What follows belongs to an exercise in optimizing a design on an open flow for small area; a production flow would make more cautious choices.
The RTL was checked by simulation tests, not by an equivalence proof against the original design.
Some runs may be left out. An edit can pass the tests and still lose a function that they never use.

Fig. 1: run 1, local utilization
Bar = 50 um. 25 x 25 tiles, from black (low) to pale yellow (high), 0 to 100% covered.
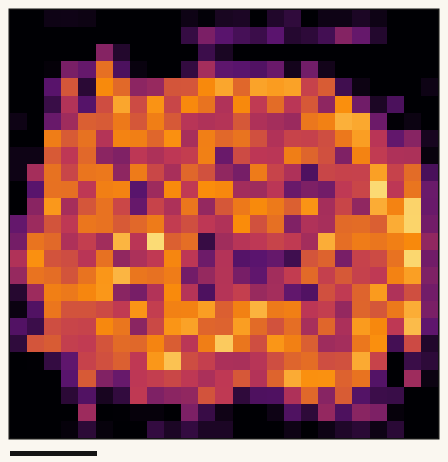
Fig. 2: run 1, the metal 1 layer
Bar = 50 um. Supply wires on this layer in gray. Cells faint in the background.
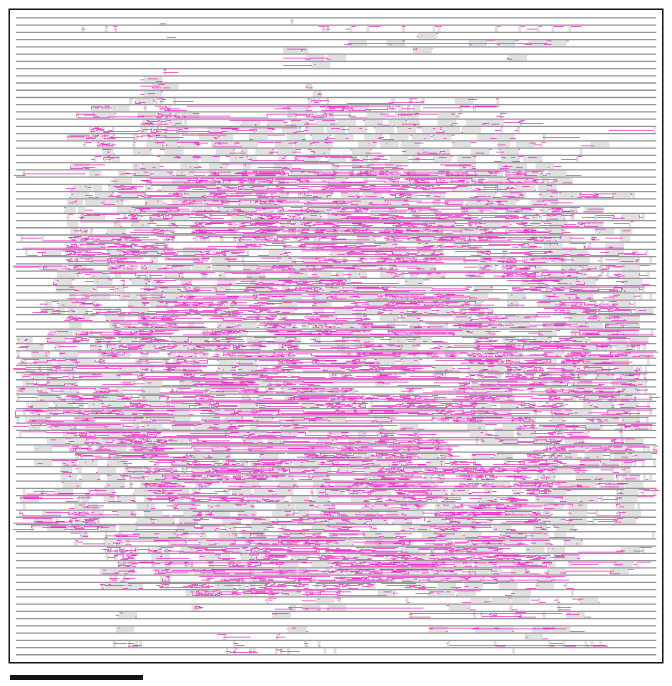
Fig. 3: run 1, placement view
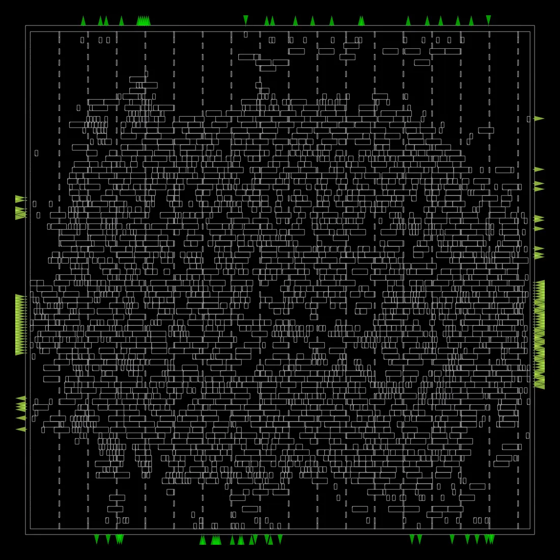
### flow/config.mk
export PLATFORM = sky130hd
export DESIGN_NAME = complex_multiplier
export DESIGN_NICKNAME = complex_multiplier
export VERILOG_FILES = /design/flow/design.v
export SDC_FILE = /design/flow/constraint.sdc
export NUM_CORES = 4
export LEC_CHECK = 0
export ABC_AREA = 1
export CAP_MARGIN = 20
export CORE_MARGIN = 2
export CORE_UTILIZATION = 40
export CTS_BUF_LIST = sky130_fd_sc_hd__clkbuf_8
export SLEW_MARGIN = 20
export SYNTH_HIERARCHICAL = 1
export SYNTH_MINIMUM_KEEP_SIZE = 0
export BUFFER_PORTS_ARGS = -buffer_cell sky130_fd_sc_hd__buf_1
### flow/constraint.sdc
create_clock -name core_clock -period 10.0 [get_ports {i_clk}]
set_input_delay 2.0000 -clock core_clock [delete_from_list [all_inputs] [get_ports {i_clk}]]
set_output_delay 2.0000 -clock core_clock [all_outputs]
set_load 0.01 [all_outputs]
### flow/design.v
module complex_multiplier #(parameter INPUT_DATA_WIDTH = 16)
    (
        input  wire                                    i_clk,
        input  wire                                    i_rst,
        input  wire signed [INPUT_DATA_WIDTH-1:0]      i_real_h,
        input  wire signed [INPUT_DATA_WIDTH-1:0]      i_imag_h,
        input  wire signed [INPUT_DATA_WIDTH-1:0]      i_real_y,
        input  wire signed [INPUT_DATA_WIDTH-1:0]      i_imag_y,
        output reg  signed [INPUT_DATA_WIDTH*2:0]      o_real,
        output reg  signed [INPUT_DATA_WIDTH*2:0]      o_imag
    );
    wire [15:0] cg = i_real_y;
    wire [15:0] dg = i_imag_y;
    wire s_1, c_2;
    cm_ha us_1 (.a(i_real_h[0]), .b(i_imag_h[0]), .s(s_1), .co(c_2));
    wire s_3, c_4;
    cm_fa us_3 (.a(i_real_h[1]), .b(i_imag_h[1]), .ci(c_2), .s(s_3), .co(c_4));
    wire s_5, c_6;
    cm_fa us_5 (.a(i_real_h[2]), .b(i_imag_h[2]), .ci(c_4), .s(s_5), .co(c_6));
    wire s_7, c_8;
    cm_fa us_7 (.a(i_real_h[3]), .b(i_imag_h[3]), .ci(c_6), .s(s_7), .co(c_8));
    wire s_9, c_10;
    cm_fa us_9 (.a(i_real_h[4]), .b(i_imag_h[4]), .ci(c_8), .s(s_9), .co(c_10));
    wire s_11, c_12;
    cm_fa us_11 (.a(i_real_h[5]), .b(i_imag_h[5]), .ci(c_10), .s(s_11), .co(c_12));
    wire s_13, c_14;
    cm_fa us_13 (.a(i_real_h[6]), .b(i_imag_h[6]), .ci(c_12), .s(s_13), .co(c_14));
    wire s_15, c_16;
    cm_fa us_15 (.a(i_real_h[7]), .b(i_imag_h[7]), .ci(c_14), .s(s_15), .co(c_16));
    wire s_17, c_18;
    cm_fa us_17 (.a(i_real_h[8]), .b(i_imag_h[8]), .ci(c_16), .s(s_17), .co(c_18));
    wire s_19, c_20;
    cm_fa us_19 (.a(i_real_h[9]), .b(i_imag_h[9]), .ci(c_18), .s(s_19), .co(c_20));
    wire s_21, c_22;
    cm_fa us_21 (.a(i_real_h[10]), .b(i_imag_h[10]), .ci(c_20), .s(s_21), .co(c_22));
    wire s_23, c_24;
    cm_ha us_23 (.a(i_real_h[11]), .b(i_imag_h[11]), .s(s_23), .co(c_24));
    wire s_25, c_26;
    cm_fa us_25 (.a(i_real_h[12]), .b(i_imag_h[12]), .ci(c_24), .s(s_25), .co(c_26));
    wire s_27, c_28;
    cm_fa us_27 (.a(i_real_h[13]), .b(i_imag_h[13]), .ci(c_26), .s(s_27), .co(c_28));
    wire s_29, c_30;
    cm_fa us_29 (.a(i_real_h[14]), .b(i_imag_h[14]), .ci(c_28), .s(s_29), .co(c_30));
    wire s_31, c_32;
    cm_fa us_31 (.a(i_real_h[15]), .b(i_imag_h[15]), .ci(c_30), .s(s_31), .co(c_32));
    wire q_33 = i_real_h[15] ^ i_imag_h[15] ^ c_32;
    wire q_34 = s_23 ^ c_22;
    wire q_35 = s_25 ^ (c_22 & s_23);
    wire t_36 = s_23 & s_25;
    wire q_37 = s_27 ^ (c_22 & t_36);
    wire t_38 = t_36 & s_27;
    wire q_39 = s_29 ^ (c_22 & t_38);
    wire t_40 = t_38 & s_29;
    wire q_41 = s_31 ^ (c_22 & t_40);
    wire t_42 = t_40 & s_31;
    wire q_43 = q_33 ^ (c_22 & t_42);
    wire [16:0] s1_d = {q_43, q_41, q_39, q_37, q_35, q_34, s_21, s_19, s_17, s_15, s_13, s_11, s_9, s_7, s_5, s_3, s_1};
    wire q_44 = ~(dg[0] ^ ~cg[0]);
    wire k_45 = dg[0] | ~cg[0];
    wire s_46, c_47;
    cm_fa us_46 (.a(dg[1]), .b(~cg[1]), .ci(k_45), .s(s_46), .co(c_47));
    wire s_48, c_49;
    cm_fa us_48 (.a(dg[2]), .b(~cg[2]), .ci(c_47), .s(s_48), .co(c_49));
    wire s_50, c_51;
    cm_fa us_50 (.a(dg[3]), .b(~cg[3]), .ci(c_49), .s(s_50), .co(c_51));
    wire s_52, c_53;
    cm_fa us_52 (.a(dg[4]), .b(~cg[4]), .ci(c_51), .s(s_52), .co(c_53));
    wire s_54, c_55;
    cm_fa us_54 (.a(dg[5]), .b(~cg[5]), .ci(c_53), .s(s_54), .co(c_55));
    wire s_56, c_57;
    cm_fa us_56 (.a(dg[6]), .b(~cg[6]), .ci(c_55), .s(s_56), .co(c_57));
    wire s_58, c_59;
    cm_fa us_58 (.a(dg[7]), .b(~cg[7]), .ci(c_57), .s(s_58), .co(c_59));
    wire s_60, c_61;
    cm_fa us_60 (.a(dg[8]), .b(~cg[8]), .ci(c_59), .s(s_60), .co(c_61));
    wire s_62, c_63;
    cm_fa us_62 (.a(dg[9]), .b(~cg[9]), .ci(c_61), .s(s_62), .co(c_63));
    wire s_64, c_65;
    cm_fa us_64 (.a(dg[10]), .b(~cg[10]), .ci(c_63), .s(s_64), .co(c_65));
    wire s_66, c_67;
    cm_ha us_66 (.a(dg[11]), .b(~cg[11]), .s(s_66), .co(c_67));
    wire s_68, c_69;
    cm_fa us_68 (.a(dg[12]), .b(~cg[12]), .ci(c_67), .s(s_68), .co(c_69));
    wire s_70, c_71;
    cm_fa us_70 (.a(dg[13]), .b(~cg[13]), .ci(c_69), .s(s_70), .co(c_71));
    wire s_72, c_73;
    cm_fa us_72 (.a(dg[14]), .b(~cg[14]), .ci(c_71), .s(s_72), .co(c_73));
    wire s_74, c_75;
    cm_fa us_74 (.a(dg[15]), .b(~cg[15]), .ci(c_73), .s(s_74), .co(c_75));
    wire q_76 = dg[15] ^ ~cg[15] ^ c_75;
    wire q_77 = s_66 ^ c_65;
    wire q_78 = s_68 ^ (c_65 & s_66);
    wire t_79 = s_66 & s_68;
    wire q_80 = s_70 ^ (c_65 & t_79);
    wire t_81 = t_79 & s_70;
    wire q_82 = s_72 ^ (c_65 & t_81);
    wire t_83 = t_81 & s_72;
    wire q_84 = s_74 ^ (c_65 & t_83);
    wire t_85 = t_83 & s_74;
    wire q_86 = q_76 ^ (c_65 & t_85);
    wire [16:0] s2_d = {q_86, q_84, q_82, q_80, q_78, q_77, s_64, s_62, s_60, s_58, s_56, s_54, s_52, s_50, s_48, s_46, q_44};
    wire s_87, c_88;
    cm_ha us_87 (.a(cg[0]), .b(dg[0]), .s(s_87), .co(c_88));
    wire s_89, c_90;
    cm_fa us_89 (.a(cg[1]), .b(dg[1]), .ci(c_88), .s(s_89), .co(c_90));
    wire s_91, c_92;
    cm_fa us_91 (.a(cg[2]), .b(dg[2]), .ci(c_90), .s(s_91), .co(c_92));
    wire s_93, c_94;
    cm_fa us_93 (.a(cg[3]), .b(dg[3]), .ci(c_92), .s(s_93), .co(c_94));
    wire s_95, c_96;
    cm_fa us_95 (.a(cg[4]), .b(dg[4]), .ci(c_94), .s(s_95), .co(c_96));
    wire s_97, c_98;
    cm_fa us_97 (.a(cg[5]), .b(dg[5]), .ci(c_96), .s(s_97), .co(c_98));
    wire s_99, c_100;
    cm_fa us_99 (.a(cg[6]), .b(dg[6]), .ci(c_98), .s(s_99), .co(c_100));
    wire s_101, c_102;
    cm_fa us_101 (.a(cg[7]), .b(dg[7]), .ci(c_100), .s(s_101), .co(c_102));
    wire s_103, c_104;
    cm_fa us_103 (.a(cg[8]), .b(dg[8]), .ci(c_102), .s(s_103), .co(c_104));
    wire s_105, c_106;
    cm_fa us_105 (.a(cg[9]), .b(dg[9]), .ci(c_104), .s(s_105), .co(c_106));
    wire s_107, c_108;
    cm_fa us_107 (.a(cg[10]), .b(dg[10]), .ci(c_106), .s(s_107), .co(c_108));
    wire s_109, c_110;
    cm_ha us_109 (.a(cg[11]), .b(dg[11]), .s(s_109), .co(c_110));
    wire s_111, c_112;
    cm_fa us_111 (.a(cg[12]), .b(dg[12]), .ci(c_110), .s(s_111), .co(c_112));
    wire s_113, c_114;
    cm_fa us_113 (.a(cg[13]), .b(dg[13]), .ci(c_112), .s(s_113), .co(c_114));
    wire s_115, c_116;
    cm_fa us_115 (.a(cg[14]), .b(dg[14]), .ci(c_114), .s(s_115), .co(c_116));
    wire s_117, c_118;
    cm_fa us_117 (.a(cg[15]), .b(dg[15]), .ci(c_116), .s(s_117), .co(c_118));
    wire q_119 = cg[15] ^ dg[15] ^ c_118;
    wire q_120 = s_109 ^ c_108;
    wire q_121 = s_111 ^ (c_108 & s_109);
    wire t_122 = s_109 & s_111;
    wire q_123 = s_113 ^ (c_108 & t_122);
    wire t_124 = t_122 & s_113;
    wire q_125 = s_115 ^ (c_108 & t_124);
    wire t_126 = t_124 & s_115;
    wire q_127 = s_117 ^ (c_108 & t_126);
    wire t_128 = t_126 & s_117;
    wire q_129 = q_119 ^ (c_108 & t_128);
    wire [16:0] s3_d = {q_129, q_127, q_125, q_123, q_121, q_120, s_107, s_105, s_103, s_101, s_99, s_97, s_95, s_93, s_91, s_89, s_87};
    reg [15:0] a, b, c;
    reg [16:0] s1, s2, s3;
    reg        r;
    always @(posedge i_clk) begin
        a  <= i_real_h;
        b  <= i_imag_h;
        c  <= cg;
        s1 <= s1_d;
        s2 <= s2_d;
        s3 <= s3_d;
        r  <= i_rst;
    end
    wire c_one0 = c[0] ^ 1'b0;
    wire c_two0 = (c[1] & ~c[0] & ~1'b0) | (~c[1] & c[0] & 1'b0);
    wire p_130 = (c_one0 & s1[0]) ^ c[1];
    wire p_131 = ((c_one0 & s1[1]) | (c_two0 & s1[0])) ^ c[1];
    wire p_132 = ((c_one0 & s1[2]) | (c_two0 & s1[1])) ^ c[1];
    wire p_133 = ((c_one0 & s1[3]) | (c_two0 & s1[2])) ^ c[1];
    wire p_134 = ((c_one0 & s1[4]) | (c_two0 & s1[3])) ^ c[1];
    wire p_135 = ((c_one0 & s1[5]) | (c_two0 & s1[4])) ^ c[1];
    wire p_136 = ((c_one0 & s1[6]) | (c_two0 & s1[5])) ^ c[1];
    wire p_137 = ((c_one0 & s1[7]) | (c_two0 & s1[6])) ^ c[1];
    wire p_138 = ((c_one0 & s1[8]) | (c_two0 & s1[7])) ^ c[1];
    wire p_139 = ((c_one0 & s1[9]) | (c_two0 & s1[8])) ^ c[1];
    wire p_140 = ((c_one0 & s1[10]) | (c_two0 & s1[9])) ^ c[1];
    wire p_141 = ((c_one0 & s1[11]) | (c_two0 & s1[10])) ^ c[1];
    wire p_142 = ((c_one0 & s1[12]) | (c_two0 & s1[11])) ^ c[1];
    wire p_143 = ((c_one0 & s1[13]) | (c_two0 & s1[12])) ^ c[1];
    wire p_144 = ((c_one0 & s1[14]) | (c_two0 & s1[13])) ^ c[1];
    wire p_145 = ((c_one0 & s1[15]) | (c_two0 & s1[14])) ^ c[1];
    wire p_146 = ((c_one0 & s1[16]) | (c_two0 & s1[15])) ^ c[1];
    wire p_147 = ~(((c_one0 & s1[16]) | (c_two0 & s1[16])) ^ c[1]);
    wire g_148 = c[1];
    wire c_one1 = c[2] ^ c[1];
    wire c_two1 = (c[3] & ~c[2] & ~c[1]) | (~c[3] & c[2] & c[1]);
    wire p_149 = (c_one1 & s1[0]) ^ c[3];
    wire p_150 = ((c_one1 & s1[1]) | (c_two1 & s1[0])) ^ c[3];
    wire p_151 = ((c_one1 & s1[2]) | (c_two1 & s1[1])) ^ c[3];
    wire p_152 = ((c_one1 & s1[3]) | (c_two1 & s1[2])) ^ c[3];
    wire p_153 = ((c_one1 & s1[4]) | (c_two1 & s1[3])) ^ c[3];
    wire p_154 = ((c_one1 & s1[5]) | (c_two1 & s1[4])) ^ c[3];
    wire p_155 = ((c_one1 & s1[6]) | (c_two1 & s1[5])) ^ c[3];
    wire p_156 = ((c_one1 & s1[7]) | (c_two1 & s1[6])) ^ c[3];
    wire p_157 = ((c_one1 & s1[8]) | (c_two1 & s1[7])) ^ c[3];
    wire p_158 = ((c_one1 & s1[9]) | (c_two1 & s1[8])) ^ c[3];
    wire p_159 = ((c_one1 & s1[10]) | (c_two1 & s1[9])) ^ c[3];
    wire p_160 = ((c_one1 & s1[11]) | (c_two1 & s1[10])) ^ c[3];
    wire p_161 = ((c_one1 & s1[12]) | (c_two1 & s1[11])) ^ c[3];
    wire p_162 = ((c_one1 & s1[13]) | (c_two1 & s1[12])) ^ c[3];
    wire p_163 = ((c_one1 & s1[14]) | (c_two1 & s1[13])) ^ c[3];
    wire p_164 = ((c_one1 & s1[15]) | (c_two1 & s1[14])) ^ c[3];
    wire p_165 = ((c_one1 & s1[16]) | (c_two1 & s1[15])) ^ c[3];
    wire p_166 = ~(((c_one1 & s1[16]) | (c_two1 & s1[16])) ^ c[3]);
    wire g_167 = c[3];
    wire c_one2 = c[4] ^ c[3];
    wire c_two2 = (c[5] & ~c[4] & ~c[3]) | (~c[5] & c[4] & c[3]);
    wire p_168 = (c_one2 & s1[0]) ^ c[5];
    wire p_169 = ((c_one2 & s1[1]) | (c_two2 & s1[0])) ^ c[5];
    wire p_170 = ((c_one2 & s1[2]) | (c_two2 & s1[1])) ^ c[5];
    wire p_171 = ((c_one2 & s1[3]) | (c_two2 & s1[2])) ^ c[5];
    wire p_172 = ((c_one2 & s1[4]) | (c_two2 & s1[3])) ^ c[5];
    wire p_173 = ((c_one2 & s1[5]) | (c_two2 & s1[4])) ^ c[5];
    wire p_174 = ((c_one2 & s1[6]) | (c_two2 & s1[5])) ^ c[5];
    wire p_175 = ((c_one2 & s1[7]) | (c_two2 & s1[6])) ^ c[5];
    wire p_176 = ((c_one2 & s1[8]) | (c_two2 & s1[7])) ^ c[5];
    wire p_177 = ((c_one2 & s1[9]) | (c_two2 & s1[8])) ^ c[5];
    wire p_178 = ((c_one2 & s1[10]) | (c_two2 & s1[9])) ^ c[5];
    wire p_179 = ((c_one2 & s1[11]) | (c_two2 & s1[10])) ^ c[5];
    wire p_180 = ((c_one2 & s1[12]) | (c_two2 & s1[11])) ^ c[5];
    wire p_181 = ((c_one2 & s1[13]) | (c_two2 & s1[12])) ^ c[5];
    wire p_182 = ((c_one2 & s1[14]) | (c_two2 & s1[13])) ^ c[5];
    wire p_183 = ((c_one2 & s1[15]) | (c_two2 & s1[14])) ^ c[5];
    wire p_184 = ((c_one2 & s1[16]) | (c_two2 & s1[15])) ^ c[5];
    wire p_185 = ~(((c_one2 & s1[16]) | (c_two2 & s1[16])) ^ c[5]);
    wire g_186 = c[5];
    wire c_one3 = c[6] ^ c[5];
    wire c_two3 = (c[7] & ~c[6] & ~c[5]) | (~c[7] & c[6] & c[5]);
    wire p_187 = (c_one3 & s1[0]) ^ c[7];
    wire p_188 = ((c_one3 & s1[1]) | (c_two3 & s1[0])) ^ c[7];
    wire p_189 = ((c_one3 & s1[2]) | (c_two3 & s1[1])) ^ c[7];
    wire p_190 = ((c_one3 & s1[3]) | (c_two3 & s1[2])) ^ c[7];
    wire p_191 = ((c_one3 & s1[4]) | (c_two3 & s1[3])) ^ c[7];
    wire p_192 = ((c_one3 & s1[5]) | (c_two3 & s1[4])) ^ c[7];
    wire p_193 = ((c_one3 & s1[6]) | (c_two3 & s1[5])) ^ c[7];
    wire p_194 = ((c_one3 & s1[7]) | (c_two3 & s1[6])) ^ c[7];
    wire p_195 = ((c_one3 & s1[8]) | (c_two3 & s1[7])) ^ c[7];
    wire p_196 = ((c_one3 & s1[9]) | (c_two3 & s1[8])) ^ c[7];
    wire p_197 = ((c_one3 & s1[10]) | (c_two3 & s1[9])) ^ c[7];
    wire p_198 = ((c_one3 & s1[11]) | (c_two3 & s1[10])) ^ c[7];
    wire p_199 = ((c_one3 & s1[12]) | (c_two3 & s1[11])) ^ c[7];
    wire p_200 = ((c_one3 & s1[13]) | (c_two3 & s1[12])) ^ c[7];
    wire p_201 = ((c_one3 & s1[14]) | (c_two3 & s1[13])) ^ c[7];
    wire p_202 = ((c_one3 & s1[15]) | (c_two3 & s1[14])) ^ c[7];
    wire p_203 = ((c_one3 & s1[16]) | (c_two3 & s1[15])) ^ c[7];
    wire p_204 = ~(((c_one3 & s1[16]) | (c_two3 & s1[16])) ^ c[7]);
    wire g_205 = c[7];
    wire c_one4 = c[8] ^ c[7];
    wire c_two4 = (c[9] & ~c[8] & ~c[7]) | (~c[9] & c[8] & c[7]);
    wire p_206 = (c_one4 & s1[0]) ^ c[9];
    wire p_207 = ((c_one4 & s1[1]) | (c_two4 & s1[0])) ^ c[9];
    wire p_208 = ((c_one4 & s1[2]) | (c_two4 & s1[1])) ^ c[9];
    wire p_209 = ((c_one4 & s1[3]) | (c_two4 & s1[2])) ^ c[9];
    wire p_210 = ((c_one4 & s1[4]) | (c_two4 & s1[3])) ^ c[9];
    wire p_211 = ((c_one4 & s1[5]) | (c_two4 & s1[4])) ^ c[9];
    wire p_212 = ((c_one4 & s1[6]) | (c_two4 & s1[5])) ^ c[9];
    wire p_213 = ((c_one4 & s1[7]) | (c_two4 & s1[6])) ^ c[9];
    wire p_214 = ((c_one4 & s1[8]) | (c_two4 & s1[7])) ^ c[9];
    wire p_215 = ((c_one4 & s1[9]) | (c_two4 & s1[8])) ^ c[9];
    wire p_216 = ((c_one4 & s1[10]) | (c_two4 & s1[9])) ^ c[9];
    wire p_217 = ((c_one4 & s1[11]) | (c_two4 & s1[10])) ^ c[9];
    wire p_218 = ((c_one4 & s1[12]) | (c_two4 & s1[11])) ^ c[9];
    wire p_219 = ((c_one4 & s1[13]) | (c_two4 & s1[12])) ^ c[9];
    wire p_220 = ((c_one4 & s1[14]) | (c_two4 & s1[13])) ^ c[9];
    wire p_221 = ((c_one4 & s1[15]) | (c_two4 & s1[14])) ^ c[9];
    wire p_222 = ((c_one4 & s1[16]) | (c_two4 & s1[15])) ^ c[9];
    wire p_223 = ~(((c_one4 & s1[16]) | (c_two4 & s1[16])) ^ c[9]);
    wire g_224 = c[9];
    wire c_one5 = c[10] ^ c[9];
    wire c_two5 = (c[11] & ~c[10] & ~c[9]) | (~c[11] & c[10] & c[9]);
    wire p_225 = (c_one5 & s1[0]) ^ c[11];
    wire p_226 = ((c_one5 & s1[1]) | (c_two5 & s1[0])) ^ c[11];
    wire p_227 = ((c_one5 & s1[2]) | (c_two5 & s1[1])) ^ c[11];
    wire p_228 = ((c_one5 & s1[3]) | (c_two5 & s1[2])) ^ c[11];
    wire p_229 = ((c_one5 & s1[4]) | (c_two5 & s1[3])) ^ c[11];
    wire p_230 = ((c_one5 & s1[5]) | (c_two5 & s1[4])) ^ c[11];
    wire p_231 = ((c_one5 & s1[6]) | (c_two5 & s1[5])) ^ c[11];
    wire p_232 = ((c_one5 & s1[7]) | (c_two5 & s1[6])) ^ c[11];
    wire p_233 = ((c_one5 & s1[8]) | (c_two5 & s1[7])) ^ c[11];
    wire p_234 = ((c_one5 & s1[9]) | (c_two5 & s1[8])) ^ c[11];
    wire p_235 = ((c_one5 & s1[10]) | (c_two5 & s1[9])) ^ c[11];
    wire p_236 = ((c_one5 & s1[11]) | (c_two5 & s1[10])) ^ c[11];
    wire p_237 = ((c_one5 & s1[12]) | (c_two5 & s1[11])) ^ c[11];
    wire p_238 = ((c_one5 & s1[13]) | (c_two5 & s1[12])) ^ c[11];
    wire p_239 = ((c_one5 & s1[14]) | (c_two5 & s1[13])) ^ c[11];
    wire p_240 = ((c_one5 & s1[15]) | (c_two5 & s1[14])) ^ c[11];
    wire p_241 = ((c_one5 & s1[16]) | (c_two5 & s1[15])) ^ c[11];
    wire p_242 = ~(((c_one5 & s1[16]) | (c_two5 & s1[16])) ^ c[11]);
    wire g_243 = c[11];
    wire c_one6 = c[12] ^ c[11];
    wire c_two6 = (c[13] & ~c[12] & ~c[11]) | (~c[13] & c[12] & c[11]);
    wire p_244 = (c_one6 & s1[0]) ^ c[13];
    wire p_245 = ((c_one6 & s1[1]) | (c_two6 & s1[0])) ^ c[13];
    wire p_246 = ((c_one6 & s1[2]) | (c_two6 & s1[1])) ^ c[13];
    wire p_247 = ((c_one6 & s1[3]) | (c_two6 & s1[2])) ^ c[13];
    wire p_248 = ((c_one6 & s1[4]) | (c_two6 & s1[3])) ^ c[13];
    wire p_249 = ((c_one6 & s1[5]) | (c_two6 & s1[4])) ^ c[13];
    wire p_250 = ((c_one6 & s1[6]) | (c_two6 & s1[5])) ^ c[13];
    wire p_251 = ((c_one6 & s1[7]) | (c_two6 & s1[6])) ^ c[13];
    wire p_252 = ((c_one6 & s1[8]) | (c_two6 & s1[7])) ^ c[13];
    wire p_253 = ((c_one6 & s1[9]) | (c_two6 & s1[8])) ^ c[13];
    wire p_254 = ((c_one6 & s1[10]) | (c_two6 & s1[9])) ^ c[13];
    wire p_255 = ((c_one6 & s1[11]) | (c_two6 & s1[10])) ^ c[13];
    wire p_256 = ((c_one6 & s1[12]) | (c_two6 & s1[11])) ^ c[13];
    wire p_257 = ((c_one6 & s1[13]) | (c_two6 & s1[12])) ^ c[13];
    wire p_258 = ((c_one6 & s1[14]) | (c_two6 & s1[13])) ^ c[13];
    wire p_259 = ((c_one6 & s1[15]) | (c_two6 & s1[14])) ^ c[13];
    wire p_260 = ((c_one6 & s1[16]) | (c_two6 & s1[15])) ^ c[13];
    wire p_261 = ~(((c_one6 & s1[16]) | (c_two6 & s1[16])) ^ c[13]);
    wire g_262 = c[13];
    wire c_one7 = c[14] ^ c[13];
    wire c_two7 = (c[15] & ~c[14] & ~c[13]) | (~c[15] & c[14] & c[13]);
    wire p_263 = (c_one7 & s1[0]) ^ c[15];
    wire p_264 = ((c_one7 & s1[1]) | (c_two7 & s1[0])) ^ c[15];
    wire p_265 = ((c_one7 & s1[2]) | (c_two7 & s1[1])) ^ c[15];
    wire p_266 = ((c_one7 & s1[3]) | (c_two7 & s1[2])) ^ c[15];
    wire p_267 = ((c_one7 & s1[4]) | (c_two7 & s1[3])) ^ c[15];
    wire p_268 = ((c_one7 & s1[5]) | (c_two7 & s1[4])) ^ c[15];
    wire p_269 = ((c_one7 & s1[6]) | (c_two7 & s1[5])) ^ c[15];
    wire p_270 = ((c_one7 & s1[7]) | (c_two7 & s1[6])) ^ c[15];
    wire p_271 = ((c_one7 & s1[8]) | (c_two7 & s1[7])) ^ c[15];
    wire p_272 = ((c_one7 & s1[9]) | (c_two7 & s1[8])) ^ c[15];
    wire p_273 = ((c_one7 & s1[10]) | (c_two7 & s1[9])) ^ c[15];
    wire p_274 = ((c_one7 & s1[11]) | (c_two7 & s1[10])) ^ c[15];
    wire p_275 = ((c_one7 & s1[12]) | (c_two7 & s1[11])) ^ c[15];
    wire p_276 = ((c_one7 & s1[13]) | (c_two7 & s1[12])) ^ c[15];
    wire p_277 = ((c_one7 & s1[14]) | (c_two7 & s1[13])) ^ c[15];
    wire p_278 = ((c_one7 & s1[15]) | (c_two7 & s1[14])) ^ c[15];
    wire p_279 = ((c_one7 & s1[16]) | (c_two7 & s1[15])) ^ c[15];
    wire p_280 = ~(((c_one7 & s1[16]) | (c_two7 & s1[16])) ^ c[15]);
    wire g_281 = c[15];
    wire s_282, c_283;
    cm_fa us_282 (.a(g_243), .b(p_140), .ci(p_157), .s(s_282), .co(c_283));
    wire s_284, c_285;
    cm_fa us_284 (.a(p_141), .b(p_158), .ci(p_175), .s(s_284), .co(c_285));
    wire s_286, c_287;
    cm_fa us_286 (.a(g_262), .b(p_142), .ci(p_159), .s(s_286), .co(c_287));
    wire s_288, c_289;
    cm_fa us_288 (.a(p_176), .b(p_193), .ci(p_210), .s(s_288), .co(c_289));
    wire s_290, c_291;
    cm_fa us_290 (.a(p_143), .b(p_160), .ci(p_177), .s(s_290), .co(c_291));
    wire s_292, c_293;
    cm_fa us_292 (.a(p_194), .b(p_211), .ci(p_228), .s(s_292), .co(c_293));
    wire s_294, c_295;
    cm_fa us_294 (.a(g_281), .b(p_144), .ci(p_161), .s(s_294), .co(c_295));
    wire s_296, c_297;
    cm_fa us_296 (.a(p_178), .b(p_195), .ci(p_212), .s(s_296), .co(c_297));
    wire s_298, c_299;
    cm_fa us_298 (.a(p_229), .b(p_246), .ci(p_263), .s(s_298), .co(c_299));
    wire s_300, c_301;
    cm_fa us_300 (.a(p_145), .b(p_162), .ci(p_179), .s(s_300), .co(c_301));
    wire s_302, c_303;
    cm_fa us_302 (.a(p_196), .b(p_213), .ci(p_230), .s(s_302), .co(c_303));
    wire s_304, c_305;
    cm_ha us_304 (.a(p_247), .b(p_264), .s(s_304), .co(c_305));
    wire s_306, c_307;
    cm_fa us_306 (.a(p_146), .b(p_163), .ci(p_180), .s(s_306), .co(c_307));
    wire s_308, c_309;
    cm_fa us_308 (.a(p_197), .b(p_214), .ci(p_231), .s(s_308), .co(c_309));
    wire s_310, c_311;
    cm_ha us_310 (.a(p_248), .b(p_265), .s(s_310), .co(c_311));
    wire s_312, c_313;
    cm_fa us_312 (.a(p_147), .b(p_164), .ci(p_181), .s(s_312), .co(c_313));
    wire s_314, c_315;
    cm_fa us_314 (.a(p_198), .b(p_215), .ci(p_232), .s(s_314), .co(c_315));
    wire s_316, c_317;
    cm_ha us_316 (.a(p_249), .b(p_266), .s(s_316), .co(c_317));
    wire s_318, c_319;
    cm_fa us_318 (.a(p_165), .b(p_182), .ci(p_199), .s(s_318), .co(c_319));
    wire s_320, c_321;
    cm_fa us_320 (.a(p_216), .b(p_233), .ci(p_250), .s(s_320), .co(c_321));
    wire s_322, c_323;
    cm_fa us_322 (.a(p_166), .b(p_183), .ci(p_200), .s(s_322), .co(c_323));
    wire s_324, c_325;
    cm_fa us_324 (.a(p_217), .b(p_234), .ci(p_251), .s(s_324), .co(c_325));
    wire s_326, c_327;
    cm_fa us_326 (.a(p_184), .b(p_201), .ci(p_218), .s(s_326), .co(c_327));
    wire s_328, c_329;
    cm_fa us_328 (.a(p_185), .b(p_202), .ci(p_219), .s(s_328), .co(c_329));
    wire s_330, c_331;
    cm_fa us_330 (.a(g_205), .b(p_136), .ci(p_153), .s(s_330), .co(c_331));
    wire s_332, c_333;
    cm_fa us_332 (.a(p_137), .b(p_154), .ci(p_171), .s(s_332), .co(c_333));
    wire s_334, c_335;
    cm_fa us_334 (.a(g_224), .b(p_138), .ci(p_155), .s(s_334), .co(c_335));
    wire s_336, c_337;
    cm_fa us_336 (.a(p_172), .b(p_189), .ci(p_206), .s(s_336), .co(c_337));
    wire s_338, c_339;
    cm_fa us_338 (.a(p_139), .b(p_156), .ci(p_173), .s(s_338), .co(c_339));
    wire s_340, c_341;
    cm_ha us_340 (.a(p_190), .b(p_207), .s(s_340), .co(c_341));
    wire s_342, c_343;
    cm_fa us_342 (.a(p_174), .b(p_191), .ci(p_208), .s(s_342), .co(c_343));
    wire s_344, c_345;
    cm_ha us_344 (.a(p_225), .b(s_282), .s(s_344), .co(c_345));
    wire s_346, c_347;
    cm_fa us_346 (.a(p_192), .b(p_209), .ci(p_226), .s(s_346), .co(c_347));
    wire s_348, c_349;
    cm_ha us_348 (.a(c_283), .b(s_284), .s(s_348), .co(c_349));
    wire s_350, c_351;
    cm_fa us_350 (.a(p_227), .b(p_244), .ci(c_285), .s(s_350), .co(c_351));
    wire s_352, c_353;
    cm_ha us_352 (.a(s_286), .b(s_288), .s(s_352), .co(c_353));
    wire s_354, c_355;
    cm_fa us_354 (.a(p_245), .b(c_287), .ci(c_289), .s(s_354), .co(c_355));
    wire s_356, c_357;
    cm_ha us_356 (.a(s_290), .b(s_292), .s(s_356), .co(c_357));
    wire s_358, c_359;
    cm_fa us_358 (.a(c_291), .b(c_293), .ci(s_294), .s(s_358), .co(c_359));
    wire s_360, c_361;
    cm_ha us_360 (.a(s_296), .b(s_298), .s(s_360), .co(c_361));
    wire s_362, c_363;
    cm_fa us_362 (.a(s_304), .b(c_295), .ci(c_297), .s(s_362), .co(c_363));
    wire s_364, c_365;
    cm_fa us_364 (.a(c_299), .b(s_300), .ci(s_302), .s(s_364), .co(c_365));
    wire s_366, c_367;
    cm_fa us_366 (.a(c_305), .b(s_310), .ci(c_301), .s(s_366), .co(c_367));
    wire s_368, c_369;
    cm_fa us_368 (.a(c_303), .b(s_306), .ci(s_308), .s(s_368), .co(c_369));
    wire s_370, c_371;
    cm_fa us_370 (.a(c_311), .b(s_316), .ci(c_307), .s(s_370), .co(c_371));
    wire s_372, c_373;
    cm_fa us_372 (.a(c_309), .b(s_312), .ci(s_314), .s(s_372), .co(c_373));
    wire s_374, c_375;
    cm_fa us_374 (.a(p_267), .b(c_317), .ci(c_313), .s(s_374), .co(c_375));
    wire s_376, c_377;
    cm_fa us_376 (.a(c_315), .b(s_318), .ci(s_320), .s(s_376), .co(c_377));
    wire s_378, c_379;
    cm_fa us_378 (.a(p_268), .b(c_319), .ci(c_321), .s(s_378), .co(c_379));
    wire s_380, c_381;
    cm_ha us_380 (.a(s_322), .b(s_324), .s(s_380), .co(c_381));
    wire s_382, c_383;
    cm_fa us_382 (.a(p_235), .b(p_252), .ci(p_269), .s(s_382), .co(c_383));
    wire s_384, c_385;
    cm_fa us_384 (.a(c_323), .b(c_325), .ci(s_326), .s(s_384), .co(c_385));
    wire s_386, c_387;
    cm_fa us_386 (.a(p_236), .b(p_253), .ci(p_270), .s(s_386), .co(c_387));
    wire s_388, c_389;
    cm_ha us_388 (.a(c_327), .b(s_328), .s(s_388), .co(c_389));
    wire s_390, c_391;
    cm_fa us_390 (.a(p_203), .b(p_220), .ci(p_237), .s(s_390), .co(c_391));
    wire s_392, c_393;
    cm_fa us_392 (.a(p_254), .b(p_271), .ci(c_329), .s(s_392), .co(c_393));
    wire s_394, c_395;
    cm_fa us_394 (.a(p_204), .b(p_221), .ci(p_238), .s(s_394), .co(c_395));
    wire s_396, c_397;
    cm_ha us_396 (.a(p_255), .b(p_272), .s(s_396), .co(c_397));
    wire s_398, c_399;
    cm_fa us_398 (.a(p_222), .b(p_239), .ci(p_256), .s(s_398), .co(c_399));
    wire s_400, c_401;
    cm_fa us_400 (.a(p_223), .b(p_240), .ci(p_257), .s(s_400), .co(c_401));
    wire s_402, c_403;
    cm_fa us_402 (.a(g_186), .b(p_134), .ci(p_151), .s(s_402), .co(c_403));
    wire s_404, c_405;
    cm_fa us_404 (.a(p_135), .b(p_152), .ci(p_169), .s(s_404), .co(c_405));
    wire s_406, c_407;
    cm_fa us_406 (.a(p_170), .b(p_187), .ci(s_330), .s(s_406), .co(c_407));
    wire s_408, c_409;
    cm_fa us_408 (.a(p_188), .b(c_331), .ci(s_332), .s(s_408), .co(c_409));
    wire s_410, c_411;
    cm_fa us_410 (.a(c_333), .b(s_334), .ci(s_336), .s(s_410), .co(c_411));
    wire s_412, c_413;
    cm_fa us_412 (.a(s_340), .b(c_335), .ci(c_337), .s(s_412), .co(c_413));
    wire s_414, c_415;
    cm_fa us_414 (.a(c_341), .b(c_339), .ci(s_342), .s(s_414), .co(c_415));
    wire s_416, c_417;
    cm_fa us_416 (.a(c_343), .b(s_346), .ci(c_345), .s(s_416), .co(c_417));
    wire s_418, c_419;
    cm_fa us_418 (.a(c_347), .b(c_349), .ci(s_352), .s(s_418), .co(c_419));
    wire s_420, c_421;
    cm_fa us_420 (.a(c_353), .b(s_356), .ci(c_351), .s(s_420), .co(c_421));
    wire s_422, c_423;
    cm_fa us_422 (.a(c_357), .b(s_360), .ci(c_355), .s(s_422), .co(c_423));
    wire s_424, c_425;
    cm_fa us_424 (.a(c_361), .b(c_359), .ci(s_362), .s(s_424), .co(c_425));
    wire s_426, c_427;
    cm_fa us_426 (.a(c_363), .b(c_365), .ci(s_366), .s(s_426), .co(c_427));
    wire s_428, c_429;
    cm_fa us_428 (.a(c_367), .b(c_369), .ci(s_370), .s(s_428), .co(c_429));
    wire s_430, c_431;
    cm_fa us_430 (.a(c_371), .b(c_373), .ci(s_374), .s(s_430), .co(c_431));
    wire s_432, c_433;
    cm_fa us_432 (.a(s_380), .b(c_375), .ci(c_377), .s(s_432), .co(c_433));
    wire s_434, c_435;
    cm_fa us_434 (.a(s_382), .b(c_381), .ci(c_379), .s(s_434), .co(c_435));
    wire s_436, c_437;
    cm_fa us_436 (.a(c_383), .b(s_386), .ci(s_388), .s(s_436), .co(c_437));
    wire s_438, c_439;
    cm_fa us_438 (.a(c_387), .b(s_390), .ci(c_389), .s(s_438), .co(c_439));
    wire s_440, c_441;
    cm_fa us_440 (.a(s_396), .b(c_391), .ci(s_394), .s(s_440), .co(c_441));
    wire s_442, c_443;
    cm_fa us_442 (.a(p_273), .b(c_397), .ci(c_395), .s(s_442), .co(c_443));
    wire s_444, c_445;
    cm_fa us_444 (.a(p_274), .b(c_399), .ci(s_400), .s(s_444), .co(c_445));
    wire s_446, c_447;
    cm_fa us_446 (.a(p_241), .b(p_258), .ci(p_275), .s(s_446), .co(c_447));
    wire s_448, c_449;
    cm_fa us_448 (.a(p_242), .b(p_259), .ci(p_276), .s(s_448), .co(c_449));
    wire s_450, c_451;
    cm_fa us_450 (.a(g_167), .b(p_132), .ci(p_149), .s(s_450), .co(c_451));
    wire s_452, c_453;
    cm_ha us_452 (.a(p_133), .b(p_150), .s(s_452), .co(c_453));
    wire s_454, c_455;
    cm_ha us_454 (.a(p_168), .b(s_402), .s(s_454), .co(c_455));
    wire s_456, c_457;
    cm_ha us_456 (.a(c_403), .b(s_404), .s(s_456), .co(c_457));
    wire s_458, c_459;
    cm_ha us_458 (.a(c_405), .b(s_406), .s(s_458), .co(c_459));
    wire s_460, c_461;
    cm_ha us_460 (.a(c_407), .b(s_408), .s(s_460), .co(c_461));
    wire s_462, c_463;
    cm_ha us_462 (.a(c_409), .b(s_410), .s(s_462), .co(c_463));
    wire s_464, c_465;
    cm_fa us_464 (.a(s_338), .b(c_411), .ci(s_412), .s(s_464), .co(c_465));
    wire s_466, c_467;
    cm_fa us_466 (.a(s_344), .b(c_413), .ci(s_414), .s(s_466), .co(c_467));
    wire s_468, c_469;
    cm_fa us_468 (.a(s_348), .b(c_415), .ci(s_416), .s(s_468), .co(c_469));
    wire s_470, c_471;
    cm_fa us_470 (.a(s_350), .b(c_417), .ci(s_418), .s(s_470), .co(c_471));
    wire s_472, c_473;
    cm_fa us_472 (.a(s_354), .b(c_419), .ci(s_420), .s(s_472), .co(c_473));
    wire s_474, c_475;
    cm_fa us_474 (.a(s_358), .b(c_421), .ci(s_422), .s(s_474), .co(c_475));
    wire s_476, c_477;
    cm_fa us_476 (.a(s_364), .b(c_423), .ci(s_424), .s(s_476), .co(c_477));
    wire s_478, c_479;
    cm_fa us_478 (.a(s_368), .b(c_425), .ci(s_426), .s(s_478), .co(c_479));
    wire s_480, c_481;
    cm_fa us_480 (.a(s_372), .b(c_427), .ci(s_428), .s(s_480), .co(c_481));
    wire s_482, c_483;
    cm_fa us_482 (.a(s_376), .b(c_429), .ci(s_430), .s(s_482), .co(c_483));
    wire s_484, c_485;
    cm_fa us_484 (.a(s_378), .b(c_431), .ci(s_432), .s(s_484), .co(c_485));
    wire s_486, c_487;
    cm_fa us_486 (.a(s_384), .b(c_433), .ci(s_434), .s(s_486), .co(c_487));
    wire s_488, c_489;
    cm_fa us_488 (.a(c_385), .b(c_435), .ci(s_436), .s(s_488), .co(c_489));
    wire s_490, c_491;
    cm_fa us_490 (.a(s_392), .b(c_437), .ci(s_438), .s(s_490), .co(c_491));
    wire s_492, c_493;
    cm_fa us_492 (.a(c_393), .b(s_440), .ci(c_439), .s(s_492), .co(c_493));
    wire s_494, c_495;
    cm_fa us_494 (.a(s_398), .b(c_441), .ci(s_442), .s(s_494), .co(c_495));
    wire s_496, c_497;
    cm_ha us_496 (.a(c_443), .b(s_444), .s(s_496), .co(c_497));
    wire s_498, c_499;
    cm_fa us_498 (.a(c_401), .b(s_446), .ci(c_445), .s(s_498), .co(c_499));
    wire s_500, c_501;
    cm_ha us_500 (.a(c_447), .b(s_448), .s(s_500), .co(c_501));
    wire s_502, c_503;
    cm_fa us_502 (.a(p_260), .b(p_277), .ci(c_449), .s(s_502), .co(c_503));
    wire s_504, c_505;
    cm_ha us_504 (.a(p_261), .b(p_278), .s(s_504), .co(c_505));
    wire b_one0 = b[0] ^ 1'b0;
    wire b_two0 = (b[1] & ~b[0] & ~1'b0) | (~b[1] & b[0] & 1'b0);
    wire p_506 = (b_one0 & s3[0]) ^ ~b[1];
    wire p_507 = ((b_one0 & s3[1]) | (b_two0 & s3[0])) ^ ~b[1];
    wire p_508 = ((b_one0 & s3[2]) | (b_two0 & s3[1])) ^ ~b[1];
    wire p_509 = ((b_one0 & s3[3]) | (b_two0 & s3[2])) ^ ~b[1];
    wire p_510 = ((b_one0 & s3[4]) | (b_two0 & s3[3])) ^ ~b[1];
    wire p_511 = ((b_one0 & s3[5]) | (b_two0 & s3[4])) ^ ~b[1];
    wire p_512 = ((b_one0 & s3[6]) | (b_two0 & s3[5])) ^ ~b[1];
    wire p_513 = ((b_one0 & s3[7]) | (b_two0 & s3[6])) ^ ~b[1];
    wire p_514 = ((b_one0 & s3[8]) | (b_two0 & s3[7])) ^ ~b[1];
    wire p_515 = ((b_one0 & s3[9]) | (b_two0 & s3[8])) ^ ~b[1];
    wire p_516 = ((b_one0 & s3[10]) | (b_two0 & s3[9])) ^ ~b[1];
    wire p_517 = ((b_one0 & s3[11]) | (b_two0 & s3[10])) ^ ~b[1];
    wire p_518 = ((b_one0 & s3[12]) | (b_two0 & s3[11])) ^ ~b[1];
    wire p_519 = ((b_one0 & s3[13]) | (b_two0 & s3[12])) ^ ~b[1];
    wire p_520 = ((b_one0 & s3[14]) | (b_two0 & s3[13])) ^ ~b[1];
    wire p_521 = ((b_one0 & s3[15]) | (b_two0 & s3[14])) ^ ~b[1];
    wire p_522 = ((b_one0 & s3[16]) | (b_two0 & s3[15])) ^ ~b[1];
    wire p_523 = ~(((b_one0 & s3[16]) | (b_two0 & s3[16])) ^ ~b[1]);
    wire g_524 = ~b[1];
    wire b_one1 = b[2] ^ b[1];
    wire b_two1 = (b[3] & ~b[2] & ~b[1]) | (~b[3] & b[2] & b[1]);
    wire p_525 = (b_one1 & s3[0]) ^ ~b[3];
    wire p_526 = ((b_one1 & s3[1]) | (b_two1 & s3[0])) ^ ~b[3];
    wire p_527 = ((b_one1 & s3[2]) | (b_two1 & s3[1])) ^ ~b[3];
    wire p_528 = ((b_one1 & s3[3]) | (b_two1 & s3[2])) ^ ~b[3];
    wire p_529 = ((b_one1 & s3[4]) | (b_two1 & s3[3])) ^ ~b[3];
    wire p_530 = ((b_one1 & s3[5]) | (b_two1 & s3[4])) ^ ~b[3];
    wire p_531 = ((b_one1 & s3[6]) | (b_two1 & s3[5])) ^ ~b[3];
    wire p_532 = ((b_one1 & s3[7]) | (b_two1 & s3[6])) ^ ~b[3];
    wire p_533 = ((b_one1 & s3[8]) | (b_two1 & s3[7])) ^ ~b[3];
    wire p_534 = ((b_one1 & s3[9]) | (b_two1 & s3[8])) ^ ~b[3];
    wire p_535 = ((b_one1 & s3[10]) | (b_two1 & s3[9])) ^ ~b[3];
    wire p_536 = ((b_one1 & s3[11]) | (b_two1 & s3[10])) ^ ~b[3];
    wire p_537 = ((b_one1 & s3[12]) | (b_two1 & s3[11])) ^ ~b[3];
    wire p_538 = ((b_one1 & s3[13]) | (b_two1 & s3[12])) ^ ~b[3];
    wire p_539 = ((b_one1 & s3[14]) | (b_two1 & s3[13])) ^ ~b[3];
    wire p_540 = ((b_one1 & s3[15]) | (b_two1 & s3[14])) ^ ~b[3];
    wire p_541 = ((b_one1 & s3[16]) | (b_two1 & s3[15])) ^ ~b[3];
    wire p_542 = ~(((b_one1 & s3[16]) | (b_two1 & s3[16])) ^ ~b[3]);
    wire g_543 = ~b[3];
    wire b_one2 = b[4] ^ b[3];
    wire b_two2 = (b[5] & ~b[4] & ~b[3]) | (~b[5] & b[4] & b[3]);
    wire p_544 = (b_one2 & s3[0]) ^ ~b[5];
    wire p_545 = ((b_one2 & s3[1]) | (b_two2 & s3[0])) ^ ~b[5];
    wire p_546 = ((b_one2 & s3[2]) | (b_two2 & s3[1])) ^ ~b[5];
    wire p_547 = ((b_one2 & s3[3]) | (b_two2 & s3[2])) ^ ~b[5];
    wire p_548 = ((b_one2 & s3[4]) | (b_two2 & s3[3])) ^ ~b[5];
    wire p_549 = ((b_one2 & s3[5]) | (b_two2 & s3[4])) ^ ~b[5];
    wire p_550 = ((b_one2 & s3[6]) | (b_two2 & s3[5])) ^ ~b[5];
    wire p_551 = ((b_one2 & s3[7]) | (b_two2 & s3[6])) ^ ~b[5];
    wire p_552 = ((b_one2 & s3[8]) | (b_two2 & s3[7])) ^ ~b[5];
    wire p_553 = ((b_one2 & s3[9]) | (b_two2 & s3[8])) ^ ~b[5];
    wire p_554 = ((b_one2 & s3[10]) | (b_two2 & s3[9])) ^ ~b[5];
    wire p_555 = ((b_one2 & s3[11]) | (b_two2 & s3[10])) ^ ~b[5];
    wire p_556 = ((b_one2 & s3[12]) | (b_two2 & s3[11])) ^ ~b[5];
    wire p_557 = ((b_one2 & s3[13]) | (b_two2 & s3[12])) ^ ~b[5];
    wire p_558 = ((b_one2 & s3[14]) | (b_two2 & s3[13])) ^ ~b[5];
    wire p_559 = ((b_one2 & s3[15]) | (b_two2 & s3[14])) ^ ~b[5];
    wire p_560 = ((b_one2 & s3[16]) | (b_two2 & s3[15])) ^ ~b[5];
    wire p_561 = ~(((b_one2 & s3[16]) | (b_two2 & s3[16])) ^ ~b[5]);
    wire g_562 = ~b[5];
    wire b_one3 = b[6] ^ b[5];
    wire b_two3 = (b[7] & ~b[6] & ~b[5]) | (~b[7] & b[6] & b[5]);
    wire p_563 = (b_one3 & s3[0]) ^ ~b[7];
    wire p_564 = ((b_one3 & s3[1]) | (b_two3 & s3[0])) ^ ~b[7];
    wire p_565 = ((b_one3 & s3[2]) | (b_two3 & s3[1])) ^ ~b[7];
    wire p_566 = ((b_one3 & s3[3]) | (b_two3 & s3[2])) ^ ~b[7];
    wire p_567 = ((b_one3 & s3[4]) | (b_two3 & s3[3])) ^ ~b[7];
    wire p_568 = ((b_one3 & s3[5]) | (b_two3 & s3[4])) ^ ~b[7];
    wire p_569 = ((b_one3 & s3[6]) | (b_two3 & s3[5])) ^ ~b[7];
    wire p_570 = ((b_one3 & s3[7]) | (b_two3 & s3[6])) ^ ~b[7];
    wire p_571 = ((b_one3 & s3[8]) | (b_two3 & s3[7])) ^ ~b[7];
    wire p_572 = ((b_one3 & s3[9]) | (b_two3 & s3[8])) ^ ~b[7];
    wire p_573 = ((b_one3 & s3[10]) | (b_two3 & s3[9])) ^ ~b[7];
    wire p_574 = ((b_one3 & s3[11]) | (b_two3 & s3[10])) ^ ~b[7];
    wire p_575 = ((b_one3 & s3[12]) | (b_two3 & s3[11])) ^ ~b[7];
    wire p_576 = ((b_one3 & s3[13]) | (b_two3 & s3[12])) ^ ~b[7];
    wire p_577 = ((b_one3 & s3[14]) | (b_two3 & s3[13])) ^ ~b[7];
    wire p_578 = ((b_one3 & s3[15]) | (b_two3 & s3[14])) ^ ~b[7];
    wire p_579 = ((b_one3 & s3[16]) | (b_two3 & s3[15])) ^ ~b[7];
    wire p_580 = ~(((b_one3 & s3[16]) | (b_two3 & s3[16])) ^ ~b[7]);
    wire g_581 = ~b[7];
    wire b_one4 = b[8] ^ b[7];
    wire b_two4 = (b[9] & ~b[8] & ~b[7]) | (~b[9] & b[8] & b[7]);
    wire p_582 = (b_one4 & s3[0]) ^ ~b[9];
    wire p_583 = ((b_one4 & s3[1]) | (b_two4 & s3[0])) ^ ~b[9];
    wire p_584 = ((b_one4 & s3[2]) | (b_two4 & s3[1])) ^ ~b[9];
    wire p_585 = ((b_one4 & s3[3]) | (b_two4 & s3[2])) ^ ~b[9];
    wire p_586 = ((b_one4 & s3[4]) | (b_two4 & s3[3])) ^ ~b[9];
    wire p_587 = ((b_one4 & s3[5]) | (b_two4 & s3[4])) ^ ~b[9];
    wire p_588 = ((b_one4 & s3[6]) | (b_two4 & s3[5])) ^ ~b[9];
    wire p_589 = ((b_one4 & s3[7]) | (b_two4 & s3[6])) ^ ~b[9];
    wire p_590 = ((b_one4 & s3[8]) | (b_two4 & s3[7])) ^ ~b[9];
    wire p_591 = ((b_one4 & s3[9]) | (b_two4 & s3[8])) ^ ~b[9];
    wire p_592 = ((b_one4 & s3[10]) | (b_two4 & s3[9])) ^ ~b[9];
    wire p_593 = ((b_one4 & s3[11]) | (b_two4 & s3[10])) ^ ~b[9];
    wire p_594 = ((b_one4 & s3[12]) | (b_two4 & s3[11])) ^ ~b[9];
    wire p_595 = ((b_one4 & s3[13]) | (b_two4 & s3[12])) ^ ~b[9];
    wire p_596 = ((b_one4 & s3[14]) | (b_two4 & s3[13])) ^ ~b[9];
    wire p_597 = ((b_one4 & s3[15]) | (b_two4 & s3[14])) ^ ~b[9];
    wire p_598 = ((b_one4 & s3[16]) | (b_two4 & s3[15])) ^ ~b[9];
    wire p_599 = ~(((b_one4 & s3[16]) | (b_two4 & s3[16])) ^ ~b[9]);
    wire g_600 = ~b[9];
    wire b_one5 = b[10] ^ b[9];
    wire b_two5 = (b[11] & ~b[10] & ~b[9]) | (~b[11] & b[10] & b[9]);
    wire p_601 = (b_one5 & s3[0]) ^ ~b[11];
    wire p_602 = ((b_one5 & s3[1]) | (b_two5 & s3[0])) ^ ~b[11];
    wire p_603 = ((b_one5 & s3[2]) | (b_two5 & s3[1])) ^ ~b[11];
    wire p_604 = ((b_one5 & s3[3]) | (b_two5 & s3[2])) ^ ~b[11];
    wire p_605 = ((b_one5 & s3[4]) | (b_two5 & s3[3])) ^ ~b[11];
    wire p_606 = ((b_one5 & s3[5]) | (b_two5 & s3[4])) ^ ~b[11];
    wire p_607 = ((b_one5 & s3[6]) | (b_two5 & s3[5])) ^ ~b[11];
    wire p_608 = ((b_one5 & s3[7]) | (b_two5 & s3[6])) ^ ~b[11];
    wire p_609 = ((b_one5 & s3[8]) | (b_two5 & s3[7])) ^ ~b[11];
    wire p_610 = ((b_one5 & s3[9]) | (b_two5 & s3[8])) ^ ~b[11];
    wire p_611 = ((b_one5 & s3[10]) | (b_two5 & s3[9])) ^ ~b[11];
    wire p_612 = ((b_one5 & s3[11]) | (b_two5 & s3[10])) ^ ~b[11];
    wire p_613 = ((b_one5 & s3[12]) | (b_two5 & s3[11])) ^ ~b[11];
    wire p_614 = ((b_one5 & s3[13]) | (b_two5 & s3[12])) ^ ~b[11];
    wire p_615 = ((b_one5 & s3[14]) | (b_two5 & s3[13])) ^ ~b[11];
    wire p_616 = ((b_one5 & s3[15]) | (b_two5 & s3[14])) ^ ~b[11];
    wire p_617 = ((b_one5 & s3[16]) | (b_two5 & s3[15])) ^ ~b[11];
    wire p_618 = ~(((b_one5 & s3[16]) | (b_two5 & s3[16])) ^ ~b[11]);
    wire g_619 = ~b[11];
    wire b_one6 = b[12] ^ b[11];
    wire b_two6 = (b[13] & ~b[12] & ~b[11]) | (~b[13] & b[12] & b[11]);
    wire p_620 = (b_one6 & s3[0]) ^ ~b[13];
    wire p_621 = ((b_one6 & s3[1]) | (b_two6 & s3[0])) ^ ~b[13];
    wire p_622 = ((b_one6 & s3[2]) | (b_two6 & s3[1])) ^ ~b[13];
    wire p_623 = ((b_one6 & s3[3]) | (b_two6 & s3[2])) ^ ~b[13];
    wire p_624 = ((b_one6 & s3[4]) | (b_two6 & s3[3])) ^ ~b[13];
    wire p_625 = ((b_one6 & s3[5]) | (b_two6 & s3[4])) ^ ~b[13];
    wire p_626 = ((b_one6 & s3[6]) | (b_two6 & s3[5])) ^ ~b[13];
    wire p_627 = ((b_one6 & s3[7]) | (b_two6 & s3[6])) ^ ~b[13];
    wire p_628 = ((b_one6 & s3[8]) | (b_two6 & s3[7])) ^ ~b[13];
    wire p_629 = ((b_one6 & s3[9]) | (b_two6 & s3[8])) ^ ~b[13];
    wire p_630 = ((b_one6 & s3[10]) | (b_two6 & s3[9])) ^ ~b[13];
    wire p_631 = ((b_one6 & s3[11]) | (b_two6 & s3[10])) ^ ~b[13];
    wire p_632 = ((b_one6 & s3[12]) | (b_two6 & s3[11])) ^ ~b[13];
    wire p_633 = ((b_one6 & s3[13]) | (b_two6 & s3[12])) ^ ~b[13];
    wire p_634 = ((b_one6 & s3[14]) | (b_two6 & s3[13])) ^ ~b[13];
    wire p_635 = ((b_one6 & s3[15]) | (b_two6 & s3[14])) ^ ~b[13];
    wire p_636 = ((b_one6 & s3[16]) | (b_two6 & s3[15])) ^ ~b[13];
    wire p_637 = ~(((b_one6 & s3[16]) | (b_two6 & s3[16])) ^ ~b[13]);
    wire g_638 = ~b[13];
    wire b_one7 = b[14] ^ b[13];
    wire b_two7 = (b[15] & ~b[14] & ~b[13]) | (~b[15] & b[14] & b[13]);
    wire p_639 = (b_one7 & s3[0]) ^ ~b[15];
    wire p_640 = ((b_one7 & s3[1]) | (b_two7 & s3[0])) ^ ~b[15];
    wire p_641 = ((b_one7 & s3[2]) | (b_two7 & s3[1])) ^ ~b[15];
    wire p_642 = ((b_one7 & s3[3]) | (b_two7 & s3[2])) ^ ~b[15];
    wire p_643 = ((b_one7 & s3[4]) | (b_two7 & s3[3])) ^ ~b[15];
    wire p_644 = ((b_one7 & s3[5]) | (b_two7 & s3[4])) ^ ~b[15];
    wire p_645 = ((b_one7 & s3[6]) | (b_two7 & s3[5])) ^ ~b[15];
    wire p_646 = ((b_one7 & s3[7]) | (b_two7 & s3[6])) ^ ~b[15];
    wire p_647 = ((b_one7 & s3[8]) | (b_two7 & s3[7])) ^ ~b[15];
    wire p_648 = ((b_one7 & s3[9]) | (b_two7 & s3[8])) ^ ~b[15];
    wire p_649 = ((b_one7 & s3[10]) | (b_two7 & s3[9])) ^ ~b[15];
    wire p_650 = ((b_one7 & s3[11]) | (b_two7 & s3[10])) ^ ~b[15];
    wire p_651 = ((b_one7 & s3[12]) | (b_two7 & s3[11])) ^ ~b[15];
    wire p_652 = ((b_one7 & s3[13]) | (b_two7 & s3[12])) ^ ~b[15];
    wire p_653 = ((b_one7 & s3[14]) | (b_two7 & s3[13])) ^ ~b[15];
    wire p_654 = ((b_one7 & s3[15]) | (b_two7 & s3[14])) ^ ~b[15];
    wire p_655 = ((b_one7 & s3[16]) | (b_two7 & s3[15])) ^ ~b[15];
    wire p_656 = ~(((b_one7 & s3[16]) | (b_two7 & s3[16])) ^ ~b[15]);
    wire g_657 = ~b[15];
    wire s_658, c_659;
    cm_fa us_658 (.a(g_638), .b(p_518), .ci(p_535), .s(s_658), .co(c_659));
    wire s_660, c_661;
    cm_fa us_660 (.a(p_519), .b(p_536), .ci(p_553), .s(s_660), .co(c_661));
    wire s_662, c_663;
    cm_fa us_662 (.a(g_657), .b(p_520), .ci(p_537), .s(s_662), .co(c_663));
    wire s_664, c_665;
    cm_fa us_664 (.a(p_554), .b(p_571), .ci(p_588), .s(s_664), .co(c_665));
    wire s_666, c_667;
    cm_fa us_666 (.a(p_521), .b(p_538), .ci(p_555), .s(s_666), .co(c_667));
    wire s_668, c_669;
    cm_fa us_668 (.a(p_572), .b(p_589), .ci(p_606), .s(s_668), .co(c_669));
    wire s_670, c_671;
    cm_fa us_670 (.a(p_522), .b(p_539), .ci(p_556), .s(s_670), .co(c_671));
    wire s_672, c_673;
    cm_fa us_672 (.a(p_573), .b(p_590), .ci(p_607), .s(s_672), .co(c_673));
    wire s_674, c_675;
    cm_fa us_674 (.a(p_523), .b(p_540), .ci(p_557), .s(s_674), .co(c_675));
    wire s_676, c_677;
    cm_fa us_676 (.a(p_574), .b(p_591), .ci(p_608), .s(s_676), .co(c_677));
    wire s_678 = ~(p_541 ^ p_558);
    wire c_679 = p_541 | p_558;
    wire s_680, c_681;
    cm_fa us_680 (.a(p_575), .b(p_592), .ci(p_609), .s(s_680), .co(c_681));
    wire s_682 = ~(p_542 ^ p_559);
    wire c_683 = p_542 | p_559;
    wire s_684, c_685;
    cm_fa us_684 (.a(p_576), .b(p_593), .ci(p_610), .s(s_684), .co(c_685));
    wire s_686, c_687;
    cm_fa us_686 (.a(p_560), .b(p_577), .ci(p_594), .s(s_686), .co(c_687));
    wire s_688 = ~(p_561 ^ p_578);
    wire c_689 = p_561 | p_578;
    wire s_690, c_691;
    cm_fa us_690 (.a(g_581), .b(p_512), .ci(p_529), .s(s_690), .co(c_691));
    wire s_692, c_693;
    cm_fa us_692 (.a(p_513), .b(p_530), .ci(p_547), .s(s_692), .co(c_693));
    wire s_694, c_695;
    cm_fa us_694 (.a(g_600), .b(p_514), .ci(p_531), .s(s_694), .co(c_695));
    wire s_696, c_697;
    cm_fa us_696 (.a(p_548), .b(p_565), .ci(p_582), .s(s_696), .co(c_697));
    wire s_698, c_699;
    cm_fa us_698 (.a(p_515), .b(p_532), .ci(p_549), .s(s_698), .co(c_699));
    wire s_700, c_701;
    cm_fa us_700 (.a(p_566), .b(p_583), .ci(c_463), .s(s_700), .co(c_701));
    wire s_702, c_703;
    cm_fa us_702 (.a(g_619), .b(p_516), .ci(p_533), .s(s_702), .co(c_703));
    wire s_704, c_705;
    cm_fa us_704 (.a(p_550), .b(p_567), .ci(p_584), .s(s_704), .co(c_705));
    wire s_706, c_707;
    cm_fa us_706 (.a(p_601), .b(c_465), .ci(s_466), .s(s_706), .co(c_707));
    wire s_708, c_709;
    cm_fa us_708 (.a(p_517), .b(p_534), .ci(p_551), .s(s_708), .co(c_709));
    wire s_710, c_711;
    cm_fa us_710 (.a(p_568), .b(p_585), .ci(p_602), .s(s_710), .co(c_711));
    wire s_712, c_713;
    cm_fa us_712 (.a(p_552), .b(p_569), .ci(p_586), .s(s_712), .co(c_713));
    wire s_714, c_715;
    cm_fa us_714 (.a(p_603), .b(p_620), .ci(s_658), .s(s_714), .co(c_715));
    wire s_716, c_717;
    cm_fa us_716 (.a(p_570), .b(p_587), .ci(p_604), .s(s_716), .co(c_717));
    wire s_718, c_719;
    cm_fa us_718 (.a(p_621), .b(c_659), .ci(s_660), .s(s_718), .co(c_719));
    wire s_720, c_721;
    cm_fa us_720 (.a(p_605), .b(p_622), .ci(p_639), .s(s_720), .co(c_721));
    wire s_722, c_723;
    cm_fa us_722 (.a(c_661), .b(s_662), .ci(s_664), .s(s_722), .co(c_723));
    wire s_724, c_725;
    cm_fa us_724 (.a(p_623), .b(p_640), .ci(c_663), .s(s_724), .co(c_725));
    wire s_726, c_727;
    cm_fa us_726 (.a(c_665), .b(s_666), .ci(s_668), .s(s_726), .co(c_727));
    wire s_728, c_729;
    cm_fa us_728 (.a(p_624), .b(p_641), .ci(c_667), .s(s_728), .co(c_729));
    wire s_730, c_731;
    cm_fa us_730 (.a(c_669), .b(s_670), .ci(s_672), .s(s_730), .co(c_731));
    wire s_732, c_733;
    cm_fa us_732 (.a(p_625), .b(p_642), .ci(c_671), .s(s_732), .co(c_733));
    wire s_734, c_735;
    cm_fa us_734 (.a(c_673), .b(s_674), .ci(s_676), .s(s_734), .co(c_735));
    wire s_736, c_737;
    cm_fa us_736 (.a(p_626), .b(p_643), .ci(c_675), .s(s_736), .co(c_737));
    wire s_738, c_739;
    cm_fa us_738 (.a(c_677), .b(s_678), .ci(s_680), .s(s_738), .co(c_739));
    wire s_740, c_741;
    cm_fa us_740 (.a(p_627), .b(p_644), .ci(c_679), .s(s_740), .co(c_741));
    wire s_742, c_743;
    cm_fa us_742 (.a(c_681), .b(s_682), .ci(s_684), .s(s_742), .co(c_743));
    wire s_744, c_745;
    cm_fa us_744 (.a(p_611), .b(p_628), .ci(p_645), .s(s_744), .co(c_745));
    wire s_746, c_747;
    cm_fa us_746 (.a(c_683), .b(c_685), .ci(s_686), .s(s_746), .co(c_747));
    wire s_748, c_749;
    cm_fa us_748 (.a(p_595), .b(p_612), .ci(p_629), .s(s_748), .co(c_749));
    wire s_750, c_751;
    cm_fa us_750 (.a(p_646), .b(c_687), .ci(s_688), .s(s_750), .co(c_751));
    wire s_752, c_753;
    cm_fa us_752 (.a(p_579), .b(p_596), .ci(p_613), .s(s_752), .co(c_753));
    wire s_754, c_755;
    cm_fa us_754 (.a(p_630), .b(p_647), .ci(c_689), .s(s_754), .co(c_755));
    wire s_756 = ~(p_580 ^ p_597);
    wire c_757 = p_580 | p_597;
    wire s_758, c_759;
    cm_fa us_758 (.a(p_614), .b(p_631), .ci(p_648), .s(s_758), .co(c_759));
    wire s_760, c_761;
    cm_fa us_760 (.a(p_598), .b(p_615), .ci(p_632), .s(s_760), .co(c_761));
    wire s_762 = ~(p_599 ^ p_616);
    wire c_763 = p_599 | p_616;
    wire s_764, c_765;
    cm_fa us_764 (.a(g_562), .b(p_510), .ci(p_527), .s(s_764), .co(c_765));
    wire s_766, c_767;
    cm_fa us_766 (.a(p_511), .b(p_528), .ci(p_545), .s(s_766), .co(c_767));
    wire s_768, c_769;
    cm_fa us_768 (.a(p_546), .b(p_563), .ci(s_690), .s(s_768), .co(c_769));
    wire s_770, c_771;
    cm_fa us_770 (.a(p_564), .b(c_691), .ci(s_692), .s(s_770), .co(c_771));
    wire s_772, c_773;
    cm_fa us_772 (.a(c_693), .b(s_694), .ci(s_696), .s(s_772), .co(c_773));
    wire s_774, c_775;
    cm_fa us_774 (.a(c_695), .b(c_697), .ci(s_698), .s(s_774), .co(c_775));
    wire s_776, c_777;
    cm_fa us_776 (.a(c_699), .b(s_702), .ci(s_704), .s(s_776), .co(c_777));
    wire s_778, c_779;
    cm_fa us_778 (.a(c_703), .b(c_705), .ci(s_708), .s(s_778), .co(c_779));
    wire s_780, c_781;
    cm_fa us_780 (.a(s_710), .b(c_467), .ci(s_468), .s(s_780), .co(c_781));
    wire s_782, c_783;
    cm_fa us_782 (.a(c_709), .b(c_711), .ci(s_712), .s(s_782), .co(c_783));
    wire s_784, c_785;
    cm_fa us_784 (.a(s_714), .b(c_469), .ci(s_470), .s(s_784), .co(c_785));
    wire s_786, c_787;
    cm_fa us_786 (.a(c_713), .b(s_716), .ci(c_715), .s(s_786), .co(c_787));
    wire s_788, c_789;
    cm_fa us_788 (.a(s_718), .b(c_471), .ci(s_472), .s(s_788), .co(c_789));
    wire s_790, c_791;
    cm_fa us_790 (.a(c_717), .b(s_720), .ci(c_719), .s(s_790), .co(c_791));
    wire s_792, c_793;
    cm_fa us_792 (.a(s_722), .b(c_473), .ci(s_474), .s(s_792), .co(c_793));
    wire s_794, c_795;
    cm_fa us_794 (.a(c_721), .b(c_723), .ci(s_724), .s(s_794), .co(c_795));
    wire s_796, c_797;
    cm_fa us_796 (.a(s_726), .b(c_475), .ci(s_476), .s(s_796), .co(c_797));
    wire s_798, c_799;
    cm_fa us_798 (.a(c_725), .b(c_727), .ci(s_728), .s(s_798), .co(c_799));
    wire s_800, c_801;
    cm_fa us_800 (.a(s_730), .b(c_477), .ci(s_478), .s(s_800), .co(c_801));
    wire s_802, c_803;
    cm_fa us_802 (.a(c_729), .b(c_731), .ci(s_732), .s(s_802), .co(c_803));
    wire s_804, c_805;
    cm_fa us_804 (.a(s_734), .b(c_479), .ci(s_480), .s(s_804), .co(c_805));
    wire s_806, c_807;
    cm_fa us_806 (.a(c_733), .b(c_735), .ci(s_736), .s(s_806), .co(c_807));
    wire s_808, c_809;
    cm_fa us_808 (.a(s_738), .b(c_481), .ci(s_482), .s(s_808), .co(c_809));
    wire s_810, c_811;
    cm_fa us_810 (.a(c_737), .b(c_739), .ci(s_740), .s(s_810), .co(c_811));
    wire s_812, c_813;
    cm_fa us_812 (.a(s_742), .b(c_483), .ci(s_484), .s(s_812), .co(c_813));
    wire s_814, c_815;
    cm_fa us_814 (.a(s_744), .b(c_741), .ci(c_743), .s(s_814), .co(c_815));
    wire s_816, c_817;
    cm_fa us_816 (.a(s_746), .b(c_485), .ci(s_486), .s(s_816), .co(c_817));
    wire s_818, c_819;
    cm_fa us_818 (.a(c_745), .b(s_748), .ci(c_747), .s(s_818), .co(c_819));
    wire s_820, c_821;
    cm_fa us_820 (.a(s_750), .b(c_487), .ci(s_488), .s(s_820), .co(c_821));
    wire s_822, c_823;
    cm_fa us_822 (.a(c_749), .b(s_752), .ci(c_751), .s(s_822), .co(c_823));
    wire s_824, c_825;
    cm_fa us_824 (.a(s_754), .b(c_489), .ci(s_490), .s(s_824), .co(c_825));
    wire s_826, c_827;
    cm_fa us_826 (.a(c_753), .b(s_756), .ci(s_758), .s(s_826), .co(c_827));
    wire s_828, c_829;
    cm_fa us_828 (.a(c_755), .b(c_491), .ci(s_492), .s(s_828), .co(c_829));
    wire s_830, c_831;
    cm_fa us_830 (.a(p_649), .b(c_757), .ci(c_759), .s(s_830), .co(c_831));
    wire s_832, c_833;
    cm_fa us_832 (.a(s_760), .b(s_494), .ci(c_493), .s(s_832), .co(c_833));
    wire s_834, c_835;
    cm_fa us_834 (.a(p_633), .b(p_650), .ci(c_761), .s(s_834), .co(c_835));
    wire s_836, c_837;
    cm_fa us_836 (.a(s_762), .b(s_496), .ci(c_495), .s(s_836), .co(c_837));
    wire s_838, c_839;
    cm_fa us_838 (.a(p_617), .b(p_634), .ci(p_651), .s(s_838), .co(c_839));
    wire s_840, c_841;
    cm_fa us_840 (.a(c_763), .b(c_497), .ci(s_498), .s(s_840), .co(c_841));
    wire s_842 = ~(p_618 ^ p_635);
    wire c_843 = p_618 | p_635;
    wire s_844, c_845;
    cm_fa us_844 (.a(p_652), .b(s_500), .ci(c_499), .s(s_844), .co(c_845));
    wire s_846, c_847;
    cm_fa us_846 (.a(p_636), .b(p_653), .ci(c_501), .s(s_846), .co(c_847));
    wire s_848 = ~(p_637 ^ p_654);
    wire c_849 = p_637 | p_654;
    wire s_850, c_851;
    cm_fa us_850 (.a(g_148), .b(g_524), .ci(p_130), .s(s_850), .co(c_851));
    wire s_852, c_853;
    cm_fa us_852 (.a(g_543), .b(p_508), .ci(p_525), .s(s_852), .co(c_853));
    wire s_854, c_855;
    cm_fa us_854 (.a(p_509), .b(p_526), .ci(s_452), .s(s_854), .co(c_855));
    wire s_856, c_857;
    cm_fa us_856 (.a(p_544), .b(c_453), .ci(s_764), .s(s_856), .co(c_857));
    wire s_858, c_859;
    cm_fa us_858 (.a(c_765), .b(s_766), .ci(c_455), .s(s_858), .co(c_859));
    wire s_860, c_861;
    cm_fa us_860 (.a(c_767), .b(c_457), .ci(s_768), .s(s_860), .co(c_861));
    wire s_862, c_863;
    cm_fa us_862 (.a(c_769), .b(s_770), .ci(c_459), .s(s_862), .co(c_863));
    wire s_864, c_865;
    cm_fa us_864 (.a(c_771), .b(s_772), .ci(c_461), .s(s_864), .co(c_865));
    wire s_866, c_867;
    cm_fa us_866 (.a(c_773), .b(s_774), .ci(s_464), .s(s_866), .co(c_867));
    wire s_868, c_869;
    cm_fa us_868 (.a(c_775), .b(s_776), .ci(c_701), .s(s_868), .co(c_869));
    wire s_870, c_871;
    cm_fa us_870 (.a(c_777), .b(s_778), .ci(c_707), .s(s_870), .co(c_871));
    wire s_872, c_873;
    cm_fa us_872 (.a(c_779), .b(s_782), .ci(c_781), .s(s_872), .co(c_873));
    wire s_874, c_875;
    cm_fa us_874 (.a(c_783), .b(s_786), .ci(c_785), .s(s_874), .co(c_875));
    wire s_876, c_877;
    cm_fa us_876 (.a(c_787), .b(s_790), .ci(c_789), .s(s_876), .co(c_877));
    wire s_878, c_879;
    cm_fa us_878 (.a(c_791), .b(s_794), .ci(c_793), .s(s_878), .co(c_879));
    wire s_880, c_881;
    cm_fa us_880 (.a(c_795), .b(s_798), .ci(c_797), .s(s_880), .co(c_881));
    wire s_882, c_883;
    cm_fa us_882 (.a(c_799), .b(s_802), .ci(c_801), .s(s_882), .co(c_883));
    wire s_884, c_885;
    cm_fa us_884 (.a(c_803), .b(s_806), .ci(c_805), .s(s_884), .co(c_885));
    wire s_886, c_887;
    cm_fa us_886 (.a(c_807), .b(s_810), .ci(c_809), .s(s_886), .co(c_887));
    wire s_888, c_889;
    cm_fa us_888 (.a(c_811), .b(s_814), .ci(c_813), .s(s_888), .co(c_889));
    wire s_890, c_891;
    cm_fa us_890 (.a(c_815), .b(s_818), .ci(c_817), .s(s_890), .co(c_891));
    wire s_892, c_893;
    cm_fa us_892 (.a(c_819), .b(s_822), .ci(c_821), .s(s_892), .co(c_893));
    wire s_894, c_895;
    cm_fa us_894 (.a(s_826), .b(c_823), .ci(c_825), .s(s_894), .co(c_895));
    wire s_896, c_897;
    cm_fa us_896 (.a(c_827), .b(s_830), .ci(c_829), .s(s_896), .co(c_897));
    wire s_898, c_899;
    cm_fa us_898 (.a(c_831), .b(s_834), .ci(s_836), .s(s_898), .co(c_899));
    wire s_900, c_901;
    cm_fa us_900 (.a(s_838), .b(c_835), .ci(c_837), .s(s_900), .co(c_901));
    wire s_902, c_903;
    cm_fa us_902 (.a(c_839), .b(s_842), .ci(c_841), .s(s_902), .co(c_903));
    wire s_904, c_905;
    cm_fa us_904 (.a(c_843), .b(s_502), .ci(s_846), .s(s_904), .co(c_905));
    wire s_906, c_907;
    cm_fa us_906 (.a(s_504), .b(s_848), .ci(c_503), .s(s_906), .co(c_907));
    wire s_908, c_909;
    cm_fa us_908 (.a(p_279), .b(p_655), .ci(c_505), .s(s_908), .co(c_909));
    wire s_910 = ~(p_280 ^ p_656);
    wire c_911 = p_280 | p_656;
    wire s_912, c_913;
    cm_fa us_912 (.a(p_131), .b(p_507), .ci(c_851), .s(s_912), .co(c_913));
    wire s_914, c_915;
    cm_ha us_914 (.a(s_450), .b(s_852), .s(s_914), .co(c_915));
    wire s_916, c_917;
    cm_fa us_916 (.a(c_451), .b(c_853), .ci(s_854), .s(s_916), .co(c_917));
    wire s_918, c_919;
    cm_fa us_918 (.a(c_855), .b(s_454), .ci(s_856), .s(s_918), .co(c_919));
    wire s_920, c_921;
    cm_fa us_920 (.a(s_456), .b(c_857), .ci(s_858), .s(s_920), .co(c_921));
    wire s_922, c_923;
    cm_fa us_922 (.a(c_859), .b(s_458), .ci(s_860), .s(s_922), .co(c_923));
    wire s_924, c_925;
    cm_fa us_924 (.a(s_460), .b(c_861), .ci(s_862), .s(s_924), .co(c_925));
    wire s_926, c_927;
    cm_fa us_926 (.a(s_462), .b(c_863), .ci(s_864), .s(s_926), .co(c_927));
    wire s_928, c_929;
    cm_fa us_928 (.a(c_865), .b(s_700), .ci(s_866), .s(s_928), .co(c_929));
    wire s_930, c_931;
    cm_fa us_930 (.a(c_867), .b(s_706), .ci(s_868), .s(s_930), .co(c_931));
    wire s_932, c_933;
    cm_fa us_932 (.a(c_869), .b(s_780), .ci(s_870), .s(s_932), .co(c_933));
    wire s_934, c_935;
    cm_fa us_934 (.a(s_784), .b(c_871), .ci(s_872), .s(s_934), .co(c_935));
    wire s_936, c_937;
    cm_fa us_936 (.a(s_788), .b(c_873), .ci(s_874), .s(s_936), .co(c_937));
    wire s_938, c_939;
    cm_fa us_938 (.a(s_792), .b(c_875), .ci(s_876), .s(s_938), .co(c_939));
    wire s_940, c_941;
    cm_fa us_940 (.a(s_796), .b(c_877), .ci(s_878), .s(s_940), .co(c_941));
    wire s_942, c_943;
    cm_fa us_942 (.a(s_800), .b(c_879), .ci(s_880), .s(s_942), .co(c_943));
    wire s_944, c_945;
    cm_fa us_944 (.a(s_804), .b(c_881), .ci(s_882), .s(s_944), .co(c_945));
    wire s_946, c_947;
    cm_fa us_946 (.a(s_808), .b(c_883), .ci(s_884), .s(s_946), .co(c_947));
    wire s_948, c_949;
    cm_fa us_948 (.a(s_812), .b(c_885), .ci(s_886), .s(s_948), .co(c_949));
    wire s_950, c_951;
    cm_fa us_950 (.a(s_816), .b(c_887), .ci(s_888), .s(s_950), .co(c_951));
    wire s_952, c_953;
    cm_fa us_952 (.a(s_820), .b(c_889), .ci(s_890), .s(s_952), .co(c_953));
    wire s_954, c_955;
    cm_fa us_954 (.a(s_824), .b(c_891), .ci(s_892), .s(s_954), .co(c_955));
    wire s_956, c_957;
    cm_fa us_956 (.a(s_828), .b(c_893), .ci(s_894), .s(s_956), .co(c_957));
    wire s_958, c_959;
    cm_fa us_958 (.a(s_832), .b(c_895), .ci(s_896), .s(s_958), .co(c_959));
    wire s_960, c_961;
    cm_fa us_960 (.a(c_833), .b(s_898), .ci(c_897), .s(s_960), .co(c_961));
    wire s_962, c_963;
    cm_fa us_962 (.a(s_840), .b(c_899), .ci(s_900), .s(s_962), .co(c_963));
    wire s_964, c_965;
    cm_fa us_964 (.a(s_844), .b(c_901), .ci(s_902), .s(s_964), .co(c_965));
    wire s_966, c_967;
    cm_fa us_966 (.a(s_904), .b(c_845), .ci(c_903), .s(s_966), .co(c_967));
    wire s_968, c_969;
    cm_fa us_968 (.a(c_847), .b(s_906), .ci(c_905), .s(s_968), .co(c_969));
    wire s_970, c_971;
    cm_fa us_970 (.a(c_849), .b(s_908), .ci(c_907), .s(s_970), .co(c_971));
    wire s_972, c_973;
    cm_ha us_972 (.a(s_910), .b(c_909), .s(s_972), .co(c_973));
    wire s_974, c_975;
    cm_ha us_974 (.a(p_506), .b(s_850), .s(s_974), .co(c_975));
    wire s_976, c_977;
    cm_ha us_976 (.a(s_912), .b(c_975), .s(s_976), .co(c_977));
    wire s_978, c_979;
    cm_fa us_978 (.a(s_914), .b(c_913), .ci(c_977), .s(s_978), .co(c_979));
    wire s_980, c_981;
    cm_fa us_980 (.a(c_915), .b(s_916), .ci(c_979), .s(s_980), .co(c_981));
    wire s_982, c_983;
    cm_fa us_982 (.a(c_917), .b(s_918), .ci(c_981), .s(s_982), .co(c_983));
    wire s_984, c_985;
    cm_fa us_984 (.a(c_919), .b(s_920), .ci(c_983), .s(s_984), .co(c_985));
    wire s_986, c_987;
    cm_fa us_986 (.a(c_921), .b(s_922), .ci(c_985), .s(s_986), .co(c_987));
    wire s_988, c_989;
    cm_fa us_988 (.a(c_923), .b(s_924), .ci(c_987), .s(s_988), .co(c_989));
    wire s_990, c_991;
    cm_fa us_990 (.a(c_925), .b(s_926), .ci(c_989), .s(s_990), .co(c_991));
    wire s_992, c_993;
    cm_fa us_992 (.a(c_927), .b(s_928), .ci(c_991), .s(s_992), .co(c_993));
    wire s_994, c_995;
    cm_fa us_994 (.a(c_929), .b(s_930), .ci(c_993), .s(s_994), .co(c_995));
    wire s_996, c_997;
    cm_fa us_996 (.a(c_931), .b(s_932), .ci(c_995), .s(s_996), .co(c_997));
    wire s_998, c_999;
    cm_fa us_998 (.a(c_933), .b(s_934), .ci(c_997), .s(s_998), .co(c_999));
    wire s_1000, c_1001;
    cm_fa us_1000 (.a(c_935), .b(s_936), .ci(c_999), .s(s_1000), .co(c_1001));
    wire s_1002, c_1003;
    cm_fa us_1002 (.a(c_937), .b(s_938), .ci(c_1001), .s(s_1002), .co(c_1003));
    wire s_1004, c_1005;
    cm_ha us_1004 (.a(c_939), .b(s_940), .s(s_1004), .co(c_1005));
    wire s_1006, c_1007;
    cm_fa us_1006 (.a(c_941), .b(s_942), .ci(c_1005), .s(s_1006), .co(c_1007));
    wire s_1008, c_1009;
    cm_fa us_1008 (.a(c_943), .b(s_944), .ci(c_1007), .s(s_1008), .co(c_1009));
    wire s_1010, c_1011;
    cm_fa us_1010 (.a(c_945), .b(s_946), .ci(c_1009), .s(s_1010), .co(c_1011));
    wire s_1012, c_1013;
    cm_fa us_1012 (.a(c_947), .b(s_948), .ci(c_1011), .s(s_1012), .co(c_1013));
    wire s_1014, c_1015;
    cm_fa us_1014 (.a(c_949), .b(s_950), .ci(c_1013), .s(s_1014), .co(c_1015));
    wire s_1016, c_1017;
    cm_fa us_1016 (.a(c_951), .b(s_952), .ci(c_1015), .s(s_1016), .co(c_1017));
    wire q_1018 = s_1004 ^ c_1003;
    wire q_1019 = s_1006 ^ (c_1003 & s_1004);
    wire t_1020 = s_1004 & s_1006;
    wire q_1021 = s_1008 ^ (c_1003 & t_1020);
    wire t_1022 = t_1020 & s_1008;
    wire q_1023 = s_1010 ^ (c_1003 & t_1022);
    wire t_1024 = t_1022 & s_1010;
    wire q_1025 = s_1012 ^ (c_1003 & t_1024);
    wire t_1026 = t_1024 & s_1012;
    wire q_1027 = s_1014 ^ (c_1003 & t_1026);
    wire t_1028 = t_1026 & s_1014;
    wire q_1029 = s_1016 ^ (c_1003 & t_1028);
    wire t_1030 = t_1028 & s_1016;
    wire k_1031 = c_1017 | (c_1003 & t_1030);
    wire s_1032, c_1033;
    cm_ha us_1032 (.a(c_953), .b(s_954), .s(s_1032), .co(c_1033));
    wire s_1034, c_1035;
    cm_fa us_1034 (.a(c_955), .b(s_956), .ci(c_1033), .s(s_1034), .co(c_1035));
    wire s_1036, c_1037;
    cm_fa us_1036 (.a(s_958), .b(c_957), .ci(c_1035), .s(s_1036), .co(c_1037));
    wire s_1038, c_1039;
    cm_fa us_1038 (.a(c_959), .b(s_960), .ci(c_1037), .s(s_1038), .co(c_1039));
    wire s_1040, c_1041;
    cm_fa us_1040 (.a(s_962), .b(c_961), .ci(c_1039), .s(s_1040), .co(c_1041));
    wire s_1042, c_1043;
    cm_fa us_1042 (.a(c_963), .b(s_964), .ci(c_1041), .s(s_1042), .co(c_1043));
    wire q_1044 = s_1032 ^ k_1031;
    wire q_1045 = s_1034 ^ (k_1031 & s_1032);
    wire t_1046 = s_1032 & s_1034;
    wire q_1047 = s_1036 ^ (k_1031 & t_1046);
    wire t_1048 = t_1046 & s_1036;
    wire q_1049 = s_1038 ^ (k_1031 & t_1048);
    wire t_1050 = t_1048 & s_1038;
    wire q_1051 = s_1040 ^ (k_1031 & t_1050);
    wire t_1052 = t_1050 & s_1040;
    wire q_1053 = s_1042 ^ (k_1031 & t_1052);
    wire t_1054 = t_1052 & s_1042;
    wire k_1055 = c_1043 | (k_1031 & t_1054);
    wire s_1056, c_1057;
    cm_ha us_1056 (.a(c_965), .b(s_966), .s(s_1056), .co(c_1057));
    wire s_1058, c_1059;
    cm_fa us_1058 (.a(s_968), .b(c_967), .ci(c_1057), .s(s_1058), .co(c_1059));
    wire s_1060, c_1061;
    cm_fa us_1060 (.a(s_970), .b(c_969), .ci(c_1059), .s(s_1060), .co(c_1061));
    wire s_1062, c_1063;
    cm_fa us_1062 (.a(s_972), .b(c_971), .ci(c_1061), .s(s_1062), .co(c_1063));
    wire q_1064 = c_911 ^ c_973 ^ c_1063;
    wire q_1065 = s_1056 ^ k_1055;
    wire q_1066 = s_1058 ^ (k_1055 & s_1056);
    wire t_1067 = s_1056 & s_1058;
    wire q_1068 = s_1060 ^ (k_1055 & t_1067);
    wire t_1069 = t_1067 & s_1060;
    wire q_1070 = s_1062 ^ (k_1055 & t_1069);
    wire t_1071 = t_1069 & s_1062;
    wire q_1072 = q_1064 ^ (k_1055 & t_1071);
    wire [32:0] real_w = {q_1072, q_1070, q_1068, q_1066, q_1065, q_1053, q_1051, q_1049, q_1047, q_1045, q_1044, q_1029, q_1027, q_1025, q_1023, q_1021, q_1019, q_1018, s_1002, s_1000, s_998, s_996, s_994, s_992, s_990, s_988, s_986, s_984, s_982, s_980, s_978, s_976, s_974};
    wire a_one0 = a[0] ^ 1'b0;
    wire a_two0 = (a[1] & ~a[0] & ~1'b0) | (~a[1] & a[0] & 1'b0);
    wire p_1073 = (a_one0 & s2[0]) ^ a[1];
    wire p_1074 = ((a_one0 & s2[1]) | (a_two0 & s2[0])) ^ a[1];
    wire p_1075 = ((a_one0 & s2[2]) | (a_two0 & s2[1])) ^ a[1];
    wire p_1076 = ((a_one0 & s2[3]) | (a_two0 & s2[2])) ^ a[1];
    wire p_1077 = ((a_one0 & s2[4]) | (a_two0 & s2[3])) ^ a[1];
    wire p_1078 = ((a_one0 & s2[5]) | (a_two0 & s2[4])) ^ a[1];
    wire p_1079 = ((a_one0 & s2[6]) | (a_two0 & s2[5])) ^ a[1];
    wire p_1080 = ((a_one0 & s2[7]) | (a_two0 & s2[6])) ^ a[1];
    wire p_1081 = ((a_one0 & s2[8]) | (a_two0 & s2[7])) ^ a[1];
    wire p_1082 = ((a_one0 & s2[9]) | (a_two0 & s2[8])) ^ a[1];
    wire p_1083 = ((a_one0 & s2[10]) | (a_two0 & s2[9])) ^ a[1];
    wire p_1084 = ((a_one0 & s2[11]) | (a_two0 & s2[10])) ^ a[1];
    wire p_1085 = ((a_one0 & s2[12]) | (a_two0 & s2[11])) ^ a[1];
    wire p_1086 = ((a_one0 & s2[13]) | (a_two0 & s2[12])) ^ a[1];
    wire p_1087 = ((a_one0 & s2[14]) | (a_two0 & s2[13])) ^ a[1];
    wire p_1088 = ((a_one0 & s2[15]) | (a_two0 & s2[14])) ^ a[1];
    wire p_1089 = ((a_one0 & s2[16]) | (a_two0 & s2[15])) ^ a[1];
    wire p_1090 = ~(((a_one0 & s2[16]) | (a_two0 & s2[16])) ^ a[1]);
    wire g_1091 = a[1];
    wire a_one1 = a[2] ^ a[1];
    wire a_two1 = (a[3] & ~a[2] & ~a[1]) | (~a[3] & a[2] & a[1]);
    wire p_1092 = (a_one1 & s2[0]) ^ a[3];
    wire p_1093 = ((a_one1 & s2[1]) | (a_two1 & s2[0])) ^ a[3];
    wire p_1094 = ((a_one1 & s2[2]) | (a_two1 & s2[1])) ^ a[3];
    wire p_1095 = ((a_one1 & s2[3]) | (a_two1 & s2[2])) ^ a[3];
    wire p_1096 = ((a_one1 & s2[4]) | (a_two1 & s2[3])) ^ a[3];
    wire p_1097 = ((a_one1 & s2[5]) | (a_two1 & s2[4])) ^ a[3];
    wire p_1098 = ((a_one1 & s2[6]) | (a_two1 & s2[5])) ^ a[3];
    wire p_1099 = ((a_one1 & s2[7]) | (a_two1 & s2[6])) ^ a[3];
    wire p_1100 = ((a_one1 & s2[8]) | (a_two1 & s2[7])) ^ a[3];
    wire p_1101 = ((a_one1 & s2[9]) | (a_two1 & s2[8])) ^ a[3];
    wire p_1102 = ((a_one1 & s2[10]) | (a_two1 & s2[9])) ^ a[3];
    wire p_1103 = ((a_one1 & s2[11]) | (a_two1 & s2[10])) ^ a[3];
    wire p_1104 = ((a_one1 & s2[12]) | (a_two1 & s2[11])) ^ a[3];
    wire p_1105 = ((a_one1 & s2[13]) | (a_two1 & s2[12])) ^ a[3];
    wire p_1106 = ((a_one1 & s2[14]) | (a_two1 & s2[13])) ^ a[3];
    wire p_1107 = ((a_one1 & s2[15]) | (a_two1 & s2[14])) ^ a[3];
    wire p_1108 = ((a_one1 & s2[16]) | (a_two1 & s2[15])) ^ a[3];
    wire p_1109 = ~(((a_one1 & s2[16]) | (a_two1 & s2[16])) ^ a[3]);
    wire g_1110 = a[3];
    wire a_one2 = a[4] ^ a[3];
    wire a_two2 = (a[5] & ~a[4] & ~a[3]) | (~a[5] & a[4] & a[3]);
    wire p_1111 = (a_one2 & s2[0]) ^ a[5];
    wire p_1112 = ((a_one2 & s2[1]) | (a_two2 & s2[0])) ^ a[5];
    wire p_1113 = ((a_one2 & s2[2]) | (a_two2 & s2[1])) ^ a[5];
    wire p_1114 = ((a_one2 & s2[3]) | (a_two2 & s2[2])) ^ a[5];
    wire p_1115 = ((a_one2 & s2[4]) | (a_two2 & s2[3])) ^ a[5];
    wire p_1116 = ((a_one2 & s2[5]) | (a_two2 & s2[4])) ^ a[5];
    wire p_1117 = ((a_one2 & s2[6]) | (a_two2 & s2[5])) ^ a[5];
    wire p_1118 = ((a_one2 & s2[7]) | (a_two2 & s2[6])) ^ a[5];
    wire p_1119 = ((a_one2 & s2[8]) | (a_two2 & s2[7])) ^ a[5];
    wire p_1120 = ((a_one2 & s2[9]) | (a_two2 & s2[8])) ^ a[5];
    wire p_1121 = ((a_one2 & s2[10]) | (a_two2 & s2[9])) ^ a[5];
    wire p_1122 = ((a_one2 & s2[11]) | (a_two2 & s2[10])) ^ a[5];
    wire p_1123 = ((a_one2 & s2[12]) | (a_two2 & s2[11])) ^ a[5];
    wire p_1124 = ((a_one2 & s2[13]) | (a_two2 & s2[12])) ^ a[5];
    wire p_1125 = ((a_one2 & s2[14]) | (a_two2 & s2[13])) ^ a[5];
    wire p_1126 = ((a_one2 & s2[15]) | (a_two2 & s2[14])) ^ a[5];
    wire p_1127 = ((a_one2 & s2[16]) | (a_two2 & s2[15])) ^ a[5];
    wire p_1128 = ~(((a_one2 & s2[16]) | (a_two2 & s2[16])) ^ a[5]);
    wire g_1129 = a[5];
    wire a_one3 = a[6] ^ a[5];
    wire a_two3 = (a[7] & ~a[6] & ~a[5]) | (~a[7] & a[6] & a[5]);
    wire p_1130 = (a_one3 & s2[0]) ^ a[7];
    wire p_1131 = ((a_one3 & s2[1]) | (a_two3 & s2[0])) ^ a[7];
    wire p_1132 = ((a_one3 & s2[2]) | (a_two3 & s2[1])) ^ a[7];
    wire p_1133 = ((a_one3 & s2[3]) | (a_two3 & s2[2])) ^ a[7];
    wire p_1134 = ((a_one3 & s2[4]) | (a_two3 & s2[3])) ^ a[7];
    wire p_1135 = ((a_one3 & s2[5]) | (a_two3 & s2[4])) ^ a[7];
    wire p_1136 = ((a_one3 & s2[6]) | (a_two3 & s2[5])) ^ a[7];
    wire p_1137 = ((a_one3 & s2[7]) | (a_two3 & s2[6])) ^ a[7];
    wire p_1138 = ((a_one3 & s2[8]) | (a_two3 & s2[7])) ^ a[7];
    wire p_1139 = ((a_one3 & s2[9]) | (a_two3 & s2[8])) ^ a[7];
    wire p_1140 = ((a_one3 & s2[10]) | (a_two3 & s2[9])) ^ a[7];
    wire p_1141 = ((a_one3 & s2[11]) | (a_two3 & s2[10])) ^ a[7];
    wire p_1142 = ((a_one3 & s2[12]) | (a_two3 & s2[11])) ^ a[7];
    wire p_1143 = ((a_one3 & s2[13]) | (a_two3 & s2[12])) ^ a[7];
    wire p_1144 = ((a_one3 & s2[14]) | (a_two3 & s2[13])) ^ a[7];
    wire p_1145 = ((a_one3 & s2[15]) | (a_two3 & s2[14])) ^ a[7];
    wire p_1146 = ((a_one3 & s2[16]) | (a_two3 & s2[15])) ^ a[7];
    wire p_1147 = ~(((a_one3 & s2[16]) | (a_two3 & s2[16])) ^ a[7]);
    wire g_1148 = a[7];
    wire a_one4 = a[8] ^ a[7];
    wire a_two4 = (a[9] & ~a[8] & ~a[7]) | (~a[9] & a[8] & a[7]);
    wire p_1149 = (a_one4 & s2[0]) ^ a[9];
    wire p_1150 = ((a_one4 & s2[1]) | (a_two4 & s2[0])) ^ a[9];
    wire p_1151 = ((a_one4 & s2[2]) | (a_two4 & s2[1])) ^ a[9];
    wire p_1152 = ((a_one4 & s2[3]) | (a_two4 & s2[2])) ^ a[9];
    wire p_1153 = ((a_one4 & s2[4]) | (a_two4 & s2[3])) ^ a[9];
    wire p_1154 = ((a_one4 & s2[5]) | (a_two4 & s2[4])) ^ a[9];
    wire p_1155 = ((a_one4 & s2[6]) | (a_two4 & s2[5])) ^ a[9];
    wire p_1156 = ((a_one4 & s2[7]) | (a_two4 & s2[6])) ^ a[9];
    wire p_1157 = ((a_one4 & s2[8]) | (a_two4 & s2[7])) ^ a[9];
    wire p_1158 = ((a_one4 & s2[9]) | (a_two4 & s2[8])) ^ a[9];
    wire p_1159 = ((a_one4 & s2[10]) | (a_two4 & s2[9])) ^ a[9];
    wire p_1160 = ((a_one4 & s2[11]) | (a_two4 & s2[10])) ^ a[9];
    wire p_1161 = ((a_one4 & s2[12]) | (a_two4 & s2[11])) ^ a[9];
    wire p_1162 = ((a_one4 & s2[13]) | (a_two4 & s2[12])) ^ a[9];
    wire p_1163 = ((a_one4 & s2[14]) | (a_two4 & s2[13])) ^ a[9];
    wire p_1164 = ((a_one4 & s2[15]) | (a_two4 & s2[14])) ^ a[9];
    wire p_1165 = ((a_one4 & s2[16]) | (a_two4 & s2[15])) ^ a[9];
    wire p_1166 = ~(((a_one4 & s2[16]) | (a_two4 & s2[16])) ^ a[9]);
    wire g_1167 = a[9];
    wire a_one5 = a[10] ^ a[9];
    wire a_two5 = (a[11] & ~a[10] & ~a[9]) | (~a[11] & a[10] & a[9]);
    wire p_1168 = (a_one5 & s2[0]) ^ a[11];
    wire p_1169 = ((a_one5 & s2[1]) | (a_two5 & s2[0])) ^ a[11];
    wire p_1170 = ((a_one5 & s2[2]) | (a_two5 & s2[1])) ^ a[11];
    wire p_1171 = ((a_one5 & s2[3]) | (a_two5 & s2[2])) ^ a[11];
    wire p_1172 = ((a_one5 & s2[4]) | (a_two5 & s2[3])) ^ a[11];
    wire p_1173 = ((a_one5 & s2[5]) | (a_two5 & s2[4])) ^ a[11];
    wire p_1174 = ((a_one5 & s2[6]) | (a_two5 & s2[5])) ^ a[11];
    wire p_1175 = ((a_one5 & s2[7]) | (a_two5 & s2[6])) ^ a[11];
    wire p_1176 = ((a_one5 & s2[8]) | (a_two5 & s2[7])) ^ a[11];
    wire p_1177 = ((a_one5 & s2[9]) | (a_two5 & s2[8])) ^ a[11];
    wire p_1178 = ((a_one5 & s2[10]) | (a_two5 & s2[9])) ^ a[11];
    wire p_1179 = ((a_one5 & s2[11]) | (a_two5 & s2[10])) ^ a[11];
    wire p_1180 = ((a_one5 & s2[12]) | (a_two5 & s2[11])) ^ a[11];
    wire p_1181 = ((a_one5 & s2[13]) | (a_two5 & s2[12])) ^ a[11];
    wire p_1182 = ((a_one5 & s2[14]) | (a_two5 & s2[13])) ^ a[11];
    wire p_1183 = ((a_one5 & s2[15]) | (a_two5 & s2[14])) ^ a[11];
    wire p_1184 = ((a_one5 & s2[16]) | (a_two5 & s2[15])) ^ a[11];
    wire p_1185 = ~(((a_one5 & s2[16]) | (a_two5 & s2[16])) ^ a[11]);
    wire g_1186 = a[11];
    wire a_one6 = a[12] ^ a[11];
    wire a_two6 = (a[13] & ~a[12] & ~a[11]) | (~a[13] & a[12] & a[11]);
    wire p_1187 = (a_one6 & s2[0]) ^ a[13];
    wire p_1188 = ((a_one6 & s2[1]) | (a_two6 & s2[0])) ^ a[13];
    wire p_1189 = ((a_one6 & s2[2]) | (a_two6 & s2[1])) ^ a[13];
    wire p_1190 = ((a_one6 & s2[3]) | (a_two6 & s2[2])) ^ a[13];
    wire p_1191 = ((a_one6 & s2[4]) | (a_two6 & s2[3])) ^ a[13];
    wire p_1192 = ((a_one6 & s2[5]) | (a_two6 & s2[4])) ^ a[13];
    wire p_1193 = ((a_one6 & s2[6]) | (a_two6 & s2[5])) ^ a[13];
    wire p_1194 = ((a_one6 & s2[7]) | (a_two6 & s2[6])) ^ a[13];
    wire p_1195 = ((a_one6 & s2[8]) | (a_two6 & s2[7])) ^ a[13];
    wire p_1196 = ((a_one6 & s2[9]) | (a_two6 & s2[8])) ^ a[13];
    wire p_1197 = ((a_one6 & s2[10]) | (a_two6 & s2[9])) ^ a[13];
    wire p_1198 = ((a_one6 & s2[11]) | (a_two6 & s2[10])) ^ a[13];
    wire p_1199 = ((a_one6 & s2[12]) | (a_two6 & s2[11])) ^ a[13];
    wire p_1200 = ((a_one6 & s2[13]) | (a_two6 & s2[12])) ^ a[13];
    wire p_1201 = ((a_one6 & s2[14]) | (a_two6 & s2[13])) ^ a[13];
    wire p_1202 = ((a_one6 & s2[15]) | (a_two6 & s2[14])) ^ a[13];
    wire p_1203 = ((a_one6 & s2[16]) | (a_two6 & s2[15])) ^ a[13];
    wire p_1204 = ~(((a_one6 & s2[16]) | (a_two6 & s2[16])) ^ a[13]);
    wire g_1205 = a[13];
    wire a_one7 = a[14] ^ a[13];
    wire a_two7 = (a[15] & ~a[14] & ~a[13]) | (~a[15] & a[14] & a[13]);
    wire p_1206 = (a_one7 & s2[0]) ^ a[15];
    wire p_1207 = ((a_one7 & s2[1]) | (a_two7 & s2[0])) ^ a[15];
    wire p_1208 = ((a_one7 & s2[2]) | (a_two7 & s2[1])) ^ a[15];
    wire p_1209 = ((a_one7 & s2[3]) | (a_two7 & s2[2])) ^ a[15];
    wire p_1210 = ((a_one7 & s2[4]) | (a_two7 & s2[3])) ^ a[15];
    wire p_1211 = ((a_one7 & s2[5]) | (a_two7 & s2[4])) ^ a[15];
    wire p_1212 = ((a_one7 & s2[6]) | (a_two7 & s2[5])) ^ a[15];
    wire p_1213 = ((a_one7 & s2[7]) | (a_two7 & s2[6])) ^ a[15];
    wire p_1214 = ((a_one7 & s2[8]) | (a_two7 & s2[7])) ^ a[15];
    wire p_1215 = ((a_one7 & s2[9]) | (a_two7 & s2[8])) ^ a[15];
    wire p_1216 = ((a_one7 & s2[10]) | (a_two7 & s2[9])) ^ a[15];
    wire p_1217 = ((a_one7 & s2[11]) | (a_two7 & s2[10])) ^ a[15];
    wire p_1218 = ((a_one7 & s2[12]) | (a_two7 & s2[11])) ^ a[15];
    wire p_1219 = ((a_one7 & s2[13]) | (a_two7 & s2[12])) ^ a[15];
    wire p_1220 = ((a_one7 & s2[14]) | (a_two7 & s2[13])) ^ a[15];
    wire p_1221 = ((a_one7 & s2[15]) | (a_two7 & s2[14])) ^ a[15];
    wire p_1222 = ((a_one7 & s2[16]) | (a_two7 & s2[15])) ^ a[15];
    wire p_1223 = ~(((a_one7 & s2[16]) | (a_two7 & s2[16])) ^ a[15]);
    wire g_1224 = a[15];
    wire s_1225, c_1226;
    cm_fa us_1225 (.a(g_1205), .b(p_1085), .ci(p_1102), .s(s_1225), .co(c_1226));
    wire s_1227, c_1228;
    cm_fa us_1227 (.a(p_1086), .b(p_1103), .ci(p_1120), .s(s_1227), .co(c_1228));
    wire s_1229, c_1230;
    cm_fa us_1229 (.a(g_1224), .b(p_1087), .ci(p_1104), .s(s_1229), .co(c_1230));
    wire s_1231, c_1232;
    cm_fa us_1231 (.a(p_1121), .b(p_1138), .ci(p_1155), .s(s_1231), .co(c_1232));
    wire s_1233, c_1234;
    cm_fa us_1233 (.a(p_1088), .b(p_1105), .ci(p_1122), .s(s_1233), .co(c_1234));
    wire s_1235, c_1236;
    cm_fa us_1235 (.a(p_1139), .b(p_1156), .ci(p_1173), .s(s_1235), .co(c_1236));
    wire s_1237, c_1238;
    cm_fa us_1237 (.a(p_1089), .b(p_1106), .ci(p_1123), .s(s_1237), .co(c_1238));
    wire s_1239, c_1240;
    cm_fa us_1239 (.a(p_1140), .b(p_1157), .ci(p_1174), .s(s_1239), .co(c_1240));
    wire s_1241, c_1242;
    cm_fa us_1241 (.a(p_1090), .b(p_1107), .ci(p_1124), .s(s_1241), .co(c_1242));
    wire s_1243, c_1244;
    cm_fa us_1243 (.a(p_1141), .b(p_1158), .ci(p_1175), .s(s_1243), .co(c_1244));
    wire s_1245 = ~(p_1108 ^ p_1125);
    wire c_1246 = p_1108 | p_1125;
    wire s_1247, c_1248;
    cm_fa us_1247 (.a(p_1142), .b(p_1159), .ci(p_1176), .s(s_1247), .co(c_1248));
    wire s_1249 = ~(p_1109 ^ p_1126);
    wire c_1250 = p_1109 | p_1126;
    wire s_1251, c_1252;
    cm_fa us_1251 (.a(p_1143), .b(p_1160), .ci(p_1177), .s(s_1251), .co(c_1252));
    wire s_1253, c_1254;
    cm_fa us_1253 (.a(p_1127), .b(p_1144), .ci(p_1161), .s(s_1253), .co(c_1254));
    wire s_1255 = ~(p_1128 ^ p_1145);
    wire c_1256 = p_1128 | p_1145;
    wire s_1257, c_1258;
    cm_fa us_1257 (.a(g_1148), .b(p_1079), .ci(p_1096), .s(s_1257), .co(c_1258));
    wire s_1259, c_1260;
    cm_fa us_1259 (.a(p_1080), .b(p_1097), .ci(p_1114), .s(s_1259), .co(c_1260));
    wire s_1261, c_1262;
    cm_fa us_1261 (.a(g_1167), .b(p_1081), .ci(p_1098), .s(s_1261), .co(c_1262));
    wire s_1263, c_1264;
    cm_fa us_1263 (.a(p_1115), .b(p_1132), .ci(p_1149), .s(s_1263), .co(c_1264));
    wire s_1265, c_1266;
    cm_fa us_1265 (.a(p_1082), .b(p_1099), .ci(p_1116), .s(s_1265), .co(c_1266));
    wire s_1267, c_1268;
    cm_fa us_1267 (.a(p_1133), .b(p_1150), .ci(c_463), .s(s_1267), .co(c_1268));
    wire s_1269, c_1270;
    cm_fa us_1269 (.a(g_1186), .b(p_1083), .ci(p_1100), .s(s_1269), .co(c_1270));
    wire s_1271, c_1272;
    cm_fa us_1271 (.a(p_1117), .b(p_1134), .ci(p_1151), .s(s_1271), .co(c_1272));
    wire s_1273, c_1274;
    cm_fa us_1273 (.a(p_1168), .b(c_465), .ci(s_466), .s(s_1273), .co(c_1274));
    wire s_1275, c_1276;
    cm_fa us_1275 (.a(p_1084), .b(p_1101), .ci(p_1118), .s(s_1275), .co(c_1276));
    wire s_1277, c_1278;
    cm_fa us_1277 (.a(p_1135), .b(p_1152), .ci(p_1169), .s(s_1277), .co(c_1278));
    wire s_1279, c_1280;
    cm_fa us_1279 (.a(p_1119), .b(p_1136), .ci(p_1153), .s(s_1279), .co(c_1280));
    wire s_1281, c_1282;
    cm_fa us_1281 (.a(p_1170), .b(p_1187), .ci(s_1225), .s(s_1281), .co(c_1282));
    wire s_1283, c_1284;
    cm_fa us_1283 (.a(p_1137), .b(p_1154), .ci(p_1171), .s(s_1283), .co(c_1284));
    wire s_1285, c_1286;
    cm_fa us_1285 (.a(p_1188), .b(c_1226), .ci(s_1227), .s(s_1285), .co(c_1286));
    wire s_1287, c_1288;
    cm_fa us_1287 (.a(p_1172), .b(p_1189), .ci(p_1206), .s(s_1287), .co(c_1288));
    wire s_1289, c_1290;
    cm_fa us_1289 (.a(c_1228), .b(s_1229), .ci(s_1231), .s(s_1289), .co(c_1290));
    wire s_1291, c_1292;
    cm_fa us_1291 (.a(p_1190), .b(p_1207), .ci(c_1230), .s(s_1291), .co(c_1292));
    wire s_1293, c_1294;
    cm_fa us_1293 (.a(c_1232), .b(s_1233), .ci(s_1235), .s(s_1293), .co(c_1294));
    wire s_1295, c_1296;
    cm_fa us_1295 (.a(p_1191), .b(p_1208), .ci(c_1234), .s(s_1295), .co(c_1296));
    wire s_1297, c_1298;
    cm_fa us_1297 (.a(c_1236), .b(s_1237), .ci(s_1239), .s(s_1297), .co(c_1298));
    wire s_1299, c_1300;
    cm_fa us_1299 (.a(p_1192), .b(p_1209), .ci(c_1238), .s(s_1299), .co(c_1300));
    wire s_1301, c_1302;
    cm_fa us_1301 (.a(c_1240), .b(s_1241), .ci(s_1243), .s(s_1301), .co(c_1302));
    wire s_1303, c_1304;
    cm_fa us_1303 (.a(p_1193), .b(p_1210), .ci(c_1242), .s(s_1303), .co(c_1304));
    wire s_1305, c_1306;
    cm_fa us_1305 (.a(c_1244), .b(s_1245), .ci(s_1247), .s(s_1305), .co(c_1306));
    wire s_1307, c_1308;
    cm_fa us_1307 (.a(p_1194), .b(p_1211), .ci(c_1246), .s(s_1307), .co(c_1308));
    wire s_1309, c_1310;
    cm_fa us_1309 (.a(c_1248), .b(s_1249), .ci(s_1251), .s(s_1309), .co(c_1310));
    wire s_1311, c_1312;
    cm_fa us_1311 (.a(p_1178), .b(p_1195), .ci(p_1212), .s(s_1311), .co(c_1312));
    wire s_1313, c_1314;
    cm_fa us_1313 (.a(c_1250), .b(c_1252), .ci(s_1253), .s(s_1313), .co(c_1314));
    wire s_1315, c_1316;
    cm_fa us_1315 (.a(p_1162), .b(p_1179), .ci(p_1196), .s(s_1315), .co(c_1316));
    wire s_1317, c_1318;
    cm_fa us_1317 (.a(p_1213), .b(c_1254), .ci(s_1255), .s(s_1317), .co(c_1318));
    wire s_1319, c_1320;
    cm_fa us_1319 (.a(p_1146), .b(p_1163), .ci(p_1180), .s(s_1319), .co(c_1320));
    wire s_1321, c_1322;
    cm_fa us_1321 (.a(p_1197), .b(p_1214), .ci(c_1256), .s(s_1321), .co(c_1322));
    wire s_1323 = ~(p_1147 ^ p_1164);
    wire c_1324 = p_1147 | p_1164;
    wire s_1325, c_1326;
    cm_fa us_1325 (.a(p_1181), .b(p_1198), .ci(p_1215), .s(s_1325), .co(c_1326));
    wire s_1327, c_1328;
    cm_fa us_1327 (.a(p_1165), .b(p_1182), .ci(p_1199), .s(s_1327), .co(c_1328));
    wire s_1329 = ~(p_1166 ^ p_1183);
    wire c_1330 = p_1166 | p_1183;
    wire s_1331, c_1332;
    cm_fa us_1331 (.a(g_1129), .b(p_1077), .ci(p_1094), .s(s_1331), .co(c_1332));
    wire s_1333, c_1334;
    cm_fa us_1333 (.a(p_1078), .b(p_1095), .ci(p_1112), .s(s_1333), .co(c_1334));
    wire s_1335, c_1336;
    cm_fa us_1335 (.a(p_1113), .b(p_1130), .ci(s_1257), .s(s_1335), .co(c_1336));
    wire s_1337, c_1338;
    cm_fa us_1337 (.a(p_1131), .b(c_1258), .ci(s_1259), .s(s_1337), .co(c_1338));
    wire s_1339, c_1340;
    cm_fa us_1339 (.a(c_1260), .b(s_1261), .ci(s_1263), .s(s_1339), .co(c_1340));
    wire s_1341, c_1342;
    cm_fa us_1341 (.a(c_1262), .b(c_1264), .ci(s_1265), .s(s_1341), .co(c_1342));
    wire s_1343, c_1344;
    cm_fa us_1343 (.a(c_1266), .b(s_1269), .ci(s_1271), .s(s_1343), .co(c_1344));
    wire s_1345, c_1346;
    cm_fa us_1345 (.a(c_1270), .b(c_1272), .ci(s_1275), .s(s_1345), .co(c_1346));
    wire s_1347, c_1348;
    cm_fa us_1347 (.a(s_1277), .b(c_467), .ci(s_468), .s(s_1347), .co(c_1348));
    wire s_1349, c_1350;
    cm_fa us_1349 (.a(c_1276), .b(c_1278), .ci(s_1279), .s(s_1349), .co(c_1350));
    wire s_1351, c_1352;
    cm_fa us_1351 (.a(s_1281), .b(c_469), .ci(s_470), .s(s_1351), .co(c_1352));
    wire s_1353, c_1354;
    cm_fa us_1353 (.a(c_1280), .b(s_1283), .ci(c_1282), .s(s_1353), .co(c_1354));
    wire s_1355, c_1356;
    cm_fa us_1355 (.a(s_1285), .b(c_471), .ci(s_472), .s(s_1355), .co(c_1356));
    wire s_1357, c_1358;
    cm_fa us_1357 (.a(c_1284), .b(s_1287), .ci(c_1286), .s(s_1357), .co(c_1358));
    wire s_1359, c_1360;
    cm_fa us_1359 (.a(s_1289), .b(c_473), .ci(s_474), .s(s_1359), .co(c_1360));
    wire s_1361, c_1362;
    cm_fa us_1361 (.a(c_1288), .b(c_1290), .ci(s_1291), .s(s_1361), .co(c_1362));
    wire s_1363, c_1364;
    cm_fa us_1363 (.a(s_1293), .b(c_475), .ci(s_476), .s(s_1363), .co(c_1364));
    wire s_1365, c_1366;
    cm_fa us_1365 (.a(c_1292), .b(c_1294), .ci(s_1295), .s(s_1365), .co(c_1366));
    wire s_1367, c_1368;
    cm_fa us_1367 (.a(s_1297), .b(c_477), .ci(s_478), .s(s_1367), .co(c_1368));
    wire s_1369, c_1370;
    cm_fa us_1369 (.a(c_1296), .b(c_1298), .ci(s_1299), .s(s_1369), .co(c_1370));
    wire s_1371, c_1372;
    cm_fa us_1371 (.a(s_1301), .b(c_479), .ci(s_480), .s(s_1371), .co(c_1372));
    wire s_1373, c_1374;
    cm_fa us_1373 (.a(c_1300), .b(c_1302), .ci(s_1303), .s(s_1373), .co(c_1374));
    wire s_1375, c_1376;
    cm_fa us_1375 (.a(s_1305), .b(c_481), .ci(s_482), .s(s_1375), .co(c_1376));
    wire s_1377, c_1378;
    cm_fa us_1377 (.a(c_1304), .b(c_1306), .ci(s_1307), .s(s_1377), .co(c_1378));
    wire s_1379, c_1380;
    cm_fa us_1379 (.a(s_1309), .b(c_483), .ci(s_484), .s(s_1379), .co(c_1380));
    wire s_1381, c_1382;
    cm_fa us_1381 (.a(s_1311), .b(c_1308), .ci(c_1310), .s(s_1381), .co(c_1382));
    wire s_1383, c_1384;
    cm_fa us_1383 (.a(s_1313), .b(c_485), .ci(s_486), .s(s_1383), .co(c_1384));
    wire s_1385, c_1386;
    cm_fa us_1385 (.a(c_1312), .b(s_1315), .ci(c_1314), .s(s_1385), .co(c_1386));
    wire s_1387, c_1388;
    cm_fa us_1387 (.a(s_1317), .b(c_487), .ci(s_488), .s(s_1387), .co(c_1388));
    wire s_1389, c_1390;
    cm_fa us_1389 (.a(c_1316), .b(s_1319), .ci(c_1318), .s(s_1389), .co(c_1390));
    wire s_1391, c_1392;
    cm_fa us_1391 (.a(s_1321), .b(c_489), .ci(s_490), .s(s_1391), .co(c_1392));
    wire s_1393, c_1394;
    cm_fa us_1393 (.a(c_1320), .b(s_1323), .ci(s_1325), .s(s_1393), .co(c_1394));
    wire s_1395, c_1396;
    cm_fa us_1395 (.a(c_1322), .b(c_491), .ci(s_492), .s(s_1395), .co(c_1396));
    wire s_1397, c_1398;
    cm_fa us_1397 (.a(p_1216), .b(c_1324), .ci(c_1326), .s(s_1397), .co(c_1398));
    wire s_1399, c_1400;
    cm_fa us_1399 (.a(s_1327), .b(s_494), .ci(c_493), .s(s_1399), .co(c_1400));
    wire s_1401, c_1402;
    cm_fa us_1401 (.a(p_1200), .b(p_1217), .ci(c_1328), .s(s_1401), .co(c_1402));
    wire s_1403, c_1404;
    cm_fa us_1403 (.a(s_1329), .b(s_496), .ci(c_495), .s(s_1403), .co(c_1404));
    wire s_1405, c_1406;
    cm_fa us_1405 (.a(p_1184), .b(p_1201), .ci(p_1218), .s(s_1405), .co(c_1406));
    wire s_1407, c_1408;
    cm_fa us_1407 (.a(c_1330), .b(c_497), .ci(s_498), .s(s_1407), .co(c_1408));
    wire s_1409 = ~(p_1185 ^ p_1202);
    wire c_1410 = p_1185 | p_1202;
    wire s_1411, c_1412;
    cm_fa us_1411 (.a(p_1219), .b(s_500), .ci(c_499), .s(s_1411), .co(c_1412));
    wire s_1413, c_1414;
    cm_fa us_1413 (.a(p_1203), .b(p_1220), .ci(c_501), .s(s_1413), .co(c_1414));
    wire s_1415 = ~(p_1204 ^ p_1221);
    wire c_1416 = p_1204 | p_1221;
    wire s_1417, c_1418;
    cm_fa us_1417 (.a(g_1091), .b(g_148), .ci(p_1073), .s(s_1417), .co(c_1418));
    wire s_1419, c_1420;
    cm_fa us_1419 (.a(g_1110), .b(p_1075), .ci(p_1092), .s(s_1419), .co(c_1420));
    wire s_1421, c_1422;
    cm_fa us_1421 (.a(p_1076), .b(p_1093), .ci(s_452), .s(s_1421), .co(c_1422));
    wire s_1423, c_1424;
    cm_fa us_1423 (.a(p_1111), .b(c_453), .ci(s_1331), .s(s_1423), .co(c_1424));
    wire s_1425, c_1426;
    cm_fa us_1425 (.a(c_1332), .b(s_1333), .ci(c_455), .s(s_1425), .co(c_1426));
    wire s_1427, c_1428;
    cm_fa us_1427 (.a(c_1334), .b(c_457), .ci(s_1335), .s(s_1427), .co(c_1428));
    wire s_1429, c_1430;
    cm_fa us_1429 (.a(c_1336), .b(s_1337), .ci(c_459), .s(s_1429), .co(c_1430));
    wire s_1431, c_1432;
    cm_fa us_1431 (.a(c_1338), .b(s_1339), .ci(c_461), .s(s_1431), .co(c_1432));
    wire s_1433, c_1434;
    cm_fa us_1433 (.a(c_1340), .b(s_1341), .ci(s_464), .s(s_1433), .co(c_1434));
    wire s_1435, c_1436;
    cm_fa us_1435 (.a(c_1342), .b(s_1343), .ci(c_1268), .s(s_1435), .co(c_1436));
    wire s_1437, c_1438;
    cm_fa us_1437 (.a(c_1344), .b(s_1345), .ci(c_1274), .s(s_1437), .co(c_1438));
    wire s_1439, c_1440;
    cm_fa us_1439 (.a(c_1346), .b(s_1349), .ci(c_1348), .s(s_1439), .co(c_1440));
    wire s_1441, c_1442;
    cm_fa us_1441 (.a(c_1350), .b(s_1353), .ci(c_1352), .s(s_1441), .co(c_1442));
    wire s_1443, c_1444;
    cm_fa us_1443 (.a(c_1354), .b(s_1357), .ci(c_1356), .s(s_1443), .co(c_1444));
    wire s_1445, c_1446;
    cm_fa us_1445 (.a(c_1358), .b(s_1361), .ci(c_1360), .s(s_1445), .co(c_1446));
    wire s_1447, c_1448;
    cm_fa us_1447 (.a(c_1362), .b(s_1365), .ci(c_1364), .s(s_1447), .co(c_1448));
    wire s_1449, c_1450;
    cm_fa us_1449 (.a(c_1366), .b(s_1369), .ci(c_1368), .s(s_1449), .co(c_1450));
    wire s_1451, c_1452;
    cm_fa us_1451 (.a(c_1370), .b(s_1373), .ci(c_1372), .s(s_1451), .co(c_1452));
    wire s_1453, c_1454;
    cm_fa us_1453 (.a(c_1374), .b(s_1377), .ci(c_1376), .s(s_1453), .co(c_1454));
    wire s_1455, c_1456;
    cm_fa us_1455 (.a(c_1378), .b(s_1381), .ci(c_1380), .s(s_1455), .co(c_1456));
    wire s_1457, c_1458;
    cm_fa us_1457 (.a(c_1382), .b(s_1385), .ci(c_1384), .s(s_1457), .co(c_1458));
    wire s_1459, c_1460;
    cm_fa us_1459 (.a(c_1386), .b(s_1389), .ci(c_1388), .s(s_1459), .co(c_1460));
    wire s_1461, c_1462;
    cm_fa us_1461 (.a(s_1393), .b(c_1390), .ci(c_1392), .s(s_1461), .co(c_1462));
    wire s_1463, c_1464;
    cm_fa us_1463 (.a(c_1394), .b(s_1397), .ci(c_1396), .s(s_1463), .co(c_1464));
    wire s_1465, c_1466;
    cm_fa us_1465 (.a(c_1398), .b(s_1401), .ci(s_1403), .s(s_1465), .co(c_1466));
    wire s_1467, c_1468;
    cm_fa us_1467 (.a(s_1405), .b(c_1402), .ci(c_1404), .s(s_1467), .co(c_1468));
    wire s_1469, c_1470;
    cm_fa us_1469 (.a(c_1406), .b(s_1409), .ci(c_1408), .s(s_1469), .co(c_1470));
    wire s_1471, c_1472;
    cm_fa us_1471 (.a(c_1410), .b(s_502), .ci(s_1413), .s(s_1471), .co(c_1472));
    wire s_1473, c_1474;
    cm_fa us_1473 (.a(s_504), .b(s_1415), .ci(c_503), .s(s_1473), .co(c_1474));
    wire s_1475, c_1476;
    cm_fa us_1475 (.a(p_1222), .b(p_279), .ci(c_505), .s(s_1475), .co(c_1476));
    wire s_1477 = ~(p_1223 ^ p_280);
    wire c_1478 = p_1223 | p_280;
    wire s_1479, c_1480;
    cm_fa us_1479 (.a(p_1074), .b(p_131), .ci(c_1418), .s(s_1479), .co(c_1480));
    wire s_1481, c_1482;
    cm_ha us_1481 (.a(s_1419), .b(s_450), .s(s_1481), .co(c_1482));
    wire s_1483, c_1484;
    cm_fa us_1483 (.a(c_1420), .b(c_451), .ci(s_1421), .s(s_1483), .co(c_1484));
    wire s_1485, c_1486;
    cm_fa us_1485 (.a(c_1422), .b(s_454), .ci(s_1423), .s(s_1485), .co(c_1486));
    wire s_1487, c_1488;
    cm_fa us_1487 (.a(s_456), .b(c_1424), .ci(s_1425), .s(s_1487), .co(c_1488));
    wire s_1489, c_1490;
    cm_fa us_1489 (.a(c_1426), .b(s_458), .ci(s_1427), .s(s_1489), .co(c_1490));
    wire s_1491, c_1492;
    cm_fa us_1491 (.a(s_460), .b(c_1428), .ci(s_1429), .s(s_1491), .co(c_1492));
    wire s_1493, c_1494;
    cm_fa us_1493 (.a(s_462), .b(c_1430), .ci(s_1431), .s(s_1493), .co(c_1494));
    wire s_1495, c_1496;
    cm_fa us_1495 (.a(c_1432), .b(s_1267), .ci(s_1433), .s(s_1495), .co(c_1496));
    wire s_1497, c_1498;
    cm_fa us_1497 (.a(c_1434), .b(s_1273), .ci(s_1435), .s(s_1497), .co(c_1498));
    wire s_1499, c_1500;
    cm_fa us_1499 (.a(c_1436), .b(s_1347), .ci(s_1437), .s(s_1499), .co(c_1500));
    wire s_1501, c_1502;
    cm_fa us_1501 (.a(s_1351), .b(c_1438), .ci(s_1439), .s(s_1501), .co(c_1502));
    wire s_1503, c_1504;
    cm_fa us_1503 (.a(s_1355), .b(c_1440), .ci(s_1441), .s(s_1503), .co(c_1504));
    wire s_1505, c_1506;
    cm_fa us_1505 (.a(s_1359), .b(c_1442), .ci(s_1443), .s(s_1505), .co(c_1506));
    wire s_1507, c_1508;
    cm_fa us_1507 (.a(s_1363), .b(c_1444), .ci(s_1445), .s(s_1507), .co(c_1508));
    wire s_1509, c_1510;
    cm_fa us_1509 (.a(s_1367), .b(c_1446), .ci(s_1447), .s(s_1509), .co(c_1510));
    wire s_1511, c_1512;
    cm_fa us_1511 (.a(s_1371), .b(c_1448), .ci(s_1449), .s(s_1511), .co(c_1512));
    wire s_1513, c_1514;
    cm_fa us_1513 (.a(s_1375), .b(c_1450), .ci(s_1451), .s(s_1513), .co(c_1514));
    wire s_1515, c_1516;
    cm_fa us_1515 (.a(s_1379), .b(c_1452), .ci(s_1453), .s(s_1515), .co(c_1516));
    wire s_1517, c_1518;
    cm_fa us_1517 (.a(s_1383), .b(c_1454), .ci(s_1455), .s(s_1517), .co(c_1518));
    wire s_1519, c_1520;
    cm_fa us_1519 (.a(s_1387), .b(c_1456), .ci(s_1457), .s(s_1519), .co(c_1520));
    wire s_1521, c_1522;
    cm_fa us_1521 (.a(s_1391), .b(c_1458), .ci(s_1459), .s(s_1521), .co(c_1522));
    wire s_1523, c_1524;
    cm_fa us_1523 (.a(s_1395), .b(c_1460), .ci(s_1461), .s(s_1523), .co(c_1524));
    wire s_1525, c_1526;
    cm_fa us_1525 (.a(s_1399), .b(c_1462), .ci(s_1463), .s(s_1525), .co(c_1526));
    wire s_1527, c_1528;
    cm_fa us_1527 (.a(c_1400), .b(s_1465), .ci(c_1464), .s(s_1527), .co(c_1528));
    wire s_1529, c_1530;
    cm_fa us_1529 (.a(s_1407), .b(c_1466), .ci(s_1467), .s(s_1529), .co(c_1530));
    wire s_1531, c_1532;
    cm_fa us_1531 (.a(s_1411), .b(c_1468), .ci(s_1469), .s(s_1531), .co(c_1532));
    wire s_1533, c_1534;
    cm_fa us_1533 (.a(s_1471), .b(c_1412), .ci(c_1470), .s(s_1533), .co(c_1534));
    wire s_1535, c_1536;
    cm_fa us_1535 (.a(c_1414), .b(s_1473), .ci(c_1472), .s(s_1535), .co(c_1536));
    wire s_1537, c_1538;
    cm_fa us_1537 (.a(c_1416), .b(s_1475), .ci(c_1474), .s(s_1537), .co(c_1538));
    wire s_1539, c_1540;
    cm_ha us_1539 (.a(s_1477), .b(c_1476), .s(s_1539), .co(c_1540));
    wire s_1541, c_1542;
    cm_ha us_1541 (.a(p_130), .b(s_1417), .s(s_1541), .co(c_1542));
    wire s_1543, c_1544;
    cm_ha us_1543 (.a(s_1479), .b(c_1542), .s(s_1543), .co(c_1544));
    wire s_1545, c_1546;
    cm_fa us_1545 (.a(s_1481), .b(c_1480), .ci(c_1544), .s(s_1545), .co(c_1546));
    wire s_1547, c_1548;
    cm_fa us_1547 (.a(c_1482), .b(s_1483), .ci(c_1546), .s(s_1547), .co(c_1548));
    wire s_1549, c_1550;
    cm_fa us_1549 (.a(c_1484), .b(s_1485), .ci(c_1548), .s(s_1549), .co(c_1550));
    wire s_1551, c_1552;
    cm_fa us_1551 (.a(c_1486), .b(s_1487), .ci(c_1550), .s(s_1551), .co(c_1552));
    wire s_1553, c_1554;
    cm_fa us_1553 (.a(c_1488), .b(s_1489), .ci(c_1552), .s(s_1553), .co(c_1554));
    wire s_1555, c_1556;
    cm_fa us_1555 (.a(c_1490), .b(s_1491), .ci(c_1554), .s(s_1555), .co(c_1556));
    wire s_1557, c_1558;
    cm_fa us_1557 (.a(c_1492), .b(s_1493), .ci(c_1556), .s(s_1557), .co(c_1558));
    wire s_1559, c_1560;
    cm_fa us_1559 (.a(c_1494), .b(s_1495), .ci(c_1558), .s(s_1559), .co(c_1560));
    wire s_1561, c_1562;
    cm_fa us_1561 (.a(c_1496), .b(s_1497), .ci(c_1560), .s(s_1561), .co(c_1562));
    wire s_1563, c_1564;
    cm_fa us_1563 (.a(c_1498), .b(s_1499), .ci(c_1562), .s(s_1563), .co(c_1564));
    wire s_1565, c_1566;
    cm_fa us_1565 (.a(c_1500), .b(s_1501), .ci(c_1564), .s(s_1565), .co(c_1566));
    wire s_1567, c_1568;
    cm_fa us_1567 (.a(c_1502), .b(s_1503), .ci(c_1566), .s(s_1567), .co(c_1568));
    wire s_1569, c_1570;
    cm_fa us_1569 (.a(c_1504), .b(s_1505), .ci(c_1568), .s(s_1569), .co(c_1570));
    wire s_1571, c_1572;
    cm_ha us_1571 (.a(c_1506), .b(s_1507), .s(s_1571), .co(c_1572));
    wire s_1573, c_1574;
    cm_fa us_1573 (.a(c_1508), .b(s_1509), .ci(c_1572), .s(s_1573), .co(c_1574));
    wire s_1575, c_1576;
    cm_fa us_1575 (.a(c_1510), .b(s_1511), .ci(c_1574), .s(s_1575), .co(c_1576));
    wire s_1577, c_1578;
    cm_fa us_1577 (.a(c_1512), .b(s_1513), .ci(c_1576), .s(s_1577), .co(c_1578));
    wire s_1579, c_1580;
    cm_fa us_1579 (.a(c_1514), .b(s_1515), .ci(c_1578), .s(s_1579), .co(c_1580));
    wire s_1581, c_1582;
    cm_fa us_1581 (.a(c_1516), .b(s_1517), .ci(c_1580), .s(s_1581), .co(c_1582));
    wire s_1583, c_1584;
    cm_fa us_1583 (.a(c_1518), .b(s_1519), .ci(c_1582), .s(s_1583), .co(c_1584));
    wire q_1585 = s_1571 ^ c_1570;
    wire q_1586 = s_1573 ^ (c_1570 & s_1571);
    wire t_1587 = s_1571 & s_1573;
    wire q_1588 = s_1575 ^ (c_1570 & t_1587);
    wire t_1589 = t_1587 & s_1575;
    wire q_1590 = s_1577 ^ (c_1570 & t_1589);
    wire t_1591 = t_1589 & s_1577;
    wire q_1592 = s_1579 ^ (c_1570 & t_1591);
    wire t_1593 = t_1591 & s_1579;
    wire q_1594 = s_1581 ^ (c_1570 & t_1593);
    wire t_1595 = t_1593 & s_1581;
    wire q_1596 = s_1583 ^ (c_1570 & t_1595);
    wire t_1597 = t_1595 & s_1583;
    wire k_1598 = c_1584 | (c_1570 & t_1597);
    wire s_1599, c_1600;
    cm_ha us_1599 (.a(c_1520), .b(s_1521), .s(s_1599), .co(c_1600));
    wire s_1601, c_1602;
    cm_fa us_1601 (.a(c_1522), .b(s_1523), .ci(c_1600), .s(s_1601), .co(c_1602));
    wire s_1603, c_1604;
    cm_fa us_1603 (.a(s_1525), .b(c_1524), .ci(c_1602), .s(s_1603), .co(c_1604));
    wire s_1605, c_1606;
    cm_fa us_1605 (.a(c_1526), .b(s_1527), .ci(c_1604), .s(s_1605), .co(c_1606));
    wire s_1607, c_1608;
    cm_fa us_1607 (.a(s_1529), .b(c_1528), .ci(c_1606), .s(s_1607), .co(c_1608));
    wire s_1609, c_1610;
    cm_fa us_1609 (.a(c_1530), .b(s_1531), .ci(c_1608), .s(s_1609), .co(c_1610));
    wire q_1611 = s_1599 ^ k_1598;
    wire q_1612 = s_1601 ^ (k_1598 & s_1599);
    wire t_1613 = s_1599 & s_1601;
    wire q_1614 = s_1603 ^ (k_1598 & t_1613);
    wire t_1615 = t_1613 & s_1603;
    wire q_1616 = s_1605 ^ (k_1598 & t_1615);
    wire t_1617 = t_1615 & s_1605;
    wire q_1618 = s_1607 ^ (k_1598 & t_1617);
    wire t_1619 = t_1617 & s_1607;
    wire q_1620 = s_1609 ^ (k_1598 & t_1619);
    wire t_1621 = t_1619 & s_1609;
    wire k_1622 = c_1610 | (k_1598 & t_1621);
    wire s_1623, c_1624;
    cm_ha us_1623 (.a(c_1532), .b(s_1533), .s(s_1623), .co(c_1624));
    wire s_1625, c_1626;
    cm_fa us_1625 (.a(s_1535), .b(c_1534), .ci(c_1624), .s(s_1625), .co(c_1626));
    wire s_1627, c_1628;
    cm_fa us_1627 (.a(s_1537), .b(c_1536), .ci(c_1626), .s(s_1627), .co(c_1628));
    wire s_1629, c_1630;
    cm_fa us_1629 (.a(s_1539), .b(c_1538), .ci(c_1628), .s(s_1629), .co(c_1630));
    wire q_1631 = c_1478 ^ c_1540 ^ c_1630;
    wire q_1632 = s_1623 ^ k_1622;
    wire q_1633 = s_1625 ^ (k_1622 & s_1623);
    wire t_1634 = s_1623 & s_1625;
    wire q_1635 = s_1627 ^ (k_1622 & t_1634);
    wire t_1636 = t_1634 & s_1627;
    wire q_1637 = s_1629 ^ (k_1622 & t_1636);
    wire t_1638 = t_1636 & s_1629;
    wire q_1639 = q_1631 ^ (k_1622 & t_1638);
    wire [32:0] imag_w = {q_1639, q_1637, q_1635, q_1633, q_1632, q_1620, q_1618, q_1616, q_1614, q_1612, q_1611, q_1596, q_1594, q_1592, q_1590, q_1588, q_1586, q_1585, s_1569, s_1567, s_1565, s_1563, s_1561, s_1559, s_1557, s_1555, s_1553, s_1551, s_1549, s_1547, s_1545, s_1543, s_1541};
    always @(posedge i_clk) begin
        if (i_rst || r) begin
            o_real <= 33'd0;
            o_imag <= 33'd0;
        end else begin
            o_real <= real_w;
            o_imag <= imag_w;
        end
    end
endmodule
module cm_fa (input wire a, input wire b, input wire ci, output wire s, output wire co);
    assign s  = a ^ b ^ ci;
    assign co = (a & b) | (ci & (a ^ b));
endmodule
module cm_ha (input wire a, input wire b, output wire s, output wire co);
    assign s  = a ^ b;
    assign co = a & b;
endmodule
### flow/flow/run.sh
#!/bin/bash
# Layout flow: the standard flow (standard.sh), except that the port
# buffers use the smallest buffer cell, sky130_fd_sc_hd__buf_1.
set -euo pipefail
echo 'export BUFFER_PORTS_ARGS = -buffer_cell sky130_fd_sc_hd__buf_1' >> config.mk
bash standard.sh > standard.log 2>&1
### flow/standard.sh
#!/bin/bash
# synth_recipe.tcl (not shown) runs the flow's synth.tcl, then flattens the netlist and writes it again
# the make line also repeats each setting of config.mk as NAME=value (left out here)
make -C /OpenROAD-flow-scripts/flow DESIGN_CONFIG=/design/flow/config.mk WORK_HOME=/design/flow/orfs CLKGATE_MAP_FILE= SYNTH_SCRIPT=/design/flow/synth_recipe.tcl "${@:-finish}"
==> results.txt, run 1 <==
CP top delay family: adder cells
Final hold violations: 0
Resized Gates After CTS: 0
Avg Cell Area, Syn: 10.1 um2
Mux cell area share after synthesis: 0%
Final Skew: 24.4 ps
CTS clock-pin slew for the worst setup and hold paths: 110 ps
Crit end category: flop
Met3 wire length: 5290 um
CP arrival: 9680 ps
DR iter-0 viols: 1,607
Outcome: timing/DRC/antenna clean
Highest net fanout along the worst path: 21
Worst skew pair latency: 580 ps
Total track usage: 24.4%
First-pass GRT wire length: 110,000 um
Highest metal used: met5
Flops & latches, synth: 166
Slew HR: 33.7%
ANT nets after route: 0
PortBufs: 131
Synthesized area: 23,200 um2
Worst min path class: flop to flop
Largest net degree at the start of global routing: 45
FILL cells: 5,599
CP bufs+invs: 0
Simple-gate share of the synthesized area: 5.66%
Startpoint types: flop
Notes on Fig. 1 above:
tiles over 75% full = 7.7%
fullest tile = 92%
nearly empty tiles = 18%
emptiest ninth of the die = top right

Notes on Fig. 2 above:
nets with wire on the layer = 2,649
longest straight run = 78.7 um
main direction = horizontal

Notes on Fig. 3 above:
FF+latch count: 166
FP Rows: 88
final std cells w/o fill: 3,108
n_taps: 765
Util after Layout: 42.8%

[run 1: final cells by class]
type                       instances  area (um2)  share of cell area [%]
multi-input combinational       1773       18400                    74.8
sequential                       166        3320                    13.5
tap                              765         957                    3.88
timing repair buffer             170         785                    3.18
inverter                         201         754                    3.06
clock buffer                      17         234                   0.949
clock inverter                    15         164                   0.665
antenna                            1        2.50                  0.0102
[run 1: how the worst max path moves through the flow]
stage	start	to	slack, ps
6_report	c[1]$_DFF_P_	o_imag[29]$_SDFF_PP0_	750
5_1_grt	c[1]$_DFF_P_	o_imag[29]$_SDFF_PP0_	260
4_1_cts	c[1]$_DFF_P_	o_real[29]$_SDFF_PP0_	760
3_5_place_dp	c[1]$_DFF_P_	o_imag[29]$_SDFF_PP0_	780
3_3_place_gp	c[1]$_DFF_P_	o_real[29]$_SDFF_PP0_	880
2_1_floorplan	c[1]$_DFF_P_	o_imag[29]$_SDFF_PP0_	1800
==> run 2: too many edits to list; what changed since run 1 <==
flow/design.v: 1735 -> 1723 lines; modules unchanged: 2
  complex_multiplier: edited, 1727 -> 1715 lines
--- a/flow/config.mk
+++ b/flow/config.mk
@@ -7,9 +7,9 @@
 export LEC_CHECK = 0
 export ABC_AREA = 1
-export CAP_MARGIN = 20
+export CAP_MARGIN = 0
 export CORE_MARGIN = 2
 export CORE_UTILIZATION = 40
 export CTS_BUF_LIST = sky130_fd_sc_hd__clkbuf_8
-export SLEW_MARGIN = 20
+export SLEW_MARGIN = 0
 export SYNTH_HIERARCHICAL = 1
 export SYNTH_MINIMUM_KEEP_SIZE = 0
Fig. 4: run 2, register map, names as in the netlist
Other sequential cells in the stronger gray, the rest of the logic in the fainter gray.
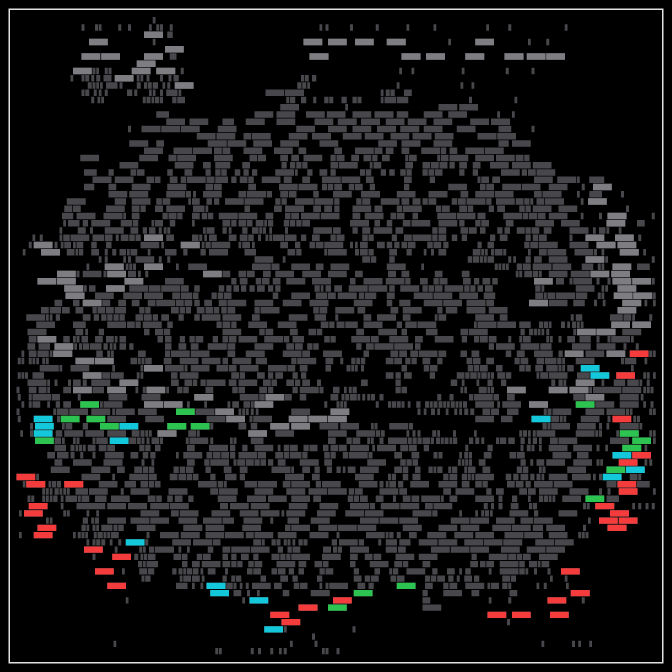
s2 -> green  # sequential cells 17
a -> cyan  # sequential cells 16
o_imag -> red  # sequential cells 33, where a horizontal strip, bottom

==> results.txt, run 2 <==
PortBufs: 131
Total track usage: 24.5%
N_taps: 765
Antenna cells: 2
Area occupied by multi-input gates: 18,300 um2
Startpoint types: flop
Multi-input combinational area share: 74.6%
DR iter-0 viols: 1,646
Highest net fanout along the worst path: 21
Flops & latches, synth: 166
Mux cell area share after synthesis: 0%
CTS clock-pin slew for the worst setup and hold paths: 110 ps
Worst min path class: flop to flop
Inverters: 199
Worst skew pair latency: 580 ps
Synthesized area: 23,200 um2
Slew HR: 29.2%
Util after Layout: 42.8%
CP startpoint: c[1]$_DFF_P_
Non-clock buffer share: 3.16%
FF+latch count: 166
Seq/total area: 13.5%
CP arrival: 9700 ps
Simple-gate share of the synthesized area: 5.38%
CLK BUF: 17
Largest net degree at the start of global routing: 45
Biggest Area Class: multi-input combinational cells
Final Skew: 19.7 ps
Clk tree area frac: 1.75%
Avg Cell Area, Syn: 10.1 um2
Outcome: timing/DRC/antenna clean
Signal buffers: 169
FP Rows: 88
Multi-input gates: 1,763
Fig. 5: run 2, gate families picked out
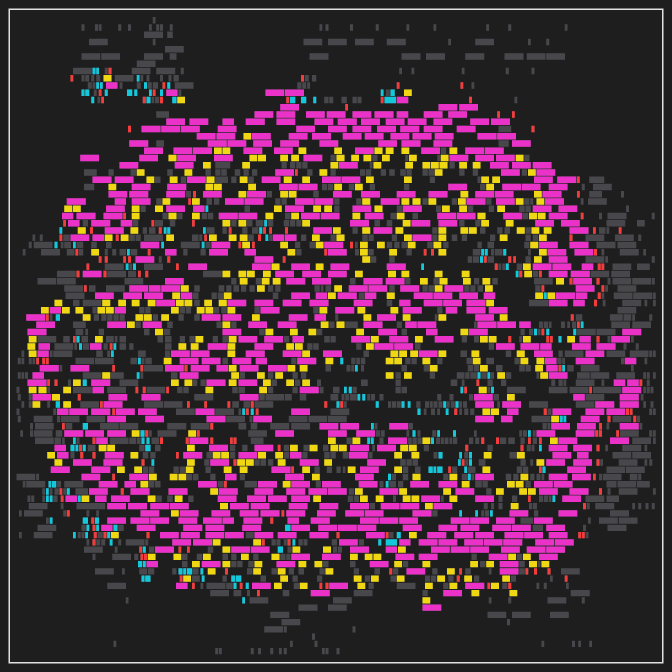
xor and xnor cells -> yellow  # cells 401, most used xor2_1
inv cells -> red  # cells 199, most used inv_1
fa/ha/maj cells -> magenta  # cells 549, most used fa_1, where widely spread
nand cells -> cyan  # cells 157, most used nand2_1, where widely spread

[run 2: cell count changes after synthesis, sizes merged, moves of 2 or more]
| cell | previous run | this run |
|---|---|---|
| o21ba | 2 | 0 |
| xor2 | 393 | 389 |
| nor3 | 4 | 2 |
| o21ai | 60 | 63 |
| nand2 | 140 | 135 |
| inv | 197 | 195 |
| a21oi | 67 | 72 |
| and3 | 2 | 0 |
[run 2: critical path: cells and delay by family (launching register included)]
kind / cells / cell delay (ps)
AND/OR/NAND/NOR: 8 / 870
adder cells (fa/ha/maj): 16 / 6270
XOR/XNOR: 2 / 340
AO/OA/AOI/OAI: 2 / 750
flip-flops: 1 / 870
[run 2: logic make-up after synthesis]
group / count (synthesis)
xor+xnor: 401
compound gates: 504
buf+inv: 357
simple gates: 309
flops: 166
fa+ha+maj: 549
[run 2: modules after synthesis, one instance, submodules excluded]
module,cells,times used
cm_fa,1,483
cm_ha,1,40
complex_multiplier,1763,1
[run 2: per-layer routing]
layer  routed length [um]  track usage [%]
met1                28500             32.5
met2                32400             38.3
met3                 5620             4.76
met4                 3740             11.9
met5                    0                0
--- run 3 (diff from run 2) ---
--- a/flow/config.mk
+++ b/flow/config.mk
@@ -6,11 +6,11 @@
 export NUM_CORES = 4
 export LEC_CHECK = 0
 export ABC_AREA = 1
-export CAP_MARGIN = 0
+export CAP_MARGIN = 20
 export CORE_MARGIN = 2
 export CORE_UTILIZATION = 40
 export CTS_BUF_LIST = sky130_fd_sc_hd__clkbuf_8
-export SLEW_MARGIN = 0
+export SLEW_MARGIN = 20
 export SYNTH_HIERARCHICAL = 1
 export SYNTH_MINIMUM_KEEP_SIZE = 0
 export BUFFER_PORTS_ARGS = -buffer_cell sky130_fd_sc_hd__buf_1
Fig. 6: run 3, local utilization
Bar = 50 um. 24 x 24 tiles, from black (low) to pale yellow (high), 0 to 100% covered.
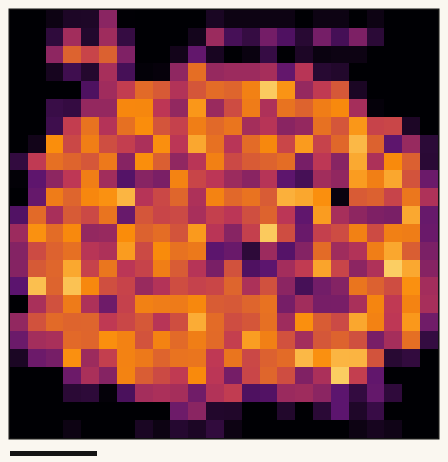
tiles over 75% full = 8.0%
nearly empty tiles = 18%
emptiest ninth of the die = top right
fullest tile = 89%

==> results.txt, run 3 <==
Met3 wire length: 5620 um
Seq/total area: 13.5%
Biggest Area Class: multi-input combinational cells
Signal buffers: 169
CP startpoint: c[1]$_DFF_P_
Startpoint types: flop
DR iter-0 viols: 1,646
GR Util met2: 38.3%
M1 GR Usage: 32.5%
PortBufs: 131
CP top delay family: adder cells
Resized Gates After CTS: 0
Non-clock buffer share: 3.16%
Multi-input gates: 1,763
DR WL met2: 32,400 um
Final Skew: 19.7 ps
ANT nets after route: 0
Slew HR: 29.2%
First-pass GRT wire length: 109,000 um
Flops & latches, synth: 166
Largest net degree at the start of global routing: 45
Critical path depth: 28
Syn_nets: 2,901
Final hold violations: 0
Mux cell area share after synthesis: 0%
Highest net fanout along the worst path: 21
FF/Latch Area: 3320 um2
Util after Layout: 42.8%
Inverters: 199
Total track usage: 24.5%
Outcome: timing/DRC/antenna clean
Final std cells w/o fill: 3,096
GR peak layer: met2
N_taps: 765
Crit end category: flop
Worst skew pair latency: 580 ps
CTS clock-pin slew for the worst setup and hold paths: 110 ps
Highest metal used: met4
Worst setup path end: o_imag[29]$_SDFF_PP0_
CP arrival: 9700 ps
FF+latch count: 166
CP bufs+invs: 0
M3 GR Usage: 4.76%
Clk tree area frac: 1.75%
Metal-1 WL: 28,500 um
Synthesized area: 23,200 um2
Multi-input combinational area share: 74.6%
Fig. 7: run 3, the metal 1 layer
Bar = 50 um. Supply wires on this layer in gray. Cells faint in the background.
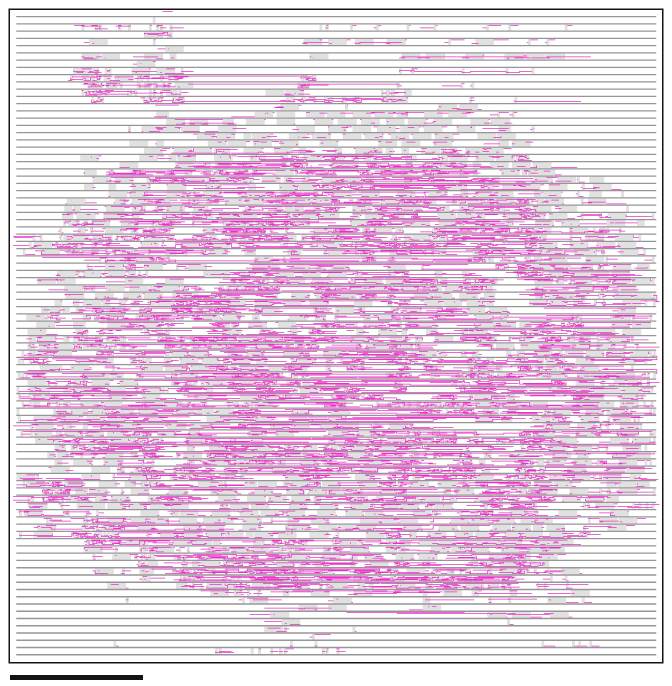
nets with wire on the layer = 2,635
share of all routed wire = 41%
main direction = horizontal
wire length on this layer = 28.5 mm

==> run 3: logic make-up after synthesis <==
kind of cell,Yosys count
XOR/XNOR,401
AO/OA/AOI/OAI,504
AND/OR/NAND/NOR,309
buffers and inverters,357
adder cells (fa/ha/maj),549
flip-flops,166
==> run 3: how the worst min path moves through the flow <==
stage          startpoint               endpoint  slack, ps  depth (start not counted)
2_1_floorplan   r$_DFF_P_  o_real[18]$_SDFF_PP0_        500                          3
5_1_grt         r$_DFF_P_  o_real[24]$_SDFF_PP0_        850                          4
4_1_cts         r$_DFF_P_  o_real[26]$_SDFF_PP0_        790                          4
3_3_place_gp    r$_DFF_P_  o_real[26]$_SDFF_PP0_        770                          4
6_report        r$_DFF_P_  o_real[26]$_SDFF_PP0_        780                          4
3_5_place_dp    r$_DFF_P_  o_real[26]$_SDFF_PP0_        780                          4
--- run 4 (diff from run 3) ---
==> flow/flow/run.sh (replaced) <==
#!/bin/bash
# Layout flow: the standard flow (standard.sh), except that
#  - the port buffers use the smallest buffer cell, sky130_fd_sc_hd__buf_1;
#  - clock tree synthesis uses clkbuf_8 buffers and inserts no dummy loads.
set -euo pipefail
echo 'export BUFFER_PORTS_ARGS = -buffer_cell sky130_fd_sc_hd__buf_1' >> config.mk
echo 'export CTS_ARGS = -sink_clustering_enable -repair_clock_nets -buf_list sky130_fd_sc_hd__clkbuf_8 -dont_use_dummy_load -sink_clustering_size 25 -sink_clustering_max_diameter 80' >> config.mk
bash standard.sh > standard.log 2>&1
--- a/flow/config.mk
+++ b/flow/config.mk
@@ -14,3 +14,4 @@
 export SYNTH_HIERARCHICAL = 1
 export SYNTH_MINIMUM_KEEP_SIZE = 0
 export BUFFER_PORTS_ARGS = -buffer_cell sky130_fd_sc_hd__buf_1
+export CTS_ARGS = -sink_clustering_enable -repair_clock_nets -buf_list sky130_fd_sc_hd__clkbuf_8 -dont_use_dummy_load -sink_clustering_size 25 -sink_clustering_max_diameter 80
Fig. 8: run 4, local utilization
Bar = 50 um. 24 x 24 tiles, from black (low) to pale yellow (high), 0 to 100% covered.
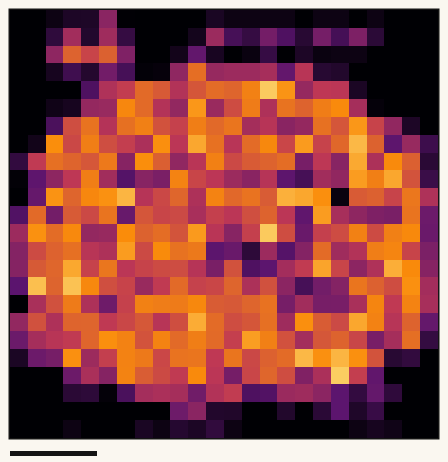
fullest tile = 89%
tiles over 75% full = 7.3%
emptiest ninth of the die = top right

==> results.txt, run 4 <==
Worst skew pair latency: 570 ps
DR WL met2: 32,700 um
FF/Latch Area: 3320 um2
Pre-antenna DRT Iters: 6
Final hold violations: 0
Avg Cell Area, Syn: 10.1 um2
M1 GR Usage: 32.2%
Worst min path class: flop to flop
Resized Gates After CTS: 0
CP arrival: 9680 ps
GR Util met2: 38.5%
Total track usage: 24.4%
Syn_nets: 2,901
Mux cell area share after synthesis: 0%
CTS clock-pin slew for the worst setup and hold paths: 90 ps
FP Rows: 88
Synthesized area: 23,200 um2
CP bufs+invs: 0
Largest net degree at the start of global routing: 45
M3 GR Usage: 4.98%
Area occupied by multi-input gates: 18,300 um2
Highest net fanout along the worst path: 21
Metal-1 WL: 28,700 um
Outcome: timing/DRC/antenna clean
DR iter-0 viols: 1,790
PortBufs: 131
GR peak layer: met2
Highest metal used: met4
First-pass GRT wire length: 109,000 um
Fig. 9: run 4, placement view
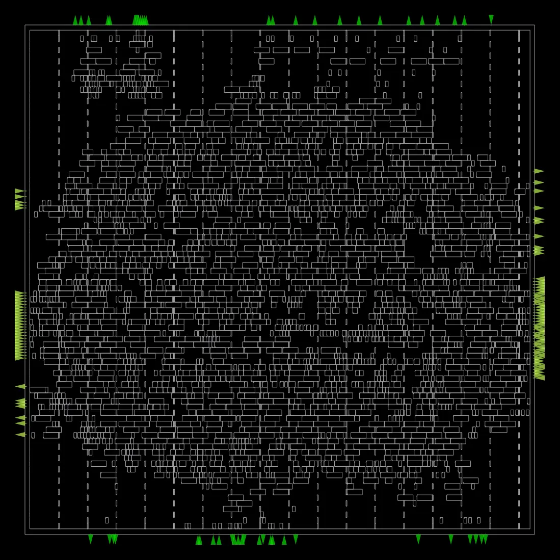
final std cells w/o fill: 3,080
core area: 57,500 um2
FILL cells: 5,680
Util after Layout: 42.4%
Seq/total area: 13.6%

==> run 4: final cells by class <==
| type | instances | share of cell area [%] |
|---|---|---|
| antenna | 1 | 0.0103 |
| clock buffer | 17 | 0.960 |
| inverter | 199 | 3.06 |
| multi-input combinational | 1763 | 75.2 |
| sequential | 166 | 13.6 |
| tap | 765 | 3.93 |
| timing repair buffer | 169 | 3.19 |
==> run 4: per-stage QoR <==
stage / util, % / instances / area, um2
after global placement: 42.0 / 3062 / 24100
after detailed placement: 42.0 / 3062 / 24100
after floorplan: - / 2286 / 23200
after CTS: 42.4 / 3079 / 24400
final: 42.4 / 3080 / 24400
after global routing: 42.4 / 3080 / 24400
==> run 4: final timing paths <==
check                                        endpoint  cells after the start  slack, ps          from
worst min register to register  o_real[26]$_SDFF_PP0_                      4        780     r$_DFF_P_
worst min-delay path            o_real[26]$_SDFF_PP0_                      4        780     r$_DFF_P_
worst max register to register  o_real[29]$_SDFF_PP0_                     28        740  c[1]$_DFF_P_
worst max-delay path            o_real[29]$_SDFF_PP0_                     28        740  c[1]$_DFF_P_
--- run 5 (diff from run 4) ---
==> flow/flow/run.sh (replaced) <==
#!/bin/bash
# Layout flow: the standard flow (standard.sh), except that
#  - the port buffers use the smallest buffer cell, sky130_fd_sc_hd__buf_1;
#  - clock tree synthesis uses clkbuf_8 buffers and inserts no dummy loads.
set -euo pipefail
echo 'export BUFFER_PORTS_ARGS = -buffer_cell sky130_fd_sc_hd__buf_1' >> config.mk
echo 'export CTS_ARGS = -sink_clustering_enable -repair_clock_nets -buf_list sky130_fd_sc_hd__clkbuf_8 -dont_use_dummy_load' >> config.mk
bash standard.sh > standard.log 2>&1
--- a/flow/config.mk
+++ b/flow/config.mk
@@ -14,4 +14,4 @@
 export SYNTH_HIERARCHICAL = 1
 export SYNTH_MINIMUM_KEEP_SIZE = 0
 export BUFFER_PORTS_ARGS = -buffer_cell sky130_fd_sc_hd__buf_1
-export CTS_ARGS = -sink_clustering_enable -repair_clock_nets -buf_list sky130_fd_sc_hd__clkbuf_8 -dont_use_dummy_load -sink_clustering_size 25 -sink_clustering_max_diameter 80
+export CTS_ARGS = -sink_clustering_enable -repair_clock_nets -buf_list sky130_fd_sc_hd__clkbuf_8 -dont_use_dummy_load
Fig. 10: run 5, gate families picked out
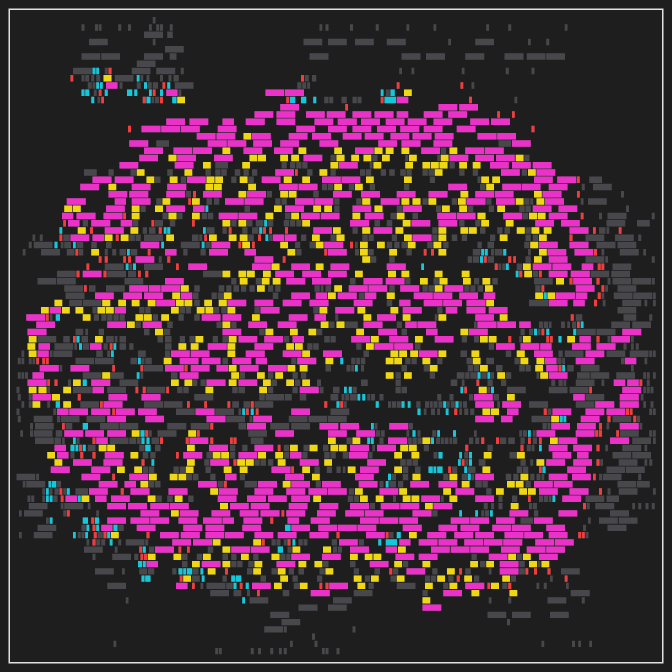
nand cells -> cyan  # cells 157, most used nand2_1, where widely spread
xor and xnor cells -> yellow  # cells 401, most used xor2_1
inv cells -> red  # cells 199, most used inv_1
fa/ha/maj cells -> magenta  # cells 549, most used fa_1, where widely spread

==> results.txt, run 5 <==
Final Skew: 46.5 ps
Syn_nets: 2,901
Reg2Reg Setup Slack: 740 ps
ANT nets after route: 0
FILL cells: 5,680
Critical path depth: 28
Met3 wire length: 5400 um
CTS clock-pin slew for the worst setup and hold paths: 90 ps
Slew HR: 28.7%
CP bufs+invs: 0
Largest net degree at the start of global routing: 45
GR peak layer: met2
First-pass GRT wire length: 109,000 um
M3 GR Usage: 4.98%
Core area: 57,500 um2
Outcome: timing/DRC/antenna clean
Total track usage: 24.4%
FF-to-FF Start: c[1]$_DFF_P_
DR iter-0 viols: 1,790
Pre-antenna DRT Iters: 6
Highest metal used: met4
Flops & latches, synth: 166
Resized Gates After CTS: 0
CP top delay family: adder cells
CP startpoint: c[1]$_DFF_P_
Fig. 11: run 5, the metal 1 layer
Bar = 50 um. Supply wires on this layer in gray. Cells faint in the background.
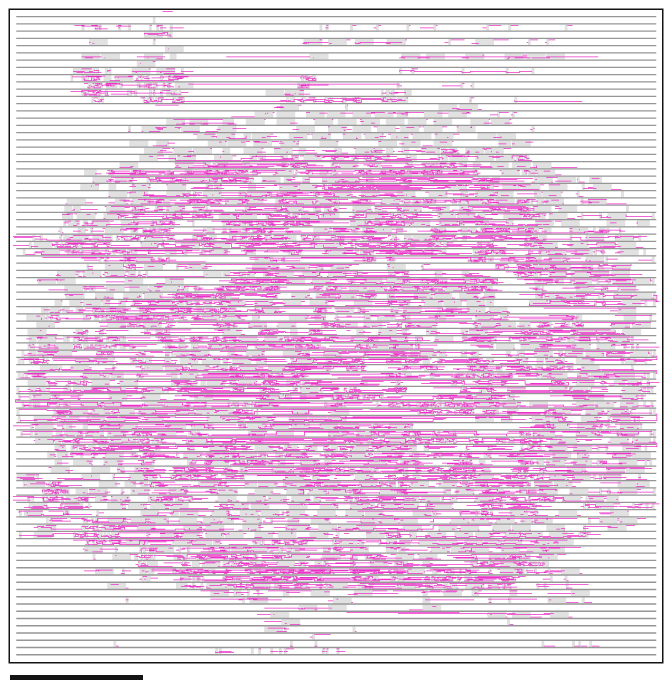
number of vias in the routed layout: 17,300
M1 GR Usage: 32.2%
Detailed Route WL: 70,200 um

==> run 5: cell counts after synthesis <==
No cell type changed its count.
==> run 5: cell type report <==
cell class	count	share of cell area (%)
tap	765	3.93
timing repair buffer	169	3.19
multi-input combinational	1763	75.2
clock buffer	17	0.960
sequential	166	13.6
inverter	199	3.06
antenna	1	0.0103
==> run 5: per-stage QoR <==
stage | instances | hold WS, ps | setup slack (ps) | cell area [um2]
global route | 3080 | 835 | 246 | 24400
global placement | 3062 | 773 | 917 | 24100
detailed placement | 3062 | 775 | 750 | 24100
floorplan | 2286 | 503 | 1770 | 23200
finish | 3080 | 776 | 735 | 24400
CTS | 3079 | 788 | 727 | 24400
==> run 5: cell families (layout without fill, tap and decap cells) <==
group                    count (synthesis)  in the layout
AND/OR/NAND/NOR                        309            309
XOR/XNOR                               401            401
flip-flops                             166            166
adder cells (fa/ha/maj)                549            549
AO/OA/AOI/OAI                          504            504
buffers and inverters                  357            385
other                                    0              1
## Run 6: large edit since run 5, in outline
flow/design.v: 1723 -> 1699 lines; modules unchanged: 2
  complex_multiplier: edited, 1715 -> 1691 lines
Fig. 12: run 6, the metal 1 layer
Bar = 50 um. Supply wires on this layer in gray. Cells faint in the background.
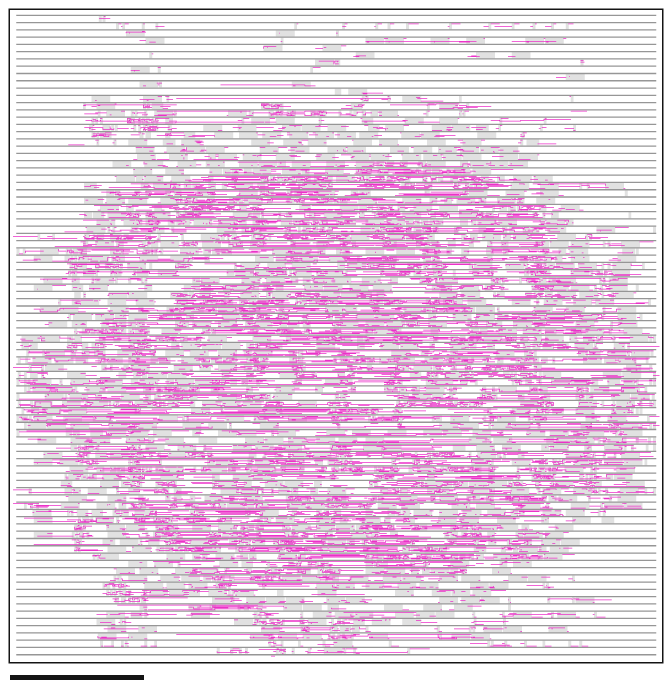
M1 GR Usage: 31.6%
number of vias in the routed layout: 17,300
Detailed Route WL: 69,200 um

==> results.txt, run 6 <==
CP bufs+invs: 1
Worst min path class: flop to flop
M3 GR Usage: 3.92%
Worst skew pair latency: 590 ps
Highest metal used: met4
Via-per-instance ratio: 5.68
Metal-1 WL: 27,700 um
Final hold violations: 0
DR WL met2: 32,600 um
Core area: 57,400 um2
Final Skew: 42.0 ps
FILL cells: 5,555
CP arrival: 9550 ps
CTS clock-pin slew for the worst setup and hold paths: 100 ps
Syn_nets: 2,860
Avg Cell Area, Syn: 10.2 um2
Startpoint types: flop
DR iter-0 viols: 1,640
Largest register FFs: 33
Final std cells w/o fill: 3,053
Resized Gates After CTS: 0
Slew HR: 32.5%
CP top delay family: adder cells
ANT nets after route: 0
Crit end category: flop
GR peak layer: met2
Largest net degree at the start of global routing: 47
Pre-antenna DRT Iters: 5
EDFF count, synth: 0
Met3 wire length: 4880 um
Initial antenna violation count: 0
Outcome: timing/DRC/antenna clean
PortBufs: 131
Cell Area, Placed: 24,100 um2
Simple-gate share of the synthesized area: 5.15%
Flops & latches, synth: 165
GR Util met2: 38.4%
Highest net fanout along the worst path: 18
FP Rows: 88
Final worst slack: 867 ps
Post-route cell area: 24,300 um2
Fig. 13: run 6, register map, names as in the netlist
Other sequential cells in the stronger gray, the rest of the logic in the fainter gray.
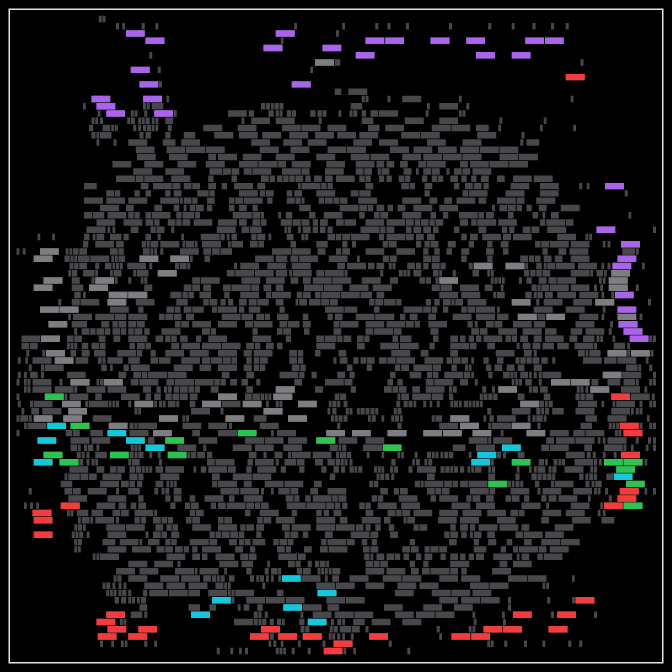
Util after Layout: 42.4%
FF/Latch Area: 3300 um2
Seq/total area: 13.6%

run 6: cell count changes after synthesis, moves of 7 or more:
cell	previous run	this run
nor2_1	145	136
o22ai_2	0	17
xor2_1	389	379
ha_1	66	59
o22ai_1	352	335
run 6: final cells by class:
class | count | area [um2] | share of cell area [%]
clock buffers | 17 | 234 | 0.962
diodes | 1 | 2.50 | 0.0103
inverters | 195 | 732 | 3.01
flip-flops and latches | 165 | 3300 | 13.6
multi-input cells | 1731 | 18300 | 75.0
repair buffers | 179 | 852 | 3.50
well taps | 765 | 957 | 3.93
run 6: Yosys stat by module, one instance, submodules excluded:
module              cells inside  copies in the design  area (um2)
cm_fa                          1                   485        20.0
cm_ha                          1                    37        12.5
complex_multiplier          1728                     1       12900
run 6: final timing paths:
kind,startpoint,to,slack [ps],cells past startpoint
min reg2reg,r$_DFF_P_,o_imag[18]$_SDFF_PP0_,730,4
min,r$_DFF_P_,o_imag[18]$_SDFF_PP0_,730,4
max,b[3]$_DFF_P_,real_q[30]$_SDFF_PP0_,870,28
max reg2reg,b[3]$_DFF_P_,real_q[30]$_SDFF_PP0_,870,28
--- run 7 (diff from run 6) ---
--- a/flow/config.mk
+++ b/flow/config.mk
@@ -8,7 +8,7 @@
 export ABC_AREA = 1
 export CAP_MARGIN = 20
 export CORE_MARGIN = 2
-export CORE_UTILIZATION = 40
+export CORE_UTILIZATION = 60
 export CTS_BUF_LIST = sky130_fd_sc_hd__clkbuf_8
 export SLEW_MARGIN = 20
 export SYNTH_HIERARCHICAL = 1
Fig. 14: run 7, gate families picked out
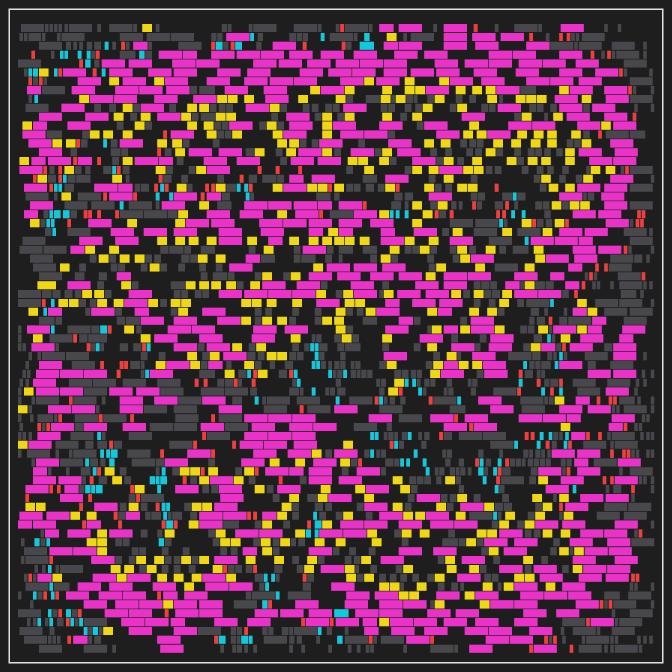
final std cells w/o fill: 2,796
multi-input combinational area share: 76.1%
commonest non-fill, non-tap cell in the layout: fa_1

==> results.txt, run 7 <==
First-pass GRT wire length: 104,000 um
Final Skew: 33.4 ps
FP Rows: 71
FF+latch count: 165
Number of vias in the routed layout: 17,300
Placed cells: 2,778
Highest net fanout along the worst path: 17
Hold path start: r$_DFF_P_
Worst min path class: flop to flop
Mux cell area share after synthesis: 0%
Crit end category: flop
Worst setup path end: o_imag[30]$_SDFF_PP0_
Inverters: 195
Worst Hold Slack: 662 ps
GR peak layer: met2
Startpoint types: flop
CP startpoint: c[1]$_DFF_P_
Signal buffers: 176
Core area: 37,800 um2
Outcome: timing/DRC/antenna clean
Resized Gates After CTS: 0
Antenna cells: 1
CTS clock-pin slew for the worst setup and hold paths: 80 ps
Synthesized area: 23,100 um2
Final hold violations: 0
FF/Latch Area: 3300 um2
Detailed Route WL: 67,400 um
GR Util met2: 53.8%
ANT nets after route: 0
RR Endpoint: o_imag[30]$_SDFF_PP0_
Non-clock buffer share: 3.46%
Biggest Area Class: multi-input combinational cells
Fig. 15: run 7, the metal 1 layer
Bar = 50 um. Supply wires on this layer in gray. Cells faint in the background.
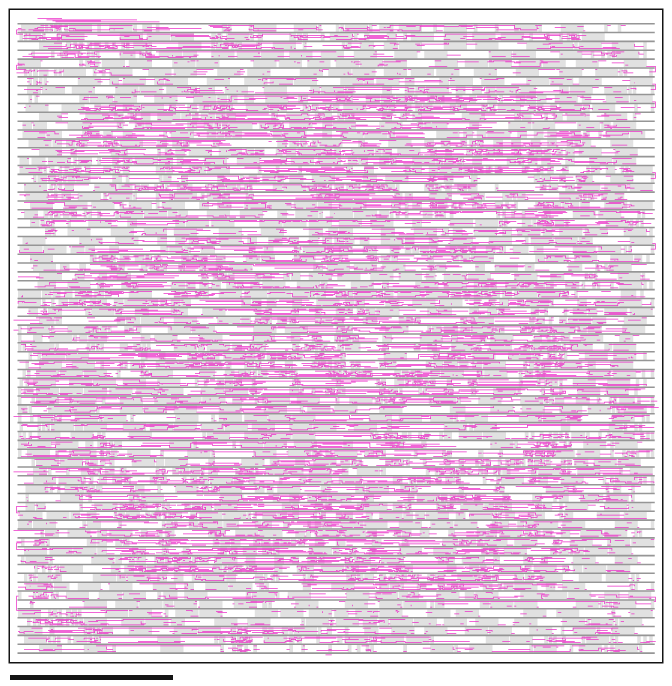
nets with wire on the layer = 2,598
share of all routed wire = 39%
wire length on this layer = 26.5 mm

run 7: cell counts after synthesis:
No cell type changed its count.
run 7: stage by stage:
step	cell area (um2)	util (%)	setup WS (ps)
after global routing	24000	63.6	209
after global placement	23800	62.9	956
after floorplan	23100	-	1380
after CTS	24000	63.5	736
after detailed placement	23800	62.9	763
final	24000	63.6	752
run 7: layer usage:
metal / wire [um] / part of all wire [%]
met4: 5650 / 8.4
met3: 5270 / 7.8
met2: 30100 / 45
met1: 26500 / 39
met5: 0 / 0
run 7: Yosys stat by module, one instance, submodules excluded:
module | flops+latches | cells | area (um2) | times used
cm_fa | 0 | 1 | 20.0 | 485
cm_ha | 0 | 1 | 12.5 | 37
complex_multiplier | 165 | 1728 | 12900 | 1
run 7: worst max-delay path, delay by kind of cell (launching register included):
kind            cells  cell delay [ps]
buf+inv             1               70
fa+ha+maj          17             6750
compound gates      1              170
flops               1              360
simple gates        9             1410
xor+xnor            2              320
--- run 8 (diff from run 7) ---
==> flow/flow/run.sh (replaced) <==
#!/bin/bash
# Layout flow: the standard flow (standard.sh), except that
#  - the port buffers use the smallest buffer cell, sky130_fd_sc_hd__buf_1;
#  - clock tree synthesis uses clkbuf_8 buffers and inserts no dummy loads;
#  - timing-driven global placement does not keep the buffers and resizing
#    of its internal timing repair (repair_timing after CTS and global
#    routing still fixes any real violation).
set -euo pipefail
echo 'export BUFFER_PORTS_ARGS = -buffer_cell sky130_fd_sc_hd__buf_1' >> config.mk
echo 'export CTS_ARGS = -sink_clustering_enable -repair_clock_nets -buf_list sky130_fd_sc_hd__clkbuf_8 -dont_use_dummy_load' >> config.mk
echo 'export GPL_KEEP_OVERFLOW = 0' >> config.mk
bash standard.sh > standard.log 2>&1
--- a/flow/config.mk
+++ b/flow/config.mk
@@ -8,10 +8,11 @@
 export ABC_AREA = 1
 export CAP_MARGIN = 20
 export CORE_MARGIN = 2
-export CORE_UTILIZATION = 60
+export CORE_UTILIZATION = 40
 export CTS_BUF_LIST = sky130_fd_sc_hd__clkbuf_8
 export SLEW_MARGIN = 20
 export SYNTH_HIERARCHICAL = 1
 export SYNTH_MINIMUM_KEEP_SIZE = 0
 export BUFFER_PORTS_ARGS = -buffer_cell sky130_fd_sc_hd__buf_1
 export CTS_ARGS = -sink_clustering_enable -repair_clock_nets -buf_list sky130_fd_sc_hd__clkbuf_8 -dont_use_dummy_load
+export GPL_KEEP_OVERFLOW = 0
Fig. 16: run 8, local utilization
Bar = 50 um. 24 x 24 tiles, from black (low) to pale yellow (high), 0 to 100% covered.
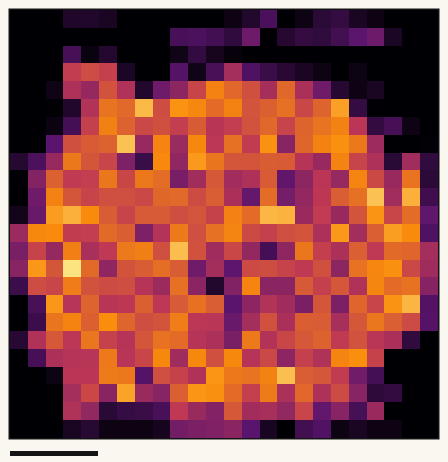
fullest tile = 94%
tiles over 75% full = 5.2%
emptiest ninth of the die = top right

==> results.txt, run 8 <==
Outcome: timing/DRC/antenna clean
DR iter-0 viols: 1,731
Worst setup path end: o_imag[30]$_SDFF_PP0_
Largest register FFs: 33
Final std cells w/o fill: 3,005
Initial antenna violation count: 2
Core area: 57,400 um2
Worst R2R Path Depth: 28
FP Rows: 88
Commonest non-fill, non-tap cell in the layout: fa_1
Placement Setup Slack: 52.2 ps
Hold endpoint: o_imag[28]$_SDFF_PP0_
EDFF count, synth: 0
FF-to-FF Start: a[3]$_DFF_P_
Final worst slack: 481 ps
Post-route cell area: 24,000 um2
CTS clock-pin slew for the worst setup and hold paths: 100 ps
Pre-antenna DRT Iters: 6
Worst min path class: flop to flop
Worst skew pair latency: 580 ps
Worst Hold Slack: 679 ps
Placed cells: 2,987
CP arrival: 9960 ps
Slew HR: 30.2%
CP top delay family: adder cells
Via-per-instance ratio: 5.72
Hold Path Cell Cnt: 3
Total track usage: 23.5%
Resized Gates After CTS: 0
CP bufs+invs: 1
Crit end category: flop
Netlist cell types: 34
Critical path depth: 28
RR Endpoint: o_imag[30]$_SDFF_PP0_
Cell Area, Placed: 23,800 um2
Reg2Reg Setup Slack: 480 ps
Synthesized area: 23,100 um2
PortBufs: 131
Syn_nets: 2,860
Flops & latches, synth: 165
Highest net fanout along the worst path: 21
Startpoint types: flop
Hold path start: r$_DFF_P_
Number of vias in the routed layout: 17,200
Fig. 17: run 8, register map, names as in the netlist
Other sequential cells in the stronger gray, the rest of the logic in the fainter gray.
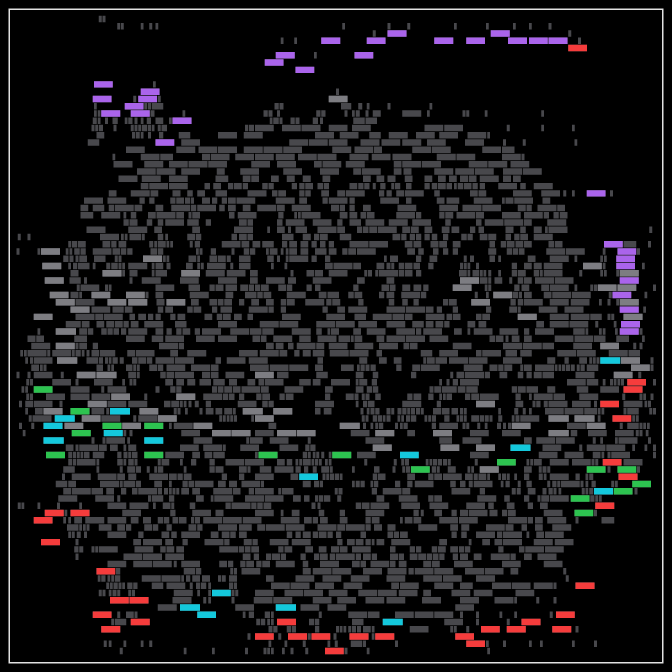
Util after Layout: 41.9%
Seq/total area: 13.8%

## run 8: cell counts after synthesis
Identical to the previous run, type by type.
## run 8: cells by family (layout without fill, tap and decap cells)
| group | count (synthesis) | in the layout | share of synthesized area (%) |
|---|---|---|---|
| AND/OR/NAND/NOR | 294 | 294 | 5.15 |
| flip-flops | 165 | 165 | 14.3 |
| AO/OA/AOI/OAI | 500 | 500 | 13.7 |
| buffers and inverters | 354 | 343 | 6.52 |
| XOR/XNOR | 393 | 393 | 15.0 |
| other | 0 | 1 | 0 |
| adder cells (fa/ha/maj) | 544 | 544 | 45.3 |
## run 8: layout make-up
type | count | area (um2)
antenna | 1 | 2.50
clock buffer | 17 | 234
fill | 5525 | 33300
inverter | 195 | 738
multi-input combinational | 1731 | 18300
sequential | 165 | 3320
tap | 765 | 957
timing repair buffer | 131 | 492
## run 8: routing by layer
metal  GRT usage (%)  wire (um)
met5               0         13
met4            13.5       4130
met3            4.58       5510
met2            37.2      32100
met1            30.1      26400
--- run 9 (diff from run 8) ---
==> flow/flow/run.sh (replaced) <==
#!/bin/bash
# Layout flow: the standard flow (standard.sh), except that
#  - the port buffers use the smallest buffer cell, sky130_fd_sc_hd__buf_1;
#  - clock tree synthesis uses a clkbuf_8 root and clkbuf_4 or clkbuf_8 buffers and inserts no dummy loads;
#  - timing-driven global placement does not keep the buffers and resizing
#    of its internal timing repair (repair_timing after CTS and global
#    routing still fixes any real violation).
set -euo pipefail
echo 'export BUFFER_PORTS_ARGS = -buffer_cell sky130_fd_sc_hd__buf_1' >> config.mk
echo "export CTS_ARGS = -sink_clustering_enable -repair_clock_nets -root_buf sky130_fd_sc_hd__clkbuf_8 -buf_list {sky130_fd_sc_hd__clkbuf_4 sky130_fd_sc_hd__clkbuf_8} -dont_use_dummy_load" >> config.mk
echo 'export GPL_KEEP_OVERFLOW = 0' >> config.mk
bash standard.sh > standard.log 2>&1
--- a/flow/config.mk
+++ b/flow/config.mk
@@ -14,5 +14,5 @@
 export SYNTH_HIERARCHICAL = 1
 export SYNTH_MINIMUM_KEEP_SIZE = 0
 export BUFFER_PORTS_ARGS = -buffer_cell sky130_fd_sc_hd__buf_1
-export CTS_ARGS = -sink_clustering_enable -repair_clock_nets -buf_list sky130_fd_sc_hd__clkbuf_8 -dont_use_dummy_load
+export CTS_ARGS = -sink_clustering_enable -repair_clock_nets -root_buf sky130_fd_sc_hd__clkbuf_8 -buf_list {sky130_fd_sc_hd__clkbuf_4 sky130_fd_sc_hd__clkbuf_8} -dont_use_dummy_load
 export GPL_KEEP_OVERFLOW = 0
Fig. 18: run 9, placement view
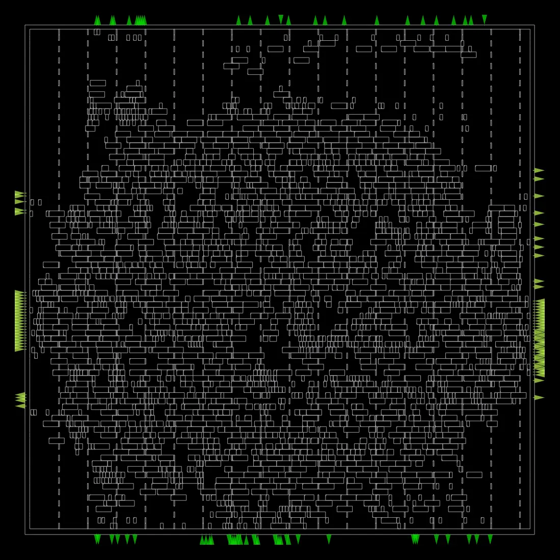
FF+latch count: 165
final std cells w/o fill: 3,005
core area: 57,400 um2
FILL cells: 5,525

==> results.txt, run 9 <==
Startpoint types: flop
Largest family of logic cells by synthesized area: adder cells
Netlist cell types: 34
Slew HR: 30.2%
Highest net fanout along the worst path: 21
Fraction of the mapped netlist area in adder cells: 45.3%
Met3 wire length: 5510 um
DR iter-0 viols: 1,731
Pre-antenna DRT Iters: 6
XOR/XNOR Fraction of Synth Area: 15.0%
Compound-gate portion of the synthesized area: 13.7%
Total track usage: 23.5%
Metal-1 WL: 26,400 um
FF-to-FF Start: a[3]$_DFF_P_
Outcome: timing/DRC/antenna clean
FP Rows: 88
Hold endpoint: o_imag[28]$_SDFF_PP0_
CP startpoint: a[3]$_DFF_P_
DR WL met2: 32,100 um
Placement Setup Slack: 52.2 ps
M3 GR Usage: 4.58%
RR Endpoint: o_imag[30]$_SDFF_PP0_
Crit end category: flop
Synthesized area: 23,100 um2
Cell Area, Placed: 23,800 um2
Fig. 19: run 9, gate families picked out
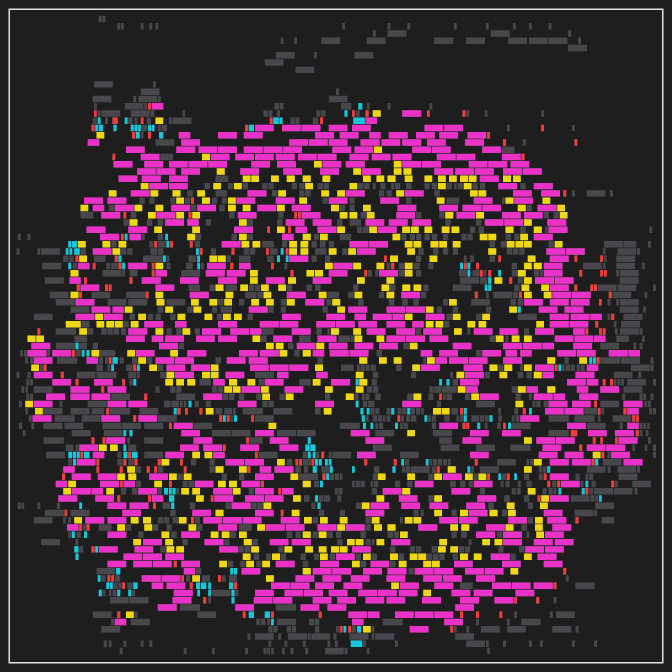
nand cells -> cyan  # cells 150, most used nand2_1, where widely spread
inv cells -> red  # cells 195, most used inv_1, where widely spread
fa/ha/maj cells -> magenta  # cells 544, most used fa_1, where widely spread
xor and xnor cells -> yellow  # cells 393, most used xor2_1

run 9: cell counts after synthesis:
Identical to the previous run, type by type.
run 9: repair_timing:
action,4_1_cts,5_1_grt
setup endpoints to repair,0,5
hold endpoints to repair,0,0
gates resized for setup,0,4
run 9: worst max-delay path, delay by kind of cell (launching register included):
family / cells / cell delay, ps
flops: 1 / 730
xor+xnor: 2 / 410
compound gates: 2 / 880
simple gates: 7 / 720
fa+ha+maj: 16 / 6410
buf+inv: 1 / 220
run 9: Yosys stat by module (local to each module, per instance):
module / flops+latches / times used / cell area, um2 / cells
complex_multiplier: 165 / 1 / 12900 / 1728
cm_ha: 0 / 37 / 12.5 / 1
cm_fa: 0 / 485 / 20.0 / 1
run 9: cell type report:
cell class	instances	area, um2
Tap cell	765	957
Inverter	195	738
Clock buffer	17	234
Fill cell	5525	33300
Antenna cell	1	2.50
Sequential cell	165	3320
Multi-Input combinational cell	1731	18300
Timing Repair Buffer	131	492
--- run 10: outline of the changes from run 9 ---
flow/design.v: 1699 -> 1695 lines; modules unchanged: 2
  complex_multiplier: edited, 1691 -> 1687 lines
==> flow/flow/run.sh (replaced) <==
#!/bin/bash
# Layout flow: the standard flow (standard.sh), except that
#  - the port buffers use the smallest buffer cell, sky130_fd_sc_hd__buf_1;
#  - clock tree synthesis uses clkbuf_8 buffers and inserts no dummy loads.
set -euo pipefail
echo 'export BUFFER_PORTS_ARGS = -buffer_cell sky130_fd_sc_hd__buf_1' >> config.mk
echo 'export CTS_ARGS = -sink_clustering_enable -repair_clock_nets -buf_list sky130_fd_sc_hd__clkbuf_8 -dont_use_dummy_load' >> config.mk
bash standard.sh > standard.log 2>&1
--- a/flow/config.mk
+++ b/flow/config.mk
@@ -15,4 +15,3 @@
 export SYNTH_MINIMUM_KEEP_SIZE = 0
 export BUFFER_PORTS_ARGS = -buffer_cell sky130_fd_sc_hd__buf_1
-export CTS_ARGS = -sink_clustering_enable -repair_clock_nets -root_buf sky130_fd_sc_hd__clkbuf_8 -buf_list {sky130_fd_sc_hd__clkbuf_4 sky130_fd_sc_hd__clkbuf_8} -dont_use_dummy_load
-export GPL_KEEP_OVERFLOW = 0
+export CTS_ARGS = -sink_clustering_enable -repair_clock_nets -buf_list sky130_fd_sc_hd__clkbuf_8 -dont_use_dummy_load
Fig. 20: run 10, placement view
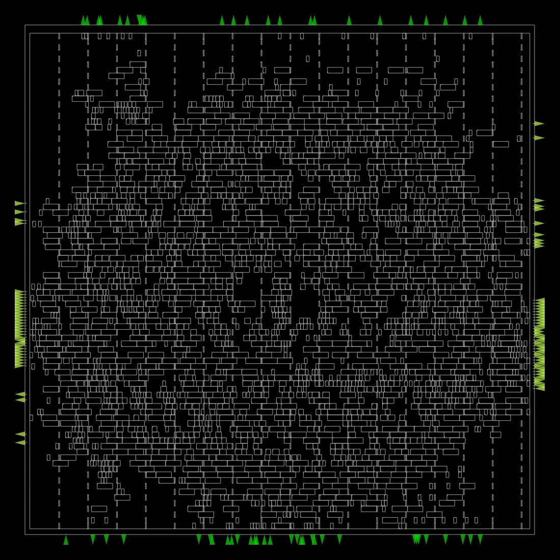
Seq/total area: 13.6%
n_taps: 756
FILL cells: 5,498

==> results.txt, run 10 <==
Antenna cells: 1
FP Rows: 87
Startpoint types: flop
Commonest non-fill, non-tap cell in the layout: fa_1
Post-route cell area: 24,300 um2
Total track usage: 24.1%
Final std cells w/o fill: 3,060
Final hold violations: 0
Inverters: 197
Crit end category: flop
Number of vias in the routed layout: 17,200
Biggest Area Class: multi-input combinational cells
Compound-gate portion of the synthesized area: 13.3%
Netlist cell types: 31
Multi-input combinational area share: 74.5%
Via-per-instance ratio: 5.62
Largest net degree at the start of global routing: 49
Final worst slack: 622 ps
Avg Cell Area, Syn: 10.2 um2
CP arrival: 9820 ps
CTS clock-pin slew for the worst setup and hold paths: 80 ps
Placed cells: 3,042
GR Util met2: 37.5%
Met3 wire length: 5200 um
M3 GR Usage: 5.14%
Mux cell area share after synthesis: 0%
Outcome: timing/DRC/antenna clean
Core area: 56,500 um2
ANT nets after route: 0
DR WL met2: 31,900 um
Largest register FFs: 33
Synthesized area: 22,900 um2
Fraction of the mapped netlist area in adder cells: 45.6%
Worst R2R Path Depth: 32
Simple-gate share of the synthesized area: 5.09%
FF+latch count: 165
Highest metal used: met4
Worst min path class: flop to flop
Detailed Route WL: 68,800 um
GR peak layer: met2
Flops & latches, synth: 165
DR iter-0 viols: 1,509
Fig. 21: run 10, local utilization
Bar = 50 um. 24 x 24 tiles, from black (low) to pale yellow (high), 0 to 100% covered.
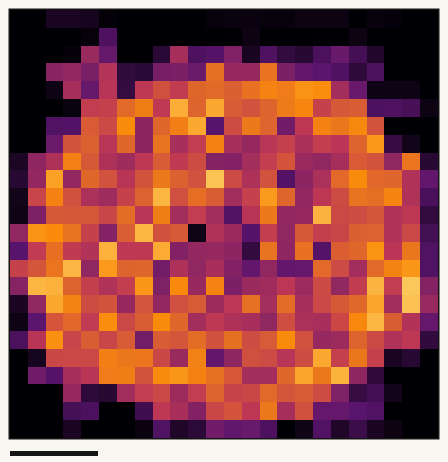
fullest tile = 88%
tiles over 75% full = 5.9%
mean over tiles = 40%
nearly empty tiles = 16%

[run 10: cell types whose count changed after synthesis, moves of 3 or more]
cell	previous run	this run
o22ai_2	17	0
inv_1	178	183
buf_2	65	69
o22ai_1	335	352
buf_4	21	18
[run 10: kinds of logic after synthesis]
logic type / after synthesis
flops: 165
simple gates: 292
compound gates: 498
buf+inv: 356
xor+xnor: 393
fa+ha+maj: 544
[run 10: worst paths after layout]
check          startpoint                    end  slack, ps
min reg2reg     r$_DFF_P_  real_q[27]$_SDFF_PP0_        750
min             r$_DFF_P_  real_q[27]$_SDFF_PP0_        750
max          c[1]$_DFF_P_  o_imag[30]$_SDFF_PP0_        620
max reg2reg  c[1]$_DFF_P_  o_imag[30]$_SDFF_PP0_        620
[run 10: Yosys stat by module (local to each module, per instance)]
module,flip-flops and latches,copies in the design
complex_multiplier,165,1
cm_fa,0,485
cm_ha,0,37
[run 10: worst max-delay path, delay by kind of cell (launching register included)]
kind	cells	cell delay [ps]
compound gates	1	190
xor+xnor	2	340
fa+ha+maj	18	7000
buf+inv	2	320
flops	1	440
simple gates	9	930
--- run 11 (diff from run 10) ---
--- a/flow/config.mk
+++ b/flow/config.mk
@@ -10,6 +10,7 @@
 export CORE_MARGIN = 2
 export CORE_UTILIZATION = 40
 export CTS_BUF_LIST = sky130_fd_sc_hd__clkbuf_8
+export GPL_TIMING_DRIVEN = 0
 export SLEW_MARGIN = 20
 export SYNTH_HIERARCHICAL = 1
 export SYNTH_MINIMUM_KEEP_SIZE = 0
Fig. 22: run 11, local utilization
Bar = 50 um. 24 x 24 tiles, from black (low) to pale yellow (high), 0 to 100% covered.
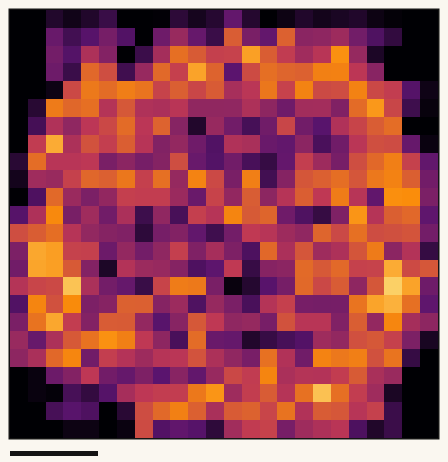
nearly empty tiles = 9.0%
densest ninth of the die = right middle
mean over tiles = 40%
tiles over 75% full = 3.8%
fullest tile = 90%

==> results.txt, run 11 <==
Critical path depth: 30
Via-per-instance ratio: 5.59
Fraction of the mapped netlist area in adder cells: 45.6%
Hold path start: r$_DFF_P_
Largest family of logic cells by synthesized area: adder cells
Pre-antenna DRT Iters: 6
FILL cells: 5,487
Synthesized area: 22,900 um2
CTS clock-pin slew for the worst setup and hold paths: 80 ps
Met3 wire length: 5190 um
Highest net fanout along the worst path: 10
Final hold violations: 0
FF-to-FF Start: s1[1]$_DFF_P_
GR peak layer: met2
Reg2Reg Setup Slack: 450 ps
Total track usage: 27.2%
Final worst slack: 455 ps
Syn_nets: 2,858
Flops & latches, synth: 165
Worst skew pair latency: 590 ps
DR iter-0 viols: 1,752
Placed cells: 3,136
Mux cell area share after synthesis: 0%
First-pass GRT wire length: 117,000 um
ANT nets after route: 0
Slew HR: 27.9%
Final Skew: 35.4 ps
Resized Gates After CTS: 2
Outcome: timing/DRC/antenna clean
XOR/XNOR Fraction of Synth Area: 15.1%
Startpoint types: flop
Netlist cell types: 31
Hold endpoint: real_q[20]$_SDFF_PP0_
CP top delay family: adder cells
CP arrival: 9960 ps
Compound-gate portion of the synthesized area: 13.3%
M3 GR Usage: 3.89%
Crit end category: flop
Simple-gate share of the synthesized area: 5.09%
Detailed Route WL: 77,500 um
PortBufs: 131
RR Endpoint: real_q[30]$_SDFF_PP0_
CP startpoint: s1[1]$_DFF_P_
GR Util met2: 40.7%
Largest net degree at the start of global routing: 19
Worst min path class: flop to flop
Metal-1 WL: 33,600 um
Hold Path Cell Cnt: 3
Placement Setup Slack: -47.2 ps
Fig. 23: run 11, register map, names as in the netlist
Other sequential cells in the stronger gray, the rest of the logic in the fainter gray.
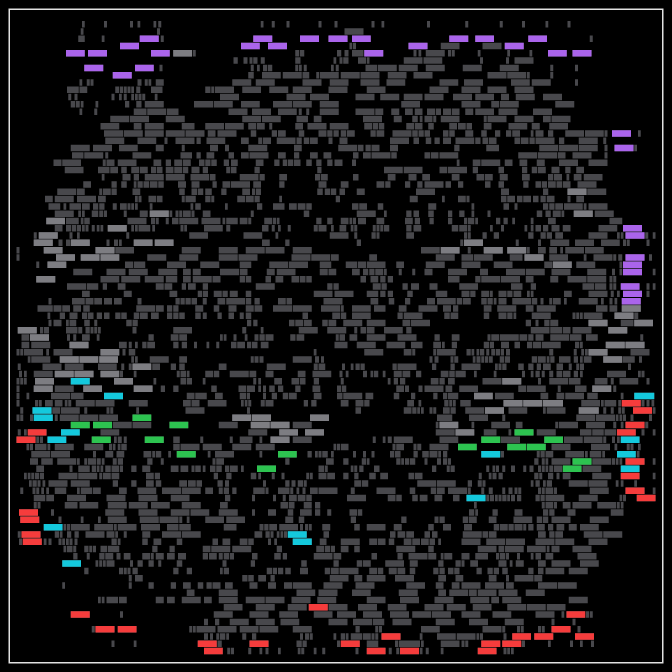
o_imag -> red  # sequential cells 33
real_q -> purple  # sequential cells 32
a -> cyan  # sequential cells 16
s2 -> green  # sequential cells 17

run 11: through the flow:
step | utilization [%] | instance area (um2) | hold slack (ps)
finish | 43.6 | 24700 | 592
detailed placement | 43.1 | 24300 | 580
floorplan | - | 22900 | 531
global route | 43.6 | 24700 | 644
global placement | 43.1 | 24300 | 805
CTS | 43.5 | 24600 | 591
run 11: final cells by class:
| class | count | area (um2) | area share, % |
|---|---|---|---|
| Multi-Input combinational cell | 1727 | 18100 | 73.6 |
| Timing Repair Buffer | 133 | 507 | 2.06 |
| Inverter | 197 | 743 | 3.01 |
| Tap cell | 756 | 946 | 3.84 |
| Clock buffer | 17 | 234 | 0.949 |
| Sequential cell | 165 | 3310 | 13.4 |
| Buffer | 159 | 778 | 3.16 |
| Antenna cell | 2 | 5.00 | 0.0203 |
run 11: worst register-to-register path, delay by kind of cell, from the launching register on:
family / cells / cell delay (ps)
xor gates and xnor gates: 2 / 320
adders and majority gates: 18 / 7150
AOI/OAI and AO/OA: 1 / 190
buffers and inverters: 2 / 690
DFF: 1 / 330
and+or+nand+nor: 7 / 710
--- run 12 (diff from run 11) ---
==> flow/flow/run.sh (replaced) <==
#!/bin/bash
# Layout flow: the standard flow (standard.sh), except that
#  - the port buffers use the smallest buffer cell, sky130_fd_sc_hd__buf_1;
#  - clock tree synthesis uses clkbuf_8 buffers and inserts no dummy loads;
#  - timing-driven global placement does not keep the buffers and resizing
#    of its internal timing repair (repair_timing after CTS and global
#    routing still fixes any real violation).
set -euo pipefail
echo 'export BUFFER_PORTS_ARGS = -buffer_cell sky130_fd_sc_hd__buf_1' >> config.mk
echo 'export CTS_ARGS = -sink_clustering_enable -repair_clock_nets -buf_list sky130_fd_sc_hd__clkbuf_8 -dont_use_dummy_load' >> config.mk
echo 'export GPL_KEEP_OVERFLOW = 0' >> config.mk
bash standard.sh > standard.log 2>&1
--- a/flow/config.mk
+++ b/flow/config.mk
@@ -10,9 +10,9 @@
 export CORE_MARGIN = 2
 export CORE_UTILIZATION = 40
 export CTS_BUF_LIST = sky130_fd_sc_hd__clkbuf_8
-export GPL_TIMING_DRIVEN = 0
 export SLEW_MARGIN = 20
 export SYNTH_HIERARCHICAL = 1
 export SYNTH_MINIMUM_KEEP_SIZE = 0
 export BUFFER_PORTS_ARGS = -buffer_cell sky130_fd_sc_hd__buf_1
 export CTS_ARGS = -sink_clustering_enable -repair_clock_nets -buf_list sky130_fd_sc_hd__clkbuf_8 -dont_use_dummy_load
+export GPL_KEEP_OVERFLOW = 0
Fig. 24: run 12, local utilization
Bar = 50 um. 24 x 24 tiles, from black (low) to pale yellow (high), 0 to 100% covered.
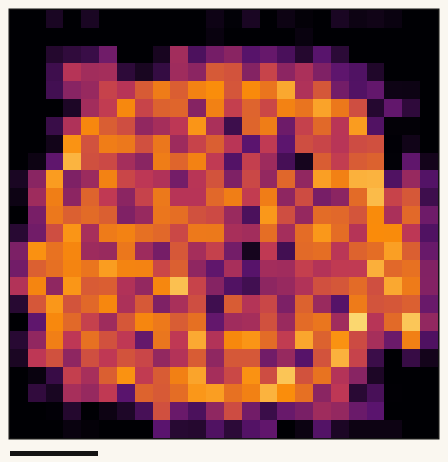
initial core utilization: 40.5%
Util after Layout: 42.5%
core area: 56,500 um2

==> results.txt, run 12 <==
Outcome: timing/DRC/antenna clean
Met3 wire length: 4390 um
FF-to-FF Start: c[1]$_DFF_P_
Hold path start: r$_DFF_P_
Highest metal used: met4
Final hold violations: 0
Fraction of the mapped netlist area in adder cells: 45.6%
Pre-antenna DRT Iters: 7
Number of vias in the routed layout: 17,100
ANT nets after route: 0
Worst skew pair latency: 590 ps
Crit end category: flop
EDFF count, synth: 0
Worst min path class: flop to flop
Largest net degree at the start of global routing: 49
First-pass GRT wire length: 107,000 um
CP bufs+invs: 1
FP Rows: 87
Final Skew: 41.8 ps
GR peak layer: met2
Initial antenna violation count: 0
Syn_nets: 2,858
Netlist cell types: 31
Cell Area, Placed: 23,600 um2
Post-route cell area: 24,000 um2
XOR/XNOR Fraction of Synth Area: 15.1%
Commonest non-fill, non-tap cell in the layout: fa_1
CP arrival: 9930 ps
DR iter-0 viols: 1,664
GR Util met2: 37.7%
CTS clock-pin slew for the worst setup and hold paths: 100 ps
CP startpoint: c[1]$_DFF_P_
Largest family of logic cells by synthesized area: adder cells
Resized Gates After CTS: 6
M3 GR Usage: 3.22%
Slew HR: 33.8%
Startpoint types: flop
Fig. 25: run 12, the metal 1 layer
Bar = 50 um. Supply wires on this layer in gray. Cells faint in the background.
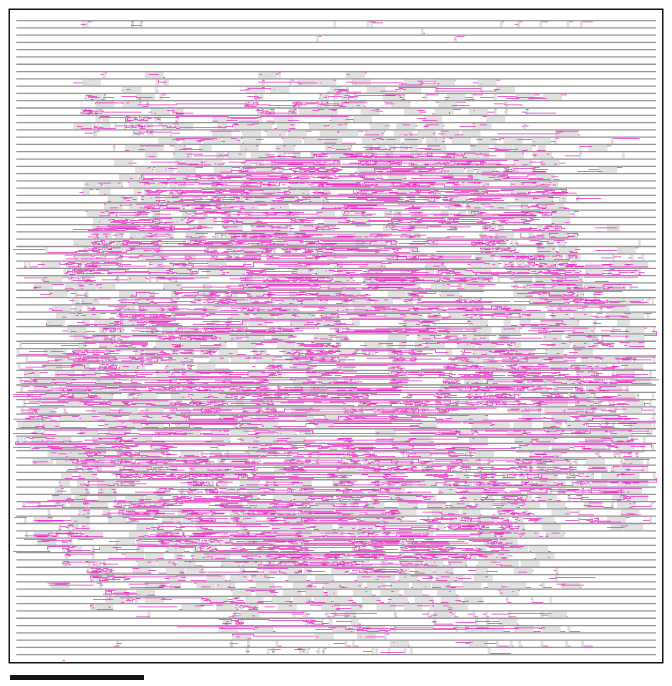
wire length on this layer = 28.0 mm
nets with wire on the layer = 2,550

## run 12: cell count changes in the layout (fill, tap and decap cells not counted), sizes merged
cell,change
clkbuf,-40
buf,-114
## run 12: worst paths after layout
| kind | to | depth (start not counted) |
|---|---|---|
| worst max-delay path | real_q[30]$_SDFF_PP0_ | 31 |
| worst max register to register | real_q[30]$_SDFF_PP0_ | 31 |
| worst min register to register | real_q[19]$_SDFF_PP0_ | 3 |
| worst min-delay path | real_q[19]$_SDFF_PP0_ | 3 |
## run 12: cell type report
type	count	area [um2]	area share, %
multi-input cells	1727	18200	75.7
flip-flops and latches	165	3330	13.9
well taps	756	946	3.94
inverters	197	747	3.11
repair buffers	138	556	2.32
clock buffers	17	234	0.975
diodes	2	5.00	0.0209
## run 12: through the flow
| stage | hold WS [ps] | cells | setup TNS [ps] | setup slack, ps |
|---|---|---|---|---|
| CTS | 600 | 2995 | 0 | 7.69 |
| floorplan | 531 | 2248 | 0 | 998 |
| detailed placement | 591 | 2978 | -3670 | -540 |
| finish | 581 | 3002 | 0 | 497 |
| global route | 626 | 3000 | -19.3 | -19.3 |
| global placement | 894 | 2976 | -2230 | -460 |
--- run 13 (diff from run 12) ---
--- a/flow/config.mk
+++ b/flow/config.mk
@@ -8,7 +8,7 @@
 export ABC_AREA = 1
 export CAP_MARGIN = 20
 export CORE_MARGIN = 2
-export CORE_UTILIZATION = 40
+export CORE_UTILIZATION = 60
 export CTS_BUF_LIST = sky130_fd_sc_hd__clkbuf_8
 export SLEW_MARGIN = 20
 export SYNTH_HIERARCHICAL = 1
Fig. 26: run 13, the metal 1 layer
Bar = 50 um. Supply wires on this layer in gray. Cells faint in the background.
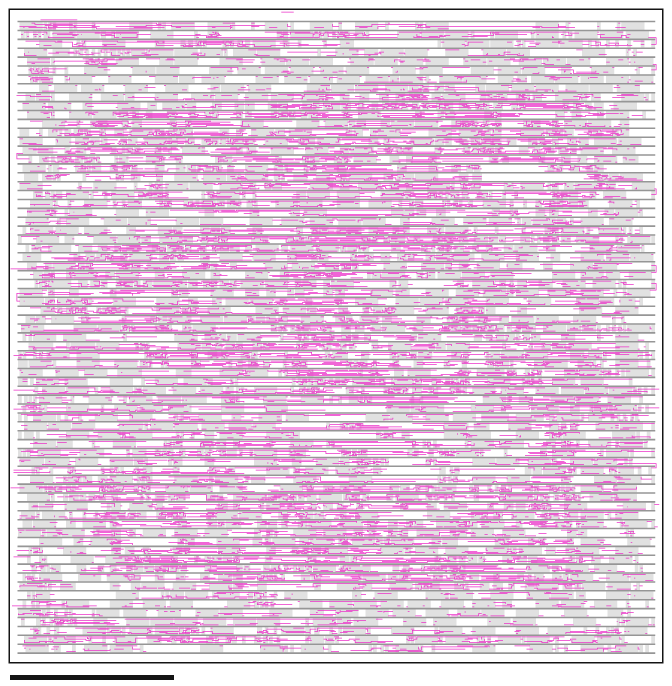
number of vias in the routed layout: 17,100
M1 GR Usage: 46.7%
Detailed Route WL: 65,900 um

==> results.txt, run 13 <==
PortBufs: 131
Antenna cells: 0
Non-clock buffer share: 2.32%
Worst min path class: flop to flop
Crit end category: flop
Clk tree area frac: 0.990%
Resized Gates After CTS: 5
Area occupied by multi-input gates: 18,100 um2
Via-per-instance ratio: 6.21
Util after Layout: 62.8%
DR WL met2: 29,000 um
Netlist cell types: 31
Biggest Area Class: multi-input combinational cells
Avg Cell Area, Syn: 10.2 um2
Commonest non-fill, non-tap cell in the layout: fa_1
Inverters: 197
FP Rows: 71
Met3 wire length: 5410 um
Slew HR: 29.5%
Final hold violations: 0
ANT nets after route: 0
CP arrival: 10,090 ps
CP top delay family: adder cells
Syn_nets: 2,858
Multi-input gates: 1,727
First-pass GRT wire length: 102,000 um
CLK BUF: 17
Flops & latches, synth: 165
FF/Latch Area: 3330 um2
Multi-input combinational area share: 76.7%
DR iter-0 viols: 1,633
Mux cell area share after synthesis: 0%
Largest register FFs: 33
Total track usage: 35.4%
CTS clock-pin slew for the worst setup and hold paths: 90 ps
M3 GR Usage: 6.13%
Pre-antenna DRT Iters: 5
Final worst slack: 357 ps
GR peak layer: met2
Final Skew: 33.5 ps
Outcome: timing/DRC/antenna clean
Synthesized area: 22,900 um2
Initial core utilization: 60.8%
EDFF count, synth: 0
Highest net fanout along the worst path: 18
CP bufs+invs: 1
Worst Hold Slack: 588 ps
Metal-1 WL: 25,800 um
N_taps: 511
Largest net degree at the start of global routing: 38
Simple-gate share of the synthesized area: 5.09%
FF+latch count: 165
Placement Setup Slack: -413 ps
Highest metal used: met4
Post-route cell area: 23,600 um2
Startpoint types: flop
Fig. 27: run 13, placement view
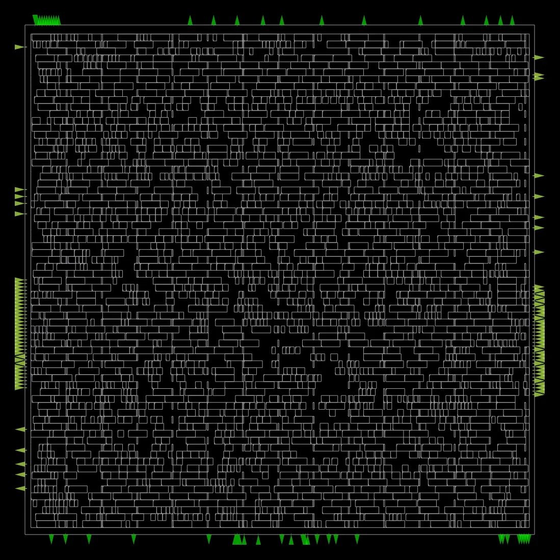
FILL cells: 3,225
final std cells w/o fill: 2,753
core area: 37,700 um2
Seq/total area: 14.1%

==> run 13: cell count changes in the layout (fill, tap and decap cells not counted), sizes merged <==
cell   previous run  this run
buf             138       136
diode             2         0
==> run 13: logic make-up after synthesis <==
logic type,after synthesis
AO/OA/AOI/OAI,498
adder cells (fa/ha/maj),544
flip-flops,165
buffers and inverters,356
XOR/XNOR,393
AND/OR/NAND/NOR,292
==> run 13: modules after synthesis, one instance, submodules excluded <==
module | area (um2) | times used | flip-flops and latches
cm_ha | 12.5 | 37 | 0
cm_fa | 20.0 | 485 | 0
complex_multiplier | 12700 | 1 | 165
==> run 13: worst paths after layout <==
kind                      from               endpoint  slack (ps)  depth (start not counted)
setup reg to reg  b[3]$_DFF_P_  real_q[30]$_SDFF_PP0_         360                         29
setup / recovery  b[3]$_DFF_P_  real_q[30]$_SDFF_PP0_         360                         29
hold reg to reg      r$_DFF_P_  real_q[27]$_SDFF_PP0_         590                          3
hold / removal       r$_DFF_P_  real_q[27]$_SDFF_PP0_         590                          3

==> screenshots <==
Gate families picked out.
image #1
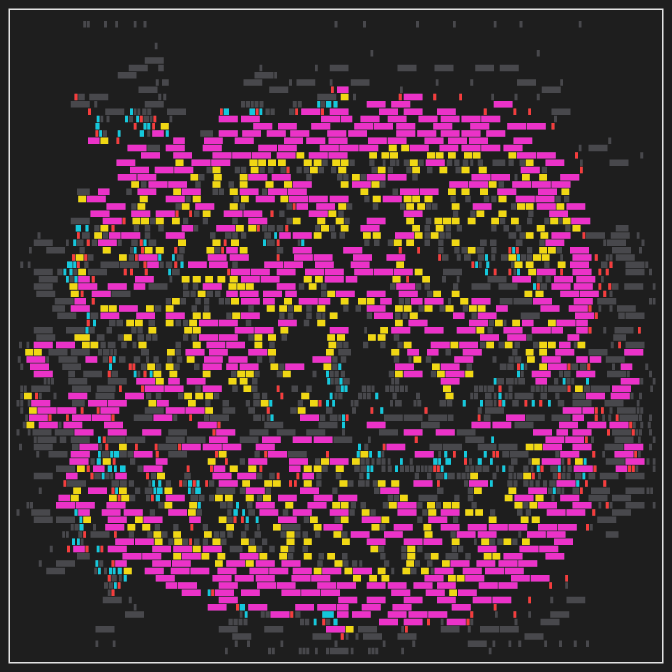
image #2
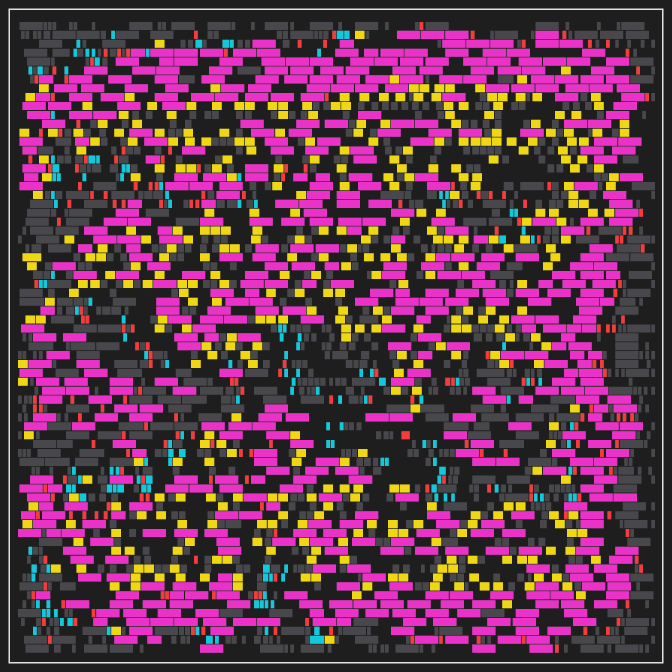
image #3
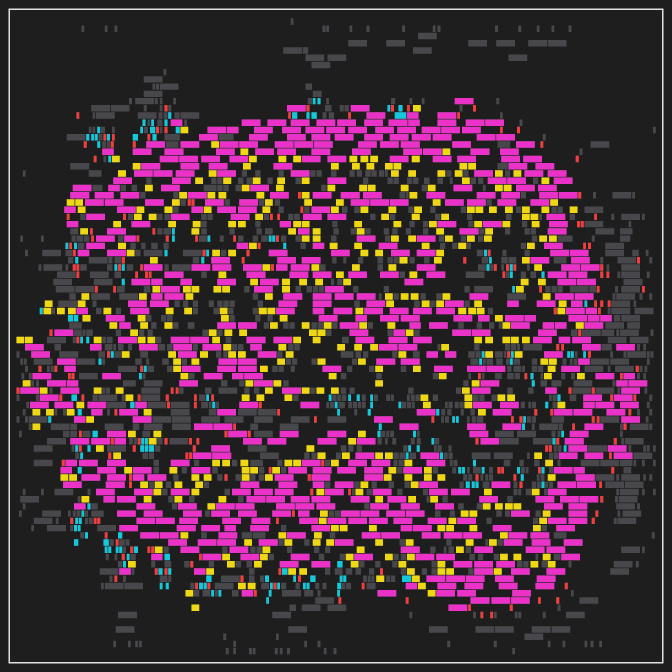
image #4
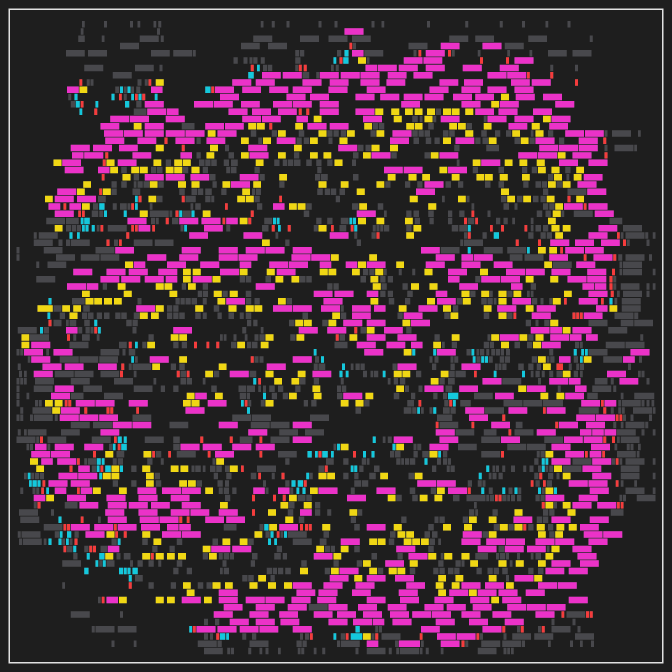
- image #4 = run 11
- image #2 = run 13
- image #1 = run 10
- image #3 = run 1


## Gallery

Local utilization.
shot_01.png
Bar = 50 um. 20 x 20 tiles, from black (low) to pale yellow (high), 0 to 100% covered.
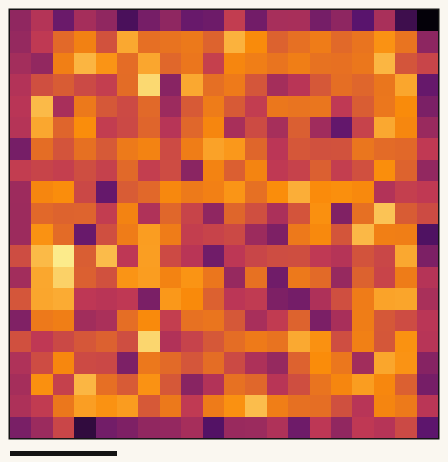
shot_02.png
Bar = 50 um. 24 x 24 tiles, from black (low) to pale yellow (high), 0 to 100% covered.
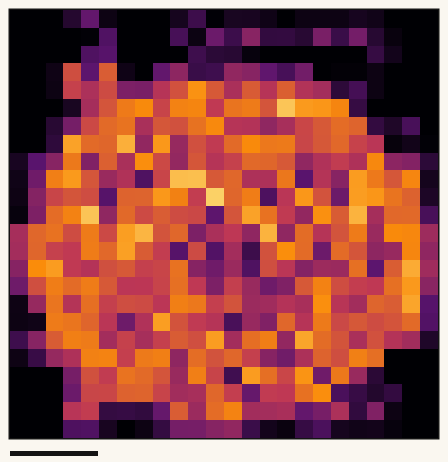
shot_03.png
Bar = 50 um. 20 x 20 tiles, from black (low) to pale yellow (high), 0 to 100% covered.
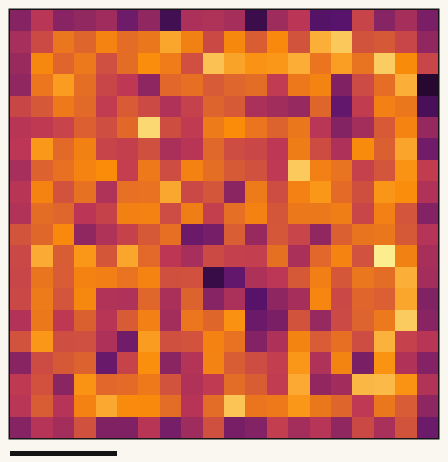
shot_01.png is run 7.
shot_02.png is run 6.
shot_03.png is run 13.
The one with the largest die is shot_02.png.
The one with the lowest utilization is shot_02.png.

## separate check: timing with driven ports
The results above use ideal ports. As a check the final layouts listed here were re-extracted and re-timed, cells and wires unchanged. Step 1 sets driving cells, clkbuf_16 on the clock port and buf_2 on the other inputs (assumed; they add their load-dependent delay and slew). Step 2 moves the port delays by t, midway between the first and last clock arrival at a register: inputs arrive t later, outputs are due t later. That takes back most of the time a late clock gives input paths. a / b / c = no drivers / after step 1 / after step 2; a / b = the first two.
| run | shift t [ns] | slack for setup (ns) | hold WS [ns] | worst data-port slew with drivers (ns) | cell pins on the clock port's net |
|---|---|---|---|---|---|
| run 1 | 0.627 | 0.750 / 0.750 / 0.750 | 0.819 / 0.819 / 0.819 | 0.05 | 1 |
| run 2 | 0.626 | 0.737 / 0.737 / 0.737 | 0.779 / 0.779 / 0.779 | 0.05 | 1 |
| run 3 | 0.626 | 0.737 / 0.737 / 0.737 | 0.779 / 0.779 / 0.779 | 0.05 | 1 |
| run 4 | 0.605 | 0.735 / 0.735 / 0.735 | 0.776 / 0.776 / 0.776 | 0.05 | 1 |
| run 5 | 0.605 | 0.735 / 0.735 / 0.735 | 0.776 / 0.776 / 0.776 | 0.05 | 1 |
| run 6 | 0.623 | 0.867 / 0.867 / 0.867 | 0.729 / 0.729 / 0.729 | 0.05 | 1 |
| run 7 | 0.632 | 0.752 / 0.752 / 0.752 | 0.662 / 0.662 / 0.662 | 0.04 | 1 |
| run 8 | 0.623 | 0.481 / 0.481 / 0.481 | 0.679 / 0.679 / 0.679 | 0.05 | 1 |
| run 9 | 0.623 | 0.481 / 0.481 / 0.481 | 0.679 / 0.679 / 0.679 | 0.05 | 1 |
| run 10 | 0.619 | 0.622 / 0.622 / 0.622 | 0.753 / 0.753 / 0.753 | 0.04 | 1 |
| run 11 | 0.621 | 0.455 / 0.455 / 0.455 | 0.592 / 0.592 / 0.592 | 0.04 | 1 |
| run 12 | 0.619 | 0.497 / 0.497 / 0.497 | 0.581 / 0.581 / 0.581 | 0.05 | 1 |
| run 13 | 0.615 | 0.357 / 0.357 / 0.357 | 0.588 / 0.588 / 0.588 | 0.06 | 1 |
After both steps setup and hold are still met in every run listed.
